Source: an optimization exercise on an open RTL-to-GDS flow (aim: small area, a short achievable clock period and few clock cycles). Production flows keep margins and buffers that such runs may drop. Where RTL was checked, it was by simulation tests only, not by an equivalence proof against the original. The series may have gaps, and a smaller design here may also do less where the tests do not look. Function not checked in runs 4 to 10: the RTL went through the layout flow alone. The flow treats the clock pin as an ideal source. Dropping or thinning the clock tree relies on that and would not hold on a real chip.

Fig. 1: run 1, M3 wires
(3 px per micron)
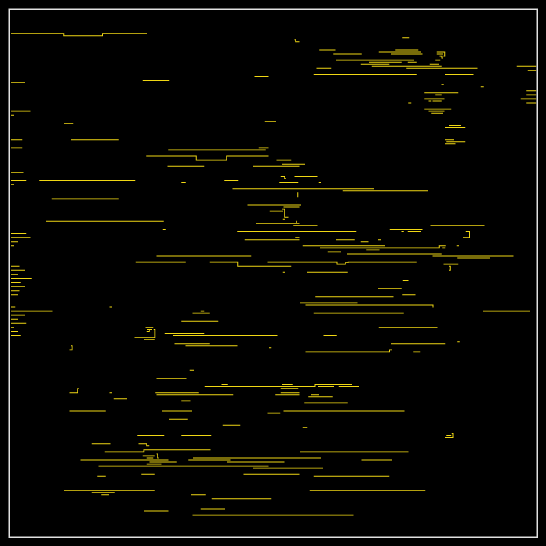
Fig. 2: run 1, cells by drive strength
(3 px per micron)
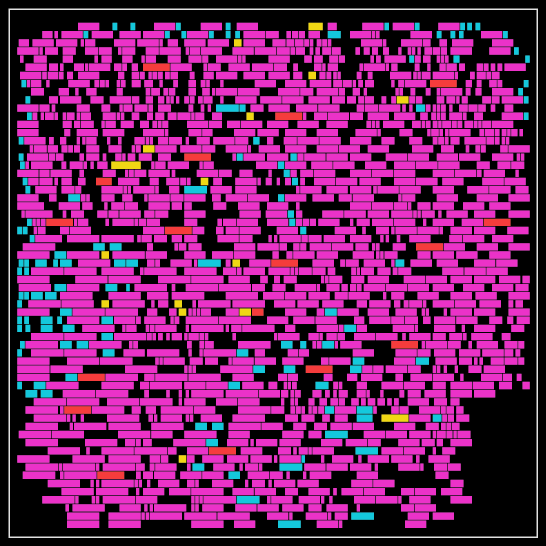
Fig. 3: run 1, placement density heat map
(2 px per micron) 18 x 18 tiles, from dark blue (low) to red (high), 0 to 100% covered.
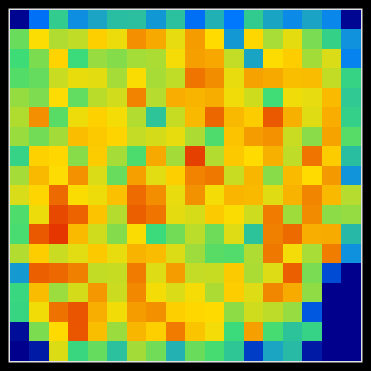
$ cat design/flow/flow/run.sh
#!/bin/bash
# Standard ORFS layout with buf_2 port buffers, the clock tree options below with
# its branch-buffer level removed (flow/post_cts.tcl), and timing repair aimed
# at a 4.3 ns path delay. The constraints stay the design's (17 ns clock).
set -euo pipefail
here=$(pwd)
bash standard.sh "BUFFER_PORTS_ARGS=-buffer_cell sky130_fd_sc_hd__buf_2" SETUP_SLACK_MARGIN=12.7 \
  "CTS_ARGS=-sink_clustering_enable -repair_clock_nets -sink_clustering_size 30 -sink_clustering_max_diameter 100 -dont_use_dummy_load -sink_clustering_levels 1" \
  "POST_CTS_TCL=$here/flow/post_cts.tcl" \
  finish > flow.log 2>&1
$ cat design/flow/standard.sh
#!/bin/bash
# synth_recipe.tcl (not shown) runs the flow's synth.tcl, then flattens the netlist and writes it again
# the make line also repeats each setting of config.mk as NAME=value (left out here)
make -C /OpenROAD-flow-scripts/flow DESIGN_CONFIG=/design/flow/config.mk WORK_HOME=/design/flow/orfs CLKGATE_MAP_FILE= SYNTH_SCRIPT=/design/flow/synth_recipe.tcl "${@:-finish}"
$ cat design/flow/constraint.sdc
create_clock -name core_clock -period 17.0 [get_ports {clk}]
set_input_delay 3.4000 -clock core_clock [delete_from_list [all_inputs] [get_ports {clk}]]
set_output_delay 3.4000 -clock core_clock [all_outputs]
set_load 0.01 [all_outputs]
$ cat design/flow/design.v
`timescale 1ns/100ps
module csi_fa (
	input  wire a, b, c,
	output wire s, co
);
assign s  = a ^ b ^ c;
assign co = (a & b) | (a & c) | (b & c);
endmodule
module csi_ha (
	input  wire a, b,
	output wire s, co
);
assign s  = a ^ b;
assign co = a & b;
endmodule
`timescale 1ns/100ps
module csi_top (
	input  logic        clk,
	input  logic        rst_n,
	input  logic        start,
	output logic [17:0] sram_addr,
	output logic [15:0] sram_wdata,
	output logic        sram_we_n,
	input  logic [15:0] sram_rdata,
	output logic        done
);
localparam logic [17:0] U_BASE   = 18'd38400;
localparam logic [17:0] V_BASE   = 18'd57600;
localparam logic [17:0] RGB_BASE = 18'd146944;
localparam logic [15:0] C_END    = 16'd38405;
logic        run;
logic        we;        
logic [4:0]  ph;        
logic [15:0] c;         
logic [7:0]  col;       
logic [16:0] wc;        
wire [15:0] c_inc;
assign c_inc[0] = ~c[0];
wire c_inc_s1, c_inc_c1;
csi_ha u_c_inc_1 (.a(c[1]), .b(c[0]), .s(c_inc_s1), .co(c_inc_c1));
assign c_inc[1] = c_inc_s1;
wire c_inc_s2, c_inc_c2;
csi_ha u_c_inc_2 (.a(c[2]), .b(c_inc_c1), .s(c_inc_s2), .co(c_inc_c2));
assign c_inc[2] = c_inc_s2;
wire c_inc_s3, c_inc_c3;
csi_ha u_c_inc_3 (.a(c[3]), .b(c_inc_c2), .s(c_inc_s3), .co(c_inc_c3));
assign c_inc[3] = c_inc_s3;
wire c_inc_s4, c_inc_c4;
csi_ha u_c_inc_4 (.a(c[4]), .b(c_inc_c3), .s(c_inc_s4), .co(c_inc_c4));
assign c_inc[4] = c_inc_s4;
wire c_inc_s5, c_inc_c5;
csi_ha u_c_inc_5 (.a(c[5]), .b(c_inc_c4), .s(c_inc_s5), .co(c_inc_c5));
assign c_inc[5] = c_inc_s5;
wire c_inc_s6, c_inc_c6;
csi_ha u_c_inc_6 (.a(c[6]), .b(c_inc_c5), .s(c_inc_s6), .co(c_inc_c6));
assign c_inc[6] = c_inc_s6;
wire c_inc_s7, c_inc_c7;
csi_ha u_c_inc_7 (.a(c[7]), .b(c_inc_c6), .s(c_inc_s7), .co(c_inc_c7));
assign c_inc[7] = c_inc_s7;
wire c_inc_s8, c_inc_c8;
csi_ha u_c_inc_8 (.a(c[8]), .b(c_inc_c7), .s(c_inc_s8), .co(c_inc_c8));
assign c_inc[8] = c_inc_s8;
wire c_inc_s9, c_inc_c9;
csi_ha u_c_inc_9 (.a(c[9]), .b(c_inc_c8), .s(c_inc_s9), .co(c_inc_c9));
assign c_inc[9] = c_inc_s9;
wire c_inc_s10, c_inc_c10;
csi_ha u_c_inc_10 (.a(c[10]), .b(c_inc_c9), .s(c_inc_s10), .co(c_inc_c10));
assign c_inc[10] = c_inc_s10;
wire c_inc_s11, c_inc_c11;
csi_ha u_c_inc_11 (.a(c[11]), .b(c_inc_c10), .s(c_inc_s11), .co(c_inc_c11));
assign c_inc[11] = c_inc_s11;
wire c_inc_s12, c_inc_c12;
csi_ha u_c_inc_12 (.a(c[12]), .b(c_inc_c11), .s(c_inc_s12), .co(c_inc_c12));
assign c_inc[12] = c_inc_s12;
wire c_inc_s13, c_inc_c13;
csi_ha u_c_inc_13 (.a(c[13]), .b(c_inc_c12), .s(c_inc_s13), .co(c_inc_c13));
assign c_inc[13] = c_inc_s13;
wire c_inc_s14, c_inc_c14;
csi_ha u_c_inc_14 (.a(c[14]), .b(c_inc_c13), .s(c_inc_s14), .co(c_inc_c14));
assign c_inc[14] = c_inc_s14;
wire c_inc_s15, c_inc_c15;
csi_ha u_c_inc_15 (.a(c[15]), .b(c_inc_c14), .s(c_inc_s15), .co(c_inc_c15));
assign c_inc[15] = c_inc_s15;
wire [16:0] wc_inc;
assign wc_inc[0] = ~wc[0];
wire wc_inc_s1, wc_inc_c1;
csi_ha u_wc_inc_1 (.a(wc[1]), .b(wc[0]), .s(wc_inc_s1), .co(wc_inc_c1));
assign wc_inc[1] = wc_inc_s1;
wire wc_inc_s2, wc_inc_c2;
csi_ha u_wc_inc_2 (.a(wc[2]), .b(wc_inc_c1), .s(wc_inc_s2), .co(wc_inc_c2));
assign wc_inc[2] = wc_inc_s2;
wire wc_inc_s3, wc_inc_c3;
csi_ha u_wc_inc_3 (.a(wc[3]), .b(wc_inc_c2), .s(wc_inc_s3), .co(wc_inc_c3));
assign wc_inc[3] = wc_inc_s3;
wire wc_inc_s4, wc_inc_c4;
csi_ha u_wc_inc_4 (.a(wc[4]), .b(wc_inc_c3), .s(wc_inc_s4), .co(wc_inc_c4));
assign wc_inc[4] = wc_inc_s4;
wire wc_inc_s5, wc_inc_c5;
csi_ha u_wc_inc_5 (.a(wc[5]), .b(wc_inc_c4), .s(wc_inc_s5), .co(wc_inc_c5));
assign wc_inc[5] = wc_inc_s5;
wire wc_inc_s6, wc_inc_c6;
csi_ha u_wc_inc_6 (.a(wc[6]), .b(wc_inc_c5), .s(wc_inc_s6), .co(wc_inc_c6));
assign wc_inc[6] = wc_inc_s6;
wire wc_inc_s7, wc_inc_c7;
csi_ha u_wc_inc_7 (.a(wc[7]), .b(wc_inc_c6), .s(wc_inc_s7), .co(wc_inc_c7));
assign wc_inc[7] = wc_inc_s7;
wire wc_inc_s8, wc_inc_c8;
csi_ha u_wc_inc_8 (.a(wc[8]), .b(wc_inc_c7), .s(wc_inc_s8), .co(wc_inc_c8));
assign wc_inc[8] = wc_inc_s8;
wire wc_inc_s9, wc_inc_c9;
csi_ha u_wc_inc_9 (.a(wc[9]), .b(wc_inc_c8), .s(wc_inc_s9), .co(wc_inc_c9));
assign wc_inc[9] = wc_inc_s9;
wire wc_inc_s10, wc_inc_c10;
csi_ha u_wc_inc_10 (.a(wc[10]), .b(wc_inc_c9), .s(wc_inc_s10), .co(wc_inc_c10));
assign wc_inc[10] = wc_inc_s10;
wire wc_inc_s11, wc_inc_c11;
csi_ha u_wc_inc_11 (.a(wc[11]), .b(wc_inc_c10), .s(wc_inc_s11), .co(wc_inc_c11));
assign wc_inc[11] = wc_inc_s11;
wire wc_inc_s12, wc_inc_c12;
csi_ha u_wc_inc_12 (.a(wc[12]), .b(wc_inc_c11), .s(wc_inc_s12), .co(wc_inc_c12));
assign wc_inc[12] = wc_inc_s12;
wire wc_inc_s13, wc_inc_c13;
csi_ha u_wc_inc_13 (.a(wc[13]), .b(wc_inc_c12), .s(wc_inc_s13), .co(wc_inc_c13));
assign wc_inc[13] = wc_inc_s13;
wire wc_inc_s14, wc_inc_c14;
csi_ha u_wc_inc_14 (.a(wc[14]), .b(wc_inc_c13), .s(wc_inc_s14), .co(wc_inc_c14));
assign wc_inc[14] = wc_inc_s14;
wire wc_inc_s15, wc_inc_c15;
csi_ha u_wc_inc_15 (.a(wc[15]), .b(wc_inc_c14), .s(wc_inc_s15), .co(wc_inc_c15));
assign wc_inc[15] = wc_inc_s15;
wire wc_inc_s16, wc_inc_c16;
csi_ha u_wc_inc_16 (.a(wc[16]), .b(wc_inc_c15), .s(wc_inc_s16), .co(wc_inc_c16));
assign wc_inc[16] = wc_inc_s16;
wire [7:0] col_inc;
assign col_inc[0] = ~col[0];
wire col_inc_s1, col_inc_c1;
csi_ha u_col_inc_1 (.a(col[1]), .b(col[0]), .s(col_inc_s1), .co(col_inc_c1));
assign col_inc[1] = col_inc_s1;
wire col_inc_s2, col_inc_c2;
csi_ha u_col_inc_2 (.a(col[2]), .b(col_inc_c1), .s(col_inc_s2), .co(col_inc_c2));
assign col_inc[2] = col_inc_s2;
wire col_inc_s3, col_inc_c3;
csi_ha u_col_inc_3 (.a(col[3]), .b(col_inc_c2), .s(col_inc_s3), .co(col_inc_c3));
assign col_inc[3] = col_inc_s3;
wire col_inc_s4, col_inc_c4;
csi_ha u_col_inc_4 (.a(col[4]), .b(col_inc_c3), .s(col_inc_s4), .co(col_inc_c4));
assign col_inc[4] = col_inc_s4;
wire col_inc_s5, col_inc_c5;
csi_ha u_col_inc_5 (.a(col[5]), .b(col_inc_c4), .s(col_inc_s5), .co(col_inc_c5));
assign col_inc[5] = col_inc_s5;
wire col_inc_s6, col_inc_c6;
csi_ha u_col_inc_6 (.a(col[6]), .b(col_inc_c5), .s(col_inc_s6), .co(col_inc_c6));
assign col_inc[6] = col_inc_s6;
wire col_inc_s7, col_inc_c7;
csi_ha u_col_inc_7 (.a(col[7]), .b(col_inc_c6), .s(col_inc_s7), .co(col_inc_c7));
assign col_inc[7] = col_inc_s7;
wire wact = (|c[15:3]) | (c[2] & (c[1] | c[0]));    
logic [7:0]  q0, q1;      
logic [7:0]  L [0:10];
wire [7:0] ins  = (ph[0] & ~c[0]) ? sram_rdata[15:8] : q0;
logic      head, t157, t158, t159;    
wire       hmod = (ph[0] & head) | (ph[4] & t159);    
logic tn2, tn3;
wire [7:0] tp1 = ({8{~t159}} & L[4]) | ({8{t159}} & L[6]);
wire [7:0] tp2 = ({8{tn2}} & L[2]) | ({8{t158}} & L[4]) | ({8{t159}} & L[6]);
wire [7:0] tp3 = ({8{tn3}} & L[0]) | ({8{t157}} & L[2]) | ({8{t158}} & L[4]) | ({8{t159}} & L[6]);
logic [8:0] ia, ib, ic;
wire [7:0] tm1 = L[8];
wire [7:0] tm2 = L[10];
wire [7:0] tp0 = L[6];
wire [8:0] sa;
wire sa_s0, sa_c0;
assign sa_s0 = ~(tp0[0] ^ tp1[0]);
assign sa_c0 = tp0[0] | tp1[0];
wire sa_s1, sa_c1;
csi_fa u_sa_1 (.a(tp0[1]), .b(tp1[1]), .c(sa_c0), .s(sa_s1), .co(sa_c1));
wire sa_s2, sa_c2;
csi_fa u_sa_2 (.a(tp0[2]), .b(tp1[2]), .c(sa_c1), .s(sa_s2), .co(sa_c2));
wire sa_s3, sa_c3;
csi_fa u_sa_3 (.a(tp0[3]), .b(tp1[3]), .c(sa_c2), .s(sa_s3), .co(sa_c3));
wire sa_s4, sa_c4;
csi_fa u_sa_4 (.a(tp0[4]), .b(tp1[4]), .c(sa_c3), .s(sa_s4), .co(sa_c4));
wire sa_s5, sa_c5;
csi_fa u_sa_5 (.a(tp0[5]), .b(tp1[5]), .c(sa_c4), .s(sa_s5), .co(sa_c5));
wire sa_s6, sa_c6;
csi_fa u_sa_6 (.a(tp0[6]), .b(tp1[6]), .c(sa_c5), .s(sa_s6), .co(sa_c6));
wire sa_s7, sa_c7;
csi_fa u_sa_7 (.a(tp0[7]), .b(tp1[7]), .c(sa_c6), .s(sa_s7), .co(sa_c7));
assign sa = {sa_c7, sa_s7, sa_s6, sa_s5, sa_s4, sa_s3, sa_s2, sa_s1, sa_s0};
wire [8:0] sb;
wire sb_s0, sb_c0;
csi_ha u_sb_0 (.a(tm1[0]), .b(tp2[0]), .s(sb_s0), .co(sb_c0));
wire sb_s1, sb_c1;
csi_fa u_sb_1 (.a(tm1[1]), .b(tp2[1]), .c(sb_c0), .s(sb_s1), .co(sb_c1));
wire sb_s2, sb_c2;
csi_fa u_sb_2 (.a(tm1[2]), .b(tp2[2]), .c(sb_c1), .s(sb_s2), .co(sb_c2));
wire sb_s3, sb_c3;
csi_fa u_sb_3 (.a(tm1[3]), .b(tp2[3]), .c(sb_c2), .s(sb_s3), .co(sb_c3));
wire sb_s4, sb_c4;
csi_fa u_sb_4 (.a(tm1[4]), .b(tp2[4]), .c(sb_c3), .s(sb_s4), .co(sb_c4));
wire sb_s5, sb_c5;
csi_fa u_sb_5 (.a(tm1[5]), .b(tp2[5]), .c(sb_c4), .s(sb_s5), .co(sb_c5));
wire sb_s6, sb_c6;
csi_fa u_sb_6 (.a(tm1[6]), .b(tp2[6]), .c(sb_c5), .s(sb_s6), .co(sb_c6));
wire sb_s7, sb_c7;
csi_fa u_sb_7 (.a(tm1[7]), .b(tp2[7]), .c(sb_c6), .s(sb_s7), .co(sb_c7));
assign sb = {sb_c7, sb_s7, sb_s6, sb_s5, sb_s4, sb_s3, sb_s2, sb_s1, sb_s0};
wire [8:0] sc;
wire sc_s0, sc_c0;
csi_ha u_sc_0 (.a(tm2[0]), .b(tp3[0]), .s(sc_s0), .co(sc_c0));
wire sc_s1, sc_c1;
csi_fa u_sc_1 (.a(tm2[1]), .b(tp3[1]), .c(sc_c0), .s(sc_s1), .co(sc_c1));
wire sc_s2, sc_c2;
csi_fa u_sc_2 (.a(tm2[2]), .b(tp3[2]), .c(sc_c1), .s(sc_s2), .co(sc_c2));
wire sc_s3, sc_c3;
csi_fa u_sc_3 (.a(tm2[3]), .b(tp3[3]), .c(sc_c2), .s(sc_s3), .co(sc_c3));
wire sc_s4, sc_c4;
csi_fa u_sc_4 (.a(tm2[4]), .b(tp3[4]), .c(sc_c3), .s(sc_s4), .co(sc_c4));
wire sc_s5, sc_c5;
csi_fa u_sc_5 (.a(tm2[5]), .b(tp3[5]), .c(sc_c4), .s(sc_s5), .co(sc_c5));
wire sc_s6, sc_c6;
csi_fa u_sc_6 (.a(tm2[6]), .b(tp3[6]), .c(sc_c5), .s(sc_s6), .co(sc_c6));
wire sc_s7, sc_c7;
csi_fa u_sc_7 (.a(tm2[7]), .b(tp3[7]), .c(sc_c6), .s(sc_s7), .co(sc_c7));
assign sc = {sc_c7, sc_s7, sc_s6, sc_s5, sc_s4, sc_s3, sc_s2, sc_s1, sc_s0};
wire  [16:0] it_s, it_c;
wire it_n1 = ~(ia[0] ^ ~ia[5]);
wire it_n2 = ia[0] | ~ia[5];
wire it_n3, it_n4;
csi_fa u_it_n3 (.a(ia[1]), .b(~ia[6]), .c(~ib[0]), .s(it_n3), .co(it_n4));
wire it_n5, it_n6;
csi_ha u_it_n5 (.a(ib[3]), .b(ib[4]), .s(it_n5), .co(it_n6));
wire it_n7, it_n8;
csi_fa u_it_n7 (.a(ia[0]), .b(ia[2]), .c(~ia[7]), .s(it_n7), .co(it_n8));
wire it_n9, it_n10;
csi_fa u_it_n9 (.a(~ib[1]), .b(ib[4]), .c(ib[5]), .s(it_n9), .co(it_n10));
wire it_n11, it_n12;
csi_ha u_it_n11 (.a(ic[3]), .b(ic[5]), .s(it_n11), .co(it_n12));
wire it_n13, it_n14;
csi_fa u_it_n13 (.a(ia[1]), .b(ia[3]), .c(~ia[8]), .s(it_n13), .co(it_n14));
wire it_n15, it_n16;
csi_fa u_it_n15 (.a(~ib[2]), .b(ib[5]), .c(ib[6]), .s(it_n15), .co(it_n16));
wire it_n17, it_n18;
csi_fa u_it_n17 (.a(ic[4]), .b(ic[6]), .c(ic[8]), .s(it_n17), .co(it_n18));
wire it_n19 = ~(ia[2] ^ ia[4]);
wire it_n20 = ia[2] | ia[4];
wire it_n21, it_n22;
csi_fa u_it_n21 (.a(~ib[3]), .b(ib[6]), .c(ib[7]), .s(it_n21), .co(it_n22));
wire it_n23, it_n24;
csi_ha u_it_n23 (.a(ic[5]), .b(ic[7]), .s(it_n23), .co(it_n24));
wire it_n25 = ~(ia[3] ^ ia[5]);
wire it_n26 = ia[3] | ia[5];
wire it_n27, it_n28;
csi_fa u_it_n27 (.a(~ib[4]), .b(ib[7]), .c(ib[8]), .s(it_n27), .co(it_n28));
wire it_n29, it_n30;
csi_ha u_it_n29 (.a(ic[6]), .b(ic[8]), .s(it_n29), .co(it_n30));
wire it_n31 = ~(ia[4] ^ ia[6]);
wire it_n32 = ia[4] | ia[6];
wire it_n33, it_n34;
csi_ha u_it_n33 (.a(~ib[5]), .b(ib[8]), .s(it_n33), .co(it_n34));
wire it_n35 = ~ia[5];
wire it_n36, it_n37;
csi_ha u_it_n36 (.a(~ia[3]), .b(ib[0]), .s(it_n36), .co(it_n37));
wire it_n38, it_n39;
csi_fa u_it_n38 (.a(~ia[4]), .b(ib[1]), .c(ib[2]), .s(it_n38), .co(it_n39));
wire it_n40, it_n41;
csi_ha u_it_n40 (.a(ic[0]), .b(ic[2]), .s(it_n40), .co(it_n41));
wire it_n42, it_n43;
csi_fa u_it_n42 (.a(ib[2]), .b(ib[3]), .c(ic[1]), .s(it_n42), .co(it_n43));
wire it_n44, it_n45;
csi_fa u_it_n44 (.a(ic[3]), .b(ic[5]), .c(it_n1), .s(it_n44), .co(it_n45));
wire it_n46, it_n47;
csi_fa u_it_n46 (.a(ic[2]), .b(ic[4]), .c(ic[6]), .s(it_n46), .co(it_n47));
wire it_n48, it_n49;
csi_fa u_it_n48 (.a(it_n2), .b(it_n5), .c(it_n3), .s(it_n48), .co(it_n49));
wire it_n50, it_n51;
csi_fa u_it_n50 (.a(ic[7]), .b(it_n7), .c(it_n9), .s(it_n50), .co(it_n51));
wire it_n52, it_n53;
csi_fa u_it_n52 (.a(it_n6), .b(it_n11), .c(it_n4), .s(it_n52), .co(it_n53));
wire it_n54, it_n55;
csi_fa u_it_n54 (.a(it_n13), .b(it_n15), .c(it_n17), .s(it_n54), .co(it_n55));
wire it_n56, it_n57;
csi_fa u_it_n56 (.a(it_n12), .b(it_n8), .c(it_n10), .s(it_n56), .co(it_n57));
wire it_n58, it_n59;
csi_fa u_it_n58 (.a(it_n19), .b(it_n23), .c(it_n21), .s(it_n58), .co(it_n59));
wire it_n60, it_n61;
csi_fa u_it_n60 (.a(it_n14), .b(it_n16), .c(it_n18), .s(it_n60), .co(it_n61));
wire it_n62, it_n63;
csi_fa u_it_n62 (.a(it_n25), .b(it_n29), .c(it_n27), .s(it_n62), .co(it_n63));
wire it_n64, it_n65;
csi_fa u_it_n64 (.a(it_n20), .b(it_n24), .c(it_n22), .s(it_n64), .co(it_n65));
wire it_n66, it_n67;
csi_fa u_it_n66 (.a(ic[7]), .b(it_n31), .c(it_n33), .s(it_n66), .co(it_n67));
wire it_n68, it_n69;
csi_fa u_it_n68 (.a(it_n26), .b(it_n30), .c(it_n28), .s(it_n68), .co(it_n69));
wire it_n70, it_n71;
csi_fa u_it_n70 (.a(ia[7]), .b(~ib[6]), .c(ic[8]), .s(it_n70), .co(it_n71));
wire it_n72, it_n73;
csi_fa u_it_n72 (.a(it_n35), .b(it_n32), .c(it_n34), .s(it_n72), .co(it_n73));
wire it_n74 = ~(ia[6] ^ ia[8]);
wire it_n75 = ia[6] | ia[8];
wire it_n76, it_n77;
csi_ha u_it_n76 (.a(~ib[7]), .b(ia[5]), .s(it_n76), .co(it_n77));
wire it_n78 = ~ia[7];
wire it_n79, it_n80;
csi_ha u_it_n79 (.a(~ia[2]), .b(ib[0]), .s(it_n79), .co(it_n80));
wire it_n81, it_n82;
csi_fa u_it_n81 (.a(ib[1]), .b(ic[1]), .c(ic[3]), .s(it_n81), .co(it_n82));
wire it_n83, it_n84;
csi_fa u_it_n83 (.a(ic[4]), .b(it_n40), .c(it_n38), .s(it_n83), .co(it_n84));
wire it_n85, it_n86;
csi_fa u_it_n85 (.a(it_n39), .b(it_n42), .c(it_n44), .s(it_n85), .co(it_n86));
wire it_n87, it_n88;
csi_fa u_it_n87 (.a(it_n43), .b(it_n46), .c(it_n48), .s(it_n87), .co(it_n88));
wire it_n89, it_n90;
csi_fa u_it_n89 (.a(it_n47), .b(it_n52), .c(it_n50), .s(it_n89), .co(it_n90));
wire it_n91, it_n92;
csi_fa u_it_n91 (.a(it_n56), .b(it_n51), .c(it_n54), .s(it_n91), .co(it_n92));
wire it_n93, it_n94;
csi_fa u_it_n93 (.a(it_n58), .b(it_n60), .c(it_n55), .s(it_n93), .co(it_n94));
wire it_n95, it_n96;
csi_fa u_it_n95 (.a(it_n64), .b(it_n59), .c(it_n62), .s(it_n95), .co(it_n96));
wire it_n97, it_n98;
csi_fa u_it_n97 (.a(it_n66), .b(it_n68), .c(it_n63), .s(it_n97), .co(it_n98));
wire it_n99, it_n100;
csi_fa u_it_n99 (.a(it_n70), .b(it_n67), .c(it_n72), .s(it_n99), .co(it_n100));
wire it_n101, it_n102;
csi_fa u_it_n101 (.a(it_n74), .b(it_n76), .c(it_n71), .s(it_n101), .co(it_n102));
wire it_n103, it_n104;
csi_fa u_it_n103 (.a(~ib[8]), .b(it_n78), .c(it_n75), .s(it_n103), .co(it_n104));
wire it_n105 = ~ia[8];
wire it_n106 = ~~ia[1];
wire it_n107, it_n108;
csi_fa u_it_n107 (.a(ic[0]), .b(ic[2]), .c(it_n79), .s(it_n107), .co(it_n108));
wire it_n109, it_n110;
csi_fa u_it_n109 (.a(it_n80), .b(it_n36), .c(it_n81), .s(it_n109), .co(it_n110));
wire it_n111, it_n112;
csi_fa u_it_n111 (.a(it_n37), .b(it_n82), .c(it_n83), .s(it_n111), .co(it_n112));
wire it_n113, it_n114;
csi_fa u_it_n113 (.a(it_n41), .b(it_n84), .c(it_n85), .s(it_n113), .co(it_n114));
wire it_n115, it_n116;
csi_fa u_it_n115 (.a(it_n45), .b(it_n86), .c(it_n87), .s(it_n115), .co(it_n116));
wire it_n117, it_n118;
csi_fa u_it_n117 (.a(it_n49), .b(it_n88), .c(it_n89), .s(it_n117), .co(it_n118));
wire it_n119, it_n120;
csi_fa u_it_n119 (.a(it_n53), .b(it_n90), .c(it_n91), .s(it_n119), .co(it_n120));
wire it_n121, it_n122;
csi_fa u_it_n121 (.a(it_n57), .b(it_n92), .c(it_n93), .s(it_n121), .co(it_n122));
wire it_n123, it_n124;
csi_fa u_it_n123 (.a(it_n61), .b(it_n95), .c(it_n94), .s(it_n123), .co(it_n124));
wire it_n125, it_n126;
csi_fa u_it_n125 (.a(it_n65), .b(it_n96), .c(it_n97), .s(it_n125), .co(it_n126));
wire it_n127, it_n128;
csi_fa u_it_n127 (.a(it_n69), .b(it_n99), .c(it_n98), .s(it_n127), .co(it_n128));
wire it_n129, it_n130;
csi_fa u_it_n129 (.a(it_n73), .b(it_n101), .c(it_n100), .s(it_n129), .co(it_n130));
wire it_n131, it_n132;
csi_fa u_it_n131 (.a(it_n77), .b(it_n103), .c(it_n102), .s(it_n131), .co(it_n132));
wire it_n133, it_n134;
csi_fa u_it_n133 (.a(ia[7]), .b(it_n105), .c(it_n104), .s(it_n133), .co(it_n134));
wire it_n135 = ~ia[8];
assign it_s = {it_n135, it_n133, it_n131, it_n129, it_n127, it_n125, it_n123, it_n121, it_n119, it_n117, it_n115, it_n113, it_n111, it_n109, it_n107, ic[1], ~ia[0]};
assign it_c = {it_n134, it_n132, it_n130, it_n128, it_n126, it_n124, it_n122, it_n120, it_n118, it_n116, it_n114, it_n112, it_n110, it_n108, ~ia[1], it_n106, ic[0]};
wire [16:0] isum = it_s + it_c;
wire [8:0]  ires = isum[16:8];
function automatic logic [8:0] ex(input logic [7:0] s);    
	ex = {s[7], ~s[7], s[6:0]};
endfunction
logic [7:0] ycur, ylo;         
logic [8:0] xcur;              
logic       selb;              
logic [8:0] gnu, gnv;          
wire [7:0]  rb_y = ycur;
wire [8:0]  rb_x = xcur;
wire        rb_selb = selb;
wire [7:0]  g_y = ycur;
wire [8:0]  g_nu = gnu;
wire [8:0]  g_nv = gnv;
wire [26:0] rbt_s, rbt_c, gt_s, gt_c;
wire rbt_n1 = ~~rb_y[6];
wire rbt_n2, rbt_n3;
csi_ha u_rbt_n2 (.a(rb_y[0]), .b(~rb_y[7]), .s(rbt_n2), .co(rbt_n3));
wire rbt_n4, rbt_n5;
csi_fa u_rbt_n4 (.a(rb_y[0]), .b(rb_y[2]), .c(rb_x[4]), .s(rbt_n4), .co(rbt_n5));
wire rbt_n6, rbt_n7;
csi_fa u_rbt_n6 (.a(rb_y[1]), .b(rb_y[3]), .c(rb_x[5]), .s(rbt_n6), .co(rbt_n7));
wire rbt_n8, rbt_n9;
csi_fa u_rbt_n8 (.a(rb_y[0]), .b(rb_y[2]), .c(rb_y[4]), .s(rbt_n8), .co(rbt_n9));
wire rbt_n10 = ~(rb_y[1] ^ rb_y[3]);
wire rbt_n11 = rb_y[1] | rb_y[3];
wire rbt_n12, rbt_n13;
csi_ha u_rbt_n12 (.a(rb_y[5]), .b(rb_x[7]), .s(rbt_n12), .co(rbt_n13));
wire rbt_n14 = ~(rb_y[2] ^ rb_y[4]);
wire rbt_n15 = rb_y[2] | rb_y[4];
wire rbt_n16, rbt_n17;
csi_fa u_rbt_n16 (.a(rb_y[6]), .b(rb_x[8]), .c((rb_selb ? rb_x[5] : rb_x[0])), .s(rbt_n16), .co(rbt_n17));
wire rbt_n18, rbt_n19;
csi_fa u_rbt_n18 (.a(rb_y[0]), .b(rb_y[3]), .c(rb_y[5]), .s(rbt_n18), .co(rbt_n19));
wire rbt_n20, rbt_n21;
csi_fa u_rbt_n20 (.a(rb_y[7]), .b((~rb_selb & rb_x[0])), .c((rb_selb ? rb_x[6] : rb_x[1])), .s(rbt_n20), .co(rbt_n21));
wire rbt_n22, rbt_n23;
csi_fa u_rbt_n22 (.a(rb_y[1]), .b(rb_y[4]), .c(rb_y[6]), .s(rbt_n22), .co(rbt_n23));
wire rbt_n24, rbt_n25;
csi_ha u_rbt_n24 (.a((rb_selb ? rb_x[0] : rb_x[1])), .b((rb_selb ? rb_x[7] : rb_x[2])), .s(rbt_n24), .co(rbt_n25));
wire rbt_n26, rbt_n27;
csi_fa u_rbt_n26 (.a(rb_y[2]), .b(rb_y[5]), .c(rb_y[7]), .s(rbt_n26), .co(rbt_n27));
wire rbt_n28, rbt_n29;
csi_fa u_rbt_n28 (.a((rb_selb ? rb_x[1] : rb_x[2])), .b((rb_selb ? rb_x[8] : rb_x[3])), .c((~rb_selb & rb_x[6])), .s(rbt_n28), .co(rbt_n29));
wire rbt_n30, rbt_n31;
csi_fa u_rbt_n30 (.a(rb_y[3]), .b(rb_y[6]), .c((rb_selb ? rb_x[2] : rb_x[3])), .s(rbt_n30), .co(rbt_n31));
wire rbt_n32, rbt_n33;
csi_ha u_rbt_n32 (.a((~rb_selb & rb_x[4])), .b((~rb_selb & rb_x[7])), .s(rbt_n32), .co(rbt_n33));
wire rbt_n34, rbt_n35;
csi_fa u_rbt_n34 (.a(rb_y[4]), .b(rb_y[7]), .c((rb_selb ? rb_x[3] : rb_x[4])), .s(rbt_n34), .co(rbt_n35));
wire rbt_n36, rbt_n37;
csi_ha u_rbt_n36 (.a(~rb_y[2]), .b(rb_x[0]), .s(rbt_n36), .co(rbt_n37));
wire rbt_n38, rbt_n39;
csi_fa u_rbt_n38 (.a(~rb_y[3]), .b(rb_x[1]), .c(rb_x[4]), .s(rbt_n38), .co(rbt_n39));
wire rbt_n40 = ~(~rb_y[4] ^ rb_x[2]);
wire rbt_n41 = ~rb_y[4] | rb_x[2];
wire rbt_n42, rbt_n43;
csi_ha u_rbt_n42 (.a(rb_x[5]), .b(rb_x[6]), .s(rbt_n42), .co(rbt_n43));
wire rbt_n44, rbt_n45;
csi_fa u_rbt_n44 (.a(~rb_y[5]), .b(rb_x[0]), .c(rb_x[3]), .s(rbt_n44), .co(rbt_n45));
wire rbt_n46, rbt_n47;
csi_fa u_rbt_n46 (.a(rb_x[6]), .b(rb_x[7]), .c((rb_selb & rb_x[4])), .s(rbt_n46), .co(rbt_n47));
wire rbt_n48, rbt_n49;
csi_fa u_rbt_n48 (.a(rb_x[1]), .b(rb_x[4]), .c(rb_x[7]), .s(rbt_n48), .co(rbt_n49));
wire rbt_n50, rbt_n51;
csi_fa u_rbt_n50 (.a(rb_x[8]), .b((rb_selb & rb_x[5])), .c(rbt_n1), .s(rbt_n50), .co(rbt_n51));
wire rbt_n52, rbt_n53;
csi_fa u_rbt_n52 (.a(rb_x[2]), .b(rb_x[5]), .c(rb_x[8]), .s(rbt_n52), .co(rbt_n53));
wire rbt_n54, rbt_n55;
csi_fa u_rbt_n54 (.a((rb_selb & rb_x[6])), .b(~rb_y[6]), .c(rbt_n2), .s(rbt_n54), .co(rbt_n55));
wire rbt_n56, rbt_n57;
csi_fa u_rbt_n56 (.a(rb_y[1]), .b(rb_x[3]), .c(rb_x[6]), .s(rbt_n56), .co(rbt_n57));
wire rbt_n58, rbt_n59;
csi_fa u_rbt_n58 (.a((rb_selb & rb_x[0])), .b((rb_selb & rb_x[7])), .c(rbt_n3), .s(rbt_n58), .co(rbt_n59));
wire rbt_n60, rbt_n61;
csi_fa u_rbt_n60 (.a(rb_x[7]), .b((rb_selb & rb_x[1])), .c((rb_selb & rb_x[8])), .s(rbt_n60), .co(rbt_n61));
wire rbt_n62, rbt_n63;
csi_fa u_rbt_n62 (.a((~rb_selb & rb_x[0])), .b(~rb_selb), .c(rbt_n4), .s(rbt_n62), .co(rbt_n63));
wire rbt_n64, rbt_n65;
csi_fa u_rbt_n64 (.a(rb_x[8]), .b((rb_selb & rb_x[2])), .c((~rb_selb & rb_x[0])), .s(rbt_n64), .co(rbt_n65));
wire rbt_n66, rbt_n67;
csi_fa u_rbt_n66 (.a((~rb_selb & rb_x[1])), .b(rbt_n5), .c(rbt_n6), .s(rbt_n66), .co(rbt_n67));
wire rbt_n68, rbt_n69;
csi_fa u_rbt_n68 (.a(rb_x[6]), .b((rb_selb & rb_x[3])), .c((~rb_selb & rb_x[1])), .s(rbt_n68), .co(rbt_n69));
wire rbt_n70, rbt_n71;
csi_fa u_rbt_n70 (.a((~rb_selb & rb_x[2])), .b(rbt_n7), .c(rbt_n8), .s(rbt_n70), .co(rbt_n71));
wire rbt_n72, rbt_n73;
csi_fa u_rbt_n72 (.a((rb_selb & rb_x[4])), .b((~rb_selb & rb_x[2])), .c((~rb_selb & rb_x[3])), .s(rbt_n72), .co(rbt_n73));
wire rbt_n74, rbt_n75;
csi_fa u_rbt_n74 (.a(rbt_n10), .b(rbt_n12), .c(rbt_n9), .s(rbt_n74), .co(rbt_n75));
wire rbt_n76, rbt_n77;
csi_fa u_rbt_n76 (.a((~rb_selb & rb_x[3])), .b((~rb_selb & rb_x[4])), .c(rbt_n14), .s(rbt_n76), .co(rbt_n77));
wire rbt_n78, rbt_n79;
csi_fa u_rbt_n78 (.a(rbt_n11), .b(rbt_n13), .c(rbt_n16), .s(rbt_n78), .co(rbt_n79));
wire rbt_n80, rbt_n81;
csi_fa u_rbt_n80 (.a((~rb_selb & rb_x[4])), .b((~rb_selb & rb_x[5])), .c(rbt_n18), .s(rbt_n80), .co(rbt_n81));
wire rbt_n82, rbt_n83;
csi_fa u_rbt_n82 (.a(rbt_n15), .b(rbt_n17), .c(rbt_n20), .s(rbt_n82), .co(rbt_n83));
wire rbt_n84, rbt_n85;
csi_fa u_rbt_n84 (.a((~rb_selb & rb_x[5])), .b((~rb_selb & rb_x[6])), .c(rbt_n22), .s(rbt_n84), .co(rbt_n85));
wire rbt_n86, rbt_n87;
csi_fa u_rbt_n86 (.a(rbt_n24), .b(rbt_n19), .c(rbt_n21), .s(rbt_n86), .co(rbt_n87));
wire rbt_n88, rbt_n89;
csi_fa u_rbt_n88 (.a((~rb_selb & rb_x[7])), .b(~rb_selb), .c(rbt_n26), .s(rbt_n88), .co(rbt_n89));
wire rbt_n90, rbt_n91;
csi_fa u_rbt_n90 (.a(rbt_n25), .b(rbt_n23), .c(rbt_n28), .s(rbt_n90), .co(rbt_n91));
wire rbt_n92, rbt_n93;
csi_fa u_rbt_n92 (.a((~rb_selb & rb_x[8])), .b(rb_selb), .c(rbt_n30), .s(rbt_n92), .co(rbt_n93));
wire rbt_n94, rbt_n95;
csi_fa u_rbt_n94 (.a(rbt_n32), .b(rbt_n27), .c(rbt_n29), .s(rbt_n94), .co(rbt_n95));
wire rbt_n96, rbt_n97;
csi_fa u_rbt_n96 (.a((~rb_selb & rb_x[5])), .b((~rb_selb & rb_x[8])), .c(~rb_selb), .s(rbt_n96), .co(rbt_n97));
wire rbt_n98, rbt_n99;
csi_fa u_rbt_n98 (.a(rbt_n33), .b(rbt_n31), .c(rbt_n34), .s(rbt_n98), .co(rbt_n99));
wire rbt_n100, rbt_n101;
csi_fa u_rbt_n100 (.a(rb_y[5]), .b((rb_selb ? rb_x[4] : rb_x[5])), .c((~rb_selb & rb_x[6])), .s(rbt_n100), .co(rbt_n101));
wire rbt_n102, rbt_n103;
csi_ha u_rbt_n102 (.a(rb_selb), .b(rbt_n35), .s(rbt_n102), .co(rbt_n103));
wire rbt_n104 = ~(rb_y[6] ^ (rb_selb ? rb_x[5] : rb_x[6]));
wire rbt_n105 = rb_y[6] | (rb_selb ? rb_x[5] : rb_x[6]);
wire rbt_n106, rbt_n107;
csi_ha u_rbt_n106 (.a(rb_y[7]), .b((rb_selb ? rb_x[6] : rb_x[7])), .s(rbt_n106), .co(rbt_n107));
wire rbt_n108 = ~~rb_y[0];
wire rbt_n109, rbt_n110;
csi_fa u_rbt_n109 (.a(~rb_y[1]), .b(rb_x[2]), .c(rb_x[3]), .s(rbt_n109), .co(rbt_n110));
wire rbt_n111, rbt_n112;
csi_fa u_rbt_n111 (.a(rb_x[3]), .b(rb_x[4]), .c((rb_selb & rb_x[1])), .s(rbt_n111), .co(rbt_n112));
wire rbt_n113, rbt_n114;
csi_fa u_rbt_n113 (.a(rb_x[5]), .b((rb_selb & rb_x[2])), .c(rbt_n38), .s(rbt_n113), .co(rbt_n114));
wire rbt_n115, rbt_n116;
csi_fa u_rbt_n115 (.a((rb_selb & rb_x[3])), .b(rbt_n40), .c(rbt_n42), .s(rbt_n115), .co(rbt_n116));
wire rbt_n117, rbt_n118;
csi_fa u_rbt_n117 (.a(rbt_n41), .b(rbt_n44), .c(rbt_n46), .s(rbt_n117), .co(rbt_n118));
wire rbt_n119, rbt_n120;
csi_fa u_rbt_n119 (.a(rbt_n45), .b(rbt_n48), .c(rbt_n50), .s(rbt_n119), .co(rbt_n120));
wire rbt_n121, rbt_n122;
csi_fa u_rbt_n121 (.a(rbt_n49), .b(rbt_n52), .c(rbt_n54), .s(rbt_n121), .co(rbt_n122));
wire rbt_n123, rbt_n124;
csi_fa u_rbt_n123 (.a(rbt_n53), .b(rbt_n56), .c(rbt_n58), .s(rbt_n123), .co(rbt_n124));
wire rbt_n125, rbt_n126;
csi_fa u_rbt_n125 (.a(rbt_n57), .b(rbt_n60), .c(rbt_n62), .s(rbt_n125), .co(rbt_n126));
wire rbt_n127, rbt_n128;
csi_fa u_rbt_n127 (.a(rbt_n61), .b(rbt_n64), .c(rbt_n66), .s(rbt_n127), .co(rbt_n128));
wire rbt_n129, rbt_n130;
csi_fa u_rbt_n129 (.a(rbt_n65), .b(rbt_n68), .c(rbt_n70), .s(rbt_n129), .co(rbt_n130));
wire rbt_n131, rbt_n132;
csi_fa u_rbt_n131 (.a(rbt_n69), .b(rbt_n72), .c(rbt_n74), .s(rbt_n131), .co(rbt_n132));
wire rbt_n133, rbt_n134;
csi_fa u_rbt_n133 (.a(rbt_n73), .b(rbt_n76), .c(rbt_n78), .s(rbt_n133), .co(rbt_n134));
wire rbt_n135, rbt_n136;
csi_fa u_rbt_n135 (.a(rbt_n77), .b(rbt_n80), .c(rbt_n82), .s(rbt_n135), .co(rbt_n136));
wire rbt_n137, rbt_n138;
csi_fa u_rbt_n137 (.a(rbt_n81), .b(rbt_n84), .c(rbt_n86), .s(rbt_n137), .co(rbt_n138));
wire rbt_n139, rbt_n140;
csi_fa u_rbt_n139 (.a(rbt_n85), .b(rbt_n88), .c(rbt_n90), .s(rbt_n139), .co(rbt_n140));
wire rbt_n141, rbt_n142;
csi_fa u_rbt_n141 (.a(rbt_n89), .b(rbt_n92), .c(rbt_n94), .s(rbt_n141), .co(rbt_n142));
wire rbt_n143, rbt_n144;
csi_fa u_rbt_n143 (.a(rbt_n96), .b(rbt_n93), .c(rbt_n98), .s(rbt_n143), .co(rbt_n144));
wire rbt_n145, rbt_n146;
csi_fa u_rbt_n145 (.a(rbt_n97), .b(rbt_n100), .c(rbt_n102), .s(rbt_n145), .co(rbt_n146));
wire rbt_n147, rbt_n148;
csi_fa u_rbt_n147 (.a((~rb_selb & rb_x[7])), .b(rbt_n104), .c(rbt_n101), .s(rbt_n147), .co(rbt_n148));
wire rbt_n149, rbt_n150;
csi_fa u_rbt_n149 (.a((~rb_selb & rb_x[8])), .b(rb_selb), .c(rbt_n106), .s(rbt_n149), .co(rbt_n150));
wire rbt_n151, rbt_n152;
csi_ha u_rbt_n151 (.a((rb_selb ? rb_x[7] : rb_x[8])), .b(rb_selb), .s(rbt_n151), .co(rbt_n152));
wire rbt_n153, rbt_n154;
csi_ha u_rbt_n153 (.a(rb_x[1]), .b(rb_x[2]), .s(rbt_n153), .co(rbt_n154));
wire rbt_n155, rbt_n156;
csi_fa u_rbt_n155 (.a((rb_selb & rb_x[0])), .b(~rb_y[0]), .c(rbt_n109), .s(rbt_n155), .co(rbt_n156));
wire rbt_n157, rbt_n158;
csi_fa u_rbt_n157 (.a(rbt_n36), .b(rbt_n110), .c(rbt_n111), .s(rbt_n157), .co(rbt_n158));
wire rbt_n159, rbt_n160;
csi_fa u_rbt_n159 (.a(rbt_n37), .b(rbt_n112), .c(rbt_n113), .s(rbt_n159), .co(rbt_n160));
wire rbt_n161, rbt_n162;
csi_fa u_rbt_n161 (.a(rbt_n39), .b(rbt_n115), .c(rbt_n114), .s(rbt_n161), .co(rbt_n162));
wire rbt_n163, rbt_n164;
csi_fa u_rbt_n163 (.a(rbt_n43), .b(rbt_n116), .c(rbt_n117), .s(rbt_n163), .co(rbt_n164));
wire rbt_n165, rbt_n166;
csi_fa u_rbt_n165 (.a(rbt_n47), .b(rbt_n118), .c(rbt_n119), .s(rbt_n165), .co(rbt_n166));
wire rbt_n167, rbt_n168;
csi_fa u_rbt_n167 (.a(rbt_n51), .b(rbt_n120), .c(rbt_n121), .s(rbt_n167), .co(rbt_n168));
wire rbt_n169, rbt_n170;
csi_fa u_rbt_n169 (.a(rbt_n55), .b(rbt_n123), .c(rbt_n122), .s(rbt_n169), .co(rbt_n170));
wire rbt_n171, rbt_n172;
csi_fa u_rbt_n171 (.a(rbt_n59), .b(rbt_n124), .c(rbt_n125), .s(rbt_n171), .co(rbt_n172));
wire rbt_n173, rbt_n174;
csi_fa u_rbt_n173 (.a(rbt_n63), .b(rbt_n126), .c(rbt_n127), .s(rbt_n173), .co(rbt_n174));
wire rbt_n175, rbt_n176;
csi_fa u_rbt_n175 (.a(rbt_n67), .b(rbt_n128), .c(rbt_n129), .s(rbt_n175), .co(rbt_n176));
wire rbt_n177, rbt_n178;
csi_fa u_rbt_n177 (.a(rbt_n71), .b(rbt_n131), .c(rbt_n130), .s(rbt_n177), .co(rbt_n178));
wire rbt_n179, rbt_n180;
csi_fa u_rbt_n179 (.a(rbt_n75), .b(rbt_n132), .c(rbt_n133), .s(rbt_n179), .co(rbt_n180));
wire rbt_n181, rbt_n182;
csi_fa u_rbt_n181 (.a(rbt_n79), .b(rbt_n134), .c(rbt_n135), .s(rbt_n181), .co(rbt_n182));
wire rbt_n183, rbt_n184;
csi_fa u_rbt_n183 (.a(rbt_n83), .b(rbt_n136), .c(rbt_n137), .s(rbt_n183), .co(rbt_n184));
wire rbt_n185, rbt_n186;
csi_fa u_rbt_n185 (.a(rbt_n87), .b(rbt_n138), .c(rbt_n139), .s(rbt_n185), .co(rbt_n186));
wire rbt_n187, rbt_n188;
csi_fa u_rbt_n187 (.a(rbt_n91), .b(rbt_n140), .c(rbt_n141), .s(rbt_n187), .co(rbt_n188));
wire rbt_n189, rbt_n190;
csi_fa u_rbt_n189 (.a(rbt_n95), .b(rbt_n143), .c(rbt_n142), .s(rbt_n189), .co(rbt_n190));
wire rbt_n191, rbt_n192;
csi_fa u_rbt_n191 (.a(rbt_n99), .b(rbt_n145), .c(rbt_n144), .s(rbt_n191), .co(rbt_n192));
wire rbt_n193, rbt_n194;
csi_fa u_rbt_n193 (.a(rbt_n103), .b(rbt_n147), .c(rbt_n146), .s(rbt_n193), .co(rbt_n194));
wire rbt_n195, rbt_n196;
csi_fa u_rbt_n195 (.a(rbt_n105), .b(rbt_n149), .c(rbt_n148), .s(rbt_n195), .co(rbt_n196));
wire rbt_n197, rbt_n198;
csi_fa u_rbt_n197 (.a(rbt_n107), .b(rbt_n151), .c(rbt_n150), .s(rbt_n197), .co(rbt_n198));
wire rbt_n199, rbt_n200;
csi_fa u_rbt_n199 (.a((rb_selb & rb_x[8])), .b(~rb_selb), .c(rbt_n152), .s(rbt_n199), .co(rbt_n200));
assign rbt_s = {1'b1, rbt_n199, rbt_n197, rbt_n195, rbt_n193, rbt_n191, rbt_n189, rbt_n187, rbt_n185, rbt_n183, rbt_n181, rbt_n179, rbt_n177, rbt_n175, rbt_n173, rbt_n171, rbt_n169, rbt_n167, rbt_n165, rbt_n163, rbt_n161, rbt_n159, rbt_n157, rbt_n155, rbt_n108, rb_x[0], rb_x[0]};
assign rbt_c = {rbt_n200, rbt_n198, rbt_n196, rbt_n194, rbt_n192, rbt_n190, rbt_n188, rbt_n186, rbt_n184, rbt_n182, rbt_n180, rbt_n178, rbt_n176, rbt_n174, rbt_n172, rbt_n170, rbt_n168, rbt_n166, rbt_n164, rbt_n162, rbt_n160, rbt_n158, rbt_n156, rbt_n154, rbt_n153, rb_x[1], 1'b0};
wire gt_n1, gt_n2;
csi_ha u_gt_n1 (.a(g_y[0]), .b(g_y[3]), .s(gt_n1), .co(gt_n2));
wire gt_n3 = ~(g_y[1] ^ g_y[4]);
wire gt_n4 = g_y[1] | g_y[4];
wire gt_n5, gt_n6;
csi_ha u_gt_n5 (.a(g_y[2]), .b(g_y[5]), .s(gt_n5), .co(gt_n6));
wire gt_n7 = ~g_y[1];
wire gt_n8, gt_n9;
csi_fa u_gt_n8 (.a(g_y[0]), .b(g_y[2]), .c(g_y[4]), .s(gt_n8), .co(gt_n9));
wire gt_n10 = ~(g_y[1] ^ g_y[3]);
wire gt_n11 = g_y[1] | g_y[3];
wire gt_n12, gt_n13;
csi_fa u_gt_n12 (.a(g_y[5]), .b(g_nu[0]), .c(g_nu[1]), .s(gt_n12), .co(gt_n13));
wire gt_n14, gt_n15;
csi_fa u_gt_n14 (.a(g_y[2]), .b(g_y[4]), .c(g_y[6]), .s(gt_n14), .co(gt_n15));
wire gt_n16, gt_n17;
csi_fa u_gt_n16 (.a(g_nu[1]), .b(g_nu[2]), .c(g_nu[5]), .s(gt_n16), .co(gt_n17));
wire gt_n18, gt_n19;
csi_ha u_gt_n18 (.a(g_nv[0]), .b(g_nv[1]), .s(gt_n18), .co(gt_n19));
wire gt_n20, gt_n21;
csi_fa u_gt_n20 (.a(g_y[5]), .b(g_y[7]), .c(g_nu[2]), .s(gt_n20), .co(gt_n21));
wire gt_n22, gt_n23;
csi_fa u_gt_n22 (.a(g_nu[3]), .b(g_nu[6]), .c(g_nv[1]), .s(gt_n22), .co(gt_n23));
wire gt_n24, gt_n25;
csi_fa u_gt_n24 (.a(g_nv[2]), .b(g_nv[4]), .c(gt_n1), .s(gt_n24), .co(gt_n25));
wire gt_n26, gt_n27;
csi_fa u_gt_n26 (.a(g_y[6]), .b(g_nu[3]), .c(g_nu[4]), .s(gt_n26), .co(gt_n27));
wire gt_n28, gt_n29;
csi_fa u_gt_n28 (.a(g_nu[7]), .b(g_nv[2]), .c(g_nv[3]), .s(gt_n28), .co(gt_n29));
wire gt_n30, gt_n31;
csi_fa u_gt_n30 (.a(g_nv[5]), .b(gt_n3), .c(gt_n2), .s(gt_n30), .co(gt_n31));
wire gt_n32, gt_n33;
csi_fa u_gt_n32 (.a(g_y[7]), .b(g_nu[4]), .c(g_nu[5]), .s(gt_n32), .co(gt_n33));
wire gt_n34, gt_n35;
csi_fa u_gt_n34 (.a(g_nu[8]), .b(g_nv[3]), .c(g_nv[4]), .s(gt_n34), .co(gt_n35));
wire gt_n36, gt_n37;
csi_fa u_gt_n36 (.a(g_nv[6]), .b(gt_n4), .c(gt_n5), .s(gt_n36), .co(gt_n37));
wire gt_n38 = ~(g_y[3] ^ g_y[6]);
wire gt_n39 = g_y[3] | g_y[6];
wire gt_n40, gt_n41;
csi_fa u_gt_n40 (.a(g_nu[5]), .b(g_nu[6]), .c(g_nv[4]), .s(gt_n40), .co(gt_n41));
wire gt_n42, gt_n43;
csi_fa u_gt_n42 (.a(g_nv[5]), .b(g_nv[7]), .c(gt_n6), .s(gt_n42), .co(gt_n43));
wire gt_n44 = ~(g_y[4] ^ g_y[7]);
wire gt_n45 = g_y[4] | g_y[7];
wire gt_n46, gt_n47;
csi_fa u_gt_n46 (.a(g_nu[6]), .b(g_nu[7]), .c(g_nv[5]), .s(gt_n46), .co(gt_n47));
wire gt_n48, gt_n49;
csi_ha u_gt_n48 (.a(g_nv[6]), .b(g_nv[8]), .s(gt_n48), .co(gt_n49));
wire gt_n50 = ~(g_y[5] ^ g_nu[7]);
wire gt_n51 = g_y[5] | g_nu[7];
wire gt_n52, gt_n53;
csi_ha u_gt_n52 (.a(g_nu[8]), .b(g_nv[6]), .s(gt_n52), .co(gt_n53));
wire gt_n54 = ~~g_y[2];
wire gt_n55 = ~(~g_y[3] ^ g_nu[1]);
wire gt_n56 = ~g_y[3] | g_nu[1];
wire gt_n57, gt_n58;
csi_ha u_gt_n57 (.a(g_nu[2]), .b(g_nv[0]), .s(gt_n57), .co(gt_n58));
wire gt_n59 = ~(~g_y[4] ^ g_nu[2]);
wire gt_n60 = ~g_y[4] | g_nu[2];
wire gt_n61, gt_n62;
csi_fa u_gt_n61 (.a(g_nu[3]), .b(g_nv[1]), .c(g_nv[6]), .s(gt_n61), .co(gt_n62));
wire gt_n63, gt_n64;
csi_fa u_gt_n63 (.a(~g_y[5]), .b(g_nu[3]), .c(g_nu[4]), .s(gt_n63), .co(gt_n64));
wire gt_n65, gt_n66;
csi_ha u_gt_n65 (.a(g_nv[2]), .b(g_nv[7]), .s(gt_n65), .co(gt_n66));
wire gt_n67 = ~(~g_y[6] ^ g_nu[4]);
wire gt_n68 = ~g_y[6] | g_nu[4];
wire gt_n69, gt_n70;
csi_fa u_gt_n69 (.a(g_nu[5]), .b(g_nv[3]), .c(g_nv[8]), .s(gt_n69), .co(gt_n70));
wire gt_n71 = ~(g_y[0] ^ ~g_y[7]);
wire gt_n72 = g_y[0] | ~g_y[7];
wire gt_n73, gt_n74;
csi_fa u_gt_n73 (.a(g_nu[5]), .b(g_nu[6]), .c(g_nv[4]), .s(gt_n73), .co(gt_n74));
wire gt_n75 = ~(g_y[1] ^ g_nu[0]);
wire gt_n76 = g_y[1] | g_nu[0];
wire gt_n77, gt_n78;
csi_fa u_gt_n77 (.a(g_nu[6]), .b(g_nu[7]), .c(g_nv[5]), .s(gt_n77), .co(gt_n78));
wire gt_n79, gt_n80;
csi_fa u_gt_n79 (.a(g_y[0]), .b(g_y[2]), .c(g_nu[1]), .s(gt_n79), .co(gt_n80));
wire gt_n81, gt_n82;
csi_fa u_gt_n81 (.a(g_nu[7]), .b(g_nu[8]), .c(g_nv[6]), .s(gt_n81), .co(gt_n82));
wire gt_n83, gt_n84;
csi_fa u_gt_n83 (.a(g_y[3]), .b(g_nu[2]), .c(g_nu[8]), .s(gt_n83), .co(gt_n84));
wire gt_n85, gt_n86;
csi_fa u_gt_n85 (.a(g_nv[0]), .b(g_nv[7]), .c(gt_n7), .s(gt_n85), .co(gt_n86));
wire gt_n87, gt_n88;
csi_fa u_gt_n87 (.a(g_nu[0]), .b(g_nu[3]), .c(g_nv[1]), .s(gt_n87), .co(gt_n88));
wire gt_n89, gt_n90;
csi_fa u_gt_n89 (.a(g_nv[8]), .b(g_y[1]), .c(gt_n8), .s(gt_n89), .co(gt_n90));
wire gt_n91, gt_n92;
csi_fa u_gt_n91 (.a(g_nu[4]), .b(g_nv[0]), .c(g_nv[2]), .s(gt_n91), .co(gt_n92));
wire gt_n93, gt_n94;
csi_fa u_gt_n93 (.a(gt_n10), .b(gt_n9), .c(gt_n12), .s(gt_n93), .co(gt_n94));
wire gt_n95, gt_n96;
csi_fa u_gt_n95 (.a(g_nv[3]), .b(gt_n14), .c(gt_n16), .s(gt_n95), .co(gt_n96));
wire gt_n97, gt_n98;
csi_fa u_gt_n97 (.a(gt_n11), .b(gt_n18), .c(gt_n13), .s(gt_n97), .co(gt_n98));
wire gt_n99, gt_n100;
csi_fa u_gt_n99 (.a(gt_n20), .b(gt_n22), .c(gt_n24), .s(gt_n99), .co(gt_n100));
wire gt_n101, gt_n102;
csi_fa u_gt_n101 (.a(gt_n19), .b(gt_n15), .c(gt_n17), .s(gt_n101), .co(gt_n102));
wire gt_n103, gt_n104;
csi_fa u_gt_n103 (.a(gt_n26), .b(gt_n28), .c(gt_n30), .s(gt_n103), .co(gt_n104));
wire gt_n105, gt_n106;
csi_fa u_gt_n105 (.a(gt_n21), .b(gt_n23), .c(gt_n25), .s(gt_n105), .co(gt_n106));
wire gt_n107, gt_n108;
csi_fa u_gt_n107 (.a(gt_n32), .b(gt_n34), .c(gt_n36), .s(gt_n107), .co(gt_n108));
wire gt_n109, gt_n110;
csi_fa u_gt_n109 (.a(gt_n27), .b(gt_n29), .c(gt_n31), .s(gt_n109), .co(gt_n110));
wire gt_n111, gt_n112;
csi_fa u_gt_n111 (.a(gt_n38), .b(gt_n40), .c(gt_n42), .s(gt_n111), .co(gt_n112));
wire gt_n113, gt_n114;
csi_fa u_gt_n113 (.a(gt_n33), .b(gt_n35), .c(gt_n37), .s(gt_n113), .co(gt_n114));
wire gt_n115, gt_n116;
csi_fa u_gt_n115 (.a(gt_n44), .b(gt_n48), .c(gt_n46), .s(gt_n115), .co(gt_n116));
wire gt_n117, gt_n118;
csi_fa u_gt_n117 (.a(gt_n39), .b(gt_n41), .c(gt_n43), .s(gt_n117), .co(gt_n118));
wire gt_n119, gt_n120;
csi_fa u_gt_n119 (.a(g_nv[7]), .b(gt_n50), .c(gt_n52), .s(gt_n119), .co(gt_n120));
wire gt_n121, gt_n122;
csi_fa u_gt_n121 (.a(gt_n45), .b(gt_n49), .c(gt_n47), .s(gt_n121), .co(gt_n122));
wire gt_n123, gt_n124;
csi_fa u_gt_n123 (.a(g_y[6]), .b(g_nu[8]), .c(g_nv[7]), .s(gt_n123), .co(gt_n124));
wire gt_n125, gt_n126;
csi_fa u_gt_n125 (.a(g_nv[8]), .b(gt_n51), .c(gt_n53), .s(gt_n125), .co(gt_n126));
wire gt_n127 = ~g_y[7];
wire gt_n128 = ~~g_y[1];
wire gt_n129, gt_n130;
csi_fa u_gt_n129 (.a(g_nu[0]), .b(g_nu[1]), .c(g_nv[4]), .s(gt_n129), .co(gt_n130));
wire gt_n131, gt_n132;
csi_fa u_gt_n131 (.a(g_nv[5]), .b(gt_n55), .c(gt_n57), .s(gt_n131), .co(gt_n132));
wire gt_n133, gt_n134;
csi_fa u_gt_n133 (.a(gt_n59), .b(gt_n56), .c(gt_n61), .s(gt_n133), .co(gt_n134));
wire gt_n135, gt_n136;
csi_fa u_gt_n135 (.a(gt_n60), .b(gt_n65), .c(gt_n63), .s(gt_n135), .co(gt_n136));
wire gt_n137, gt_n138;
csi_fa u_gt_n137 (.a(gt_n67), .b(gt_n64), .c(gt_n69), .s(gt_n137), .co(gt_n138));
wire gt_n139, gt_n140;
csi_fa u_gt_n139 (.a(gt_n71), .b(gt_n68), .c(gt_n73), .s(gt_n139), .co(gt_n140));
wire gt_n141, gt_n142;
csi_fa u_gt_n141 (.a(gt_n75), .b(gt_n72), .c(gt_n77), .s(gt_n141), .co(gt_n142));
wire gt_n143, gt_n144;
csi_fa u_gt_n143 (.a(gt_n76), .b(gt_n79), .c(gt_n81), .s(gt_n143), .co(gt_n144));
wire gt_n145, gt_n146;
csi_fa u_gt_n145 (.a(gt_n80), .b(gt_n83), .c(gt_n85), .s(gt_n145), .co(gt_n146));
wire gt_n147, gt_n148;
csi_fa u_gt_n147 (.a(gt_n84), .b(gt_n87), .c(gt_n89), .s(gt_n147), .co(gt_n148));
wire gt_n149, gt_n150;
csi_fa u_gt_n149 (.a(gt_n88), .b(gt_n91), .c(gt_n93), .s(gt_n149), .co(gt_n150));
wire gt_n151, gt_n152;
csi_fa u_gt_n151 (.a(gt_n92), .b(gt_n97), .c(gt_n95), .s(gt_n151), .co(gt_n152));
wire gt_n153, gt_n154;
csi_fa u_gt_n153 (.a(gt_n101), .b(gt_n96), .c(gt_n99), .s(gt_n153), .co(gt_n154));
wire gt_n155, gt_n156;
csi_fa u_gt_n155 (.a(gt_n105), .b(gt_n100), .c(gt_n103), .s(gt_n155), .co(gt_n156));
wire gt_n157, gt_n158;
csi_fa u_gt_n157 (.a(gt_n109), .b(gt_n104), .c(gt_n107), .s(gt_n157), .co(gt_n158));
wire gt_n159, gt_n160;
csi_fa u_gt_n159 (.a(gt_n111), .b(gt_n113), .c(gt_n108), .s(gt_n159), .co(gt_n160));
wire gt_n161, gt_n162;
csi_fa u_gt_n161 (.a(gt_n115), .b(gt_n112), .c(gt_n117), .s(gt_n161), .co(gt_n162));
wire gt_n163, gt_n164;
csi_fa u_gt_n163 (.a(gt_n119), .b(gt_n121), .c(gt_n116), .s(gt_n163), .co(gt_n164));
wire gt_n165, gt_n166;
csi_fa u_gt_n165 (.a(gt_n123), .b(gt_n120), .c(gt_n125), .s(gt_n165), .co(gt_n166));
wire gt_n167, gt_n168;
csi_fa u_gt_n167 (.a(g_nv[8]), .b(gt_n127), .c(gt_n124), .s(gt_n167), .co(gt_n168));
wire gt_n169 = ~~g_y[0];
wire gt_n170, gt_n171;
csi_fa u_gt_n170 (.a(g_nu[0]), .b(g_nv[3]), .c(gt_n128), .s(gt_n170), .co(gt_n171));
wire gt_n172, gt_n173;
csi_fa u_gt_n172 (.a(~g_y[1]), .b(gt_n54), .c(gt_n129), .s(gt_n172), .co(gt_n173));
wire gt_n174, gt_n175;
csi_fa u_gt_n174 (.a(~g_y[2]), .b(gt_n130), .c(gt_n131), .s(gt_n174), .co(gt_n175));
wire gt_n176, gt_n177;
csi_fa u_gt_n176 (.a(gt_n58), .b(gt_n132), .c(gt_n133), .s(gt_n176), .co(gt_n177));
wire gt_n178, gt_n179;
csi_fa u_gt_n178 (.a(gt_n62), .b(gt_n134), .c(gt_n135), .s(gt_n178), .co(gt_n179));
wire gt_n180, gt_n181;
csi_fa u_gt_n180 (.a(gt_n66), .b(gt_n136), .c(gt_n137), .s(gt_n180), .co(gt_n181));
wire gt_n182, gt_n183;
csi_fa u_gt_n182 (.a(gt_n70), .b(gt_n139), .c(gt_n138), .s(gt_n182), .co(gt_n183));
wire gt_n184, gt_n185;
csi_fa u_gt_n184 (.a(gt_n74), .b(gt_n140), .c(gt_n141), .s(gt_n184), .co(gt_n185));
wire gt_n186, gt_n187;
csi_fa u_gt_n186 (.a(gt_n78), .b(gt_n142), .c(gt_n143), .s(gt_n186), .co(gt_n187));
wire gt_n188, gt_n189;
csi_fa u_gt_n188 (.a(gt_n82), .b(gt_n144), .c(gt_n145), .s(gt_n188), .co(gt_n189));
wire gt_n190, gt_n191;
csi_fa u_gt_n190 (.a(gt_n86), .b(gt_n146), .c(gt_n147), .s(gt_n190), .co(gt_n191));
wire gt_n192, gt_n193;
csi_fa u_gt_n192 (.a(gt_n90), .b(gt_n148), .c(gt_n149), .s(gt_n192), .co(gt_n193));
wire gt_n194, gt_n195;
csi_fa u_gt_n194 (.a(gt_n94), .b(gt_n150), .c(gt_n151), .s(gt_n194), .co(gt_n195));
wire gt_n196, gt_n197;
csi_fa u_gt_n196 (.a(gt_n98), .b(gt_n152), .c(gt_n153), .s(gt_n196), .co(gt_n197));
wire gt_n198, gt_n199;
csi_fa u_gt_n198 (.a(gt_n102), .b(gt_n154), .c(gt_n155), .s(gt_n198), .co(gt_n199));
wire gt_n200, gt_n201;
csi_fa u_gt_n200 (.a(gt_n106), .b(gt_n156), .c(gt_n157), .s(gt_n200), .co(gt_n201));
wire gt_n202, gt_n203;
csi_fa u_gt_n202 (.a(gt_n110), .b(gt_n158), .c(gt_n159), .s(gt_n202), .co(gt_n203));
wire gt_n204, gt_n205;
csi_fa u_gt_n204 (.a(gt_n114), .b(gt_n161), .c(gt_n160), .s(gt_n204), .co(gt_n205));
wire gt_n206, gt_n207;
csi_fa u_gt_n206 (.a(gt_n118), .b(gt_n163), .c(gt_n162), .s(gt_n206), .co(gt_n207));
wire gt_n208, gt_n209;
csi_fa u_gt_n208 (.a(gt_n122), .b(gt_n165), .c(gt_n164), .s(gt_n208), .co(gt_n209));
wire gt_n210, gt_n211;
csi_fa u_gt_n210 (.a(gt_n126), .b(gt_n167), .c(gt_n166), .s(gt_n210), .co(gt_n211));
wire gt_n212, gt_n213;
csi_ha u_gt_n212 (.a(g_y[7]), .b(gt_n168), .s(gt_n212), .co(gt_n213));
assign gt_s = {1'b1, 1'b1, gt_n212, gt_n210, gt_n208, gt_n206, gt_n204, gt_n202, gt_n200, gt_n198, gt_n196, gt_n194, gt_n192, gt_n190, gt_n188, gt_n186, gt_n184, gt_n182, gt_n180, gt_n178, gt_n176, gt_n174, gt_n172, gt_n170, g_nv[2], g_nv[1], 1'b1};
assign gt_c = {1'b0, gt_n213, gt_n211, gt_n209, gt_n207, gt_n205, gt_n203, gt_n201, gt_n199, gt_n197, gt_n195, gt_n193, gt_n191, gt_n189, gt_n187, gt_n185, gt_n183, gt_n181, gt_n179, gt_n177, gt_n175, gt_n173, gt_n171, ~g_y[0], gt_n169, 1'b0, g_nv[0]};
wire [16:0] rb_lo = {1'b0, rbt_s[15:0]} + {1'b0, rbt_c[15:0]};
wire [16:0] g_lo  = {1'b0, gt_s[15:0]} + {1'b0, gt_c[15:0]};
logic [10:0] rb_hs, rb_hc, g_hs, g_hc;
logic        rb_cy, g_cy;
function automatic logic [7:0] clip(input logic [10:0] h);   
	if (h[10])
		clip = 8'd0;
	else if (h[9] | h[8])
		clip = 8'd255;
	else
		clip = h[7:0];
endfunction
wire [10:0] rb_h = rb_hs + rb_hc + {10'd0, rb_cy};
wire [10:0] g_h  = g_hs + g_hc + {10'd0, g_cy};
wire [7:0]  rb   = clip(rb_h);
wire [7:0]  gg   = clip(g_h);
logic [7:0] bbuf;
always_ff @(posedge clk or negedge rst_n) begin
	if (!rst_n) begin
		run  <= 1'b0;
		done <= 1'b0;
		we   <= 1'b0;
	end else begin
		we   <= run & wact & (ph[1] | ph[3] | ph[4]);
		if (!run) begin
			if (start) begin
				run  <= 1'b1;
				done <= 1'b0;
			end
		end else if (ph[0] && c == C_END) begin
			run  <= 1'b0;
			done <= 1'b1;
		end
	end
end
always_ff @(posedge clk) begin
	if (!run) begin
		ph   <= 5'b00001;
		c    <= 16'd0;
		col  <= 8'd155;
		head <= 1'b0;
		t157 <= 1'b0;
		t158 <= 1'b0;
		t159 <= 1'b0;
		tn2  <= 1'b1;
		tn3  <= 1'b1;
		wc   <= RGB_BASE[16:0];
	end else begin
		ph <= {ph[3:0], ph[4]};
		if (ph[4]) begin
			c    <= c_inc;
			col  <= t159 ? 8'd0 : col_inc;
			head <= t159;
			t157 <= (col == 8'd156);
			t158 <= t157;
			t159 <= t158;
			tn2  <= ~(t157 | t158) | t159;
			tn3  <= ~((col == 8'd156) | t157 | t158) | t159;
		end
		if (wact & (ph[1] | ph[3] | ph[4]))
			wc <= wc_inc;
	end
end
assign sram_we_n = ~we;
always_ff @(posedge clk) begin
	if (ph[0])
		sram_addr <= {2'b00, c - 16'd4};
	else if (ph[2])
		sram_addr <= (c[0] ? U_BASE : V_BASE) + {3'b000, c[15:1]};
	else
		sram_addr <= {1'b1, wc};
	sram_wdata[15:8] <= ph[1] ? rb : (ph[3] ? bbuf : gg);
	sram_wdata[7:0]  <= ph[1] ? gg : rb;
	bbuf <= rb;    
end
always_ff @(posedge clk) begin
	if (ph[3]) begin
		ycur <= sram_rdata[15:8];
		ylo  <= sram_rdata[7:0];
	end else if (ph[1]) begin
		ycur <= ylo;
	end
	if ((ph[0] & c[0]) | ph[4])
		q0 <= ph[0] ? sram_rdata[15:8] : q1;
	if (ph[0])
		q1 <= sram_rdata[7:0];
	if (run & (ph[0] | ph[4])) begin
		L[0] <= ins;
		for (int i = 1; i <= 10; i++)
			L[i] <= L[i-1];
		if (hmod) begin
			L[8]  <= L[5];
			L[10] <= L[5];
		end
	end
end
always_ff @(posedge clk) begin
	xcur <= (ph[4] | ph[0]) ? ex(L[5]) : ires;
	selb <= ph[0] | ph[2];
	gnu  <= ~(ph[4] ? ex(L[4]) : ires);
	gnv  <= ~(ph[4] ? ex(L[5]) : xcur);    
	ia <= sa;    
	ib <= sb;
	ic <= sc;
	rb_hs <= rbt_s[26:16];
	rb_hc <= rbt_c[26:16];
	rb_cy <= rb_lo[16];
	g_hs  <= gt_s[26:16];
	g_hc  <= gt_c[26:16];
	g_cy  <= g_lo[16];
end
endmodule
$ cat design/flow/config.mk
export PLATFORM = sky130hd
export DESIGN_NAME = csi_top
export DESIGN_NICKNAME = csi_top
export VERILOG_FILES = /design/flow/design.v
export SDC_FILE = /design/flow/constraint.sdc
export NUM_CORES = 4
export LEC_CHECK = 0
export CAP_MARGIN = 20
export CORE_MARGIN = 2
export CORE_UTILIZATION = 65
export CTS_CLUSTER_DIAMETER = 100
export CTS_CLUSTER_SIZE = 30
export PLACE_DENSITY = 0.75
export SLEW_MARGIN = 20
export SYNTH_HIERARCHICAL = 1
export SYNTH_MINIMUM_KEEP_SIZE = 0
$ cat design/flow/flow/post_cts.tcl
# Runs at the end of ORFS's CTS step (POST_CTS_TCL). TritonCTS builds
# clk -> root buffer -> H-tree branch buffers -> sink-cluster buffers -> registers.
# This removes the branch-buffer level and splits the root into $nroot buffers,
# each driven by the clock port and driving the cluster buffers of one sector of
# the die. Every register keeps the same two buffers on its clock path, so the
# tree stays balanced; only the common insertion delay shrinks.
set nroot 3
set block [ord::get_db_block]
set root [$block findInst clkbuf_0_clk]
if { $root == "NULL" } {
  puts "post_cts: no root buffer clkbuf_0_clk, tree left as is"
  return
}
set clk_net [[$root findITerm A] getNet]
set root_net [[$root findITerm X] getNet]

# 1. root drives the cluster buffers directly
foreach it [$root_net getITerms] {
  set inst [$it getInst]
  if { $inst == $root } { continue }
  if { ![string match "clkbuf_1_*" [$inst getName]] } { continue }
  set out_net [[$inst findITerm X] getNet]
  foreach load [$out_net getITerms] {
    if { [$load getInst] == $inst } { continue }
    $load disconnect
    $load connect $root_net
  }
  [$inst findITerm A] disconnect
  [$inst findITerm X] disconnect
  odb::dbInst_destroy $inst
  odb::dbNet_destroy $out_net
}

# 2. split the cluster buffers into sectors around their centroid
set leaves {}
set sx 0
set sy 0
foreach it [$root_net getITerms] {
  set inst [$it getInst]
  if { $inst == $root } { continue }
  set b [$inst getBBox]
  set x [expr { ([$b xMin] + [$b xMax]) / 2.0 }]
  set y [expr { ([$b yMin] + [$b yMax]) / 2.0 }]
  lappend leaves [list $it $x $y]
  set sx [expr { $sx + $x }]
  set sy [expr { $sy + $y }]
}
set n [llength $leaves]
set cx [expr { $sx / $n }]
set cy [expr { $sy / $n }]
set sorted {}
foreach l $leaves {
  lappend sorted [list [expr { atan2([lindex $l 2] - $cy, [lindex $l 1] - $cx) }] {*}$l]
}
set sorted [lsort -real -index 0 $sorted]
set master [[ord::get_db] findMaster sky130_fd_sc_hd__clkbuf_16]
for { set g 1 } { $g < $nroot } { incr g } {
  set lo [expr { $g * $n / $nroot }]
  set hi [expr { ($g + 1) * $n / $nroot }]
  set grp [lrange $sorted $lo [expr { $hi - 1 }]]
  set gx 0
  set gy 0
  foreach l $grp {
    set gx [expr { $gx + [lindex $l 2] }]
    set gy [expr { $gy + [lindex $l 3] }]
  }
  set gx [expr { int($gx / [llength $grp]) }]
  set gy [expr { int($gy / [llength $grp]) }]
  set buf [odb::dbInst_create $block $master "clkbuf_0_${g}_clk"]
  set net [odb::dbNet_create $block "clknet_0_${g}_clk"]
  $net setSigType CLOCK
  $buf setLocation $gx $gy
  $buf setPlacementStatus PLACED
  [$buf findITerm A] connect $clk_net
  [$buf findITerm X] connect $net
  foreach l $grp {
    set it [lindex $l 1]
    $it disconnect
    $it connect $net
  }
}
# group 0 stays on the original root
detailed_placement
check_placement -verbose
estimate_parasitics -placement
puts "post_cts: $nroot root buffers for $n cluster buffers"
report_clock_skew
==> results.toml, run 1 <==
[synthesis]
synth.largest_area_cell = "fa_1"
synth_edf_count = 120
synthMuxAreaShare_pct = 5.24
synthXorXnorAreaFrac_pct = 1.56
synth_most_common_cell = "fa_1"
synth_top_family_by_area = "adder cells"
ys_async_sr_fraction_pct = 0.955
yosysWarnings = 8
synth-adder-area-share_pct = 36.0

[finish]
fin_cells = 1934
largest_register = "L"
final_common_cell = "fa_1"
layout.nets = 1972
layout-drive-gt1-share_pct = 10.3
largest_reg_flops = 88
reg.largest.list = "L x88, sram_addr x18, wc x17"
design_area_sq_mm = 0.0203
area_growth_syn_to_layout_pct = 5.99

[drt]
wirelength_mm = 39.7
drc_errors = 0
top_layer = "met5"
wl_met3_mm = 2.36
viasPerCell = 5.98
firstDrtPassIters = 5
wirelength_met1_mm = 17.7

[setup_path]
path_depth = 2
crit_path_end_kind = "output pin"
cp.arrival_ns = 0.88
cp-startpoint = "we$_DFF_PN0_"
slowest_delay_ns = 0.38
worstPathRequired_ns = 13.60
crit_family = "flip-flops"
crit_end = "sram_we_n"
crit_fanout = 1
crit_path_top_delay_cell = "dfrtp_1"
start_kind = "flop"
reg2reg_to = "ic[7]$_DFF_P_"
r2r_start = "t159$_SDFFE_PN0P_"
reg2regPathDepth = 11

[global_routing]
first_global_vias = 12073
grt_max_degree = 89
grt_use_met3_pct = 4.22
grt_util_met1_pct = 39.8
grt_busiest_layer = "met2"
grt_pass1_wl_mm = 64.4
grt_overflow = 0

[clock_tree]
clock-sinks = 314
clk_latency_ns = 0.35

[flow_run]
cap_violations = 0

[hold_path]
min-delay-start = "L[3][5]$_DFFE_PP_"
hold_class = "flop to flop"

[placed_design]
finalWeightedCongestion = 0.934
dp_cells = 1918
placed_cell_area_sq_mm = 0.0198
port_buffers = 54

[timing]
skew_ns = 0.0601
period_needed_ns = 4.28
holdWs_ns = 0.402
report.final.slew_viol_count = 0
tns_ns = 0

[floorplanning]
coreArea_sq_mm = 0.0289
dieArea_sq_mm = 0.0308
initial_utilization_pct = 66.3
io-pin-count = 55
die_h_microns = 176

[outcome]
status = "no timing/DRC/antenna violations"
Testbench counts for the RTL of run 1, summed over its fixed seeds: cycles 2,304,324.
-- Fig. 1 (at the start) --
The layer carries 2360 microns of wire. The longest straight run is 56.4 microns. 166 nets have wire on it. The layer holds 5.9% of the routed length. The wires run mostly horizontal.

-- Fig. 2 (at the start) --
Key: x2 = cyan [cells 127, share 8.2%, most used buf_2]; x6 and larger = red [cells 17, share 1.1%, most used clkbuf_16]; x1 and smaller = magenta [cells 1389, share 90%, most used fa_1]; x3 and x4 = yellow [cells 16, share 1.0%, most used buf_4]

-- Fig. 3 (at the start) --
36% of the tiles are over 75% full. The mean over all tiles is 64%. The fullest tile reaches 94%. 3.7% of the tiles are nearly empty. The emptiest ninth of the die: south-east.

run 1: how the worst min path moves through the flow:
stage | end | cells after the start | slack [ns]
final | L[4][5]$_DFFE_PP_ | 0 | 0.40
after global routing | L[2][6]$_DFFE_PP_ | 0 | 0.41
after detailed placement | L[4][1]$_DFFE_PP_ | 0 | 0.41
after global placement | L[4][6]$_DFFE_PP_ | 0 | 0.40
after floorplan | L[2][0]$_DFFE_PP_ | 0 | 0.40
run 1: stage by stage:
| step | utilization (%) |
|---|---|
| detailed placement | 68.7 |
| finish | 70.2 |
| floorplan | - |
| global placement | 68.7 |
| global route | 70.2 |
run 1: final cells by class, without the clock buffers:
class,instances,area [sq um],area share (%)
Multi-Input combinational cell,1043,11100,54.8
Antenna cell,1,2.50,0.0123
Tap cell,384,480,2.37
Inverter,111,417,2.06
Sequential cell,314,7510,37.1
Timing Repair Buffer,66,372,1.83
Buffer,2,50.0,0.247
run 1: worst register-to-register path: cells and delay by family, from the launching register on:
kind | cells | cell delay (ns)
buf+inv | 1 | 0.15
fa+ha+maj | 8 | 3.03
compound gates | 2 | 0.42
flops | 1 | 0.49
==> run 2: changes to the inputs <==
--- a/design/flow/config.mk
+++ b/design/flow/config.mk
@@ -7,10 +7,10 @@
 export LEC_CHECK = 0
 export CAP_MARGIN = 20
 export CORE_MARGIN = 2
-export CORE_UTILIZATION = 65
+export CORE_UTILIZATION = 75
 export CTS_CLUSTER_DIAMETER = 100
 export CTS_CLUSTER_SIZE = 30
-export PLACE_DENSITY = 0.75
+export PLACE_DENSITY = 0.85
 export SLEW_MARGIN = 20
 export SYNTH_HIERARCHICAL = 1
 export SYNTH_MINIMUM_KEEP_SIZE = 0
==> results.toml, run 2 <==
[synthesis]
synth_most_common_cell = "fa_1"
synth-simple-area-share_pct = 7.34
synth.largest_area_cell = "fa_1"
syn_area_sq_mm = 0.0191
ys_async_sr_fraction_pct = 0.955
yosysSeqAreaShare_pct = 39.2
synthTopCellsByArea = "fa_1 26%, dfxtp_1 20%, edfxtp_1 19%, ha_1 10%, mux2i_1 2.9%"
yosysWarnings = 8
synth.top_cell.area_share_pct = 26.0
dominantRegCellSynth = "dfxtp_1"
synth_top_family_by_area = "adder cells"
synth-adder-area-share_pct = 36.0
yosys.cell_types.count = 70
synthMuxAreaShare_pct = 5.24
synth_edf_count = 120
ys_seq_elements = 314
ys_top_cells_by_count = "248 x fa_1, 191 x dfxtp_1, 154 x ha_1, 120 x edfxtp_1, 109 x inv_1"
synth_cells = 1506
synth_compound_area_share_pct = 7.53
synthXorXnorAreaFrac_pct = 1.56
syn_area_per_cell_sq_um = 12.7

[drt]
wl_met3_mm = 3.34
viasPerCell = 6.35
wirelength_mm = 41.6
firstDrtPassIters = 5
ant_nets = 0
num_vias = 11904
drc_errors = 0
drt-initial-drc-count = 1179
met2_length_mm = 20.2
top_layer = "met4"
wirelength_met1_mm = 17.0
wl_per_cell_microns = 22.2

[timing]
worst_slew_pin_slew_ns = 1.09
period_needed_ns = 4.29
rsz0062_at_grt = "true"
skew_ns = 0.0536
setup_ws_ns = 12.71
hold_violations = 0
slew-limit-headroom_pct = 27.1
report.final.slew_viol_count = 0
tns_ns = 0
fin_crit_sh_pct = 25.2
setup_viol = 0
fmax_mhz = 233
holdWs_ns = 0.399

[setup_path]
cp.arrival_ns = 0.89
crit_type = "flop to output pin"
worstPathRequired_ns = 13.60
crit_path_end_kind = "output pin"
start_kind = "flop"
crit_fanout = 1

[placed_design]
dp_cells = 1860
dp_slack_ns = 12.62
dp_hpwl_mm = 32.1
port_buffers = 54
finalWeightedCongestion = 0.934
placed_cell_area_sq_mm = 0.0197

[floorplanning]
coreArea_sq_mm = 0.0251
initial_utilization_pct = 76.1
rows = 58
dieArea_sq_mm = 0.0268
die_h_microns = 164
io-pin-count = 55
die_x_microns = 164

[global_routing]
first_global_vias = 12726
grt_overflow = 0
antenna_found_initial = 0
grtUsageTotal_pct = 33.1
grt_max_degree = 89
grt_pass1_wl_mm = 67.1

[finish]
n_antenna_cell = 0
n_fill_cell = 1460
fin_cells = 1875
layout_common_cells = "248 x fa_1, 179 x dfxtp_1, 153 x ha_1"
final_util_pct = 80.3
largest_reg_flops = 88
area_growth_syn_to_layout_pct = 5.47
layout-drive-gt1-share_pct = 10.4
reg.largest.list = "L x88, sram_addr x18, wc x17"
design_area_sq_mm = 0.0202
largest_register = "L"
final_common_cell = "fa_1"
layout.nets = 1968

[clock_tree]
clock-sinks = 314
path_clk_slew_ns = 0.11
clk_latency_ns = 0.35

[hold_path]
hold_class = "flop to flop"

[outcome]
status = "no timing/DRC/antenna violations"

[flow_run]
cap_violations = 0
run 2: final timing paths:
kind                                           to  slack (ns)               from  cells past startpoint
worst max-delay path                    sram_we_n       12.71       we$_DFF_PN0_                      2
worst min-delay path            L[4][0]$_DFFE_PP_        0.40  L[3][0]$_DFFE_PP_                      0
worst max register to register      ic[7]$_DFF_P_       12.82  L[4][0]$_DFFE_PP_                     11
worst min register to register  L[4][0]$_DFFE_PP_        0.40  L[3][0]$_DFFE_PP_                      0
max in group asynchronous        done$_DFFE_PN0P_       14.06              rst_n                      1
min in group asynchronous           run$_DFF_PN0_        2.84              rst_n                      1
run 2: final cells by class, without the clock buffers:
class / count / area (sq um) / area share [%]
well taps: 330 / 413 / 2.05
inverters: 111 / 417 / 2.07
plain buffers: 2 / 50.0 / 0.248
repair buffers: 63 / 354 / 1.76
flip-flops and latches: 314 / 7520 / 37.3
multi-input cells: 1043 / 11100 / 55.1
run 2: metal layers:
metal / GRT usage (%) / vias up
met5: 0 / -
met4: 9.69 / 0
met3: 5.97 / 86
met2: 54.4 / 508
li1: - / 5265
met1: 46.0 / 6045
run 2: worst max-delay path: stages (launching register included):
cell,delay (ns)
dfrtp_1,0.39
inv_1,0.06
buf_2,0.12
Fig. 4: run 2, M3 wires
(3 px per micron)
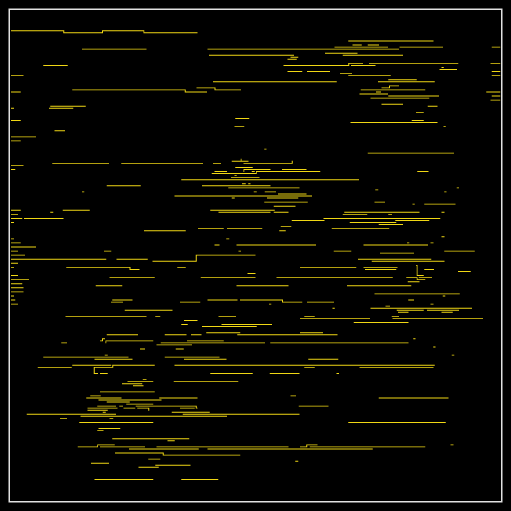
196 nets have wire on it. The wires run mostly horizontal. The layer holds 8.0% of the routed length.

Fig. 5: run 2, placement by cell class
(3 px per micron) Fill, decap, tap and diode cells in gray.
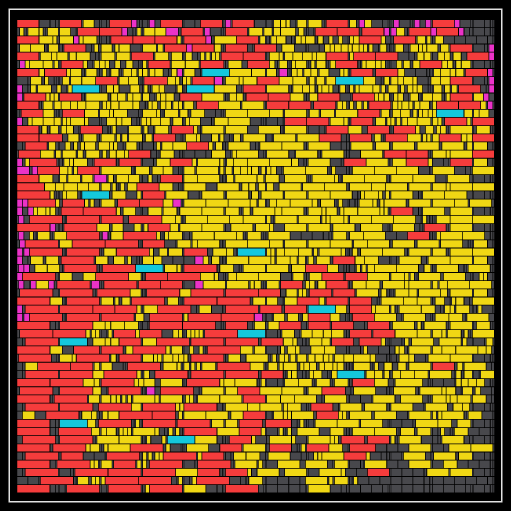
Key: remaining buffers and delay cells = magenta [cells 63]; remaining logic cells = yellow [cells 1154]; clock-net drivers = cyan [cells 14]; sequential cells = red [cells 314]

==> run 3: changes to the inputs <==
==> design/flow/flow/run.sh (replaced) <==
#!/bin/bash
# Standard ORFS layout with buf_2 port buffers, the clock tree options below with
# its branch-buffer level removed (flow/post_cts.tcl), and timing repair aimed
# at a 4.2 ns path delay. The constraints stay the design's (17 ns clock).
set -euo pipefail
here=$(pwd)
bash standard.sh "BUFFER_PORTS_ARGS=-buffer_cell sky130_fd_sc_hd__buf_2" SETUP_SLACK_MARGIN=12.8 MATCH_CELL_FOOTPRINT=0 \
  "CTS_ARGS=-sink_clustering_enable -repair_clock_nets -sink_clustering_size 24 -sink_clustering_max_diameter 100 -dont_use_dummy_load -sink_clustering_levels 1" \
  "POST_CTS_TCL=$here/flow/post_cts.tcl" \
  finish > flow.log 2>&1
--- a/design/flow/config.mk
+++ b/design/flow/config.mk
@@ -7,10 +7,10 @@
 export LEC_CHECK = 0
 export CAP_MARGIN = 20
 export CORE_MARGIN = 2
-export CORE_UTILIZATION = 75
+export CORE_UTILIZATION = 65
 export CTS_CLUSTER_DIAMETER = 100
 export CTS_CLUSTER_SIZE = 30
-export PLACE_DENSITY = 0.85
+export PLACE_DENSITY = 0.75
 export SLEW_MARGIN = 20
 export SYNTH_HIERARCHICAL = 1
 export SYNTH_MINIMUM_KEEP_SIZE = 0
==> results.toml, run 3 <==
[drt]
num_vias = 11616
met2_length_mm = 19.1
wl_met3_mm = 2.39
drt-initial-drc-count = 936
wirelength_mm = 40.1
wl_per_cell_microns = 20.7
top_layer = "met5"
firstDrtPassIters = 5
drc_errors = 0
viasPerCell = 5.98
wirelength_met1_mm = 17.9
ant_nets = 0

[timing]
fin_crit_sh_pct = 25.2
report.final.slew_viol_count = 0
setup_viol = 0
slew-limit-headroom_pct = 32.8
worst_slew_pin_slew_ns = 1.00
rsz0062_at_grt = "true"
setup_ws_ns = 12.72
tns_ns = 0
period_needed_ns = 4.28
hold_violations = 0
fmax_mhz = 234
holdWs_ns = 0.375
skew_ns = 0.0579

[placed_design]
placed_cell_area_sq_mm = 0.0198
dp_cells = 1918
dp_slack_ns = 12.70
port_buffers = 54
finalWeightedCongestion = 0.934
dp_hpwl_mm = 31.1

[floorplanning]
initial_utilization_pct = 66.3
dieArea_sq_mm = 0.0308
taps = 384
rows = 62
die_x_microns = 176
io-pin-count = 55
coreArea_sq_mm = 0.0289
die_h_microns = 176

[finish]
largest_reg_flops = 88
reg.largest.list = "L x88, sram_addr x18, wc x17"
inverters = 111
layout_common_cells = "247 x fa_1, 169 x dfxtp_1, 148 x ha_1"
n_antenna_cell = 1
multi_input_cells = 1043
dominant_cells = "multi-input gates"
multi_input_area_share_pct = 54.4
layout.nets = 1980
sh_seq_area_pct = 36.8
largest_register = "L"
final_util_pct = 71.1
final_common_cell = "fa_1"
seq_cell_count = 314
multi_input_area_sq_mm = 0.0112
fin_cells = 1942
layout-drive-gt1-share_pct = 12.2
seqCellArea_sq_mm = 0.00754
design_area_sq_mm = 0.0205
n_fill_cell = 2077
area_growth_syn_to_layout_pct = 7.30

[clock_tree]
clk_latency_ns = 0.35
path_clk_slew_ns = 0.10
clock-sinks = 314

[hold_path]
hold_class = "flop to flop"

[global_routing]
grt_util_met1_pct = 39.5
use_met2_pct = 43.7
first_global_vias = 12124
grt_busiest_layer = "met2"
grtUsageTotal_pct = 27.3
grt_overflow = 0
grt_use_met3_pct = 4.39
grt_pass1_wl_mm = 64.6
grt_max_degree = 89
antenna_found_initial = 2

[flow_run]
cap_violations = 0

[synthesis]
synthMuxAreaShare_pct = 5.24
synth.largest_area_cell = "fa_1"
synth_cells = 1506
synthXorXnorAreaFrac_pct = 1.56
synth_compound_area_share_pct = 7.53
ys_seq_elements = 314
yosysSeqAreaShare_pct = 39.2
ys_async_sr_fraction_pct = 0.955
yosysWarnings = 8
syn_area_sq_mm = 0.0191
yosys.cell_types.count = 70
synth_most_common_cell = "fa_1"
dominantRegCellSynth = "dfxtp_1"
synth_top_family_by_area = "adder cells"
synthTopCellsByArea = "fa_1 26%, dfxtp_1 20%, edfxtp_1 19%, ha_1 10%, mux2i_1 2.9%"
synth-adder-area-share_pct = 36.0
synth.top_cell.area_share_pct = 26.0
ys_top_cells_by_count = "248 x fa_1, 191 x dfxtp_1, 154 x ha_1, 120 x edfxtp_1, 109 x inv_1"
synth_edf_count = 120
syn_area_per_cell_sq_um = 12.7
synth-simple-area-share_pct = 7.34

[setup_path]
start_kind = "flop"
crit_path_end_kind = "output pin"
cp.arrival_ns = 0.88
crit_fanout = 1
worstPathRequired_ns = 13.60
crit_type = "flop to output pin"

[outcome]
status = "no timing/DRC/antenna violations"
[run 3: cell counts after synthesis]
Identical to the previous run, type by type.
[run 3: final timing paths]
| check | start | end | slack [ns] | cells after the start |
|---|---|---|---|---|
| max in group asynchronous | rst_n | done$_DFFE_PN0P_ | 14.07 | 1 |
| setup / recovery | we$_DFF_PN0_ | sram_we_n | 12.72 | 2 |
| setup reg to reg | t158$_SDFFE_PN0P_ | ic[7]$_DFF_P_ | 12.91 | 11 |
| min in group asynchronous | rst_n | we$_DFF_PN0_ | 2.83 | 1 |
| hold reg to reg | L[3][7]$_DFFE_PP_ | L[4][7]$_DFFE_PP_ | 0.38 | 0 |
| hold / removal | L[3][7]$_DFFE_PP_ | L[4][7]$_DFFE_PP_ | 0.38 | 0 |
[run 3: modules after synthesis (local to each module, per instance)]
module / cells / cell area, sq um / flip-flops and latches / copies in the design
csi_top: 1196 / 13400 / 314 / 1
csi_ha: 1 / 12.5 / 0 / 67
csi_fa: 1 / 20.0 / 0 / 243
[run 3: worst max-delay path: stages, from the launching register on]
cell and delay, ns:
dfrtp_1 0.37, inv_1 0.05, buf_2 0.12
Fig. 6: run 3, cells by drive strength
(3 px per micron)
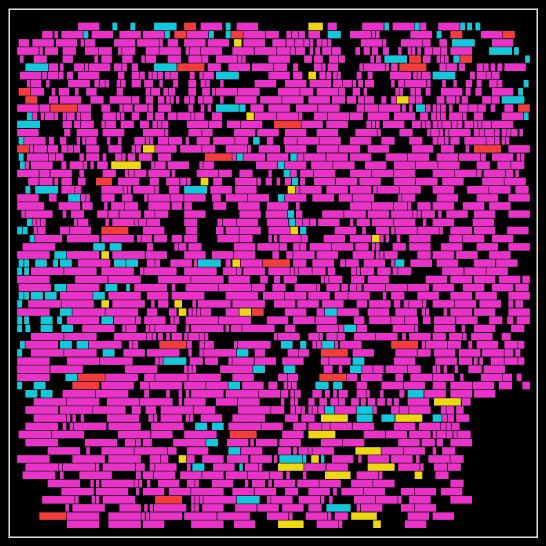
Key: x1 and smaller = magenta [cells 1367, share 88%, most used fa_1]; x3 and x4 = yellow [cells 31, share 2.0%, most used buf_4]; x2 = cyan [cells 129, share 8.3%, most used buf_2]; x6 and larger = red [cells 30, share 1.9%, most used clkbuf_16]

Fig. 7: run 3, M3 wires
(3 px per micron)
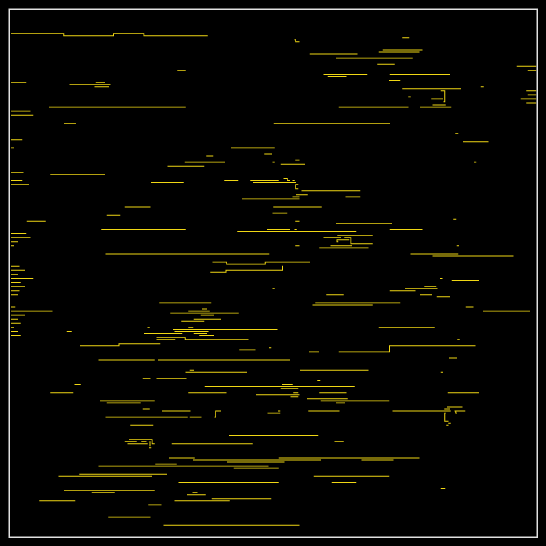
165 nets have wire on it. The layer holds 5.9% of the routed length. The longest straight run is 56.4 microns.

==> run 4: changes to the inputs <==
--- a/design/flow/design.v
+++ b/design/flow/design.v
@@ -205,24 +205,6 @@
 wire sb_s7, sb_c7;
 csi_fa u_sb_7 (.a(tm1[7]), .b(tp2[7]), .c(sb_c6), .s(sb_s7), .co(sb_c7));
 assign sb = {sb_c7, sb_s7, sb_s6, sb_s5, sb_s4, sb_s3, sb_s2, sb_s1, sb_s0};
-wire [8:0] sc;
-wire sc_s0, sc_c0;
-csi_ha u_sc_0 (.a(tm2[0]), .b(tp3[0]), .s(sc_s0), .co(sc_c0));
-wire sc_s1, sc_c1;
-csi_fa u_sc_1 (.a(tm2[1]), .b(tp3[1]), .c(sc_c0), .s(sc_s1), .co(sc_c1));
-wire sc_s2, sc_c2;
-csi_fa u_sc_2 (.a(tm2[2]), .b(tp3[2]), .c(sc_c1), .s(sc_s2), .co(sc_c2));
-wire sc_s3, sc_c3;
-csi_fa u_sc_3 (.a(tm2[3]), .b(tp3[3]), .c(sc_c2), .s(sc_s3), .co(sc_c3));
-wire sc_s4, sc_c4;
-csi_fa u_sc_4 (.a(tm2[4]), .b(tp3[4]), .c(sc_c3), .s(sc_s4), .co(sc_c4));
-wire sc_s5, sc_c5;
-csi_fa u_sc_5 (.a(tm2[5]), .b(tp3[5]), .c(sc_c4), .s(sc_s5), .co(sc_c5));
-wire sc_s6, sc_c6;
-csi_fa u_sc_6 (.a(tm2[6]), .b(tp3[6]), .c(sc_c5), .s(sc_s6), .co(sc_c6));
-wire sc_s7, sc_c7;
-csi_fa u_sc_7 (.a(tm2[7]), .b(tp3[7]), .c(sc_c6), .s(sc_s7), .co(sc_c7));
-assign sc = {sc_c7, sc_s7, sc_s6, sc_s5, sc_s4, sc_s3, sc_s2, sc_s1, sc_s0};
 wire  [16:0] it_s, it_c;
 wire it_n1 = ~(ia[0] ^ ~ia[5]);
 wire it_n2 = ia[0] | ~ia[5];
@@ -897,7 +879,7 @@
 	gnv  <= ~(ph[4] ? ex(L[5]) : xcur);    
 	ia <= sa;    
 	ib <= sb;
-	ic <= sc;
+	ic <= {1'b0, tm2} + {1'b0, tp3};
 	rb_hs <= rbt_s[26:16];
 	rb_hc <= rbt_c[26:16];
 	rb_cy <= rb_lo[16];
==> design/flow/flow/run.sh (replaced) <==
#!/bin/bash
# Standard ORFS layout with buf_2 port buffers, the clock tree options below with
# its branch-buffer level removed (flow/post_cts.tcl), and timing repair aimed
# at a 4.3 ns path delay. The constraints stay the design's (17 ns clock).
set -euo pipefail
here=$(pwd)
bash standard.sh "BUFFER_PORTS_ARGS=-buffer_cell sky130_fd_sc_hd__buf_2" SETUP_SLACK_MARGIN=12.7 \
  "CTS_ARGS=-sink_clustering_enable -repair_clock_nets -sink_clustering_size 30 -sink_clustering_max_diameter 100 -dont_use_dummy_load -sink_clustering_levels 1" \
  "POST_CTS_TCL=$here/flow/post_cts.tcl" \
  finish > flow.log 2>&1
--- a/design/flow/flow/post_cts.tcl
+++ b/design/flow/flow/post_cts.tcl
@@ -4,7 +4,7 @@
 # each driven by the clock port and driving the cluster buffers of one sector of
 # the die. Every register keeps the same two buffers on its clock path, so the
 # tree stays balanced; only the common insertion delay shrinks.
-set nroot 3
+set nroot 4
 set block [ord::get_db_block]
 set root [$block findInst clkbuf_0_clk]
 if { $root == "NULL" } {
==> results.toml, run 4 <==
[outcome]
status = "no timing/DRC/antenna violations"

[finish]
final_common_cell = "fa_1"
area_growth_syn_to_layout_pct = 6.51
design_area_sq_mm = 0.0208
layout_common_cells = "242 x fa_1, 176 x dfxtp_1, 158 x ha_1"
reg.largest.list = "L x88, sram_addr x18, wc x17"
sh_seq_area_pct = 36.1
multi_input_area_share_pct = 55.4
n_fill_cell = 2161
seqCellArea_sq_mm = 0.00753
layout.nets = 2040
largest_reg_flops = 88
dominant_cells = "multi-input gates"
seq_cell_count = 314
largest_register = "L"
inverters = 120
n_antenna_cell = 0
final_util_pct = 70.3
multi_input_cells = 1096
multi_input_area_sq_mm = 0.0115
fin_cells = 2006
layout-drive-gt1-share_pct = 11.3

[setup_path]
crit_fanout = 6
reg2regPathDepth = 12
rrSetupSlack_ns = 12.71
r2r_start = "ia[7]$_DFF_P_"
worstPathRequired_ns = 17.20
crit_type = "flop to flop"
crit_end = "xcur[4]$_DFF_P_"
reg2reg_to = "xcur[4]$_DFF_P_"
cp.arrival_ns = 4.48
crit_path_end_kind = "flop"
start_kind = "flop"
cp-startpoint = "ia[7]$_DFF_P_"

[synthesis]
synth.top_cell.area_share_pct = 24.8
synth_edf_count = 120
yosys.cell_types.count = 73
ys_seq_elements = 314
synth_most_common_cell = "fa_1"
dominantRegCellSynth = "dfxtp_1"
yosysWarnings = 8
syn_area_per_cell_sq_um = 12.4
yosysSeqAreaShare_pct = 38.4
ys_top_cells_by_count = "242 x fa_1, 191 x dfxtp_1, 161 x ha_1, 120 x edfxtp_1, 119 x inv_1"
ys_async_sr_fraction_pct = 0.955
synth.largest_area_cell = "fa_1"
synthTopCellsByArea = "fa_1 25%, dfxtp_1 20%, edfxtp_1 18%, ha_1 10%, mux2i_1 2.7%"
syn_area_sq_mm = 0.0196
synth_cells = 1571

[floorplanning]
io-pin-count = 55
die_h_microns = 177
taps = 390
initial_utilization_pct = 66.0
rows = 63
dieArea_sq_mm = 0.0315
die_x_microns = 177
coreArea_sq_mm = 0.0296

[drt]
wirelength_mm = 42.0
ant_nets = 0
viasPerCell = 6.07
firstDrtPassIters = 5
drt-initial-drc-count = 965
num_vias = 12175
wl_per_cell_microns = 20.9
drc_errors = 0

[clock_tree]
clock-sinks = 314
path_clk_slew_ns = 0.10
clk_latency_ns = 0.32

[placed_design]
dp_hpwl_mm = 32.3
dp_slack_ns = 12.49
port_buffers = 54
finalWeightedCongestion = 0.921
placed_cell_area_sq_mm = 0.0202
dp_cells = 1982

[global_routing]
grtUsageTotal_pct = 28.2
antenna_found_initial = 1
grt_util_met1_pct = 40.8
grt_overflow = 0
use_met2_pct = 46.0
first_global_vias = 12517
grt_busiest_layer = "met2"
grt_use_met3_pct = 4.09
grt_max_degree = 89
grt_pass1_wl_mm = 67.6

[timing]
skew_ns = 0.0421
hold_violations = 0
fmax_mhz = 233
holdWs_ns = 0.375
tns_ns = 0
setup_viol = 0
fin_crit_sh_pct = 25.2
slew-limit-headroom_pct = 35.8
worst_slew_pin_slew_ns = 0.953
period_needed_ns = 4.29
report.final.slew_viol_count = 0
rsz0062_at_grt = "true"
setup_ws_ns = 12.71

[hold_path]
min-delay-start = "L[3][7]$_DFFE_PP_"
hold_depth = 0
min_to = "L[4][7]$_DFFE_PP_"
hold_class = "flop to flop"

[flow_run]
cap_violations = 0
run 4: kinds of logic (layout without fill, tap and decap cells):
logic type | after synthesis | count (layout) | synth area share [%]
buffers and inverters | 161 | 206 | 3.18
AO/OA/AOI/OAI | 268 | 268 | 9.58
flip-flops | 314 | 314 | 38.4
AND/OR/NAND/NOR | 298 | 298 | 7.29
adder cells (fa/ha/maj) | 403 | 403 | 35.1
XOR/XNOR | 35 | 35 | 1.57
multiplexers | 92 | 92 | 4.96
run 4: worst max-delay path, cell delays in order (launching register included):
cell and delay (ns):
dfxtp_4 0.38, inv_2 0.06, fa_1 0.46, fa_1 0.55, fa_1 0.44, fa_1 0.51, ha_4 0.22, a2111oi_4 0.35
o21ai_1 0.14, o211a_4 0.31, a311oi_4 0.39, xnor2_2 0.10, mux2_2 0.26
run 4: modules after synthesis (local to each module, per instance):
module   flops+latches  cells inside  cell area [sq um]  copies in the design
csi_ha               0             1               12.5                    66
csi_fa               0             1               20.0                   236
csi_top            314          1269              14000                     1
run 4: metal layers:
metal | part of all wire (%) | routed length [microns]
met1 | 46 | 19200
met2 | 47 | 19900
met3 | 5.5 | 2290
met4 | 1.6 | 681
met5 | 0 | 0
Fig. 8: run 4, placement by cell class
(3 px per micron) Fill, decap, tap and diode cells in gray.
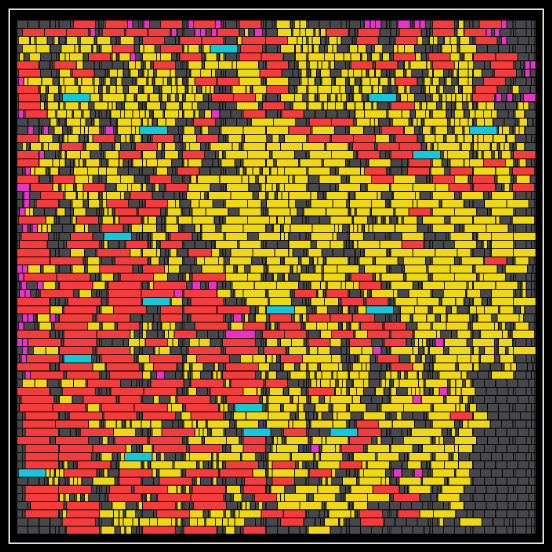
Key: clock-net drivers = cyan [cells 16]; remaining logic cells = yellow [cells 1216]; sequential cells = red [cells 314]; remaining buffers and delay cells = magenta [cells 70]

Fig. 9: run 4, cells by drive strength
(3 px per micron)
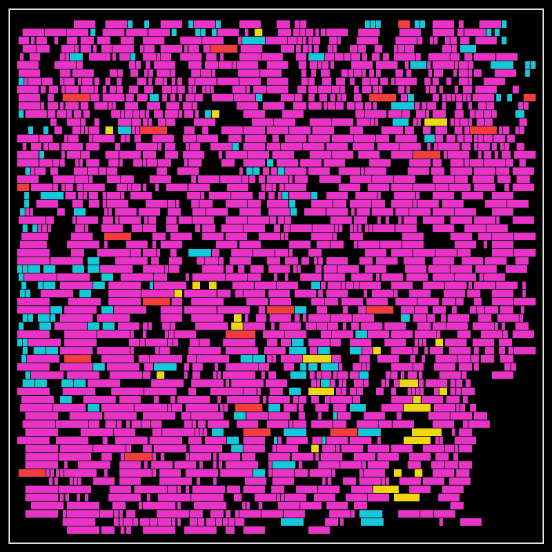
Key: x6 and larger = red [cells 20, share 1.2%, most used clkbuf_16]; x3 and x4 = yellow [cells 25, share 1.5%, most used buf_4]; x1 and smaller = magenta [cells 1434, share 89%, most used fa_1]; x2 = cyan [cells 137, share 8.5%, most used buf_2]

==> run 5: changes to the inputs <==
--- a/design/flow/design.v
+++ b/design/flow/design.v
@@ -33,7 +33,7 @@
 logic [4:0]  ph;        
 logic [15:0] c;         
 logic [7:0]  col;       
-logic [16:0] wc;        
+logic [17:0] wc;        
 wire [15:0] c_inc;
 assign c_inc[0] = ~c[0];
 wire c_inc_s1, c_inc_c1;
@@ -81,7 +81,7 @@
 wire c_inc_s15, c_inc_c15;
 csi_ha u_c_inc_15 (.a(c[15]), .b(c_inc_c14), .s(c_inc_s15), .co(c_inc_c15));
 assign c_inc[15] = c_inc_s15;
-wire [16:0] wc_inc;
+wire [17:0] wc_inc;
 assign wc_inc[0] = ~wc[0];
 wire wc_inc_s1, wc_inc_c1;
 csi_ha u_wc_inc_1 (.a(wc[1]), .b(wc[0]), .s(wc_inc_s1), .co(wc_inc_c1));
@@ -131,6 +131,9 @@
 wire wc_inc_s16, wc_inc_c16;
 csi_ha u_wc_inc_16 (.a(wc[16]), .b(wc_inc_c15), .s(wc_inc_s16), .co(wc_inc_c16));
 assign wc_inc[16] = wc_inc_s16;
+wire wc_inc_s17, wc_inc_c17;
+csi_ha u_wc_inc_17 (.a(wc[17]), .b(wc_inc_c16), .s(wc_inc_s17), .co(wc_inc_c17));
+assign wc_inc[17] = wc_inc_s17;
 wire [7:0] col_inc;
 assign col_inc[0] = ~col[0];
 wire col_inc_s1, col_inc_c1;
@@ -155,56 +158,18 @@
 csi_ha u_col_inc_7 (.a(col[7]), .b(col_inc_c6), .s(col_inc_s7), .co(col_inc_c7));
 assign col_inc[7] = col_inc_s7;
 wire wact = (|c[15:3]) | (c[2] & (c[1] | c[0]));    
-logic [7:0]  q0, q1;      
+logic [7:0]  ul, vh, vl;
 logic [7:0]  L [0:10];
-wire [7:0] ins  = (ph[0] & ~c[0]) ? sram_rdata[15:8] : q0;
+wire [7:0] ins  = ph[0] ? (c[0] ? ul : sram_rdata[15:8]) : (c[0] ? vh : vl);
 logic      head, t157, t158, t159;    
 wire       hmod = (ph[0] & head) | (ph[4] & t159);    
-logic tn2, tn3;
-wire [7:0] tp1 = ({8{~t159}} & L[4]) | ({8{t159}} & L[6]);
-wire [7:0] tp2 = ({8{tn2}} & L[2]) | ({8{t158}} & L[4]) | ({8{t159}} & L[6]);
-wire [7:0] tp3 = ({8{tn3}} & L[0]) | ({8{t157}} & L[2]) | ({8{t158}} & L[4]) | ({8{t159}} & L[6]);
+wire [7:0] tp1 = t159 ? L[6] : L[4];
+wire [7:0] tp2 = t159 ? L[6] : (t158 ? L[4] : L[2]);
+wire [7:0] tp3 = t159 ? L[6] : (t158 ? L[4] : (t157 ? L[2] : L[0]));
 logic [8:0] ia, ib, ic;
 wire [7:0] tm1 = L[8];
 wire [7:0] tm2 = L[10];
 wire [7:0] tp0 = L[6];
-wire [8:0] sa;
-wire sa_s0, sa_c0;
-assign sa_s0 = ~(tp0[0] ^ tp1[0]);
-assign sa_c0 = tp0[0] | tp1[0];
-wire sa_s1, sa_c1;
-csi_fa u_sa_1 (.a(tp0[1]), .b(tp1[1]), .c(sa_c0), .s(sa_s1), .co(sa_c1));
-wire sa_s2, sa_c2;
-csi_fa u_sa_2 (.a(tp0[2]), .b(tp1[2]), .c(sa_c1), .s(sa_s2), .co(sa_c2));
-wire sa_s3, sa_c3;
-csi_fa u_sa_3 (.a(tp0[3]), .b(tp1[3]), .c(sa_c2), .s(sa_s3), .co(sa_c3));
-wire sa_s4, sa_c4;
-csi_fa u_sa_4 (.a(tp0[4]), .b(tp1[4]), .c(sa_c3), .s(sa_s4), .co(sa_c4));
-wire sa_s5, sa_c5;
-csi_fa u_sa_5 (.a(tp0[5]), .b(tp1[5]), .c(sa_c4), .s(sa_s5), .co(sa_c5));
-wire sa_s6, sa_c6;
-csi_fa u_sa_6 (.a(tp0[6]), .b(tp1[6]), .c(sa_c5), .s(sa_s6), .co(sa_c6));
-wire sa_s7, sa_c7;
-csi_fa u_sa_7 (.a(tp0[7]), .b(tp1[7]), .c(sa_c6), .s(sa_s7), .co(sa_c7));
-assign sa = {sa_c7, sa_s7, sa_s6, sa_s5, sa_s4, sa_s3, sa_s2, sa_s1, sa_s0};
-wire [8:0] sb;
-wire sb_s0, sb_c0;
-csi_ha u_sb_0 (.a(tm1[0]), .b(tp2[0]), .s(sb_s0), .co(sb_c0));
-wire sb_s1, sb_c1;
-csi_fa u_sb_1 (.a(tm1[1]), .b(tp2[1]), .c(sb_c0), .s(sb_s1), .co(sb_c1));
-wire sb_s2, sb_c2;
-csi_fa u_sb_2 (.a(tm1[2]), .b(tp2[2]), .c(sb_c1), .s(sb_s2), .co(sb_c2));
-wire sb_s3, sb_c3;
-csi_fa u_sb_3 (.a(tm1[3]), .b(tp2[3]), .c(sb_c2), .s(sb_s3), .co(sb_c3));
-wire sb_s4, sb_c4;
-csi_fa u_sb_4 (.a(tm1[4]), .b(tp2[4]), .c(sb_c3), .s(sb_s4), .co(sb_c4));
-wire sb_s5, sb_c5;
-csi_fa u_sb_5 (.a(tm1[5]), .b(tp2[5]), .c(sb_c4), .s(sb_s5), .co(sb_c5));
-wire sb_s6, sb_c6;
-csi_fa u_sb_6 (.a(tm1[6]), .b(tp2[6]), .c(sb_c5), .s(sb_s6), .co(sb_c6));
-wire sb_s7, sb_c7;
-csi_fa u_sb_7 (.a(tm1[7]), .b(tp2[7]), .c(sb_c6), .s(sb_s7), .co(sb_c7));
-assign sb = {sb_c7, sb_s7, sb_s6, sb_s5, sb_s4, sb_s3, sb_s2, sb_s1, sb_s0};
 wire  [16:0] it_s, it_c;
 wire it_n1 = ~(ia[0] ^ ~ia[5]);
 wire it_n2 = ia[0] | ~ia[5];
@@ -795,8 +760,8 @@
 logic [7:0] bbuf;
 always_ff @(posedge clk or negedge rst_n) begin
 	if (!rst_n) begin
-		run  <= 1'b0;
-		done <= 1'b0;
+		run       <= 1'b0;
+		done      <= 1'b0;
 		we   <= 1'b0;
 	end else begin
 		we   <= run & wact & (ph[1] | ph[3] | ph[4]);
@@ -813,16 +778,14 @@
 end
 always_ff @(posedge clk) begin
 	if (!run) begin
-		ph   <= 5'b00001;
-		c    <= 16'd0;
+		ph  <= 5'b00001;
+		c   <= 16'd0;
 		col  <= 8'd155;
 		head <= 1'b0;
 		t157 <= 1'b0;
 		t158 <= 1'b0;
 		t159 <= 1'b0;
-		tn2  <= 1'b1;
-		tn3  <= 1'b1;
-		wc   <= RGB_BASE[16:0];
+		wc  <= RGB_BASE;
 	end else begin
 		ph <= {ph[3:0], ph[4]};
 		if (ph[4]) begin
@@ -832,8 +795,6 @@
 			t157 <= (col == 8'd156);
 			t158 <= t157;
 			t159 <= t158;
-			tn2  <= ~(t157 | t158) | t159;
-			tn3  <= ~((col == 8'd156) | t157 | t158) | t159;
 		end
 		if (wact & (ph[1] | ph[3] | ph[4]))
 			wc <= wc_inc;
@@ -846,10 +807,11 @@
 	else if (ph[2])
 		sram_addr <= (c[0] ? U_BASE : V_BASE) + {3'b000, c[15:1]};
 	else
-		sram_addr <= {1'b1, wc};
+		sram_addr <= wc;
 	sram_wdata[15:8] <= ph[1] ? rb : (ph[3] ? bbuf : gg);
 	sram_wdata[7:0]  <= ph[1] ? gg : rb;
-	bbuf <= rb;    
+	if (ph[2])
+		bbuf <= rb;
 end
 always_ff @(posedge clk) begin
 	if (ph[3]) begin
@@ -858,10 +820,10 @@
 	end else if (ph[1]) begin
 		ycur <= ylo;
 	end
-	if ((ph[0] & c[0]) | ph[4])
-		q0 <= ph[0] ? sram_rdata[15:8] : q1;
-	if (ph[0])
-		q1 <= sram_rdata[7:0];
+	if (ph[0] & c[0])
+		{vh, vl} <= sram_rdata;
+	if (ph[0] & ~c[0])
+		ul <= sram_rdata[7:0];
 	if (run & (ph[0] | ph[4])) begin
 		L[0] <= ins;
 		for (int i = 1; i <= 10; i++)
@@ -876,9 +838,10 @@
 	xcur <= (ph[4] | ph[0]) ? ex(L[5]) : ires;
 	selb <= ph[0] | ph[2];
 	gnu  <= ~(ph[4] ? ex(L[4]) : ires);
-	gnv  <= ~(ph[4] ? ex(L[5]) : xcur);    
-	ia <= sa;    
-	ib <= sb;
+	if (ph[4] | ph[1])
+		gnv <= ~(ph[4] ? ex(L[5]) : ires);
+	ia <= {1'b0, tp0} + {1'b0, tp1} + 9'd1;    
+	ib <= {1'b0, tm1} + {1'b0, tp2};
 	ic <= {1'b0, tm2} + {1'b0, tp3};
 	rb_hs <= rbt_s[26:16];
 	rb_hc <= rbt_c[26:16];
==> design/flow/flow/run.sh (replaced) <==
#!/bin/bash
# Standard ORFS layout with buf_2 port buffers and timing repair aimed at a
# 4.3 ns path delay (the constraints stay the design's: 17 ns clock).
set -euo pipefail
bash standard.sh "BUFFER_PORTS_ARGS=-buffer_cell sky130_fd_sc_hd__buf_2" SETUP_SLACK_MARGIN=12.7 finish > flow.log 2>&1
removed: design/flow/flow/post_cts.tcl
==> results.toml, run 5 <==
[outcome]
status = "no timing/DRC/antenna violations"

[timing]
period_needed_ns = 4.56
fmax_mhz = 219
rsz0062_at_grt = "true"
report.final.slew_viol_count = 0
slew-limit-headroom_pct = 32.1
setup_ws_ns = 12.44
worst_slew_pin_slew_ns = 1.02
setup_viol = 0

[setup_path]
cp_common_cell = "fa_1"
worstPathRequired_ns = 17.27
crit_end = "gnv[7]$_DFFE_PP_"
crit_path_end_kind = "flop"
crit_fanout = 3
r2r_start = "ib[1]$_DFF_P_"
reg2reg_to = "gnv[7]$_DFFE_PP_"
crit_type = "flop to flop"
crit_family = "adder cells"
cp-startpoint = "ib[1]$_DFF_P_"
cp.arrival_ns = 4.83
cp_num_buf_inv = 1
reg2regPathDepth = 14
start_kind = "flop"

[global_routing]
grt_pass1_wl_mm = 68.7
grt_overflow = 0
first_global_vias = 12763
antenna_found_initial = 0
grt_max_degree = 83

[synthesis]
ys_seq_elements = 321
synthTopCellsByArea = "fa_1 23%, edfxtp_1 22%, dfxtp_1 18%, ha_1 11%, mux2i_1 3.4%"
synth_edf_count = 145
ys_top_cells_by_count = "230 x fa_1, 176 x ha_1, 173 x dfxtp_1, 145 x edfxtp_1, 123 x inv_1"
dominantRegCellSynth = "dfxtp_1"
yosys.cell_types.count = 66
syn_area_sq_mm = 0.0197
yosysSeqAreaShare_pct = 40.0
ys_async_sr_fraction_pct = 0.935

[finish]
sh_seq_area_pct = 37.2
n_fill_cell = 2110
layout.nets = 2053
layout-drive-gt1-share_pct = 11.6
design_area_sq_mm = 0.0213
inverters = 125
n_antenna_cell = 0
multi_input_cells = 1080
reg.largest.list = "L x88, sram_addr x18, wc x18"
clk_share_pct = 2.20
seqCellArea_sq_mm = 0.00792
area_growth_syn_to_layout_pct = 7.92
fin_cells = 2026
buffers = 85

[drt]
num_vias = 11955
viasPerCell = 5.90
wirelength_mm = 42.0
drt-initial-drc-count = 916
ant_nets = 0
firstDrtPassIters = 5
wl_per_cell_microns = 20.8

[floorplanning]
coreArea_sq_mm = 0.0298
io-pin-count = 55
die_x_microns = 178
rows = 63

[hold_path]
min-delay-start = "L[3][6]$_DFFE_PP_"
hold_class = "flop to flop"
min_to = "L[4][6]$_DFFE_PP_"

[clock_tree]
clk_latency_ns = 0.52

[flow_run]
cap_violations = 0

[placed_design]
dp_slack_ns = 12.37
dp_cells = 1983
port_buffers = 54
==> run 5: cells by family after synthesis <==
| group | count (synthesis) | synth area share (%) |
|---|---|---|
| AO/OA/AOI/OAI | 228 | 7.62 |
| AND/OR/NAND/NOR | 300 | 7.04 |
| XOR/XNOR | 53 | 2.35 |
| flip-flops | 321 | 40.0 |
| buffers and inverters | 167 | 3.22 |
| multiplexers | 93 | 5.33 |
| adder cells (fa/ha/maj) | 406 | 34.5 |
==> run 5: timing repair <==
item	CTS	global route
pin swaps	10	7
endpoints found under the setup margin	52	61
gates resized for setup	18	31
buffers inserted	10	7
==> run 5: metrics by stage <==
step / hold WS [ns] / util (%)
2_1_floorplan: 0.400 / -
3_3_place_gp: 0.401 / 68.7
3_5_place_dp: 0.405 / 68.7
4_1_cts: 0.426 / 70.8
5_1_grt: 0.439 / 71.5
6_report: 0.421 / 71.5
==> run 5: per-layer routing <==
metal | part of all wire, % | GRT usage [%] | vias to the layer above
met3 | 7.1 | 6.03 | 44
met5 | 0 | 0 | -
li1 | - | - | 5506
met1 | 45 | 41.1 | 6058
met2 | 46 | 44.9 | 347
met4 | 1.7 | 5.18 | 0
Fig. 10: run 5, cells by drive strength
(3 px per micron)
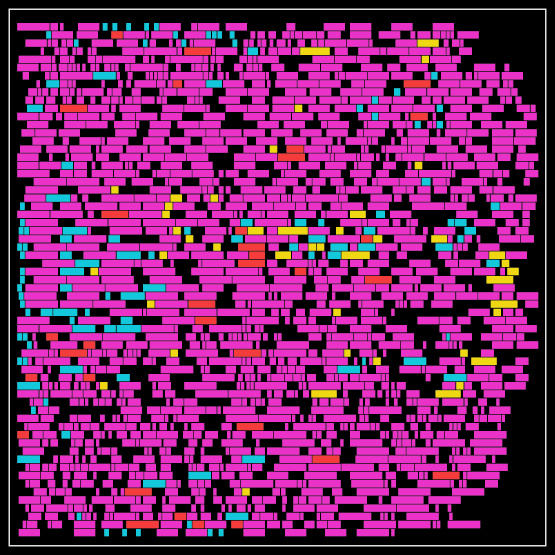
Key: x1 and smaller = magenta [cells 1447, share 88%, most used fa_1]; x6 and larger = red [cells 33, share 2.0%, most used clkbuf_16]; x2 = cyan [cells 112, share 6.8%, most used buf_2]; x3 and x4 = yellow [cells 44, share 2.7%, most used buf_4]

Fig. 11: run 5, placement density heat map
(2 px per micron) 18 x 18 tiles, from dark blue (low) to red (high), 0 to 100% covered.
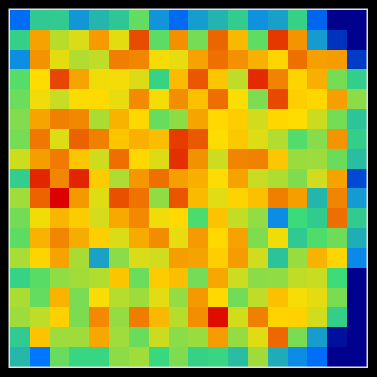
The mean over all tiles is 66%. The emptiest ninth of the die: south-east. The fullest tile reaches 100%. 41% of the tiles are over 75% full. 2.8% of the tiles are nearly empty.

==> run 6: changes to the inputs <==
--- a/design/flow/design.v
+++ b/design/flow/design.v
@@ -33,7 +33,7 @@
 logic [4:0]  ph;        
 logic [15:0] c;         
 logic [7:0]  col;       
-logic [17:0] wc;        
+logic [16:0] wc;        
 wire [15:0] c_inc;
 assign c_inc[0] = ~c[0];
 wire c_inc_s1, c_inc_c1;
@@ -81,7 +81,7 @@
 wire c_inc_s15, c_inc_c15;
 csi_ha u_c_inc_15 (.a(c[15]), .b(c_inc_c14), .s(c_inc_s15), .co(c_inc_c15));
 assign c_inc[15] = c_inc_s15;
-wire [17:0] wc_inc;
+wire [16:0] wc_inc;
 assign wc_inc[0] = ~wc[0];
 wire wc_inc_s1, wc_inc_c1;
 csi_ha u_wc_inc_1 (.a(wc[1]), .b(wc[0]), .s(wc_inc_s1), .co(wc_inc_c1));
@@ -131,9 +131,6 @@
 wire wc_inc_s16, wc_inc_c16;
 csi_ha u_wc_inc_16 (.a(wc[16]), .b(wc_inc_c15), .s(wc_inc_s16), .co(wc_inc_c16));
 assign wc_inc[16] = wc_inc_s16;
-wire wc_inc_s17, wc_inc_c17;
-csi_ha u_wc_inc_17 (.a(wc[17]), .b(wc_inc_c16), .s(wc_inc_s17), .co(wc_inc_c17));
-assign wc_inc[17] = wc_inc_s17;
 wire [7:0] col_inc;
 assign col_inc[0] = ~col[0];
 wire col_inc_s1, col_inc_c1;
@@ -158,18 +155,74 @@
 csi_ha u_col_inc_7 (.a(col[7]), .b(col_inc_c6), .s(col_inc_s7), .co(col_inc_c7));
 assign col_inc[7] = col_inc_s7;
 wire wact = (|c[15:3]) | (c[2] & (c[1] | c[0]));    
-logic [7:0]  ul, vh, vl;
+logic [7:0]  q0, q1;      
 logic [7:0]  L [0:10];
-wire [7:0] ins  = ph[0] ? (c[0] ? ul : sram_rdata[15:8]) : (c[0] ? vh : vl);
+wire [7:0] ins  = (ph[0] & ~c[0]) ? sram_rdata[15:8] : q0;
 logic      head, t157, t158, t159;    
 wire       hmod = (ph[0] & head) | (ph[4] & t159);    
-wire [7:0] tp1 = t159 ? L[6] : L[4];
-wire [7:0] tp2 = t159 ? L[6] : (t158 ? L[4] : L[2]);
-wire [7:0] tp3 = t159 ? L[6] : (t158 ? L[4] : (t157 ? L[2] : L[0]));
+logic tn2, tn3;
+wire [7:0] tp1 = ({8{~t159}} & L[4]) | ({8{t159}} & L[6]);
+wire [7:0] tp2 = ({8{tn2}} & L[2]) | ({8{t158}} & L[4]) | ({8{t159}} & L[6]);
+wire [7:0] tp3 = ({8{tn3}} & L[0]) | ({8{t157}} & L[2]) | ({8{t158}} & L[4]) | ({8{t159}} & L[6]);
 logic [8:0] ia, ib, ic;
 wire [7:0] tm1 = L[8];
 wire [7:0] tm2 = L[10];
 wire [7:0] tp0 = L[6];
+wire [8:0] sa;
+wire sa_s0, sa_c0;
+assign sa_s0 = ~(tp0[0] ^ tp1[0]);
+assign sa_c0 = tp0[0] | tp1[0];
+wire sa_s1, sa_c1;
+csi_fa u_sa_1 (.a(tp0[1]), .b(tp1[1]), .c(sa_c0), .s(sa_s1), .co(sa_c1));
+wire sa_s2, sa_c2;
+csi_fa u_sa_2 (.a(tp0[2]), .b(tp1[2]), .c(sa_c1), .s(sa_s2), .co(sa_c2));
+wire sa_s3, sa_c3;
+csi_fa u_sa_3 (.a(tp0[3]), .b(tp1[3]), .c(sa_c2), .s(sa_s3), .co(sa_c3));
+wire sa_s4, sa_c4;
+csi_fa u_sa_4 (.a(tp0[4]), .b(tp1[4]), .c(sa_c3), .s(sa_s4), .co(sa_c4));
+wire sa_s5, sa_c5;
+csi_fa u_sa_5 (.a(tp0[5]), .b(tp1[5]), .c(sa_c4), .s(sa_s5), .co(sa_c5));
+wire sa_s6, sa_c6;
+csi_fa u_sa_6 (.a(tp0[6]), .b(tp1[6]), .c(sa_c5), .s(sa_s6), .co(sa_c6));
+wire sa_s7, sa_c7;
+csi_fa u_sa_7 (.a(tp0[7]), .b(tp1[7]), .c(sa_c6), .s(sa_s7), .co(sa_c7));
+assign sa = {sa_c7, sa_s7, sa_s6, sa_s5, sa_s4, sa_s3, sa_s2, sa_s1, sa_s0};
+wire [8:0] sb;
+wire sb_s0, sb_c0;
+csi_ha u_sb_0 (.a(tm1[0]), .b(tp2[0]), .s(sb_s0), .co(sb_c0));
+wire sb_s1, sb_c1;
+csi_fa u_sb_1 (.a(tm1[1]), .b(tp2[1]), .c(sb_c0), .s(sb_s1), .co(sb_c1));
+wire sb_s2, sb_c2;
+csi_fa u_sb_2 (.a(tm1[2]), .b(tp2[2]), .c(sb_c1), .s(sb_s2), .co(sb_c2));
+wire sb_s3, sb_c3;
+csi_fa u_sb_3 (.a(tm1[3]), .b(tp2[3]), .c(sb_c2), .s(sb_s3), .co(sb_c3));
+wire sb_s4, sb_c4;
+csi_fa u_sb_4 (.a(tm1[4]), .b(tp2[4]), .c(sb_c3), .s(sb_s4), .co(sb_c4));
+wire sb_s5, sb_c5;
+csi_fa u_sb_5 (.a(tm1[5]), .b(tp2[5]), .c(sb_c4), .s(sb_s5), .co(sb_c5));
+wire sb_s6, sb_c6;
+csi_fa u_sb_6 (.a(tm1[6]), .b(tp2[6]), .c(sb_c5), .s(sb_s6), .co(sb_c6));
+wire sb_s7, sb_c7;
+csi_fa u_sb_7 (.a(tm1[7]), .b(tp2[7]), .c(sb_c6), .s(sb_s7), .co(sb_c7));
+assign sb = {sb_c7, sb_s7, sb_s6, sb_s5, sb_s4, sb_s3, sb_s2, sb_s1, sb_s0};
+wire [8:0] sc;
+wire sc_s0, sc_c0;
+csi_ha u_sc_0 (.a(tm2[0]), .b(tp3[0]), .s(sc_s0), .co(sc_c0));
+wire sc_s1, sc_c1;
+csi_fa u_sc_1 (.a(tm2[1]), .b(tp3[1]), .c(sc_c0), .s(sc_s1), .co(sc_c1));
+wire sc_s2, sc_c2;
+csi_fa u_sc_2 (.a(tm2[2]), .b(tp3[2]), .c(sc_c1), .s(sc_s2), .co(sc_c2));
+wire sc_s3, sc_c3;
+csi_fa u_sc_3 (.a(tm2[3]), .b(tp3[3]), .c(sc_c2), .s(sc_s3), .co(sc_c3));
+wire sc_s4, sc_c4;
+csi_fa u_sc_4 (.a(tm2[4]), .b(tp3[4]), .c(sc_c3), .s(sc_s4), .co(sc_c4));
+wire sc_s5, sc_c5;
+csi_fa u_sc_5 (.a(tm2[5]), .b(tp3[5]), .c(sc_c4), .s(sc_s5), .co(sc_c5));
+wire sc_s6, sc_c6;
+csi_fa u_sc_6 (.a(tm2[6]), .b(tp3[6]), .c(sc_c5), .s(sc_s6), .co(sc_c6));
+wire sc_s7, sc_c7;
+csi_fa u_sc_7 (.a(tm2[7]), .b(tp3[7]), .c(sc_c6), .s(sc_s7), .co(sc_c7));
+assign sc = {sc_c7, sc_s7, sc_s6, sc_s5, sc_s4, sc_s3, sc_s2, sc_s1, sc_s0};
 wire  [16:0] it_s, it_c;
 wire it_n1 = ~(ia[0] ^ ~ia[5]);
 wire it_n2 = ia[0] | ~ia[5];
@@ -753,8 +806,96 @@
 	else
 		clip = h[7:0];
 endfunction
-wire [10:0] rb_h = rb_hs + rb_hc + {10'd0, rb_cy};
-wire [10:0] g_h  = g_hs + g_hc + {10'd0, g_cy};
+wire [10:0] rb_h;
+wire rb_h_s0, rb_h_c0;
+csi_fa u_rb_h_0 (.a(rb_hs[0]), .b(rb_hc[0]), .c(rb_cy), .s(rb_h_s0), .co(rb_h_c0));
+assign rb_h[0] = rb_h_s0;
+wire rb_h_s1, rb_h_c1;
+csi_fa u_rb_h_1 (.a(rb_hs[1]), .b(rb_hc[1]), .c(rb_h_c0), .s(rb_h_s1), .co(rb_h_c1));
+assign rb_h[1] = rb_h_s1;
+wire rb_h_s2, rb_h_c2;
+csi_fa u_rb_h_2 (.a(rb_hs[2]), .b(rb_hc[2]), .c(rb_h_c1), .s(rb_h_s2), .co(rb_h_c2));
+assign rb_h[2] = rb_h_s2;
+wire rb_h_s3, rb_h_c3;
+csi_fa u_rb_h_3 (.a(rb_hs[3]), .b(rb_hc[3]), .c(rb_h_c2), .s(rb_h_s3), .co(rb_h_c3));
+assign rb_h[3] = rb_h_s3;
+wire rb_h_s4, rb_h_c4;
+csi_fa u_rb_h_4 (.a(rb_hs[4]), .b(rb_hc[4]), .c(rb_h_c3), .s(rb_h_s4), .co(rb_h_c4));
+assign rb_h[4] = rb_h_s4;
+wire rb_h_s5, rb_h_c5;
+csi_fa u_rb_h_5 (.a(rb_hs[5]), .b(rb_hc[5]), .c(rb_h_c4), .s(rb_h_s5), .co(rb_h_c5));
+assign rb_h[5] = rb_h_s5;
+wire rb_h_h0s6, rb_h_h0c6;
+csi_ha u_rb_h_h0_6 (.a(rb_hs[6]), .b(rb_hc[6]), .s(rb_h_h0s6), .co(rb_h_h0c6));
+wire rb_h_h0s7, rb_h_h0c7;
+csi_fa u_rb_h_h0_7 (.a(rb_hs[7]), .b(rb_hc[7]), .c(rb_h_h0c6), .s(rb_h_h0s7), .co(rb_h_h0c7));
+wire rb_h_h0s8, rb_h_h0c8;
+csi_fa u_rb_h_h0_8 (.a(rb_hs[8]), .b(rb_hc[8]), .c(rb_h_h0c7), .s(rb_h_h0s8), .co(rb_h_h0c8));
+wire rb_h_h0s9, rb_h_h0c9;
+csi_fa u_rb_h_h0_9 (.a(rb_hs[9]), .b(rb_hc[9]), .c(rb_h_h0c8), .s(rb_h_h0s9), .co(rb_h_h0c9));
+wire rb_h_h0s10, rb_h_h0c10;
+csi_fa u_rb_h_h0_10 (.a(rb_hs[10]), .b(rb_hc[10]), .c(rb_h_h0c9), .s(rb_h_h0s10), .co(rb_h_h0c10));
+wire rb_h_h1s6, rb_h_h1c6;
+assign rb_h_h1s6 = ~(rb_hs[6] ^ rb_hc[6]);
+assign rb_h_h1c6 = rb_hs[6] | rb_hc[6];
+wire rb_h_h1s7, rb_h_h1c7;
+csi_fa u_rb_h_h1_7 (.a(rb_hs[7]), .b(rb_hc[7]), .c(rb_h_h1c6), .s(rb_h_h1s7), .co(rb_h_h1c7));
+wire rb_h_h1s8, rb_h_h1c8;
+csi_fa u_rb_h_h1_8 (.a(rb_hs[8]), .b(rb_hc[8]), .c(rb_h_h1c7), .s(rb_h_h1s8), .co(rb_h_h1c8));
+wire rb_h_h1s9, rb_h_h1c9;
+csi_fa u_rb_h_h1_9 (.a(rb_hs[9]), .b(rb_hc[9]), .c(rb_h_h1c8), .s(rb_h_h1s9), .co(rb_h_h1c9));
+wire rb_h_h1s10, rb_h_h1c10;
+csi_fa u_rb_h_h1_10 (.a(rb_hs[10]), .b(rb_hc[10]), .c(rb_h_h1c9), .s(rb_h_h1s10), .co(rb_h_h1c10));
+assign rb_h[6] = rb_h_c5 ? rb_h_h1s6 : rb_h_h0s6;
+assign rb_h[7] = rb_h_c5 ? rb_h_h1s7 : rb_h_h0s7;
+assign rb_h[8] = rb_h_c5 ? rb_h_h1s8 : rb_h_h0s8;
+assign rb_h[9] = rb_h_c5 ? rb_h_h1s9 : rb_h_h0s9;
+assign rb_h[10] = rb_h_c5 ? rb_h_h1s10 : rb_h_h0s10;
+wire [10:0] g_h;
+wire g_h_s0, g_h_c0;
+csi_fa u_g_h_0 (.a(g_hs[0]), .b(g_hc[0]), .c(g_cy), .s(g_h_s0), .co(g_h_c0));
+assign g_h[0] = g_h_s0;
+wire g_h_s1, g_h_c1;
+csi_fa u_g_h_1 (.a(g_hs[1]), .b(g_hc[1]), .c(g_h_c0), .s(g_h_s1), .co(g_h_c1));
+assign g_h[1] = g_h_s1;
+wire g_h_s2, g_h_c2;
+csi_fa u_g_h_2 (.a(g_hs[2]), .b(g_hc[2]), .c(g_h_c1), .s(g_h_s2), .co(g_h_c2));
+assign g_h[2] = g_h_s2;
+wire g_h_s3, g_h_c3;
+csi_fa u_g_h_3 (.a(g_hs[3]), .b(g_hc[3]), .c(g_h_c2), .s(g_h_s3), .co(g_h_c3));
+assign g_h[3] = g_h_s3;
+wire g_h_s4, g_h_c4;
+csi_fa u_g_h_4 (.a(g_hs[4]), .b(g_hc[4]), .c(g_h_c3), .s(g_h_s4), .co(g_h_c4));
+assign g_h[4] = g_h_s4;
+wire g_h_s5, g_h_c5;
+csi_fa u_g_h_5 (.a(g_hs[5]), .b(g_hc[5]), .c(g_h_c4), .s(g_h_s5), .co(g_h_c5));
+assign g_h[5] = g_h_s5;
+wire g_h_h0s6, g_h_h0c6;
+csi_ha u_g_h_h0_6 (.a(g_hs[6]), .b(g_hc[6]), .s(g_h_h0s6), .co(g_h_h0c6));
+wire g_h_h0s7, g_h_h0c7;
+csi_fa u_g_h_h0_7 (.a(g_hs[7]), .b(g_hc[7]), .c(g_h_h0c6), .s(g_h_h0s7), .co(g_h_h0c7));
+wire g_h_h0s8, g_h_h0c8;
+csi_fa u_g_h_h0_8 (.a(g_hs[8]), .b(g_hc[8]), .c(g_h_h0c7), .s(g_h_h0s8), .co(g_h_h0c8));
+wire g_h_h0s9, g_h_h0c9;
+csi_fa u_g_h_h0_9 (.a(g_hs[9]), .b(g_hc[9]), .c(g_h_h0c8), .s(g_h_h0s9), .co(g_h_h0c9));
+wire g_h_h0s10, g_h_h0c10;
+csi_fa u_g_h_h0_10 (.a(g_hs[10]), .b(g_hc[10]), .c(g_h_h0c9), .s(g_h_h0s10), .co(g_h_h0c10));
+wire g_h_h1s6, g_h_h1c6;
+assign g_h_h1s6 = ~(g_hs[6] ^ g_hc[6]);
+assign g_h_h1c6 = g_hs[6] | g_hc[6];
+wire g_h_h1s7, g_h_h1c7;
+csi_fa u_g_h_h1_7 (.a(g_hs[7]), .b(g_hc[7]), .c(g_h_h1c6), .s(g_h_h1s7), .co(g_h_h1c7));
+wire g_h_h1s8, g_h_h1c8;
+csi_fa u_g_h_h1_8 (.a(g_hs[8]), .b(g_hc[8]), .c(g_h_h1c7), .s(g_h_h1s8), .co(g_h_h1c8));
+wire g_h_h1s9, g_h_h1c9;
+csi_fa u_g_h_h1_9 (.a(g_hs[9]), .b(g_hc[9]), .c(g_h_h1c8), .s(g_h_h1s9), .co(g_h_h1c9));
+wire g_h_h1s10, g_h_h1c10;
+csi_fa u_g_h_h1_10 (.a(g_hs[10]), .b(g_hc[10]), .c(g_h_h1c9), .s(g_h_h1s10), .co(g_h_h1c10));
+assign g_h[6] = g_h_c5 ? g_h_h1s6 : g_h_h0s6;
+assign g_h[7] = g_h_c5 ? g_h_h1s7 : g_h_h0s7;
+assign g_h[8] = g_h_c5 ? g_h_h1s8 : g_h_h0s8;
+assign g_h[9] = g_h_c5 ? g_h_h1s9 : g_h_h0s9;
+assign g_h[10] = g_h_c5 ? g_h_h1s10 : g_h_h0s10;
 wire [7:0]  rb   = clip(rb_h);
 wire [7:0]  gg   = clip(g_h);
 logic [7:0] bbuf;
@@ -785,7 +926,9 @@
 		t157 <= 1'b0;
 		t158 <= 1'b0;
 		t159 <= 1'b0;
-		wc  <= RGB_BASE;
+		tn2  <= 1'b1;
+		tn3  <= 1'b1;
+		wc  <= RGB_BASE[16:0];
 	end else begin
 		ph <= {ph[3:0], ph[4]};
 		if (ph[4]) begin
@@ -795,6 +938,8 @@
 			t157 <= (col == 8'd156);
 			t158 <= t157;
 			t159 <= t158;
+			tn2  <= ~(t157 | t158) | t159;
+			tn3  <= ~((col == 8'd156) | t157 | t158) | t159;
 		end
 		if (wact & (ph[1] | ph[3] | ph[4]))
 			wc <= wc_inc;
@@ -807,11 +952,10 @@
 	else if (ph[2])
 		sram_addr <= (c[0] ? U_BASE : V_BASE) + {3'b000, c[15:1]};
 	else
-		sram_addr <= wc;
+		sram_addr <= {1'b1, wc};
 	sram_wdata[15:8] <= ph[1] ? rb : (ph[3] ? bbuf : gg);
 	sram_wdata[7:0]  <= ph[1] ? gg : rb;
-	if (ph[2])
-		bbuf <= rb;
+	bbuf <= rb;    
 end
 always_ff @(posedge clk) begin
 	if (ph[3]) begin
@@ -820,10 +964,10 @@
 	end else if (ph[1]) begin
 		ycur <= ylo;
 	end
-	if (ph[0] & c[0])
-		{vh, vl} <= sram_rdata;
-	if (ph[0] & ~c[0])
-		ul <= sram_rdata[7:0];
+	if ((ph[0] & c[0]) | ph[4])
+		q0 <= ph[0] ? sram_rdata[15:8] : q1;
+	if (ph[0])
+		q1 <= sram_rdata[7:0];
 	if (run & (ph[0] | ph[4])) begin
 		L[0] <= ins;
 		for (int i = 1; i <= 10; i++)
@@ -838,11 +982,10 @@
 	xcur <= (ph[4] | ph[0]) ? ex(L[5]) : ires;
 	selb <= ph[0] | ph[2];
 	gnu  <= ~(ph[4] ? ex(L[4]) : ires);
-	if (ph[4] | ph[1])
-		gnv <= ~(ph[4] ? ex(L[5]) : ires);
-	ia <= {1'b0, tp0} + {1'b0, tp1} + 9'd1;    
-	ib <= {1'b0, tm1} + {1'b0, tp2};
-	ic <= {1'b0, tm2} + {1'b0, tp3};
+	gnv  <= ~(ph[4] ? ex(L[5]) : xcur);    
+	ia <= sa;    
+	ib <= sb;
+	ic <= sc;
 	rb_hs <= rbt_s[26:16];
 	rb_hc <= rbt_c[26:16];
 	rb_cy <= rb_lo[16];
==> design/flow/flow/run.sh (replaced) <==
#!/bin/bash
# Standard ORFS layout with buf_2 port buffers, clock tree options below, and
# timing repair aimed at a 4.3 ns path delay. The constraints stay the design's.
set -euo pipefail
bash standard.sh "BUFFER_PORTS_ARGS=-buffer_cell sky130_fd_sc_hd__buf_2" SETUP_SLACK_MARGIN=12.7 \
  "CTS_ARGS=-sink_clustering_enable -repair_clock_nets -sink_clustering_size 30 -sink_clustering_max_diameter 100 -dont_use_dummy_load -sink_clustering_levels 1" \
  finish > flow.log 2>&1
==> results.toml, run 6 <==
[outcome]
status = "no timing/DRC/antenna violations"

[synthesis]
synthXorXnorAreaFrac_pct = 1.11
ys_async_sr_fraction_pct = 0.955
yosys.cell_types.count = 61
yosysWarnings = 8
synth-simple-area-share_pct = 6.43
synth.largest_area_cell = "fa_1"
syn_area_sq_mm = 0.0190
synth-adder-area-share_pct = 37.9
ys_top_cells_by_count = "272 x fa_1, 191 x dfxtp_1, 141 x ha_1, 120 x edfxtp_1, 111 x inv_1"
synth_most_common_cell = "fa_1"
synth_edf_count = 120
syn_area_per_cell_sq_um = 13.2
synth_compound_area_share_pct = 6.08
synth.top_cell.area_share_pct = 28.7
synth_cells = 1442
synthTopCellsByArea = "fa_1 29%, dfxtp_1 20%, edfxtp_1 19%, ha_1 9.3%, mux2i_1 3.4%"
yosysSeqAreaShare_pct = 39.5
synthMuxAreaShare_pct = 5.74
dominantRegCellSynth = "dfxtp_1"
ys_seq_elements = 314
synth_top_family_by_area = "adder cells"

[drt]
wirelength_mm = 39.1
viasPerCell = 5.93
wl_met3_mm = 2.19
num_vias = 11116
firstDrtPassIters = 5
met2_length_mm = 18.8
drt-initial-drc-count = 760
drc_errors = 0
wirelength_met1_mm = 17.4
wl_per_cell_microns = 20.8
ant_nets = 0
top_layer = "met5"

[floorplanning]
coreArea_sq_mm = 0.0288
die_h_microns = 175
initial_utilization_pct = 66.0
die_x_microns = 175
rows = 62
io-pin-count = 55
dieArea_sq_mm = 0.0306

[clock_tree]
htreeDepth = 1
cts_root_buffer = "clkbuf_16"
clock-sinks = 314
cts_buffer_depth = 3
clk_latency_ns = 0.52
path_clk_slew_ns = 0.11
cts_tree = "done"
cts_hold_repair.buffers = 0

[timing]
holdWs_ns = 0.427
setup_ws_ns = 12.54
tns_ns = 0
period_needed_ns = 4.46
rsz0062_at_grt = "true"
worst_slew_pin_slew_ns = 1.05
setup_viol = 0
hold_violations = 0
slew-limit-headroom_pct = 29.9
fin_crit_sh_pct = 26.2
skew_ns = 0.0632
report.final.slew_viol_count = 0
fmax_mhz = 224

[finish]
area_growth_syn_to_layout_pct = 7.08
largest_register = "L"
n_antenna_cell = 0
layout.nets = 1926
design_area_sq_mm = 0.0203
layout-drive-gt1-share_pct = 12.7
reg.largest.list = "L x88, sram_addr x18, wc x17"
final_common_cell = "fa_1"
final_util_pct = 70.7
layout_common_cells = "271 x fa_1, 161 x dfxtp_1, 135 x ha_1"
largest_reg_flops = 88
fin_cells = 1876

[flow_run]
cap_violations = 0

[placed_design]
port_buffers = 54
dp_cells = 1856
finalWeightedCongestion = 0.939
dp_hpwl_mm = 30.3
placed_cell_area_sq_mm = 0.0197
dp_slack_ns = 12.59

[setup_path]
crit_path_top_delay_cell = "dfrtp_1"
crit_chain = "inv_1 > buf_2"
slowest_delay_ns = 0.38
cp.arrival_ns = 1.06
crit_fanout = 1
crit_path_end_kind = "output pin"
worstPathRequired_ns = 13.60
start_kind = "flop"
crit_type = "flop to output pin"

[global_routing]
grt_max_degree = 59
grt_overflow = 0
antenna_found_initial = 1
use_met2_pct = 44.3
grt_use_met3_pct = 3.46
grt_pass1_wl_mm = 63.6
first_global_vias = 11893
grtUsageTotal_pct = 26.9
grt_busiest_layer = "met2"
grt_util_met1_pct = 39.2

[hold_path]
hold_class = "flop to flop"
-- run 6: final timing paths --
kind                                   start  cells after the start  slack, ns                end
max                             we$_DFF_PN0_                      2      12.54          sram_we_n
min                        L[3][3]$_DFFE_PP_                      0       0.43  L[4][3]$_DFFE_PP_
max reg2reg                    ia[8]$_DFF_P_                     12      12.79    xcur[7]$_DFF_P_
min reg2reg                L[3][3]$_DFFE_PP_                      0       0.43  L[4][3]$_DFFE_PP_
max in group asynchronous              rst_n                      1      14.25      run$_DFF_PN0_
min in group asynchronous              rst_n                      1       2.65       we$_DFF_PN0_
-- run 6: what timing repair did --
| item | CTS | global route |
|---|---|---|
| endpoints found under the setup margin | 45 | 58 |
| pin swaps | 0 | 2 |
| gates resized for setup | 19 | 51 |
| buffers inserted | 0 | 6 |
-- run 6: layout make-up --
type,instances,area (sq um)
inverter,112,420
fill,1958,8430
tap,384,480
multi-input combinational,982,11100
timing repair buffer,70,503
clock buffer,14,350
sequential,314,7540
-- run 6: critical path, delay by kind of cell (launching register included) --
kind     cells  cell delay, ns
flops        1            0.38
buf+inv      2            0.17
Fig. 12: run 6, M3 wires
(3 px per micron)
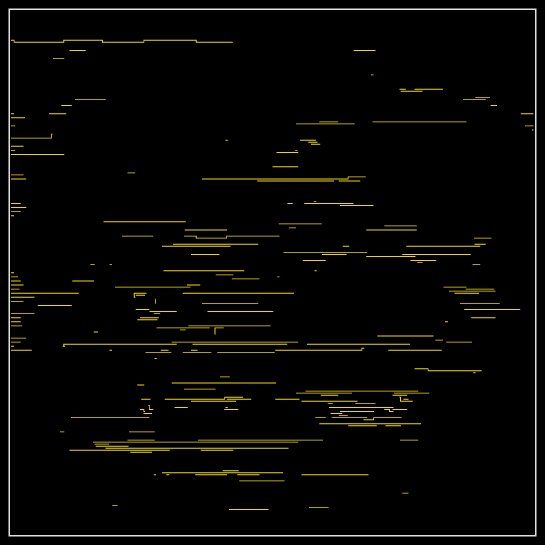
The layer holds 5.6% of the routed length. The longest straight run is 68.1 microns. 158 nets have wire on it. The wires run mostly horizontal.

Fig. 13: run 6, placement density heat map
(2 px per micron) 17 x 17 tiles, from dark blue (low) to red (high), 0 to 100% covered.
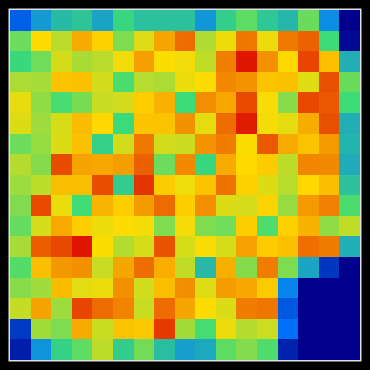
The fullest tile reaches 98%. 5.2% of the tiles are nearly empty. The mean over all tiles is 65%. The emptiest ninth of the die: south-east.

==> run 7: changes to the inputs <==
==> design/flow/flow/run.sh (replaced) <==
#!/bin/bash
# Standard ORFS layout with buf_2 port buffers, clock tree options below
# the constraints stay the design's.
set -euo pipefail
bash standard.sh "BUFFER_PORTS_ARGS=-buffer_cell sky130_fd_sc_hd__buf_2" \
  "CTS_ARGS=-sink_clustering_enable -repair_clock_nets -sink_clustering_size 30 -sink_clustering_max_diameter 100 -dont_use_dummy_load -sink_clustering_levels 1" \
  finish > flow.log 2>&1
==> results.toml, run 7 <==
[finish]
final_util_pct = 69.6
n_antenna_cell = 0
seqCellArea_sq_mm = 0.00751
largest_register = "L"
nClkBuffers = 14
layout_common_cells = "272 x fa_1, 188 x dfxtp_1, 141 x ha_1"
fin_cells = 1870
multi_input_area_sq_mm = 0.0109
clk_share_pct = 1.75
layout-drive-gt1-share_pct = 9.62
n_fill_cell = 1967
design_area_sq_mm = 0.0200
inverters = 112
buffers = 64
dominant_cells = "multi-input gates"
largest_reg_flops = 88
layout.nets = 1920
multi_input_area_share_pct = 54.6
multi_input_cells = 982
sh_seq_area_pct = 37.5
area_growth_syn_to_layout_pct = 5.41

[clock_tree]
htreeDepth = 1
cts_tree = "done"
cts_buffer_depth = 3
cts_root_buffer = "clkbuf_16"

[synthesis]
synth_cells = 1442
syn_area_sq_mm = 0.0190
syn_area_per_cell_sq_um = 13.2
yosys.cell_types.count = 61
synth.largest_area_cell = "fa_1"
synth.top_cell.area_share_pct = 28.7
dominantRegCellSynth = "dfxtp_1"
ys_async_sr_fraction_pct = 0.955
ys_seq_elements = 314

[drt]
viasPerCell = 5.91
wirelength_met1_mm = 17.4
drt-initial-drc-count = 911
top_layer = "met5"
firstDrtPassIters = 7
drc_errors = 0
wl_per_cell_microns = 20.8

[setup_path]
crit_type = "flop to output pin"
worstPathRequired_ns = 13.60

[floorplanning]
coreArea_sq_mm = 0.0288
rows = 62
io-pin-count = 55
initial_utilization_pct = 66.0
die_h_microns = 175

[global_routing]
grt_pass1_wl_mm = 63.7
antenna_found_initial = 1
first_global_vias = 11911
grt_use_met3_pct = 4.83
grt_overflow = 0
grt_max_degree = 71
grt_busiest_layer = "met2"
grtUsageTotal_pct = 27.0
use_met2_pct = 43.2

[timing]
worst_slew_pin_slew_ns = 0.908
fmax_mhz = 225
setup_ws_ns = 12.55
tns_ns = 0
slew-limit-headroom_pct = 39.2

[hold_path]
hold_class = "flop to flop"

[flow_run]
cap_violations = 0

[outcome]
status = "no timing/DRC/antenna violations"
==> run 7: cell count changes in the layout (fill, tap and decap cells not counted), sizes merged <==
cell  delta
buf      -6
==> run 7: cells by family (layout without fill, tap and decap cells) <==
group           after synthesis  count (layout)  synth area share [%]
fa+ha+maj                   413             413                  37.9
flops                       314             314                  39.5
mux                         104             104                  5.74
other cells                   2               8                0.0395
simple gates                256             256                  6.43
xor+xnor                     24              24                  1.11
buf+inv                     152             190                  3.17
compound gates              177             177                  6.08
==> run 7: final timing paths <==
kind / startpoint / endpoint / slack [ns] / cells after the start
hold / removal: L[3][0]$_DFFE_PP_ / L[4][0]$_DFFE_PP_ / 0.42 / 0
max in group asynchronous: rst_n / done$_DFFE_PN0P_ / 14.23 / 1
hold reg to reg: L[3][0]$_DFFE_PP_ / L[4][0]$_DFFE_PP_ / 0.42 / 0
setup / recovery: we$_DFF_PN0_ / sram_we_n / 12.55 / 2
min in group asynchronous: rst_n / we$_DFF_PN0_ / 2.67 / 1
setup reg to reg: ib[2]$_DFF_P_ / xcur[5]$_DFF_P_ / 12.56 / 12
==> run 7: critical path: stages, from the launching register on <==
cell and delay (ns):
dfrtp_1 0.38, inv_1 0.05, buf_2 0.12
Fig. 14: run 7, placement by cell class
(3 px per micron) Fill, decap, tap and diode cells in gray.
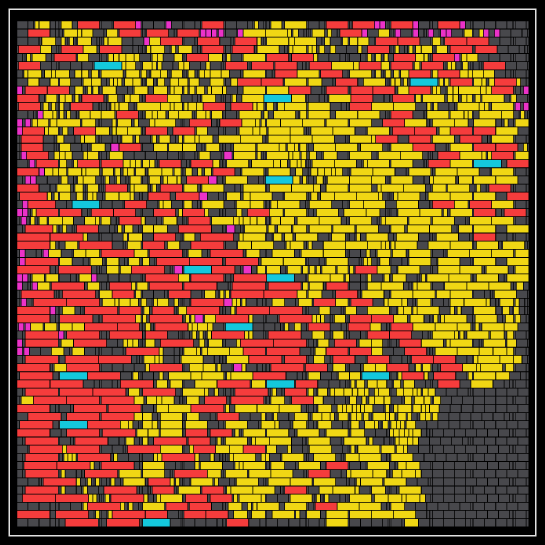
Key: remaining logic cells = yellow [cells 1094]; remaining buffers and delay cells = magenta [cells 64]; clock-net drivers = cyan [cells 14]; sequential cells = red [cells 314]

Fig. 15: run 7, cells by drive strength
(3 px per micron)
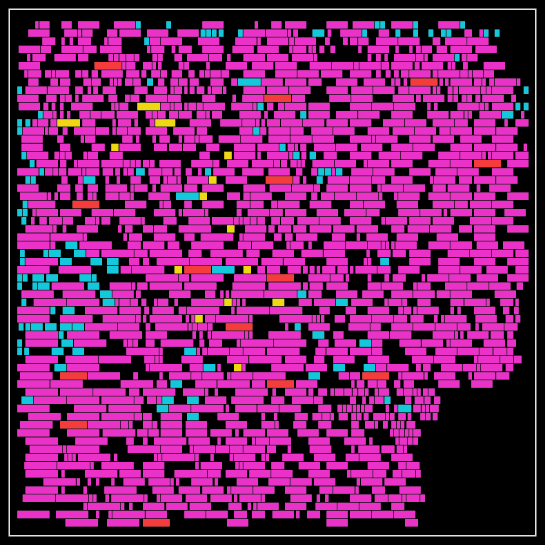
Key: x2 = cyan [cells 115, share 7.7%, most used buf_2]; x1 and smaller = magenta [cells 1343, share 90%, most used fa_1]; x6 and larger = red [cells 14, share 0.94%, most used clkbuf_16]; x3 and x4 = yellow [cells 14, share 0.94%, most used buf_4]

--- run 8 (changed files replaced; the others as in run 7) ---
removed: design/flow/flow/run.sh
removed: design/flow/standard.sh
==> design/flow/design.v <==
`timescale 1ns/100ps
module csi_fa (
	input  wire a, b, c,
	output wire s, co
);
assign s  = a ^ b ^ c;
assign co = (a & b) | (a & c) | (b & c);
endmodule
module csi_ha (
	input  wire a, b,
	output wire s, co
);
assign s  = a ^ b;
assign co = a & b;
endmodule
`timescale 1ns/100ps
module csi_top (
	input  logic        clk,
	input  logic        rst_n,
	input  logic        start,
	output logic [17:0] sram_addr,
	output logic [15:0] sram_wdata,
	output logic        sram_we_n,
	input  logic [15:0] sram_rdata,
	output logic        done
);
localparam logic [17:0] U_BASE   = 18'd38400;
localparam logic [17:0] V_BASE   = 18'd57600;
localparam logic [17:0] RGB_BASE = 18'd146944;
localparam logic [15:0] C_END    = 16'd38406;
logic        run;
logic [4:0]  ph;        
logic [15:0] c;         
logic [7:0]  col;       
logic [17:0] wc;        
wire wact = (|c[15:3]) | (c[2] & c[1]);    
logic [7:0]  uh, ul, vh, vl;
logic [7:0]  L [0:10];
wire [7:0] ins  = ph[0] ? (c[0] ? vl : vh) : (c[0] ? ul : uh);
wire       head = (col == 8'd0);
wire t157 = (col == 8'd157);
wire t158 = (col == 8'd158);
wire t159 = (col == 8'd159);
wire [7:0] tp1 = t159 ? L[6] : L[4];
wire [7:0] tp2 = t159 ? L[6] : (t158 ? L[4] : L[2]);
wire [7:0] tp3 = t159 ? L[6] : (t158 ? L[4] : (t157 ? L[2] : L[0]));
logic [8:0] ia, ib, ic;
logic [8:0] uo, vo;
wire  [16:0] it_s, it_c;
wire it_n1 = ~ia[0];
wire it_n2, it_n3;
csi_ha u_it_n2 (.a(ia[1]), .b(ia[3]), .s(it_n2), .co(it_n3));
wire it_n4, it_n5;
csi_ha u_it_n4 (.a(ia[0]), .b(~ia[5]), .s(it_n4), .co(it_n5));
wire it_n6 = ~(ia[1] ^ ~ia[6]);
wire it_n7 = ia[1] | ~ia[6];
wire it_n8, it_n9;
csi_fa u_it_n8 (.a(~ib[0]), .b(ib[3]), .c(ib[4]), .s(it_n8), .co(it_n9));
wire it_n10, it_n11;
csi_fa u_it_n10 (.a(ia[2]), .b(~ia[7]), .c(~ib[1]), .s(it_n10), .co(it_n11));
wire it_n12, it_n13;
csi_fa u_it_n12 (.a(ib[4]), .b(ib[5]), .c(ic[3]), .s(it_n12), .co(it_n13));
wire it_n14, it_n15;
csi_ha u_it_n14 (.a(ic[5]), .b(ic[7]), .s(it_n14), .co(it_n15));
wire it_n16, it_n17;
csi_fa u_it_n16 (.a(~ia[8]), .b(~ib[2]), .c(ib[5]), .s(it_n16), .co(it_n17));
wire it_n18, it_n19;
csi_fa u_it_n18 (.a(ib[6]), .b(ic[4]), .c(ic[6]), .s(it_n18), .co(it_n19));
wire it_n20, it_n21;
csi_fa u_it_n20 (.a(ic[8]), .b(it_n2), .c(ia[0]), .s(it_n20), .co(it_n21));
wire it_n22 = ~(ia[2] ^ ia[4]);
wire it_n23 = ia[2] | ia[4];
wire it_n24, it_n25;
csi_fa u_it_n24 (.a(~ib[3]), .b(ib[6]), .c(ib[7]), .s(it_n24), .co(it_n25));
wire it_n26, it_n27;
csi_fa u_it_n26 (.a(ic[5]), .b(ic[7]), .c(it_n3), .s(it_n26), .co(it_n27));
wire it_n28 = ~(ia[3] ^ ia[5]);
wire it_n29 = ia[3] | ia[5];
wire it_n30, it_n31;
csi_fa u_it_n30 (.a(~ib[4]), .b(ib[7]), .c(ib[8]), .s(it_n30), .co(it_n31));
wire it_n32, it_n33;
csi_ha u_it_n32 (.a(ic[6]), .b(ic[8]), .s(it_n32), .co(it_n33));
wire it_n34 = ~(ia[4] ^ ia[6]);
wire it_n35 = ia[4] | ia[6];
wire it_n36, it_n37;
csi_ha u_it_n36 (.a(~ib[5]), .b(ib[8]), .s(it_n36), .co(it_n37));
wire it_n38 = ~ia[5];
wire it_n39, it_n40;
csi_ha u_it_n39 (.a(~ia[3]), .b(ib[0]), .s(it_n39), .co(it_n40));
wire it_n41, it_n42;
csi_fa u_it_n41 (.a(~ia[4]), .b(ib[1]), .c(ib[2]), .s(it_n41), .co(it_n42));
wire it_n43, it_n44;
csi_ha u_it_n43 (.a(ic[0]), .b(ic[2]), .s(it_n43), .co(it_n44));
wire it_n45, it_n46;
csi_fa u_it_n45 (.a(ib[2]), .b(ib[3]), .c(ic[1]), .s(it_n45), .co(it_n46));
wire it_n47, it_n48;
csi_fa u_it_n47 (.a(ic[3]), .b(ic[5]), .c(it_n4), .s(it_n47), .co(it_n48));
wire it_n49, it_n50;
csi_fa u_it_n49 (.a(ic[2]), .b(ic[4]), .c(ic[6]), .s(it_n49), .co(it_n50));
wire it_n51, it_n52;
csi_fa u_it_n51 (.a(it_n6), .b(it_n8), .c(it_n5), .s(it_n51), .co(it_n52));
wire it_n53, it_n54;
csi_fa u_it_n53 (.a(it_n1), .b(it_n10), .c(it_n12), .s(it_n53), .co(it_n54));
wire it_n55, it_n56;
csi_fa u_it_n55 (.a(it_n14), .b(it_n7), .c(it_n9), .s(it_n55), .co(it_n56));
wire it_n57, it_n58;
csi_fa u_it_n57 (.a(it_n16), .b(it_n18), .c(it_n20), .s(it_n57), .co(it_n58));
wire it_n59, it_n60;
csi_fa u_it_n59 (.a(it_n11), .b(it_n13), .c(it_n15), .s(it_n59), .co(it_n60));
wire it_n61, it_n62;
csi_fa u_it_n61 (.a(it_n22), .b(it_n24), .c(it_n26), .s(it_n61), .co(it_n62));
wire it_n63, it_n64;
csi_fa u_it_n63 (.a(it_n17), .b(it_n19), .c(it_n21), .s(it_n63), .co(it_n64));
wire it_n65, it_n66;
csi_fa u_it_n65 (.a(it_n28), .b(it_n30), .c(it_n32), .s(it_n65), .co(it_n66));
wire it_n67, it_n68;
csi_fa u_it_n67 (.a(it_n23), .b(it_n25), .c(it_n27), .s(it_n67), .co(it_n68));
wire it_n69, it_n70;
csi_fa u_it_n69 (.a(ic[7]), .b(it_n34), .c(it_n36), .s(it_n69), .co(it_n70));
wire it_n71, it_n72;
csi_fa u_it_n71 (.a(it_n29), .b(it_n31), .c(it_n33), .s(it_n71), .co(it_n72));
wire it_n73, it_n74;
csi_fa u_it_n73 (.a(ia[7]), .b(~ib[6]), .c(ic[8]), .s(it_n73), .co(it_n74));
wire it_n75, it_n76;
csi_fa u_it_n75 (.a(it_n38), .b(it_n35), .c(it_n37), .s(it_n75), .co(it_n76));
wire it_n77 = ~(ia[6] ^ ia[8]);
wire it_n78 = ia[6] | ia[8];
wire it_n79, it_n80;
csi_ha u_it_n79 (.a(~ib[7]), .b(ia[5]), .s(it_n79), .co(it_n80));
wire it_n81 = ~ia[7];
wire it_n82, it_n83;
csi_ha u_it_n82 (.a(~ia[2]), .b(ib[0]), .s(it_n82), .co(it_n83));
wire it_n84, it_n85;
csi_fa u_it_n84 (.a(ib[1]), .b(ic[1]), .c(ic[3]), .s(it_n84), .co(it_n85));
wire it_n86, it_n87;
csi_fa u_it_n86 (.a(ic[4]), .b(it_n41), .c(it_n43), .s(it_n86), .co(it_n87));
wire it_n88, it_n89;
csi_fa u_it_n88 (.a(it_n45), .b(it_n47), .c(it_n42), .s(it_n88), .co(it_n89));
wire it_n90, it_n91;
csi_fa u_it_n90 (.a(it_n49), .b(it_n51), .c(it_n46), .s(it_n90), .co(it_n91));
wire it_n92, it_n93;
csi_fa u_it_n92 (.a(it_n53), .b(it_n55), .c(it_n50), .s(it_n92), .co(it_n93));
wire it_n94, it_n95;
csi_fa u_it_n94 (.a(it_n57), .b(it_n59), .c(it_n54), .s(it_n94), .co(it_n95));
wire it_n96, it_n97;
csi_fa u_it_n96 (.a(it_n61), .b(it_n63), .c(it_n58), .s(it_n96), .co(it_n97));
wire it_n98, it_n99;
csi_fa u_it_n98 (.a(it_n65), .b(it_n67), .c(it_n62), .s(it_n98), .co(it_n99));
wire it_n100, it_n101;
csi_fa u_it_n100 (.a(it_n69), .b(it_n71), .c(it_n66), .s(it_n100), .co(it_n101));
wire it_n102, it_n103;
csi_fa u_it_n102 (.a(it_n73), .b(it_n75), .c(it_n70), .s(it_n102), .co(it_n103));
wire it_n104, it_n105;
csi_fa u_it_n104 (.a(it_n77), .b(it_n79), .c(it_n74), .s(it_n104), .co(it_n105));
wire it_n106, it_n107;
csi_fa u_it_n106 (.a(~ib[8]), .b(it_n81), .c(it_n78), .s(it_n106), .co(it_n107));
wire it_n108 = ~ia[8];
wire it_n109 = ~~ia[0];
wire it_n110, it_n111;
csi_ha u_it_n110 (.a(~ia[1]), .b(ic[1]), .s(it_n110), .co(it_n111));
wire it_n112, it_n113;
csi_fa u_it_n112 (.a(ic[0]), .b(ic[2]), .c(it_n82), .s(it_n112), .co(it_n113));
wire it_n114, it_n115;
csi_fa u_it_n114 (.a(it_n39), .b(it_n84), .c(it_n83), .s(it_n114), .co(it_n115));
wire it_n116, it_n117;
csi_fa u_it_n116 (.a(it_n40), .b(it_n86), .c(it_n85), .s(it_n116), .co(it_n117));
wire it_n118, it_n119;
csi_fa u_it_n118 (.a(it_n44), .b(it_n88), .c(it_n87), .s(it_n118), .co(it_n119));
wire it_n120, it_n121;
csi_fa u_it_n120 (.a(it_n48), .b(it_n90), .c(it_n89), .s(it_n120), .co(it_n121));
wire it_n122, it_n123;
csi_fa u_it_n122 (.a(it_n52), .b(it_n92), .c(it_n91), .s(it_n122), .co(it_n123));
wire it_n124, it_n125;
csi_fa u_it_n124 (.a(it_n56), .b(it_n94), .c(it_n93), .s(it_n124), .co(it_n125));
wire it_n126, it_n127;
csi_fa u_it_n126 (.a(it_n60), .b(it_n96), .c(it_n95), .s(it_n126), .co(it_n127));
wire it_n128, it_n129;
csi_fa u_it_n128 (.a(it_n64), .b(it_n98), .c(it_n97), .s(it_n128), .co(it_n129));
wire it_n130, it_n131;
csi_fa u_it_n130 (.a(it_n68), .b(it_n100), .c(it_n99), .s(it_n130), .co(it_n131));
wire it_n132, it_n133;
csi_fa u_it_n132 (.a(it_n72), .b(it_n102), .c(it_n101), .s(it_n132), .co(it_n133));
wire it_n134, it_n135;
csi_fa u_it_n134 (.a(it_n76), .b(it_n104), .c(it_n103), .s(it_n134), .co(it_n135));
wire it_n136, it_n137;
csi_fa u_it_n136 (.a(it_n80), .b(it_n106), .c(it_n105), .s(it_n136), .co(it_n137));
wire it_n138, it_n139;
csi_fa u_it_n138 (.a(ia[7]), .b(it_n108), .c(it_n107), .s(it_n138), .co(it_n139));
wire it_n140 = ~ia[8];
assign it_s = {it_n140, it_n138, it_n136, it_n134, it_n132, it_n130, it_n128, it_n126, it_n124, it_n122, it_n120, it_n118, it_n116, it_n114, it_n112, it_n110, ic[0]};
assign it_c = {it_n139, it_n137, it_n135, it_n133, it_n131, it_n129, it_n127, it_n125, it_n123, it_n121, it_n119, it_n117, it_n115, it_n113, it_n111, ~ia[0], it_n109};
wire [16:0] isum = it_s + it_c;
wire [8:0]  ires = isum[16:8];
function automatic logic [8:0] ex(input logic [7:0] s);    
	ex = {s[7], ~s[7], s[6:0]};
endfunction
logic [7:0] ycur, ylo;         
logic [8:0] xcur;              
logic       selb;              
logic [8:0] gnu, gnv;          
wire [7:0]  rb_y = ycur;
wire [8:0]  rb_x = xcur;
wire        rb_selb = selb;
wire [7:0]  g_y = ycur;
wire [8:0]  g_nu = gnu;
wire [8:0]  g_nv = gnv;
wire [26:0] rbt_s, rbt_c, gt_s, gt_c;
wire rbt_n1 = ~~rb_y[6];
wire rbt_n2, rbt_n3;
csi_ha u_rbt_n2 (.a(rb_y[0]), .b(~rb_y[7]), .s(rbt_n2), .co(rbt_n3));
wire rbt_n4, rbt_n5;
csi_fa u_rbt_n4 (.a(rb_y[0]), .b(rb_y[2]), .c(rb_x[4]), .s(rbt_n4), .co(rbt_n5));
wire rbt_n6, rbt_n7;
csi_fa u_rbt_n6 (.a(rb_y[1]), .b(rb_y[3]), .c(rb_x[5]), .s(rbt_n6), .co(rbt_n7));
wire rbt_n8, rbt_n9;
csi_fa u_rbt_n8 (.a(rb_y[0]), .b(rb_y[2]), .c(rb_y[4]), .s(rbt_n8), .co(rbt_n9));
wire rbt_n10 = ~(rb_y[1] ^ rb_y[3]);
wire rbt_n11 = rb_y[1] | rb_y[3];
wire rbt_n12, rbt_n13;
csi_ha u_rbt_n12 (.a(rb_y[5]), .b(rb_x[7]), .s(rbt_n12), .co(rbt_n13));
wire rbt_n14 = ~(rb_y[2] ^ rb_y[4]);
wire rbt_n15 = rb_y[2] | rb_y[4];
wire rbt_n16, rbt_n17;
csi_fa u_rbt_n16 (.a(rb_y[6]), .b(rb_x[8]), .c((rb_selb ? rb_x[5] : rb_x[0])), .s(rbt_n16), .co(rbt_n17));
wire rbt_n18, rbt_n19;
csi_fa u_rbt_n18 (.a(rb_y[0]), .b(rb_y[3]), .c(rb_y[5]), .s(rbt_n18), .co(rbt_n19));
wire rbt_n20, rbt_n21;
csi_fa u_rbt_n20 (.a(rb_y[7]), .b((~rb_selb & rb_x[0])), .c((rb_selb ? rb_x[6] : rb_x[1])), .s(rbt_n20), .co(rbt_n21));
wire rbt_n22, rbt_n23;
csi_fa u_rbt_n22 (.a(rb_y[1]), .b(rb_y[4]), .c(rb_y[6]), .s(rbt_n22), .co(rbt_n23));
wire rbt_n24, rbt_n25;
csi_ha u_rbt_n24 (.a((rb_selb ? rb_x[0] : rb_x[1])), .b((rb_selb ? rb_x[7] : rb_x[2])), .s(rbt_n24), .co(rbt_n25));
wire rbt_n26, rbt_n27;
csi_fa u_rbt_n26 (.a(rb_y[2]), .b(rb_y[5]), .c(rb_y[7]), .s(rbt_n26), .co(rbt_n27));
wire rbt_n28, rbt_n29;
csi_fa u_rbt_n28 (.a((rb_selb ? rb_x[1] : rb_x[2])), .b((rb_selb ? rb_x[8] : rb_x[3])), .c((~rb_selb & rb_x[6])), .s(rbt_n28), .co(rbt_n29));
wire rbt_n30, rbt_n31;
csi_fa u_rbt_n30 (.a(rb_y[3]), .b(rb_y[6]), .c((rb_selb ? rb_x[2] : rb_x[3])), .s(rbt_n30), .co(rbt_n31));
wire rbt_n32, rbt_n33;
csi_ha u_rbt_n32 (.a((~rb_selb & rb_x[4])), .b((~rb_selb & rb_x[7])), .s(rbt_n32), .co(rbt_n33));
wire rbt_n34, rbt_n35;
csi_fa u_rbt_n34 (.a(rb_y[4]), .b(rb_y[7]), .c((rb_selb ? rb_x[3] : rb_x[4])), .s(rbt_n34), .co(rbt_n35));
wire rbt_n36, rbt_n37;
csi_ha u_rbt_n36 (.a(~rb_y[2]), .b(rb_x[0]), .s(rbt_n36), .co(rbt_n37));
wire rbt_n38, rbt_n39;
csi_fa u_rbt_n38 (.a(~rb_y[3]), .b(rb_x[1]), .c(rb_x[4]), .s(rbt_n38), .co(rbt_n39));
wire rbt_n40 = ~(~rb_y[4] ^ rb_x[2]);
wire rbt_n41 = ~rb_y[4] | rb_x[2];
wire rbt_n42, rbt_n43;
csi_ha u_rbt_n42 (.a(rb_x[5]), .b(rb_x[6]), .s(rbt_n42), .co(rbt_n43));
wire rbt_n44, rbt_n45;
csi_fa u_rbt_n44 (.a(~rb_y[5]), .b(rb_x[0]), .c(rb_x[3]), .s(rbt_n44), .co(rbt_n45));
wire rbt_n46, rbt_n47;
csi_fa u_rbt_n46 (.a(rb_x[6]), .b(rb_x[7]), .c((rb_selb & rb_x[4])), .s(rbt_n46), .co(rbt_n47));
wire rbt_n48, rbt_n49;
csi_fa u_rbt_n48 (.a(rb_x[1]), .b(rb_x[4]), .c(rb_x[7]), .s(rbt_n48), .co(rbt_n49));
wire rbt_n50, rbt_n51;
csi_fa u_rbt_n50 (.a(rb_x[8]), .b((rb_selb & rb_x[5])), .c(rbt_n1), .s(rbt_n50), .co(rbt_n51));
wire rbt_n52, rbt_n53;
csi_fa u_rbt_n52 (.a(rb_x[2]), .b(rb_x[5]), .c(rb_x[8]), .s(rbt_n52), .co(rbt_n53));
wire rbt_n54, rbt_n55;
csi_fa u_rbt_n54 (.a((rb_selb & rb_x[6])), .b(rbt_n2), .c(~rb_y[6]), .s(rbt_n54), .co(rbt_n55));
wire rbt_n56, rbt_n57;
csi_fa u_rbt_n56 (.a(rb_y[1]), .b(rb_x[3]), .c(rb_x[6]), .s(rbt_n56), .co(rbt_n57));
wire rbt_n58, rbt_n59;
csi_fa u_rbt_n58 (.a((rb_selb & rb_x[0])), .b((rb_selb & rb_x[7])), .c(rbt_n3), .s(rbt_n58), .co(rbt_n59));
wire rbt_n60, rbt_n61;
csi_fa u_rbt_n60 (.a(rb_x[7]), .b((rb_selb & rb_x[1])), .c((rb_selb & rb_x[8])), .s(rbt_n60), .co(rbt_n61));
wire rbt_n62, rbt_n63;
csi_fa u_rbt_n62 (.a((~rb_selb & rb_x[0])), .b(~rb_selb), .c(rbt_n4), .s(rbt_n62), .co(rbt_n63));
wire rbt_n64, rbt_n65;
csi_fa u_rbt_n64 (.a(rb_x[8]), .b((rb_selb & rb_x[2])), .c((~rb_selb & rb_x[0])), .s(rbt_n64), .co(rbt_n65));
wire rbt_n66, rbt_n67;
csi_fa u_rbt_n66 (.a((~rb_selb & rb_x[1])), .b(rbt_n6), .c(rbt_n5), .s(rbt_n66), .co(rbt_n67));
wire rbt_n68, rbt_n69;
csi_fa u_rbt_n68 (.a(rb_x[6]), .b((rb_selb & rb_x[3])), .c((~rb_selb & rb_x[1])), .s(rbt_n68), .co(rbt_n69));
wire rbt_n70, rbt_n71;
csi_fa u_rbt_n70 (.a((~rb_selb & rb_x[2])), .b(rbt_n8), .c(rbt_n7), .s(rbt_n70), .co(rbt_n71));
wire rbt_n72, rbt_n73;
csi_fa u_rbt_n72 (.a((rb_selb & rb_x[4])), .b((~rb_selb & rb_x[2])), .c((~rb_selb & rb_x[3])), .s(rbt_n72), .co(rbt_n73));
wire rbt_n74, rbt_n75;
csi_fa u_rbt_n74 (.a(rbt_n10), .b(rbt_n12), .c(rbt_n9), .s(rbt_n74), .co(rbt_n75));
wire rbt_n76, rbt_n77;
csi_fa u_rbt_n76 (.a((~rb_selb & rb_x[3])), .b((~rb_selb & rb_x[4])), .c(rbt_n14), .s(rbt_n76), .co(rbt_n77));
wire rbt_n78, rbt_n79;
csi_fa u_rbt_n78 (.a(rbt_n16), .b(rbt_n11), .c(rbt_n13), .s(rbt_n78), .co(rbt_n79));
wire rbt_n80, rbt_n81;
csi_fa u_rbt_n80 (.a((~rb_selb & rb_x[4])), .b((~rb_selb & rb_x[5])), .c(rbt_n18), .s(rbt_n80), .co(rbt_n81));
wire rbt_n82, rbt_n83;
csi_fa u_rbt_n82 (.a(rbt_n20), .b(rbt_n15), .c(rbt_n17), .s(rbt_n82), .co(rbt_n83));
wire rbt_n84, rbt_n85;
csi_fa u_rbt_n84 (.a((~rb_selb & rb_x[5])), .b((~rb_selb & rb_x[6])), .c(rbt_n22), .s(rbt_n84), .co(rbt_n85));
wire rbt_n86, rbt_n87;
csi_fa u_rbt_n86 (.a(rbt_n24), .b(rbt_n19), .c(rbt_n21), .s(rbt_n86), .co(rbt_n87));
wire rbt_n88, rbt_n89;
csi_fa u_rbt_n88 (.a((~rb_selb & rb_x[7])), .b(~rb_selb), .c(rbt_n26), .s(rbt_n88), .co(rbt_n89));
wire rbt_n90, rbt_n91;
csi_fa u_rbt_n90 (.a(rbt_n28), .b(rbt_n23), .c(rbt_n25), .s(rbt_n90), .co(rbt_n91));
wire rbt_n92, rbt_n93;
csi_fa u_rbt_n92 (.a((~rb_selb & rb_x[8])), .b(rb_selb), .c(rbt_n30), .s(rbt_n92), .co(rbt_n93));
wire rbt_n94, rbt_n95;
csi_fa u_rbt_n94 (.a(rbt_n32), .b(rbt_n27), .c(rbt_n29), .s(rbt_n94), .co(rbt_n95));
wire rbt_n96, rbt_n97;
csi_fa u_rbt_n96 (.a((~rb_selb & rb_x[5])), .b((~rb_selb & rb_x[8])), .c(~rb_selb), .s(rbt_n96), .co(rbt_n97));
wire rbt_n98, rbt_n99;
csi_fa u_rbt_n98 (.a(rbt_n34), .b(rbt_n31), .c(rbt_n33), .s(rbt_n98), .co(rbt_n99));
wire rbt_n100, rbt_n101;
csi_fa u_rbt_n100 (.a(rb_y[5]), .b((rb_selb ? rb_x[4] : rb_x[5])), .c((~rb_selb & rb_x[6])), .s(rbt_n100), .co(rbt_n101));
wire rbt_n102, rbt_n103;
csi_ha u_rbt_n102 (.a(rb_selb), .b(rbt_n35), .s(rbt_n102), .co(rbt_n103));
wire rbt_n104 = ~(rb_y[6] ^ (rb_selb ? rb_x[5] : rb_x[6]));
wire rbt_n105 = rb_y[6] | (rb_selb ? rb_x[5] : rb_x[6]);
wire rbt_n106, rbt_n107;
csi_ha u_rbt_n106 (.a(rb_y[7]), .b((rb_selb ? rb_x[6] : rb_x[7])), .s(rbt_n106), .co(rbt_n107));
wire rbt_n108 = ~~rb_y[0];
wire rbt_n109, rbt_n110;
csi_fa u_rbt_n109 (.a(~rb_y[1]), .b(rb_x[2]), .c(rb_x[3]), .s(rbt_n109), .co(rbt_n110));
wire rbt_n111, rbt_n112;
csi_fa u_rbt_n111 (.a(rb_x[3]), .b(rb_x[4]), .c((rb_selb & rb_x[1])), .s(rbt_n111), .co(rbt_n112));
wire rbt_n113, rbt_n114;
csi_fa u_rbt_n113 (.a(rb_x[5]), .b((rb_selb & rb_x[2])), .c(rbt_n38), .s(rbt_n113), .co(rbt_n114));
wire rbt_n115, rbt_n116;
csi_fa u_rbt_n115 (.a((rb_selb & rb_x[3])), .b(rbt_n40), .c(rbt_n42), .s(rbt_n115), .co(rbt_n116));
wire rbt_n117, rbt_n118;
csi_fa u_rbt_n117 (.a(rbt_n44), .b(rbt_n46), .c(rbt_n41), .s(rbt_n117), .co(rbt_n118));
wire rbt_n119, rbt_n120;
csi_fa u_rbt_n119 (.a(rbt_n48), .b(rbt_n50), .c(rbt_n45), .s(rbt_n119), .co(rbt_n120));
wire rbt_n121, rbt_n122;
csi_fa u_rbt_n121 (.a(rbt_n52), .b(rbt_n54), .c(rbt_n49), .s(rbt_n121), .co(rbt_n122));
wire rbt_n123, rbt_n124;
csi_fa u_rbt_n123 (.a(rbt_n56), .b(rbt_n58), .c(rbt_n53), .s(rbt_n123), .co(rbt_n124));
wire rbt_n125, rbt_n126;
csi_fa u_rbt_n125 (.a(rbt_n60), .b(rbt_n62), .c(rbt_n57), .s(rbt_n125), .co(rbt_n126));
wire rbt_n127, rbt_n128;
csi_fa u_rbt_n127 (.a(rbt_n64), .b(rbt_n66), .c(rbt_n61), .s(rbt_n127), .co(rbt_n128));
wire rbt_n129, rbt_n130;
csi_fa u_rbt_n129 (.a(rbt_n68), .b(rbt_n70), .c(rbt_n65), .s(rbt_n129), .co(rbt_n130));
wire rbt_n131, rbt_n132;
csi_fa u_rbt_n131 (.a(rbt_n72), .b(rbt_n74), .c(rbt_n69), .s(rbt_n131), .co(rbt_n132));
wire rbt_n133, rbt_n134;
csi_fa u_rbt_n133 (.a(rbt_n76), .b(rbt_n78), .c(rbt_n73), .s(rbt_n133), .co(rbt_n134));
wire rbt_n135, rbt_n136;
csi_fa u_rbt_n135 (.a(rbt_n80), .b(rbt_n82), .c(rbt_n77), .s(rbt_n135), .co(rbt_n136));
wire rbt_n137, rbt_n138;
csi_fa u_rbt_n137 (.a(rbt_n84), .b(rbt_n86), .c(rbt_n81), .s(rbt_n137), .co(rbt_n138));
wire rbt_n139, rbt_n140;
csi_fa u_rbt_n139 (.a(rbt_n88), .b(rbt_n90), .c(rbt_n85), .s(rbt_n139), .co(rbt_n140));
wire rbt_n141, rbt_n142;
csi_fa u_rbt_n141 (.a(rbt_n92), .b(rbt_n94), .c(rbt_n89), .s(rbt_n141), .co(rbt_n142));
wire rbt_n143, rbt_n144;
csi_fa u_rbt_n143 (.a(rbt_n96), .b(rbt_n98), .c(rbt_n93), .s(rbt_n143), .co(rbt_n144));
wire rbt_n145, rbt_n146;
csi_fa u_rbt_n145 (.a(rbt_n100), .b(rbt_n102), .c(rbt_n97), .s(rbt_n145), .co(rbt_n146));
wire rbt_n147, rbt_n148;
csi_fa u_rbt_n147 (.a((~rb_selb & rb_x[7])), .b(rbt_n104), .c(rbt_n101), .s(rbt_n147), .co(rbt_n148));
wire rbt_n149, rbt_n150;
csi_fa u_rbt_n149 (.a((~rb_selb & rb_x[8])), .b(rb_selb), .c(rbt_n106), .s(rbt_n149), .co(rbt_n150));
wire rbt_n151, rbt_n152;
csi_ha u_rbt_n151 (.a((rb_selb ? rb_x[7] : rb_x[8])), .b(rb_selb), .s(rbt_n151), .co(rbt_n152));
wire rbt_n153, rbt_n154;
csi_ha u_rbt_n153 (.a(rb_x[1]), .b(rb_x[2]), .s(rbt_n153), .co(rbt_n154));
wire rbt_n155, rbt_n156;
csi_fa u_rbt_n155 (.a((rb_selb & rb_x[0])), .b(rbt_n109), .c(~rb_y[0]), .s(rbt_n155), .co(rbt_n156));
wire rbt_n157, rbt_n158;
csi_fa u_rbt_n157 (.a(rbt_n36), .b(rbt_n111), .c(rbt_n110), .s(rbt_n157), .co(rbt_n158));
wire rbt_n159, rbt_n160;
csi_fa u_rbt_n159 (.a(rbt_n37), .b(rbt_n113), .c(rbt_n112), .s(rbt_n159), .co(rbt_n160));
wire rbt_n161, rbt_n162;
csi_fa u_rbt_n161 (.a(rbt_n39), .b(rbt_n115), .c(rbt_n114), .s(rbt_n161), .co(rbt_n162));
wire rbt_n163, rbt_n164;
csi_fa u_rbt_n163 (.a(rbt_n43), .b(rbt_n117), .c(rbt_n116), .s(rbt_n163), .co(rbt_n164));
wire rbt_n165, rbt_n166;
csi_fa u_rbt_n165 (.a(rbt_n47), .b(rbt_n119), .c(rbt_n118), .s(rbt_n165), .co(rbt_n166));
wire rbt_n167, rbt_n168;
csi_fa u_rbt_n167 (.a(rbt_n51), .b(rbt_n121), .c(rbt_n120), .s(rbt_n167), .co(rbt_n168));
wire rbt_n169, rbt_n170;
csi_fa u_rbt_n169 (.a(rbt_n55), .b(rbt_n123), .c(rbt_n122), .s(rbt_n169), .co(rbt_n170));
wire rbt_n171, rbt_n172;
csi_fa u_rbt_n171 (.a(rbt_n59), .b(rbt_n125), .c(rbt_n124), .s(rbt_n171), .co(rbt_n172));
wire rbt_n173, rbt_n174;
csi_fa u_rbt_n173 (.a(rbt_n63), .b(rbt_n127), .c(rbt_n126), .s(rbt_n173), .co(rbt_n174));
wire rbt_n175, rbt_n176;
csi_fa u_rbt_n175 (.a(rbt_n67), .b(rbt_n129), .c(rbt_n128), .s(rbt_n175), .co(rbt_n176));
wire rbt_n177, rbt_n178;
csi_fa u_rbt_n177 (.a(rbt_n71), .b(rbt_n131), .c(rbt_n130), .s(rbt_n177), .co(rbt_n178));
wire rbt_n179, rbt_n180;
csi_fa u_rbt_n179 (.a(rbt_n75), .b(rbt_n133), .c(rbt_n132), .s(rbt_n179), .co(rbt_n180));
wire rbt_n181, rbt_n182;
csi_fa u_rbt_n181 (.a(rbt_n79), .b(rbt_n135), .c(rbt_n134), .s(rbt_n181), .co(rbt_n182));
wire rbt_n183, rbt_n184;
csi_fa u_rbt_n183 (.a(rbt_n83), .b(rbt_n137), .c(rbt_n136), .s(rbt_n183), .co(rbt_n184));
wire rbt_n185, rbt_n186;
csi_fa u_rbt_n185 (.a(rbt_n87), .b(rbt_n139), .c(rbt_n138), .s(rbt_n185), .co(rbt_n186));
wire rbt_n187, rbt_n188;
csi_fa u_rbt_n187 (.a(rbt_n91), .b(rbt_n141), .c(rbt_n140), .s(rbt_n187), .co(rbt_n188));
wire rbt_n189, rbt_n190;
csi_fa u_rbt_n189 (.a(rbt_n95), .b(rbt_n143), .c(rbt_n142), .s(rbt_n189), .co(rbt_n190));
wire rbt_n191, rbt_n192;
csi_fa u_rbt_n191 (.a(rbt_n99), .b(rbt_n145), .c(rbt_n144), .s(rbt_n191), .co(rbt_n192));
wire rbt_n193, rbt_n194;
csi_fa u_rbt_n193 (.a(rbt_n103), .b(rbt_n147), .c(rbt_n146), .s(rbt_n193), .co(rbt_n194));
wire rbt_n195, rbt_n196;
csi_fa u_rbt_n195 (.a(rbt_n105), .b(rbt_n149), .c(rbt_n148), .s(rbt_n195), .co(rbt_n196));
wire rbt_n197, rbt_n198;
csi_fa u_rbt_n197 (.a(rbt_n107), .b(rbt_n151), .c(rbt_n150), .s(rbt_n197), .co(rbt_n198));
wire rbt_n199, rbt_n200;
csi_fa u_rbt_n199 (.a((rb_selb & rb_x[8])), .b(~rb_selb), .c(rbt_n152), .s(rbt_n199), .co(rbt_n200));
assign rbt_s = {1'b1, rbt_n199, rbt_n197, rbt_n195, rbt_n193, rbt_n191, rbt_n189, rbt_n187, rbt_n185, rbt_n183, rbt_n181, rbt_n179, rbt_n177, rbt_n175, rbt_n173, rbt_n171, rbt_n169, rbt_n167, rbt_n165, rbt_n163, rbt_n161, rbt_n159, rbt_n157, rbt_n155, rbt_n108, rb_x[0], rb_x[0]};
assign rbt_c = {rbt_n200, rbt_n198, rbt_n196, rbt_n194, rbt_n192, rbt_n190, rbt_n188, rbt_n186, rbt_n184, rbt_n182, rbt_n180, rbt_n178, rbt_n176, rbt_n174, rbt_n172, rbt_n170, rbt_n168, rbt_n166, rbt_n164, rbt_n162, rbt_n160, rbt_n158, rbt_n156, rbt_n154, rbt_n153, rb_x[1], 1'b0};
wire gt_n1, gt_n2;
csi_ha u_gt_n1 (.a(g_y[0]), .b(g_y[3]), .s(gt_n1), .co(gt_n2));
wire gt_n3 = ~(g_y[1] ^ g_y[4]);
wire gt_n4 = g_y[1] | g_y[4];
wire gt_n5, gt_n6;
csi_ha u_gt_n5 (.a(g_y[2]), .b(g_y[5]), .s(gt_n5), .co(gt_n6));
wire gt_n7 = ~g_y[1];
wire gt_n8, gt_n9;
csi_fa u_gt_n8 (.a(g_y[0]), .b(g_y[2]), .c(g_y[4]), .s(gt_n8), .co(gt_n9));
wire gt_n10 = ~(g_y[1] ^ g_y[3]);
wire gt_n11 = g_y[1] | g_y[3];
wire gt_n12, gt_n13;
csi_fa u_gt_n12 (.a(g_y[5]), .b(g_nu[0]), .c(g_nu[1]), .s(gt_n12), .co(gt_n13));
wire gt_n14, gt_n15;
csi_fa u_gt_n14 (.a(g_y[2]), .b(g_y[4]), .c(g_y[6]), .s(gt_n14), .co(gt_n15));
wire gt_n16, gt_n17;
csi_fa u_gt_n16 (.a(g_nu[1]), .b(g_nu[2]), .c(g_nu[5]), .s(gt_n16), .co(gt_n17));
wire gt_n18, gt_n19;
csi_ha u_gt_n18 (.a(g_nv[0]), .b(g_nv[1]), .s(gt_n18), .co(gt_n19));
wire gt_n20, gt_n21;
csi_fa u_gt_n20 (.a(g_y[5]), .b(g_y[7]), .c(g_nu[2]), .s(gt_n20), .co(gt_n21));
wire gt_n22, gt_n23;
csi_fa u_gt_n22 (.a(g_nu[3]), .b(g_nu[6]), .c(g_nv[1]), .s(gt_n22), .co(gt_n23));
wire gt_n24, gt_n25;
csi_fa u_gt_n24 (.a(g_nv[2]), .b(g_nv[4]), .c(gt_n1), .s(gt_n24), .co(gt_n25));
wire gt_n26, gt_n27;
csi_fa u_gt_n26 (.a(g_y[6]), .b(g_nu[3]), .c(g_nu[4]), .s(gt_n26), .co(gt_n27));
wire gt_n28, gt_n29;
csi_fa u_gt_n28 (.a(g_nu[7]), .b(g_nv[2]), .c(g_nv[3]), .s(gt_n28), .co(gt_n29));
wire gt_n30, gt_n31;
csi_fa u_gt_n30 (.a(g_nv[5]), .b(gt_n3), .c(gt_n2), .s(gt_n30), .co(gt_n31));
wire gt_n32, gt_n33;
csi_fa u_gt_n32 (.a(g_y[7]), .b(g_nu[4]), .c(g_nu[5]), .s(gt_n32), .co(gt_n33));
wire gt_n34, gt_n35;
csi_fa u_gt_n34 (.a(g_nu[8]), .b(g_nv[3]), .c(g_nv[4]), .s(gt_n34), .co(gt_n35));
wire gt_n36, gt_n37;
csi_fa u_gt_n36 (.a(g_nv[6]), .b(gt_n5), .c(gt_n4), .s(gt_n36), .co(gt_n37));
wire gt_n38 = ~(g_y[3] ^ g_y[6]);
wire gt_n39 = g_y[3] | g_y[6];
wire gt_n40, gt_n41;
csi_fa u_gt_n40 (.a(g_nu[5]), .b(g_nu[6]), .c(g_nv[4]), .s(gt_n40), .co(gt_n41));
wire gt_n42, gt_n43;
csi_fa u_gt_n42 (.a(g_nv[5]), .b(g_nv[7]), .c(gt_n6), .s(gt_n42), .co(gt_n43));
wire gt_n44 = ~(g_y[4] ^ g_y[7]);
wire gt_n45 = g_y[4] | g_y[7];
wire gt_n46, gt_n47;
csi_fa u_gt_n46 (.a(g_nu[6]), .b(g_nu[7]), .c(g_nv[5]), .s(gt_n46), .co(gt_n47));
wire gt_n48, gt_n49;
csi_ha u_gt_n48 (.a(g_nv[6]), .b(g_nv[8]), .s(gt_n48), .co(gt_n49));
wire gt_n50 = ~(g_y[5] ^ g_nu[7]);
wire gt_n51 = g_y[5] | g_nu[7];
wire gt_n52, gt_n53;
csi_ha u_gt_n52 (.a(g_nu[8]), .b(g_nv[6]), .s(gt_n52), .co(gt_n53));
wire gt_n54 = ~~g_y[2];
wire gt_n55 = ~(~g_y[3] ^ g_nu[1]);
wire gt_n56 = ~g_y[3] | g_nu[1];
wire gt_n57, gt_n58;
csi_ha u_gt_n57 (.a(g_nu[2]), .b(g_nv[0]), .s(gt_n57), .co(gt_n58));
wire gt_n59 = ~(~g_y[4] ^ g_nu[2]);
wire gt_n60 = ~g_y[4] | g_nu[2];
wire gt_n61, gt_n62;
csi_fa u_gt_n61 (.a(g_nu[3]), .b(g_nv[1]), .c(g_nv[6]), .s(gt_n61), .co(gt_n62));
wire gt_n63, gt_n64;
csi_fa u_gt_n63 (.a(~g_y[5]), .b(g_nu[3]), .c(g_nu[4]), .s(gt_n63), .co(gt_n64));
wire gt_n65, gt_n66;
csi_ha u_gt_n65 (.a(g_nv[2]), .b(g_nv[7]), .s(gt_n65), .co(gt_n66));
wire gt_n67 = ~(~g_y[6] ^ g_nu[4]);
wire gt_n68 = ~g_y[6] | g_nu[4];
wire gt_n69, gt_n70;
csi_fa u_gt_n69 (.a(g_nu[5]), .b(g_nv[3]), .c(g_nv[8]), .s(gt_n69), .co(gt_n70));
wire gt_n71 = ~(g_y[0] ^ ~g_y[7]);
wire gt_n72 = g_y[0] | ~g_y[7];
wire gt_n73, gt_n74;
csi_fa u_gt_n73 (.a(g_nu[5]), .b(g_nu[6]), .c(g_nv[4]), .s(gt_n73), .co(gt_n74));
wire gt_n75 = ~(g_y[1] ^ g_nu[0]);
wire gt_n76 = g_y[1] | g_nu[0];
wire gt_n77, gt_n78;
csi_fa u_gt_n77 (.a(g_nu[6]), .b(g_nu[7]), .c(g_nv[5]), .s(gt_n77), .co(gt_n78));
wire gt_n79, gt_n80;
csi_fa u_gt_n79 (.a(g_y[0]), .b(g_y[2]), .c(g_nu[1]), .s(gt_n79), .co(gt_n80));
wire gt_n81, gt_n82;
csi_fa u_gt_n81 (.a(g_nu[7]), .b(g_nu[8]), .c(g_nv[6]), .s(gt_n81), .co(gt_n82));
wire gt_n83, gt_n84;
csi_fa u_gt_n83 (.a(g_y[3]), .b(g_nu[2]), .c(g_nu[8]), .s(gt_n83), .co(gt_n84));
wire gt_n85, gt_n86;
csi_fa u_gt_n85 (.a(g_nv[0]), .b(g_nv[7]), .c(gt_n7), .s(gt_n85), .co(gt_n86));
wire gt_n87, gt_n88;
csi_fa u_gt_n87 (.a(g_nu[0]), .b(g_nu[3]), .c(g_nv[1]), .s(gt_n87), .co(gt_n88));
wire gt_n89, gt_n90;
csi_fa u_gt_n89 (.a(g_nv[8]), .b(gt_n8), .c(g_y[1]), .s(gt_n89), .co(gt_n90));
wire gt_n91, gt_n92;
csi_fa u_gt_n91 (.a(g_nu[4]), .b(g_nv[0]), .c(g_nv[2]), .s(gt_n91), .co(gt_n92));
wire gt_n93, gt_n94;
csi_fa u_gt_n93 (.a(gt_n10), .b(gt_n12), .c(gt_n9), .s(gt_n93), .co(gt_n94));
wire gt_n95, gt_n96;
csi_fa u_gt_n95 (.a(g_nv[3]), .b(gt_n14), .c(gt_n16), .s(gt_n95), .co(gt_n96));
wire gt_n97, gt_n98;
csi_fa u_gt_n97 (.a(gt_n18), .b(gt_n11), .c(gt_n13), .s(gt_n97), .co(gt_n98));
wire gt_n99, gt_n100;
csi_fa u_gt_n99 (.a(gt_n20), .b(gt_n22), .c(gt_n24), .s(gt_n99), .co(gt_n100));
wire gt_n101, gt_n102;
csi_fa u_gt_n101 (.a(gt_n15), .b(gt_n17), .c(gt_n19), .s(gt_n101), .co(gt_n102));
wire gt_n103, gt_n104;
csi_fa u_gt_n103 (.a(gt_n26), .b(gt_n28), .c(gt_n30), .s(gt_n103), .co(gt_n104));
wire gt_n105, gt_n106;
csi_fa u_gt_n105 (.a(gt_n21), .b(gt_n23), .c(gt_n25), .s(gt_n105), .co(gt_n106));
wire gt_n107, gt_n108;
csi_fa u_gt_n107 (.a(gt_n32), .b(gt_n34), .c(gt_n36), .s(gt_n107), .co(gt_n108));
wire gt_n109, gt_n110;
csi_fa u_gt_n109 (.a(gt_n27), .b(gt_n29), .c(gt_n31), .s(gt_n109), .co(gt_n110));
wire gt_n111, gt_n112;
csi_fa u_gt_n111 (.a(gt_n38), .b(gt_n40), .c(gt_n42), .s(gt_n111), .co(gt_n112));
wire gt_n113, gt_n114;
csi_fa u_gt_n113 (.a(gt_n33), .b(gt_n35), .c(gt_n37), .s(gt_n113), .co(gt_n114));
wire gt_n115, gt_n116;
csi_fa u_gt_n115 (.a(gt_n44), .b(gt_n46), .c(gt_n48), .s(gt_n115), .co(gt_n116));
wire gt_n117, gt_n118;
csi_fa u_gt_n117 (.a(gt_n39), .b(gt_n41), .c(gt_n43), .s(gt_n117), .co(gt_n118));
wire gt_n119, gt_n120;
csi_fa u_gt_n119 (.a(g_nv[7]), .b(gt_n50), .c(gt_n52), .s(gt_n119), .co(gt_n120));
wire gt_n121, gt_n122;
csi_fa u_gt_n121 (.a(gt_n45), .b(gt_n47), .c(gt_n49), .s(gt_n121), .co(gt_n122));
wire gt_n123, gt_n124;
csi_fa u_gt_n123 (.a(g_y[6]), .b(g_nu[8]), .c(g_nv[7]), .s(gt_n123), .co(gt_n124));
wire gt_n125, gt_n126;
csi_fa u_gt_n125 (.a(g_nv[8]), .b(gt_n51), .c(gt_n53), .s(gt_n125), .co(gt_n126));
wire gt_n127 = ~g_y[7];
wire gt_n128 = ~~g_y[1];
wire gt_n129, gt_n130;
csi_fa u_gt_n129 (.a(g_nu[0]), .b(g_nu[1]), .c(g_nv[4]), .s(gt_n129), .co(gt_n130));
wire gt_n131, gt_n132;
csi_fa u_gt_n131 (.a(g_nv[5]), .b(gt_n55), .c(gt_n57), .s(gt_n131), .co(gt_n132));
wire gt_n133, gt_n134;
csi_fa u_gt_n133 (.a(gt_n59), .b(gt_n61), .c(gt_n56), .s(gt_n133), .co(gt_n134));
wire gt_n135, gt_n136;
csi_fa u_gt_n135 (.a(gt_n63), .b(gt_n65), .c(gt_n60), .s(gt_n135), .co(gt_n136));
wire gt_n137, gt_n138;
csi_fa u_gt_n137 (.a(gt_n67), .b(gt_n69), .c(gt_n64), .s(gt_n137), .co(gt_n138));
wire gt_n139, gt_n140;
csi_fa u_gt_n139 (.a(gt_n71), .b(gt_n73), .c(gt_n68), .s(gt_n139), .co(gt_n140));
wire gt_n141, gt_n142;
csi_fa u_gt_n141 (.a(gt_n75), .b(gt_n77), .c(gt_n72), .s(gt_n141), .co(gt_n142));
wire gt_n143, gt_n144;
csi_fa u_gt_n143 (.a(gt_n79), .b(gt_n81), .c(gt_n76), .s(gt_n143), .co(gt_n144));
wire gt_n145, gt_n146;
csi_fa u_gt_n145 (.a(gt_n83), .b(gt_n85), .c(gt_n80), .s(gt_n145), .co(gt_n146));
wire gt_n147, gt_n148;
csi_fa u_gt_n147 (.a(gt_n87), .b(gt_n89), .c(gt_n84), .s(gt_n147), .co(gt_n148));
wire gt_n149, gt_n150;
csi_fa u_gt_n149 (.a(gt_n91), .b(gt_n93), .c(gt_n88), .s(gt_n149), .co(gt_n150));
wire gt_n151, gt_n152;
csi_fa u_gt_n151 (.a(gt_n95), .b(gt_n97), .c(gt_n92), .s(gt_n151), .co(gt_n152));
wire gt_n153, gt_n154;
csi_fa u_gt_n153 (.a(gt_n99), .b(gt_n101), .c(gt_n96), .s(gt_n153), .co(gt_n154));
wire gt_n155, gt_n156;
csi_fa u_gt_n155 (.a(gt_n103), .b(gt_n105), .c(gt_n100), .s(gt_n155), .co(gt_n156));
wire gt_n157, gt_n158;
csi_fa u_gt_n157 (.a(gt_n107), .b(gt_n109), .c(gt_n104), .s(gt_n157), .co(gt_n158));
wire gt_n159, gt_n160;
csi_fa u_gt_n159 (.a(gt_n111), .b(gt_n113), .c(gt_n108), .s(gt_n159), .co(gt_n160));
wire gt_n161, gt_n162;
csi_fa u_gt_n161 (.a(gt_n115), .b(gt_n117), .c(gt_n112), .s(gt_n161), .co(gt_n162));
wire gt_n163, gt_n164;
csi_fa u_gt_n163 (.a(gt_n119), .b(gt_n121), .c(gt_n116), .s(gt_n163), .co(gt_n164));
wire gt_n165, gt_n166;
csi_fa u_gt_n165 (.a(gt_n123), .b(gt_n125), .c(gt_n120), .s(gt_n165), .co(gt_n166));
wire gt_n167, gt_n168;
csi_fa u_gt_n167 (.a(g_nv[8]), .b(gt_n127), .c(gt_n124), .s(gt_n167), .co(gt_n168));
wire gt_n169 = ~~g_y[0];
wire gt_n170, gt_n171;
csi_fa u_gt_n170 (.a(g_nu[0]), .b(g_nv[3]), .c(gt_n128), .s(gt_n170), .co(gt_n171));
wire gt_n172, gt_n173;
csi_fa u_gt_n172 (.a(gt_n54), .b(gt_n129), .c(~g_y[1]), .s(gt_n172), .co(gt_n173));
wire gt_n174, gt_n175;
csi_fa u_gt_n174 (.a(~g_y[2]), .b(gt_n131), .c(gt_n130), .s(gt_n174), .co(gt_n175));
wire gt_n176, gt_n177;
csi_fa u_gt_n176 (.a(gt_n58), .b(gt_n133), .c(gt_n132), .s(gt_n176), .co(gt_n177));
wire gt_n178, gt_n179;
csi_fa u_gt_n178 (.a(gt_n62), .b(gt_n135), .c(gt_n134), .s(gt_n178), .co(gt_n179));
wire gt_n180, gt_n181;
csi_fa u_gt_n180 (.a(gt_n66), .b(gt_n137), .c(gt_n136), .s(gt_n180), .co(gt_n181));
wire gt_n182, gt_n183;
csi_fa u_gt_n182 (.a(gt_n70), .b(gt_n139), .c(gt_n138), .s(gt_n182), .co(gt_n183));
wire gt_n184, gt_n185;
csi_fa u_gt_n184 (.a(gt_n74), .b(gt_n141), .c(gt_n140), .s(gt_n184), .co(gt_n185));
wire gt_n186, gt_n187;
csi_fa u_gt_n186 (.a(gt_n78), .b(gt_n143), .c(gt_n142), .s(gt_n186), .co(gt_n187));
wire gt_n188, gt_n189;
csi_fa u_gt_n188 (.a(gt_n82), .b(gt_n145), .c(gt_n144), .s(gt_n188), .co(gt_n189));
wire gt_n190, gt_n191;
csi_fa u_gt_n190 (.a(gt_n86), .b(gt_n147), .c(gt_n146), .s(gt_n190), .co(gt_n191));
wire gt_n192, gt_n193;
csi_fa u_gt_n192 (.a(gt_n90), .b(gt_n149), .c(gt_n148), .s(gt_n192), .co(gt_n193));
wire gt_n194, gt_n195;
csi_fa u_gt_n194 (.a(gt_n94), .b(gt_n151), .c(gt_n150), .s(gt_n194), .co(gt_n195));
wire gt_n196, gt_n197;
csi_fa u_gt_n196 (.a(gt_n98), .b(gt_n153), .c(gt_n152), .s(gt_n196), .co(gt_n197));
wire gt_n198, gt_n199;
csi_fa u_gt_n198 (.a(gt_n102), .b(gt_n155), .c(gt_n154), .s(gt_n198), .co(gt_n199));
wire gt_n200, gt_n201;
csi_fa u_gt_n200 (.a(gt_n106), .b(gt_n157), .c(gt_n156), .s(gt_n200), .co(gt_n201));
wire gt_n202, gt_n203;
csi_fa u_gt_n202 (.a(gt_n110), .b(gt_n159), .c(gt_n158), .s(gt_n202), .co(gt_n203));
wire gt_n204, gt_n205;
csi_fa u_gt_n204 (.a(gt_n114), .b(gt_n161), .c(gt_n160), .s(gt_n204), .co(gt_n205));
wire gt_n206, gt_n207;
csi_fa u_gt_n206 (.a(gt_n118), .b(gt_n163), .c(gt_n162), .s(gt_n206), .co(gt_n207));
wire gt_n208, gt_n209;
csi_fa u_gt_n208 (.a(gt_n122), .b(gt_n165), .c(gt_n164), .s(gt_n208), .co(gt_n209));
wire gt_n210, gt_n211;
csi_fa u_gt_n210 (.a(gt_n126), .b(gt_n167), .c(gt_n166), .s(gt_n210), .co(gt_n211));
wire gt_n212, gt_n213;
csi_ha u_gt_n212 (.a(g_y[7]), .b(gt_n168), .s(gt_n212), .co(gt_n213));
assign gt_s = {1'b1, 1'b1, gt_n212, gt_n210, gt_n208, gt_n206, gt_n204, gt_n202, gt_n200, gt_n198, gt_n196, gt_n194, gt_n192, gt_n190, gt_n188, gt_n186, gt_n184, gt_n182, gt_n180, gt_n178, gt_n176, gt_n174, gt_n172, gt_n170, g_nv[2], g_nv[1], 1'b1};
assign gt_c = {1'b0, gt_n213, gt_n211, gt_n209, gt_n207, gt_n205, gt_n203, gt_n201, gt_n199, gt_n197, gt_n195, gt_n193, gt_n191, gt_n189, gt_n187, gt_n185, gt_n183, gt_n181, gt_n179, gt_n177, gt_n175, gt_n173, gt_n171, ~g_y[0], gt_n169, 1'b0, g_nv[0]};
wire [16:0] rb_lo = {1'b0, rbt_s[15:0]} + {1'b0, rbt_c[15:0]};
wire [16:0] g_lo  = {1'b0, gt_s[15:0]} + {1'b0, gt_c[15:0]};
logic [10:0] rb_hs, rb_hc, g_hs, g_hc;
logic        rb_cy, g_cy;
function automatic logic [7:0] clip(input logic [10:0] h);   
	if (h[10])
		clip = 8'd0;
	else if (h[9] | h[8])
		clip = 8'd255;
	else
		clip = h[7:0];
endfunction
wire [10:0] rb_h = rb_hs + rb_hc + {10'd0, rb_cy};
wire [10:0] g_h  = g_hs + g_hc + {10'd0, g_cy};
wire [7:0]  rb   = clip(rb_h);
wire [7:0]  gg   = clip(g_h);
logic [7:0] bbuf;
always_ff @(posedge clk or negedge rst_n) begin
	if (!rst_n) begin
		run       <= 1'b0;
		done      <= 1'b0;
		sram_we_n <= 1'b1;
	end else begin
		sram_we_n <= ~(run & wact & (ph[1] | ph[3] | ph[4]));
		if (!run) begin
			if (start) begin
				run  <= 1'b1;
				done <= 1'b0;
			end
		end else if (ph[0] && c == C_END) begin
			run  <= 1'b0;
			done <= 1'b1;
		end
	end
end
always_ff @(posedge clk) begin
	if (!run) begin
		ph  <= 5'b00001;
		c   <= 16'd0;
		col <= 8'd155;
		wc  <= RGB_BASE;
	end else begin
		ph <= {ph[3:0], ph[4]};
		if (ph[4]) begin
			c   <= c + 16'd1;
			col <= (col == 8'd159) ? 8'd0 : col + 8'd1;
		end
		if (wact & (ph[1] | ph[3] | ph[4]))
			wc <= wc + 18'd1;
	end
end
always_ff @(posedge clk) begin
	if (ph[0])
		sram_addr <= {2'b00, c - 16'd5};
	else if (ph[2])
		sram_addr <= (c[0] ? U_BASE : V_BASE) + {3'b000, c[15:1]};
	else
		sram_addr <= wc;
	sram_wdata[15:8] <= ph[1] ? rb : (ph[3] ? bbuf : gg);
	sram_wdata[7:0]  <= ph[1] ? gg : rb;
	if (ph[2])
		bbuf <= rb;
end
always_ff @(posedge clk) begin
	if (ph[3]) begin
		ycur <= sram_rdata[15:8];
		ylo  <= sram_rdata[7:0];
	end else if (ph[1]) begin
		ycur <= ylo;
	end
	if (ph[0] & c[0])
		{vh, vl} <= sram_rdata;
	if (ph[0] & ~c[0])
		{uh, ul} <= sram_rdata;
	if (run & (ph[0] | ph[2])) begin
		L[0] <= ins;
		for (int i = 1; i <= 10; i++)
			L[i] <= L[i-1];
		if (head) begin
			L[8]  <= L[5];
			L[10] <= L[5];
		end
	end
end
always_ff @(posedge clk) begin
	xcur <= ph[4] ? ex(L[7]) : (ph[0] ? ex(L[6]) : (ph[1] ? vo : uo));
	selb <= ph[0] | ph[2];
	gnu  <= ~(ph[4] ? ex(L[6]) : uo);
	gnv  <= ~(ph[4] ? ex(L[7]) : vo);
	ia <= {1'b0, L[6]} + {1'b0, tp1};
	ib <= {1'b0, L[8]} + {1'b0, tp2};
	ic <= {1'b0, L[10]} + {1'b0, tp3};
	if (ph[3])
		vo <= ires;
	if (ph[4])
		uo <= ires;
	rb_hs <= rbt_s[26:16];
	rb_hc <= rbt_c[26:16];
	rb_cy <= rb_lo[16];
	g_hs  <= gt_s[26:16];
	g_hc  <= gt_c[26:16];
	g_cy  <= g_lo[16];
end
endmodule
==> design/flow/run.sh <==
#!/bin/bash
# synth_recipe.tcl (not shown) runs the flow's synth.tcl, then flattens the netlist and writes it again
# the make line also repeats each setting of config.mk as NAME=value (left out here)
make -C /OpenROAD-flow-scripts/flow DESIGN_CONFIG=/design/flow/config.mk WORK_HOME=/design/flow/orfs CLKGATE_MAP_FILE= SYNTH_SCRIPT=/design/flow/synth_recipe.tcl finish
==> design/flow/config.mk <==
export PLATFORM = sky130hd
export DESIGN_NAME = csi_top
export DESIGN_NICKNAME = csi_top
export VERILOG_FILES = /design/flow/design.v
export SDC_FILE = /design/flow/constraint.sdc
export NUM_CORES = 4
export LEC_CHECK = 0
export CAP_MARGIN = 20
export CORE_MARGIN = 2
export CORE_UTILIZATION = 40
export PLACE_DENSITY = 0.6
export SLEW_MARGIN = 20
export SYNTH_HIERARCHICAL = 1
export SYNTH_MINIMUM_KEEP_SIZE = 0
==> results.toml, run 8 <==
[drt]
drt-initial-drc-count = 774
num_vias = 12500
wl_met3_mm = 1.86
firstDrtPassIters = 4
viasPerCell = 5.15
wirelength_mm = 45.9
top_layer = "met4"
wirelength_met1_mm = 21.4
ant_nets = 0
met2_length_mm = 21.6
drc_errors = 0
wl_per_cell_microns = 18.9

[timing]
skew_ns = 0.0264
hold_violations = 0
rsz0062_at_grt = "false"
slew-limit-headroom_pct = 36.9
fin_crit_sh_pct = 29.4
period_needed_ns = 5.00
fmax_mhz = 200
report.final.slew_viol_count = 0
tns_ns = 0
setup_viol = 0
worst_slew_pin_slew_ns = 0.943

[setup_path]
reg2reg_to = "uo[8]$_DFFE_PP_"
cp_num_buf_inv = 1
crit_type = "flop to output pin"
crit_end = "sram_we_n"
worstPathRequired_ns = 13.60
crit_chain = "clkdlybuf4s50_1"
slowest_delay_ns = 0.53
crit_fanout = 1
r2r_start = "ia[1]$_DFF_P_"
cp-startpoint = "sram_we_n$_DFF_PN1_"
reg2regPathDepth = 12
crit_path_top_delay_cell = "clkdlybuf4s50_1"
rrSetupSlack_ns = 12.44
crit_family = "buffers and inverters"
start_kind = "flop"
crit_path_end_kind = "output pin"
cp.arrival_ns = 1.60
path_depth = 1

[floorplanning]
initial_utilization_pct = 40.5
dieArea_sq_mm = 0.0539
die_x_microns = 232
rows = 83
io-pin-count = 55
coreArea_sq_mm = 0.0514
die_h_microns = 232

[hold_path]
min-delay-start = "L[3][5]$_DFFE_PP_"
hold_class = "flop to flop"
hold_depth = 0
min_to = "L[4][5]$_DFFE_PP_"

[synthesis]
synth-adder-area-share_pct = 30.8
ys_seq_elements = 343
synth_top_family_by_area = "adder cells"
synthMuxAreaShare_pct = 4.43
synthTopCellsByArea = "edfxtp_1 23%, fa_1 22%, dfxtp_1 17%, ha_1 8.6%, xnor2_1 2.3%"
ys_async_sr_fraction_pct = 0.875
synth_most_common_cell = "fa_1"
yosysSeqAreaShare_pct = 40.8
synthXorXnorAreaFrac_pct = 3.69
yosys.cell_types.count = 71
synth_compound_area_share_pct = 7.93
yosysWarnings = 8
synth_edf_count = 162
syn_area_per_cell_sq_um = 12.5
dominantRegCellSynth = "dfxtp_1"
ys_top_cells_by_count = "231 x fa_1, 178 x dfxtp_1, 162 x edfxtp_1, 144 x ha_1, 122 x inv_1"
synth.top_cell.area_share_pct = 23.3
synth.largest_area_cell = "edfxtp_1"
syn_area_sq_mm = 0.0208
synth_cells = 1667
synth-simple-area-share_pct = 8.85

[clock_tree]
post_cts_resized = 0
cts_root_buffer = "clkbuf_16"
cts_setup_buffers = 0
path_clk_slew_ns = 0.06
htreeDepth = 2
clock-sinks = 343
clk_latency_ns = 0.57
cts_buffers = 38
cts_buffer_depth = 3
cts_tree = "done"
cts_hold_repair.buffers = 0

[finish]
final_common_cell = "fa_1"
multi_input_area_sq_mm = 0.0116
fin_cells = 2429
layout_common_cells = "231 x fa_1, 175 x dfxtp_1, 162 x edfxtp_1"
layout.nets = 2113
layout-drive-gt1-share_pct = 8.35
seqCellArea_sq_mm = 0.00851
n_antenna_cell = 0
reg.largest.list = "L x88, sram_addr x18, wc x18"
largest_reg_flops = 88
n_fill_cell = 4666
area_growth_syn_to_layout_pct = 12.0
largest_register = "L"

[global_routing]
use_met2_pct = 28.1
grt_pass1_wl_mm = 73.4
grt_use_met3_pct = 2.59
grt_max_degree = 89
grt_util_met1_pct = 24.7
grtUsageTotal_pct = 17.6
antenna_found_initial = 0
grt_busiest_layer = "met2"
grt_overflow = 0
first_global_vias = 13147

[outcome]
status = "no timing/DRC/antenna violations"

[placed_design]
dp_cells = 2359
finalWeightedCongestion = 0.881
port_buffers = 54
dp_hpwl_mm = 34.8

[flow_run]
cap_violations = 0
[run 8: cell types whose count changed in the layout (fill, tap and decap cells not counted), moves of 18 or more]
cell             delta
clkbuf_16          +25
buf_2              -54
nand3_1            +31
edfxtp_1           +42
nor2_1             -23
and2_1             +26
xnor2_1            +44
fa_1               -41
xor2_1             +18
clkdlybuf4s50_1    +54
mux2i_1            -18
o21ai_0            +27
[run 8: per-module statistics from Yosys, one instance, submodules excluded]
module | copies in the design | flops+latches
csi_fa | 223 | 0
csi_top | 1 | 343
csi_ha | 28 | 0
[run 8: area by class of cell]
type / instances / share of cell area, %
flip-flops and latches: 343 / 36.5
multi-input cells: 1148 / 49.8
inverters: 122 / 1.96
repair buffers: 66 / 2.72
clock inverters: 24 / 1.11
well taps: 680 / 3.65
clock buffers: 46 / 4.30
[run 8: metrics by stage]
step	hold slack, ns	worst slack (ns)	area, sq um	util (%)
4_1_cts	0.407	11.96	23300	45.4
5_1_grt	0.407	11.96	23300	45.4
6_report	0.407	12.00	23300	45.4
2_1_floorplan	0.400	12.71	20800	-
3_3_place_gp	0.400	12.52	22100	42.9
3_5_place_dp	0.405	12.46	22100	42.9
Fig. 16: run 8, cells by drive strength
(2 px per micron)
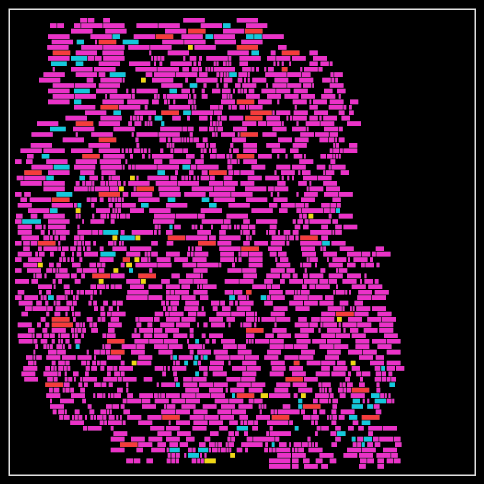
Key: x2 = cyan [cells 77, share 4.4%, most used mux2_2]; x3 and x4 = yellow [cells 21, share 1.2%, most used buf_4]; x6 and larger = red [cells 48, share 2.7%, most used clkbuf_16]; x1 and smaller = magenta [cells 1603, share 92%, most used fa_1]

Fig. 17: run 8, placement by cell class
(2 px per micron) Fill, decap, tap and diode cells in gray.
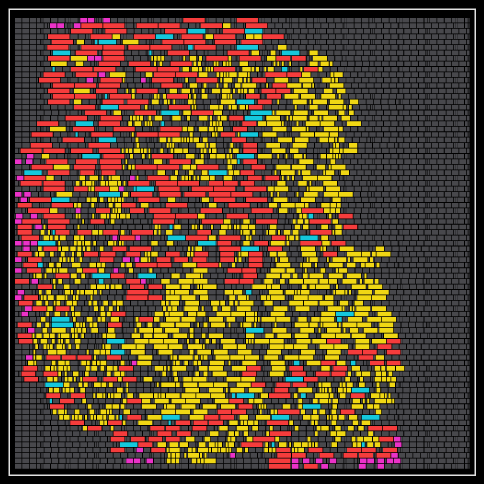
Key: remaining buffers and delay cells = magenta [cells 66]; remaining logic cells = yellow [cells 1270]; clock drivers and dummy loads = cyan [cells 70]; sequential cells = red [cells 343]

--- run 9 (changed files replaced; the others as in run 8) ---
==> design/flow/design.v <==
`timescale 1ns/100ps
`default_nettype none
module Multiplier (
	input logic signed [31:0] Mult_op_1, 
	input logic signed [31:0] Mult_op_2,
	output logic signed [31:0] Mult_result,
	output logic signed[63:0] Mult_result_long
);
assign Mult_result_long = Mult_op_1 * Mult_op_2;
assign Mult_result = Mult_result_long[31:0];
endmodule
`timescale 1ns/100ps
`default_nettype none
module Interpolation (
	input  logic            Clock,
	input  logic            Rst_n,
   input  logic            Resetn,
	input  logic I_en,
	input logic   [7:0]   inputdata,
	input logic   [7:0]   inputdata_wire,
	output wire   [31:0]   MACdata,
	output logic   [7:0]   bottomData,
	output logic      outputready,
	input logic [3:0] sync_state,
	input logic force_state
);
enum logic [1:0] {
	Idle,
	initLoad,
	Process
} top_state_type;
logic [5:0][7:0] old_values;
logic [2:0] load_counter;
logic [2:0] async_stage_counter;
logic [7:0] op1;
logic [31:0] acc_mult_result;
logic [31:0] mult_result;
logic [31:0] sum;
assign bottomData = old_values[3];
assign load_counter = force_state ? sync_state : async_stage_counter;
Multiplier mult_unit_I (
.Mult_op_1({24'd0,op1}),
.Mult_op_2({24'd0,old_values[0]}),
.Mult_result(mult_result)
);
assign MACdata = {{8{sum[31]}}, sum[31:8]};
always_comb begin
		sum = 32'd0;
		outputready = 1'd0;
	if(load_counter == 3'd5)begin
		sum = acc_mult_result + mult_result + 8'd128;
		outputready =  1'd1;
	end
end
always_ff @(posedge Clock or negedge Rst_n) begin
	if(!Rst_n)begin
		old_values <= {8'd0,8'd0,8'd0,8'd0,8'd0,8'd0};
		async_stage_counter <= 3'd0;
		top_state_type <=Idle;
		acc_mult_result <= 32'd0;
		op1 <= 8'd0;
	end else if(!Resetn)begin
		old_values <= {8'd0,8'd0,8'd0,8'd0,8'd0,8'd0};
		async_stage_counter <= 3'd0;
		top_state_type <=Idle;
		acc_mult_result <= 32'd0;
		op1 <= 8'd0;
	end else begin
		case(top_state_type)
			Idle:begin
				async_stage_counter <= 3'd0;
				if(I_en == 1'd1)begin
					top_state_type <= initLoad;							
				end
			end
			initLoad: begin
			if(load_counter == 3'd0)begin
				old_values <= {inputdata, inputdata,inputdata,old_values[5],old_values[4],old_values[3]}; 									 
				async_stage_counter <= async_stage_counter + 3'd3;
			end else begin
				old_values <= {inputdata, old_values[5],old_values[4],old_values[3],old_values[2],old_values[1]};
				async_stage_counter <= async_stage_counter + 3'd1;
					if(load_counter == 3'd5)begin
						top_state_type <= Process;
						op1 <= 8'd21;
						async_stage_counter <= 3'd0;
					end
				end
			end
			Process: begin
				case(load_counter)
					3'd0:begin
						op1 <= 8'd52;
						if(!force_state)
							async_stage_counter <= async_stage_counter +3'd1;
						acc_mult_result <= acc_mult_result + mult_result; 
						old_values <= {old_values[0], old_values[5],old_values[4],old_values[3],old_values[2],old_values[1]};				 
					end
					3'd1:begin
						op1 <= 8'd159;
						if(!force_state)
							async_stage_counter <= async_stage_counter +3'd1;
						acc_mult_result <= acc_mult_result - mult_result;
						old_values <= {old_values[0], old_values[5],old_values[4],old_values[3],old_values[2],old_values[1]};				 
					end
					3'd2:begin
						op1 <= 8'd159;
						if(!force_state)
							async_stage_counter <= async_stage_counter +3'd1;
						acc_mult_result <= acc_mult_result + mult_result; 
						old_values <= {old_values[0], old_values[5],old_values[4],old_values[3],old_values[2],old_values[1]};				 
					end
					3'd3:begin
						op1 <= 8'd52;
						if(!force_state)
							async_stage_counter <= async_stage_counter +3'd1;
						acc_mult_result <= acc_mult_result + mult_result; 
						old_values <= {old_values[0], old_values[5],old_values[4],old_values[3],old_values[2],old_values[1]};				 
					end
					3'd4:begin
						op1 <= 8'd21;
						if(!force_state)
							async_stage_counter <= async_stage_counter +3'd1;
						acc_mult_result <= acc_mult_result - mult_result;	
						old_values <= {old_values[0], old_values[5],old_values[4],old_values[3],old_values[2],old_values[1]};				 
					end
					3'd5:begin
						acc_mult_result <= 32'd0;
						if(!force_state) begin
							async_stage_counter <= 3'd0;
							old_values <= {inputdata, old_values[0], old_values[5],old_values[4],old_values[3],old_values[2]};  				 
						end else begin
							old_values <= {inputdata_wire, old_values[0], old_values[5],old_values[4],old_values[3],old_values[2]};  
						end
						op1 <= 8'd21;
						if(!I_en)
							top_state_type <=Idle;
					end
					default:begin
						op1 <= 8'd0;
						async_stage_counter <= 3'd0;	
					end
				endcase
			end
		endcase
	end
end
endmodule
`timescale 1ns/100ps
`default_nettype none
module CSConversion (
	input  logic            Clock,
	input  logic            Rst_n,
   input  logic            Resetn,
	input  logic CS_en,
	input wire [31:0] Yi,
	input logic [31:0] Ui,
	input logic [31:0] Vi,
	output logic R_flag,
	output logic  G_flag,
	output logic  B_flag,
	output logic [7:0] Ro,
	output logic [7:0] Go,
	output logic [7:0] Bo,
	output logic [7:0] Ro_reg,
	output logic [7:0] Go_reg,
	output logic [7:0] Bo_reg,
	input logic [3:0] sync_state,
	input logic force_state
);
enum logic [1:0] {
	Idle,
	Process
} top_state_type;
reg [31:0] Y_result; 
reg [31:0] U_intermediary;
logic [2:0] async_stage_counter;
logic [2:0] stage_counter;
logic [31:0] op1;
logic [31:0] op2;
reg [31:0] mult_result;
logic [31:0] sum;
assign stage_counter = force_state ? sync_state : async_stage_counter;
Multiplier mult_unit_C (
.Mult_op_1(op1),
.Mult_op_2(op2),
.Mult_result(mult_result)
);
always_comb begin
	op1 = 0;
	op2 = 0;
	Ro = 0;
	Go = 0;
	Bo = 0;
	R_flag = 0;
	G_flag = 0;
	B_flag = 0;
	sum = 0;
	case(stage_counter)
		3'd0:begin
			op1 = (Yi-32'd16);												
			op2 = 32'd76284;
		end
		3'd1:begin
			op1 = (Vi-32'd128);
			op2 = 32'd104595;
			sum = Y_result + mult_result;
			if(sum[31])
				Ro = 8'd0;
			else if(|sum[30:24] )
				Ro = 8'd255;
			else 
				Ro = sum[23:16];
			R_flag = 1;
		end
		3'd2:begin
			op1 = (Ui-32'd128);
			op2 = 32'd25624;
		end
		3'd3:begin
			op1 = (Vi-32'd128);
			op2 = 32'd53281;
			sum = Y_result - U_intermediary - mult_result;
			if(sum[31])
				Go = 8'd0;
			else if(|sum[30:24] )
				Go = 8'd255;
			else 
				Go = sum[23:16];
			G_flag = 1;
		end
		3'd4:begin
			op1 = (Ui-32'd128);
			op2 = 32'd132251;
			sum = Y_result + mult_result;
			if(sum[31])
				Bo = 8'd0;
			else if(|sum[30:24] )
				Bo = 8'd255;
			else 
				Bo = sum[23:16];
			B_flag = 1;
		end
		default:begin
			Ro = 0;
			Go = 0;
			Bo = 0;
			R_flag = 0;
			G_flag = 0;
			B_flag = 0;
			sum = 0;
		end
	endcase
end
always_ff @(posedge Clock or negedge Rst_n) begin
	if(!Rst_n)begin
		top_state_type <=Idle;
		Y_result <= 32'd0;
		U_intermediary <= 32'd0;
		async_stage_counter <= 3'd0;
	end else if(!Resetn)begin
		top_state_type <=Idle;
		Y_result <= 32'd0;
		U_intermediary <= 32'd0;
		async_stage_counter <= 3'd0;
	end else begin
		case(top_state_type)
			Idle:begin
			async_stage_counter <= 3'd0;
				if(CS_en)begin
					top_state_type <= Process;
					Y_result <= mult_result;
				end
			end
			Process:begin
				case(stage_counter)
					3'd0:begin
						Y_result <= mult_result;
						if(!force_state)
							async_stage_counter <= async_stage_counter +3'd1;
					end
					3'd1:begin
						if(!force_state)
							async_stage_counter <= async_stage_counter +3'd1;
					end
					3'd2:begin
						U_intermediary <= mult_result;
						if(!force_state)
							async_stage_counter <= async_stage_counter +3'd1;
					end
					3'd3:begin
						if(!force_state)
							async_stage_counter <= async_stage_counter +3'd1;
					end
					3'd4:begin
						if(!force_state)
							async_stage_counter <= async_stage_counter +3'd1;
						if(!CS_en)
							top_state_type <= Idle;
					end
					3'd5:begin
						if(!force_state)
							async_stage_counter <= 3'd0;
					end
				endcase
			end
		endcase
	end
end
always_ff @(posedge Clock) begin
	if(Resetn && top_state_type == Process)begin
		case(stage_counter)
			3'd1: Ro_reg <= Ro;
			3'd3: Go_reg <= Go;
			3'd4: Bo_reg <= Bo;
			default: ;
		endcase
	end
end
endmodule
`timescale 1ns/100ps
`default_nettype none
module ColorspaceConversion_Interpolation (
	input  logic            Clock,
   input  logic            Resetn,
	input  logic 				CSI_en,
   output wire   [17:0]   SRAM_address_o,
	output  wire   [15:0]   SRAM_write_data_o,
   input  wire   [15:0]   SRAM_read_data,
	output wire SRAM_we_n_o,
	output logic [0:2] errorCode,
	output logic   done,
	output logic [8:0] CSC_x,
	output logic [7:0] CSC_y
);
localparam logic [0:2] Normal = 3'd0;
localparam logic [0:2] InitInterpolFail = 3'd1;
logic flip_flop;
logic force_state;
logic reset_CS_e;
logic enable_CS_e;
wire [31:0] Y_e;
wire [31:0] U_e;
reg [7:0] U_e_r;
wire [31:0] V_e;
reg [7:0] V_e_r;
logic R_flag_e;
logic G_flag_e;
logic B_flag_e;
logic [7:0] Ro_e;
logic [7:0] Go_e;
logic [7:0] Bo_e;
wire [7:0] nexteven_U;
logic reset_CS_o;
logic enable_CS_o;
wire [31:0] Y_o;
logic [31:0] U_o;
logic [31:0] V_o;
logic R_flag_o;
logic G_flag_o;
logic B_flag_o;
logic [7:0] Ro_o;
logic [7:0] Go_o;
logic [7:0] Bo_o;
wire [7:0] nexteven_V;
assign U_e = {24'd0, U_e_r};
assign V_e = {24'd0, V_e_r};
logic [8:0] x_counter;
logic [7:0] y_counter;
assign CSC_x = x_counter;
assign CSC_y = y_counter;
enum logic [1:0] {
	Init,
	Load_I_unit,
	GenerateUV1,
	process
} state;
logic [15:0] Y;
logic [15:0] U;
logic [15:0] U_buffer;
logic [15:0] V;
logic [31:0] U_odd;
logic [31:0] V_odd;
logic [3:0] load_counter;
logic [17:0] Y_address;
logic [17:0] U_address;
logic [17:0] V_address;
logic [17:0] write_address;
logic [17:0]   SRAM_address;
logic 	SRAM_we_n;
logic [15:0]   SRAM_write_data;
assign SRAM_address_o = SRAM_address;
assign SRAM_we_n_o = SRAM_we_n;
assign SRAM_write_data_o = SRAM_write_data;
logic enable_I_U;
logic reset_I_U;
reg [7:0] load_I_U;
wire [7:0] load_I_U_wire;
wire [31:0] Uprime;
logic outputready_U;
logic enable_I_V;
logic reset_I_V;
reg [7:0] load_I_V;
wire [7:0] load_I_V_wire;
wire [31:0] Vprime;
logic outputready_V;
Interpolation I_unit_U(
.Clock (Clock),
.Rst_n(Resetn),
.Resetn(reset_I_U),
.I_en(enable_I_U),
.MACdata(Uprime),
.inputdata(load_I_U),
.inputdata_wire(load_I_U_wire),
.outputready(outputready_U),
.bottomData(nexteven_U),
.force_state(force_state),
.sync_state(load_counter)
);
Interpolation I_unit_V(
.Clock (Clock),
.Rst_n(Resetn),
.Resetn(reset_I_V),
.I_en(enable_I_V),
.MACdata(Vprime),
.inputdata(load_I_V),
.inputdata_wire(load_I_V_wire),
.outputready(outputready_V),
.bottomData(nexteven_V),
.force_state(force_state),
.sync_state(load_counter)
);
CSConversion CS_unit_e(
.Clock (Clock),
.Rst_n(Resetn),
.Resetn(reset_CS_e),
.CS_en(enable_CS_e),
.Yi(Y_e),
.Ui(U_e),
.Vi(V_e),
.R_flag(R_flag_e),
.G_flag(G_flag_e),
.B_flag(B_flag_e),
.Ro_reg(Ro_e),
.Go_reg(Go_e),
.Bo_reg(Bo_e),
.force_state(force_state),
.sync_state(load_counter)
);
CSConversion CS_unit_o(
.Clock (Clock),
.Rst_n(Resetn),
.Resetn(reset_CS_o),
.CS_en(enable_CS_o),
.Yi(Y_o),
.Ui(U_o),
.Vi(V_o),
.R_flag(R_flag_o),
.G_flag(G_flag_o),
.B_flag(B_flag_o),
.Ro_reg(Ro_o),
.Go_reg(Go_o),
.Bo_reg(Bo_o),
.force_state(force_state),
.sync_state(load_counter)
);
assign Y_e = Y[7:0];
assign Y_o = Y[15:8];
assign load_I_V_wire = !flip_flop ? V[15:8] : (x_counter < (9'd160-9'd6) ? SRAM_read_data[15:8] : V[7:0] );  
assign load_I_U_wire = !flip_flop ? U[15:8] : U[7:0];
always_comb begin
	U_o = 32'd0;
	V_o = 32'd0;
	SRAM_write_data = 16'd0;
		case(state)
			GenerateUV1:begin
				if(outputready_V && outputready_U)begin		
					U_o = Uprime;							
					V_o = Vprime;
				end
			end
			process:begin
				case(load_counter)
				4'd0:begin
					U_o = U_odd;							
					V_o = V_odd;
					SRAM_write_data = {Go_o,Bo_o};
				end
				4'd1:begin
					U_o = U_odd;							
					V_o = V_odd;
				end
				4'd2:begin
					U_o = U_odd;							
					V_o = V_odd;
				end
				4'd3:begin
					U_o = U_odd;							
					V_o = V_odd;
				end
				4'd4:begin
					U_o = U_odd;							
					V_o = V_odd;
					SRAM_write_data = {Ro_e,Go_e};
				end
				4'd5:begin
					U_o = U_odd;							
					V_o = V_odd;
					SRAM_write_data = {Bo_e,Ro_o};
				end
			endcase
		end
	endcase
end
always_ff @(posedge Clock or negedge Resetn) begin
	if(!Resetn)begin
		SRAM_address <= 18'd0;
		Y_address <= 18'd0;
		U_address <= 18'd38400;
		V_address <= 18'd57600;
		write_address <= 18'd146944;
		reset_I_U <= 1'd1;
		reset_I_V <= 1'd1;
		reset_CS_e <= 1'd1;
		reset_CS_o <= 1'd1;
		enable_I_U <= 1'd0;
		enable_I_V <= 1'd0;
		enable_CS_e <= 1'd0;
		enable_CS_o <= 1'd0;
		U_odd <= 32'd0;
		V_odd <= 32'd0;
		U_buffer <= 16'd0;
		Y <= 16'd0;
		U <= 16'd0;
		V <= 16'd0;
		load_I_U <= 8'd0;
		load_I_V <= 8'd0;
		load_counter <= 4'd0;
		SRAM_we_n <= 1'd1;
		errorCode <= Normal;
		flip_flop <= 0;
		x_counter <= 8'd0;
		y_counter <= 9'd0;
		done <= 0;
		state <= Init;
		U_e_r <= 8'd0;
		V_e_r <= 8'd0;
		force_state<=0;
	end else begin
		case(state)
			Init:begin
			Y_address <= 18'd0;
			U_address <= 18'd38400;
			V_address <= 18'd57600;
			enable_I_U <= 1'd0;
			enable_I_V <= 1'd0;
			enable_CS_e <= 1'd0;
			enable_CS_o <= 1'd0;
			x_counter <= 9'd0;
			y_counter <= 8'd0;
			write_address <= 18'd146944;
			reset_I_U <= 1'd0;
			reset_I_V <= 1'd0;
			load_I_U <= 8'd0;
			load_I_V <= 8'd0;
			load_counter <= 4'd0;
			reset_CS_e <= 1'd0;
			reset_CS_o <= 1'd0;
				if(CSI_en)begin
					done <= 0;
					state <= Load_I_unit;				
					SRAM_address <= 18'd0;													 
					Y_address <= 18'd1;
					reset_I_U <= 1'd0;
					reset_I_V <= 1'd0;
					reset_CS_e <= 1'd0;
					reset_CS_o <= 1'd0;
				end
			end
			Load_I_unit:begin
				case(load_counter)
					4'd0:begin
						done <= 0;
						reset_I_U <= 1'd1;
						reset_I_V <= 1'd1;
						reset_CS_e <= 1'd1;
						reset_CS_o <= 1'd1;
					if(0)
						flip_flop <= 0;
						load_counter <= load_counter + 4'd1;								 
						SRAM_address <= U_address;
						U_address <= U_address + 18'd1;
					end
					4'd1:begin
						load_counter <= load_counter + 4'd1;								 
						SRAM_address <= V_address;
						V_address <= V_address + 18'd1;
					end
					4'd2:begin
						load_counter <= load_counter + 4'd1;								 
						SRAM_address <= U_address;
						U_address <= U_address + 18'd1;										 
						Y[15:8] <= SRAM_read_data[7:0];
						Y[7:0] <= SRAM_read_data[15:8];
					end
					4'd3:begin
						load_counter <= load_counter + 4'd1;								 
						SRAM_address <= V_address;
						V_address <= V_address + 18'd1;										 
						U[15:8] <= SRAM_read_data[7:0];
						U[7:0] <= SRAM_read_data[15:8];
						enable_I_U <= 1'd1;														 
						enable_I_V <= 1'd1;													    
					end
					4'd4:begin
						load_counter <= load_counter + 4'd1;								 
						SRAM_address <= U_address;
						U_address <= U_address + 18'd1;										 
						V[15:8] <= SRAM_read_data[7:0];
						V[7:0] <= SRAM_read_data[15:8];										 
						load_I_V <= SRAM_read_data[15:8];									 
						load_I_U <= U[7:0];
					end
					4'd5:begin
						load_counter <= load_counter + 4'd1;								 
						SRAM_address <= V_address;
						V_address <= V_address + 18'd1;										 
						load_I_V <=V[15:8];														 
						load_I_U <=U[15:8];														 
						U[15:8] <= SRAM_read_data[7:0];
						U[7:0] <= SRAM_read_data[15:8];
					end
					4'd6:begin
						load_counter <= load_counter + 4'd1;
						load_I_V <= SRAM_read_data[15:8];									 
						load_I_U <= U[7:0];														 
						V[15:8] <= SRAM_read_data[7:0];										 
						V[7:0] <= SRAM_read_data[15:8];												
					end
					4'd7:begin
						load_counter <= load_counter + 4'd1;
						U[15:8] <= SRAM_read_data[7:0];
						U[7:0] <= SRAM_read_data[15:8];					
						load_I_V <=V[15:8];														 
						load_I_U <=U[15:8];														 
					end
					4'd8:begin											
						V[15:8] <= SRAM_read_data[7:0];										 
						V[7:0] <= SRAM_read_data[15:8];
						state <= GenerateUV1;													 
						load_counter <= 4'd0;
					end
				endcase
			end
			GenerateUV1:begin
			case(load_counter)
					4'd0:begin
						load_counter <= load_counter + 4'd1;
					end
					4'd1:begin
						load_counter <= load_counter + 4'd1;
					end
					4'd2:begin
						load_counter <= load_counter + 4'd1;
						load_I_U<= U[7:0];
						load_I_V<= V[7:0];
					end
					4'd3:begin
						load_counter <= load_counter + 4'd1;
					end
					4'd4:begin
						load_counter <= load_counter + 4'd1;
					end
					4'd5:begin
						load_counter <= load_counter + 4'd1;
						enable_CS_e <= 1'd1;														 
						enable_CS_o <= 1'd1;
					end
					4'd6:begin
						errorCode <= InitInterpolFail;
						state <= Init;
					end
				endcase
				if(outputready_V && outputready_U)begin									 
					load_counter <= 4'd0;														 
					state <= process;
					U_odd <= Uprime;
					V_odd <= Vprime;
					U_buffer <= U;					
					U_e_r <= nexteven_U;
					V_e_r <= nexteven_V;
					force_state<=1;																 
				end
			end
			process:begin
				if(y_counter < 9'd240)begin
					if(x_counter < 9'd160)begin
						case(load_counter)
							4'd0:begin
								if(x_counter < (9'd160-9'd1))begin
									SRAM_address <= Y_address;
									Y_address <= Y_address + 18'd1;
								end
								SRAM_we_n <= 1'd1;
							end
							4'd1:begin
								if(flip_flop && x_counter < (9'd160-9'd6))begin
									SRAM_address <= U_address;
									U_address <= U_address + 18'd1;
								end
								SRAM_we_n <= 1'd1;
							end
							4'd2:begin
								if(flip_flop && x_counter < (9'd160-9'd6))begin
									SRAM_address <= V_address;
									V_address <= V_address + 18'd1;
								end
								SRAM_we_n <= 1'd1;
							end
							4'd3:begin
								if(x_counter < (9'd160-9'd1))									 
									Y[15:8] <= SRAM_read_data[7:0];
								Y[7:0] <= SRAM_read_data[15:8];
								SRAM_address <= write_address;
								write_address <= write_address + 18'd1;
								SRAM_we_n <= 1'd0;
							end
							4'd4:begin
								if(flip_flop && x_counter < (9'd160-9'd6))begin
									U[15:8] <= SRAM_read_data[7:0];
									U[7:0] <= SRAM_read_data[15:8];
								end
								SRAM_address <= write_address;
								write_address <= write_address + 18'd1;
								SRAM_we_n <= 1'd0;
							end
							4'd5:begin
								if(flip_flop && x_counter < (9'd160-9'd6))begin
									V[15:8] <= SRAM_read_data[7:0];
									V[7:0] <= SRAM_read_data[15:8];
								end
								SRAM_address <= write_address;
								write_address <= write_address + 18'd1;
								SRAM_we_n <= 1'd0;
							end
						endcase
						case(load_counter)
							4'd0:begin
								load_counter <= load_counter + 4'd1;
							end
							4'd1:begin
								load_counter <= load_counter + 4'd1;
							end
							4'd2:begin
								load_counter <= load_counter + 4'd1;
							end
							4'd3:begin
								load_counter <= load_counter + 4'd1;
								if(!flip_flop)										
									load_I_U <= U[15:8];
								else
									load_I_U <= U[7:0];
								end
							4'd4:begin
								load_counter <= load_counter + 4'd1;
							end
							4'd5:begin
								load_counter <= 4'd0;
								x_counter <= x_counter + 9'd1;
								if(x_counter < (9'd160-9'd6))
									flip_flop <= ~flip_flop;									 
								U_odd <= Uprime;
								U_buffer <= U;
							end
						endcase
						case(load_counter)
							4'd3:begin
								if(!flip_flop)
								load_I_V <= V[15:8];
								else
								load_I_V <= V[7:0];
							end
							4'd5:begin
								V_odd <= Vprime;
							end
						endcase
						case(load_counter)
							4'd5:begin
								U_e_r <= nexteven_U;
								V_e_r <= nexteven_V;
							end
						endcase
					end else begin		 
						y_counter <= y_counter+8'd1;
						x_counter <= 9'd0;
						state <= Load_I_unit;
						SRAM_address <= Y_address;
						Y_address <= Y_address + 18'd1;
						reset_I_U <= 1'd0;
						reset_I_V <= 1'd0;
						load_counter <= 4'd0;
						force_state<=0;
						reset_CS_e <= 1'd0;
						reset_CS_o <= 1'd0;
						SRAM_we_n <= 1'd1;
						enable_CS_e <= 1'd0;
						enable_CS_o <= 1'd0;
						enable_I_U <= 1'd0;														 
						enable_I_V <= 1'd0;														 
					end 
				end else begin		 
					done <=1;
					state <= Init;
					reset_I_U <= 1'd0;
					reset_I_V <= 1'd0;
					load_counter <= 4'd0;
					force_state<=0;
					SRAM_we_n <= 1'd1;
					reset_CS_e <= 1'd0;
					reset_CS_o <= 1'd0;
				end 
			end																						 
		endcase
	end
end
endmodule
`timescale 1ns/100ps
module csi_top (
	input  logic        clk,
	input  logic        rst_n,
	input  logic        start,
	output logic [17:0] sram_addr,
	output logic [15:0] sram_wdata,
	output logic        sram_we_n,
	input  logic [15:0] sram_rdata,
	output logic        done
);
logic [0:2] error_code;
logic [8:0] csc_x;
logic [7:0] csc_y;
ColorspaceConversion_Interpolation CSI_unit (
	.Clock(clk),
	.Resetn(rst_n),
	.CSI_en(start),
	.SRAM_address_o(sram_addr),
	.SRAM_write_data_o(sram_wdata),
	.SRAM_read_data(sram_rdata),
	.SRAM_we_n_o(sram_we_n),
	.errorCode(error_code),
	.done(done),
	.CSC_x(csc_x),
	.CSC_y(csc_y)
);
endmodule
==> design/flow/config.mk <==
export PLATFORM = sky130hd
export DESIGN_NAME = csi_top
export DESIGN_NICKNAME = csi_top
export VERILOG_FILES = /design/flow/design.v
export SDC_FILE = /design/flow/constraint.sdc
export NUM_CORES = 4
export LEC_CHECK = 0
export CAP_MARGIN = 20
export CORE_MARGIN = 2
export CORE_UTILIZATION = 40
export PLACE_DENSITY = 0.6
export SLEW_MARGIN = 20
==> results.toml, run 9 <==
[clock_tree]
post_cts_resized = 13
clk_latency_ns = 0.72
cts_hold_repair.buffers = 0
htreeDepth = 3
cts_setup_buffers = 0
cts_buffer_depth = 3
cts_root_buffer = "clkbuf_16"
clock-sinks = 610
path_clk_slew_ns = 0.06
cts_tree = "done"
cts_buffers = 76

[timing]
skew_ns = 0.0667
worst_slew_pin_slew_ns = 1.17
period_needed_ns = 16.31
fmax_mhz = 61.3
slew-limit-headroom_pct = 22.3
setup_viol = 0
hold_violations = 0
fin_crit_sh_pct = 96.0
report.final.slew_viol_count = 0

[synthesis]
synth_cells = 7730
syn_area_sq_mm = 0.0657
synth_most_common_cell = "inv_1"
synth.top_cell.area_share_pct = 20.8
dominantRegCellSynth = "dfrtp_1"
yosysSeqAreaShare_pct = 23.6
synthTopCellsByArea = "dfrtp_1 21%, fa_1 19%, ha_1 9.6%, inv_1 6.8%, nand2_1 6.0%"
syn_area_per_cell_sq_um = 8.50
synth_edf_count = 48
synth.largest_area_cell = "dfrtp_1"
ys_top_cells_by_count = "1183 x inv_1, 1056 x nand2_1, 627 x nor2_1, 619 x fa_1, 546 x dfrtp_1"
ys_async_sr_fraction_pct = 92.1
ys_seq_elements = 610
yosys.cell_types.count = 102
yosysWarnings = 3

[global_routing]
grt_util_met1_pct = 32.9
grt_overflow = 0
grt_max_degree = 176
grt_use_met3_pct = 2.63
grt_busiest_layer = "met2"
antenna_found_initial = 3
use_met2_pct = 36.0
grtUsageTotal_pct = 22.8
grt_pass1_wl_mm = 308
first_global_vias = 54469

[hold_path]
hold_class = "flop to flop"
hold_depth = 2
min_to = "CSI_unit.V_odd[4]$_DFFE_PN0P_"
min-delay-start = "CSI_unit.V_odd[4]$_DFFE_PN0P_"

[finish]
design_area_sq_mm = 0.0731
layout.nets = 8898
n_fill_cell = 15894
final_util_pct = 44.9
reg.largest.list = "CSI_unit.I_unit_U.old_values x48, CSI_unit.I_unit_V.old_values x48"
seqCellArea_sq_mm = 0.0155
multi_input_area_sq_mm = 0.0455
final_common_cell = "inv_1"
area_growth_syn_to_layout_pct = 11.3
layout-drive-gt1-share_pct = 8.77
layout_common_cells = "1182 x inv_1, 1050 x nand2_1, 617 x fa_1"

[setup_path]
reg2reg_to = "CSI_unit.CS_unit_o.Go_reg[7]$_SDFFCE_PP0P_"
rrSetupSlack_ns = 0.69
cp_common_cell = "fa_1"
path_depth = 67
crit_fanout = 8
crit_end = "CSI_unit.CS_unit_o.Go_reg[7]$_SDFFCE_PP0P_"
cp_num_buf_inv = 10
cp.arrival_ns = 16.72
cp-startpoint = "CSI_unit.I_unit_V.op1[4]$_DFFE_PN0P_"
slowest_delay_ns = 0.56
crit_family = "adder cells"
start_kind = "flop"
reg2regPathDepth = 67
r2r_start = "CSI_unit.I_unit_V.op1[4]$_DFFE_PN0P_"
crit_path_top_delay_cell = "fa_1"
crit_type = "flop to flop"
worstPathRequired_ns = 17.40
crit_path_end_kind = "flop"

[floorplanning]
coreArea_sq_mm = 0.163
io-pin-count = 55
dieArea_sq_mm = 0.167
rows = 148
die_h_microns = 409
die_x_microns = 409
initial_utilization_pct = 40.3

[drt]
wirelength_met1_mm = 90.3
top_layer = "met5"
viasPerCell = 5.50
ant_nets = 0
wl_per_cell_microns = 19.5
drc_errors = 0
drt-initial-drc-count = 4669
num_vias = 54948
wirelength_mm = 195
firstDrtPassIters = 9
met2_length_mm = 88.3
wl_met3_mm = 10.9

[outcome]
status = "no timing/DRC/antenna violations"

[placed_design]
finalWeightedCongestion = 0.927
placed_cell_area_sq_mm = 0.0692
dp_hpwl_mm = 147
port_buffers = 54

[flow_run]
cap_violations = 0
[run 9: changes by cell type after synthesis, sizes merged, moves of 362 or more]
cell	change
nor2	+573
a21oi	+364
inv	+1061
fa	+388
ha	+362
dfrtp	+544
nand2	+952
[run 9: cells by family after synthesis]
| family | synth area share [%] |
|---|---|
| AOI/OAI and AO/OA | 16.4 |
| xor gates and xnor gates | 3.87 |
| adders and majority gates | 28.5 |
| buffers and inverters | 8.73 |
| DFF | 23.6 |
| muxes | 2.13 |
| and+or+nand+nor | 16.7 |
[run 9: through the flow]
step	hold WS, ns	setup TNS, ns	cells	worst slack [ns]
after global routing	0.495	-0.563	9991	-0.0886
after detailed placement	0.461	-1.05	9800	-0.137
final	0.477	0	9992	0.686
after CTS	0.474	0	9939	0.00989
after floorplan	0.438	0	7730	0.296
after global placement	0.461	-0.549	9800	-0.0721
[run 9: layout make-up]
class | instances | share of cell area [%]
multi-input cells | 5600 | 62.2
repair buffers | 281 | 3.14
diodes | 2 | 0.00684
clock inverters | 33 | 0.770
well taps | 2175 | 3.72
flip-flops and latches | 610 | 21.2
clock buffers | 106 | 2.89
inverters | 1185 | 6.08
Fig. 18: run 9, M3 wires
(1.5 px per micron)
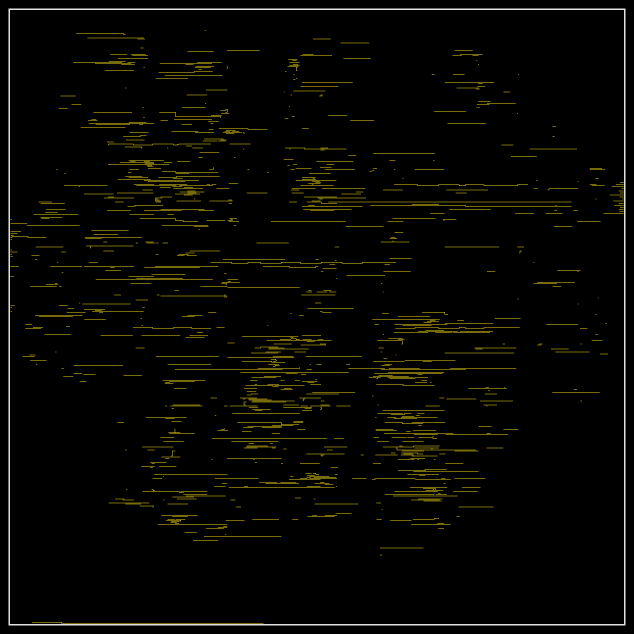
The layer holds 5.6% of the routed length. The layer carries 10900 microns of wire. 540 nets have wire on it. The longest straight run is 162 microns.

Fig. 19: run 9, cells by drive strength
(1.5 px per micron)
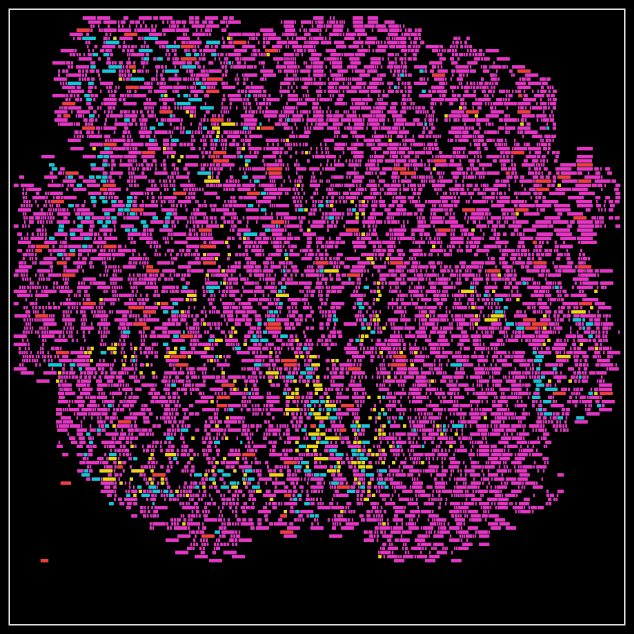
Key: x2 = cyan [cells 300, share 3.8%, most used mux2_2]; x3 and x4 = yellow [cells 273, share 3.5%, most used buf_4]; x1 and smaller = magenta [cells 7130, share 91%, most used inv_1]; x6 and larger = red [cells 112, share 1.4%, most used clkbuf_16]

## Run 10: large edit since run 9, in outline
design/flow/design.v: 854 -> 742 lines; modules unchanged: 0
  csi_rb_tree: new, 212 lines
  csi_g_tree: new, 224 lines
  csi_i_tree: new, 156 lines
  csi_top: edited, 27 -> 148 lines
  removed: Multiplier, Interpolation, CSConversion, ColorspaceConversion_Interpolation
==> module csi_top as of run 10 <==
module csi_top (
	input  logic        clk,
	input  logic        rst_n,
	input  logic        start,
	output logic [17:0] sram_addr,
	output logic [15:0] sram_wdata,
	output logic        sram_we_n,
	input  logic [15:0] sram_rdata,
	output logic        done
);
localparam logic [17:0] U_BASE   = 18'd38400;
localparam logic [17:0] V_BASE   = 18'd57600;
localparam logic [17:0] RGB_BASE = 18'd146944;
localparam logic [15:0] C_END    = 16'd38406;
logic        run;
logic [2:0]  ph;
logic [15:0] c;         
logic [7:0]  col;       
logic [17:0] wc;        
wire p0 = (ph == 3'd0);
wire p1 = (ph == 3'd1);
wire p2 = (ph == 3'd2);
wire p3 = (ph == 3'd3);
wire p4 = (ph == 3'd4);
wire wact = (|c[15:3]) | (c[2] & c[1]);    
logic [15:0] yw;
logic [7:0]  uh, ul, vh, vl;
logic [7:0]  L [0:10];
wire [7:0] ins = p0 ? (c[0] ? vl : vh) : (c[0] ? ul : uh);
wire head = (col == 8'd0);
wire t157 = (col == 8'd157);
wire t158 = (col == 8'd158);
wire t159 = (col == 8'd159);
wire [7:0] tp1 = t159 ? L[6] : L[4];
wire [7:0] tp2 = t159 ? L[6] : (t158 ? L[4] : L[2]);
wire [7:0] tp3 = t159 ? L[6] : (t158 ? L[4] : (t157 ? L[2] : L[0]));
logic [8:0] ia, ib, ic;
logic [8:0] uo, vo;
wire [16:0] is_, ic_;
csi_i_tree itree (.a(ia), .b(ib), .c_in(ic), .s(is_), .c(ic_));
wire [16:0] isum = is_ + ic_;
wire [8:0]  ires = isum[16:8];
function automatic logic [8:0] ex(input logic [7:0] s);    
	ex = {s[7], ~s[7], s[6:0]};
endfunction
wire [7:0] y   = (p0 | p1) ? yw[15:8] : yw[7:0];
wire [8:0] rbx = (p0 | p1) ? ex(L[7]) : (p2 ? vo : uo);
wire       selb = p1 | p3;
wire [8:0] gu  = p0 ? ex(L[6]) : uo;
wire [8:0] gv  = p0 ? ex(L[7]) : vo;
wire [26:0] rb_s, rb_c, g_s, g_c;
csi_rb_tree rbtree (.y(y), .x(rbx), .selb(selb), .s(rb_s), .c(rb_c));
csi_g_tree  gtree  (.y(y), .u(gu), .v(gv), .s(g_s), .c(g_c));
wire [16:0] rb_lo = {1'b0, rb_s[15:0]} + {1'b0, rb_c[15:0]};
wire [16:0] g_lo  = {1'b0, g_s[15:0]} + {1'b0, g_c[15:0]};
logic [10:0] rb_hs, rb_hc, g_hs, g_hc;
logic        rb_cy, g_cy;
function automatic logic [7:0] clip(input logic [10:0] h);   
	if (h[10])
		clip = 8'd0;
	else if (h[9] | h[8])
		clip = 8'd255;
	else
		clip = h[7:0];
endfunction
wire [10:0] rb_h = rb_hs + rb_hc + {10'd0, rb_cy};
wire [10:0] g_h  = g_hs + g_hc + {10'd0, g_cy};
wire [7:0]  rb   = clip(rb_h);
wire [7:0]  gg   = clip(g_h);
logic [7:0] bbuf;
always_ff @(posedge clk or negedge rst_n) begin
	if (!rst_n) begin
		run       <= 1'b0;
		done      <= 1'b0;
		sram_we_n <= 1'b1;
	end else begin
		sram_we_n <= ~(run & wact & (p1 | p3 | p4));
		if (!run) begin
			if (start) begin
				run  <= 1'b1;
				done <= 1'b0;
			end
		end else if (p0 && c == C_END) begin
			run  <= 1'b0;
			done <= 1'b1;
		end
	end
end
always_ff @(posedge clk) begin
	if (!run) begin
		ph  <= 3'd0;
		c   <= 16'd0;
		col <= 8'd155;
		wc  <= RGB_BASE;
	end else begin
		ph <= p4 ? 3'd0 : ph + 3'd1;
		if (p4) begin
			c   <= c + 16'd1;
			col <= (col == 8'd159) ? 8'd0 : col + 8'd1;
		end
		if (wact & (p1 | p3 | p4))
			wc <= wc + 18'd1;
	end
end
always_ff @(posedge clk) begin
	case (ph)
		3'd0:    sram_addr <= {2'b00, c - 16'd5};
		3'd2:    sram_addr <= (c[0] ? U_BASE : V_BASE) + {3'b000, c[15:1]};
		default: sram_addr <= wc;
	endcase
	sram_wdata[15:8] <= p1 ? rb : (p3 ? bbuf : gg);
	sram_wdata[7:0]  <= p1 ? gg : rb;
	if (p2)
		bbuf <= rb;
end
always_ff @(posedge clk) begin
	if (p3)
		yw <= sram_rdata;
	if (p0 & c[0])
		{vh, vl} <= sram_rdata;
	if (p0 & ~c[0])
		{uh, ul} <= sram_rdata;
	if (run & (p0 | p2)) begin
		L[0] <= ins;
		for (int i = 1; i <= 10; i++)
			L[i] <= L[i-1];
		if (head) begin
			L[8]  <= L[5];
			L[10] <= L[5];
		end
	end
end
always_ff @(posedge clk) begin
	ia <= {1'b0, L[6]} + {1'b0, tp1};
	ib <= {1'b0, L[8]} + {1'b0, tp2};
	ic <= {1'b0, L[10]} + {1'b0, tp3};
	if (p3)
		vo <= ires;
	if (p4)
		uo <= ires;
	rb_hs <= rb_s[26:16];
	rb_hc <= rb_c[26:16];
	rb_cy <= rb_lo[16];
	g_hs  <= g_s[26:16];
	g_hc  <= g_c[26:16];
	g_cy  <= g_lo[16];
end
endmodule
==> results.toml, run 10 <==
[outcome]
status = "no timing/DRC/antenna violations"

[global_routing]
grt_overflow = 0
use_met2_pct = 31.6
grt_util_met1_pct = 25.4
grt_max_degree = 89
grtUsageTotal_pct = 19.0
grt_busiest_layer = "met2"
first_global_vias = 14471
grt_use_met3_pct = 2.82
antenna_found_initial = 0
grt_pass1_wl_mm = 79.5

[timing]
fin_crit_sh_pct = 35.2
worst_slew_pin_slew_ns = 0.960
period_needed_ns = 5.98
skew_ns = 0.0343
holdWs_ns = 0.412
report.final.slew_viol_count = 0
slew-limit-headroom_pct = 34.1
setup_viol = 0
hold_violations = 0
tns_ns = 0
fmax_mhz = 167

[setup_path]
crit_path_end_kind = "flop"
crit_fanout = 21
crit_type = "flop to flop"
cp.arrival_ns = 6.42
crit_end = "rb_cy$_DFF_P_"
crit_family = "adder cells"
cp_common_cell = "inv_1"
rrSetupSlack_ns = 11.02
crit_chain = "inv_1 > ha_1 > nand2b_1 > inv_2 > nand2_1 > a21oi_1 > a21oi_1 > inv_1 > ha_1 > inv_1 > fa_1 > fa_1 > inv_1 > fa_1 > ha_1 > a21o_1 > a21o_1 > a21oi_1 > o2111ai_1 > and3_1"
cp_num_buf_inv = 5
crit_path_top_delay_cell = "a21oi_1"
start_kind = "flop"
reg2reg_to = "rb_cy$_DFF_P_"
reg2regPathDepth = 20
slowest_delay_ns = 0.64
path_depth = 20
worstPathRequired_ns = 17.44

[drt]
firstDrtPassIters = 5
met2_length_mm = 23.3
drc_errors = 0
wirelength_mm = 49.6
ant_nets = 0
wl_met3_mm = 2.09
wl_per_cell_microns = 18.2
drt-initial-drc-count = 789
num_vias = 13726
viasPerCell = 5.05
wirelength_met1_mm = 22.8

[floorplanning]
rows = 83
initial_utilization_pct = 40.7
dieArea_sq_mm = 0.0542
coreArea_sq_mm = 0.0515
io-pin-count = 55
die_h_microns = 233
taps = 680
die_x_microns = 233

[clock_tree]
htreeDepth = 2
cts_tree = "done"
cts_hold_repair.buffers = 0
cts_buffers = 36
clk_latency_ns = 0.57
clock-sinks = 314
cts_root_buffer = "clkbuf_16"
cts_setup_buffers = 0
post_cts_resized = 0
cts_buffer_depth = 3
path_clk_slew_ns = 0.06

[finish]
seq_cell_count = 314
nClkBuffers = 50
dominant_cells = "multi-input gates"
clk_share_pct = 5.52
inverters = 328
buffers = 74
final_common_cell = "inv_1"
n_antenna_cell = 0
largest_register = "L"
area_growth_syn_to_layout_pct = 12.4
layout.nets = 2386
sh_seq_area_pct = 33.6
seqCellArea_sq_mm = 0.00792
largest_reg_flops = 88
layout_common_cells = "325 x inv_1, 188 x fa_1, 168 x ha_1"
layout-drive-gt1-share_pct = 6.43
multi_input_area_share_pct = 49.1
buffer_area_share_pct = 2.95
n_fill_cell = 4844
reg.largest.list = "L x88, sram_addr x18, wc x18"
multi_input_cells = 1256
multi_input_area_sq_mm = 0.0116

[synthesis]
yosysWarnings = 2
synth_most_common_cell = "inv_1"
synth-adder-area-share_pct = 28.3
synthTopCellsByArea = "edfxtp_1 23%, fa_1 18%, dfxtp_1 14%, ha_1 10%, inv_1 5.8%"
synth.largest_area_cell = "edfxtp_1"
synthXorXnorAreaFrac_pct = 5.48
synthMuxAreaShare_pct = 3.19
syn_area_sq_mm = 0.0210
synth_top_family_by_area = "adder cells"
synth_edf_count = 162
ys_async_sr_fraction_pct = 0.955
yosysSeqAreaShare_pct = 37.8
yosys.cell_types.count = 75
ys_seq_elements = 314
synth.top_cell.area_share_pct = 23.2
ys_top_cells_by_count = "325 x inv_1, 188 x fa_1, 169 x ha_1, 165 x nand2_1, 162 x edfxtp_1"
dominantRegCellSynth = "edfxtp_1"
synth_cells = 1948
synth_compound_area_share_pct = 8.58
synth-simple-area-share_pct = 9.51
syn_area_per_cell_sq_um = 10.8

[placed_design]
dp_hpwl_mm = 38.8
finalWeightedCongestion = 0.899
port_buffers = 54

[flow_run]
cap_violations = 0

[hold_path]
min_to = "L[2][1]$_DFFE_PP_"
min-delay-start = "L[1][1]$_DFFE_PP_"
[run 10: changes by cell type in the layout (fill, tap and decap cells not counted), sizes merged, moves of 114 or more]
cell | previous run | this run
nand2 | 1056 | 165
inv | 1188 | 330
dfrtp | 546 | 2
nor2 | 627 | 95
fa | 619 | 188
ha | 506 | 169
a21oi | 421 | 92
o21ai | 362 | 75
buf | 226 | 20
dfxtp | 0 | 149
edfxtp | 48 | 162
[run 10: per-stage QoR]
step / setup WS (ns) / utilization [%] / cells / area, sq um
2_1_floorplan: 11.71 / - / 1948 / 21000
3_3_place_gp: 11.29 / 43.2 / 2652 / 22300
3_5_place_dp: 11.08 / 43.2 / 2652 / 22300
4_1_cts: 11.04 / 45.7 / 2718 / 23600
5_1_grt: 10.58 / 45.7 / 2718 / 23600
6_report: 11.02 / 45.7 / 2718 / 23600
Fig. 20: run 10, placement density heat map
(1.5 px per micron) 23 x 23 tiles, from dark blue (low) to red (high), 0 to 100% covered.
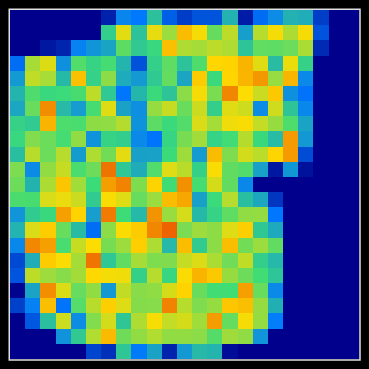
The fullest tile reaches 89%. 23% of the tiles are nearly empty. The emptiest ninth of the die: south-east. 11% of the tiles are over 75% full.

Fig. 21: run 10, placement by cell class
(2 px per micron) Fill, decap, tap and diode cells in gray.
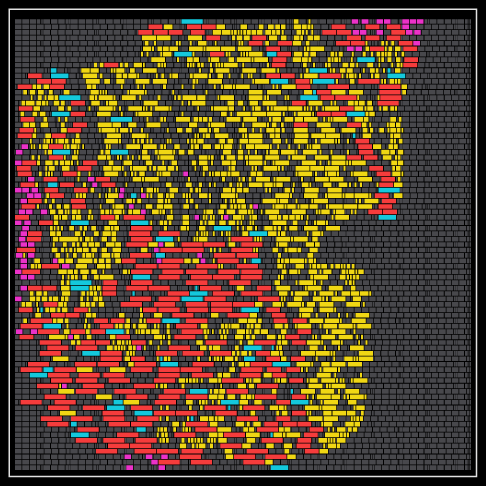
Key: remaining logic cells = yellow [cells 1584]; remaining buffers and delay cells = magenta [cells 74]; sequential cells = red [cells 314]; clock drivers and dummy loads = cyan [cells 66]


==> notes/layouts.md <==
Pictures saved along the way, in no particular order.

Cells by drive strength.
picture 1
(3 px per micron)
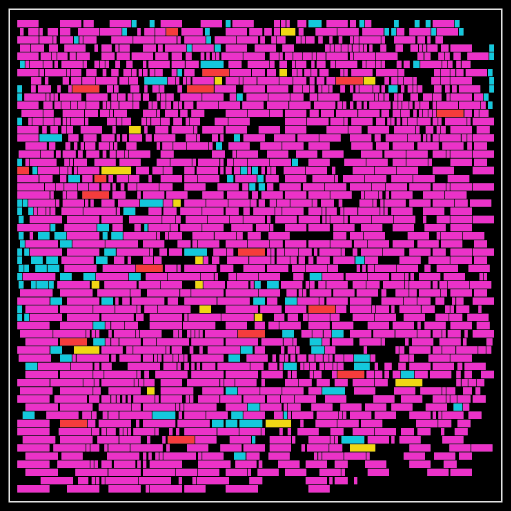
picture 2
(2 px per micron)
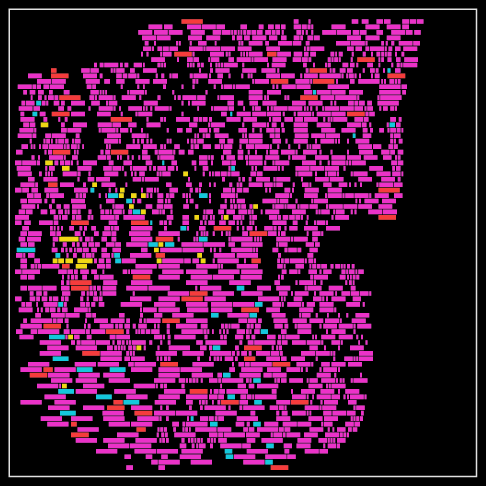
picture 3
(3 px per micron)
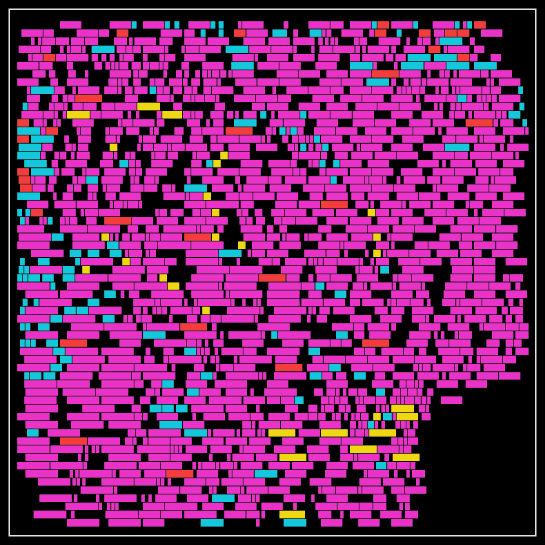
- picture 3 = run 6
- picture 1 = run 2
- picture 2 = run 10
Of these, largest die: picture 2
Of these, most cells: picture 2

separate check: timing with driven ports:
In the flow no input, the clock included, has a driving cell. The finished layouts below were timed again as built, in two steps. Step 1 (the two cells are an assumption about what drives the block):
set clk [get_ports {clk}]
set_driving_cell -lib_cell sky130_fd_sc_hd__clkbuf_16 $clk
set_driving_cell -lib_cell sky130_fd_sc_hd__buf_2 [delete_from_list [all_inputs] $clk]
Step 2, shift: input delay + t, output delay - t, t = (earliest + latest rising clock arrival at the registers) / 2. This alone moves slack from input paths to output paths. Three values: ideal ports, drivers, drivers and shift; two values: the first two.
run | t, ns | setup slack, ns | worst setup path after step 2 | clock arrival spread, ns | pins driven straight from the clock port
run 1 | 0.399 | 12.723 / 12.644 / 12.808 | register to register | 0.060 / 0.060 | 3
run 2 | 0.401 | 12.711 / 12.637 / 12.822 | register to register | 0.054 / 0.054 | 3
run 3 | 0.398 | 12.720 / 12.644 / 12.906 | register to register | 0.058 / 0.059 | 3
run 4 | 0.402 | 12.713 / 12.633 / 12.713 | register to register | 0.043 / 0.043 | 4
run 5 | 0.557 | 12.440 / 12.440 / 12.440 | register to register | 0.032 / 0.032 | 1
run 6 | 0.541 | 12.541 / 12.489 / 12.794 | register to register | 0.065 / 0.065 | 1
run 7 | 0.544 | 12.554 / 12.502 / 12.558 | register to register | 0.035 / 0.035 | 1
run 8 | 0.617 | 11.996 / 11.940 / 12.438 | register to register | 0.030 / 0.029 | 1
run 9 | 0.770 | 0.686 / 0.686 / 0.686 | register to register | 0.070 / 0.070 | 1
run 10 | 0.609 | 11.020 / 11.020 / 11.020 | register to register | 0.034 / 0.035 | 1
After both steps every run listed still meets setup and hold.
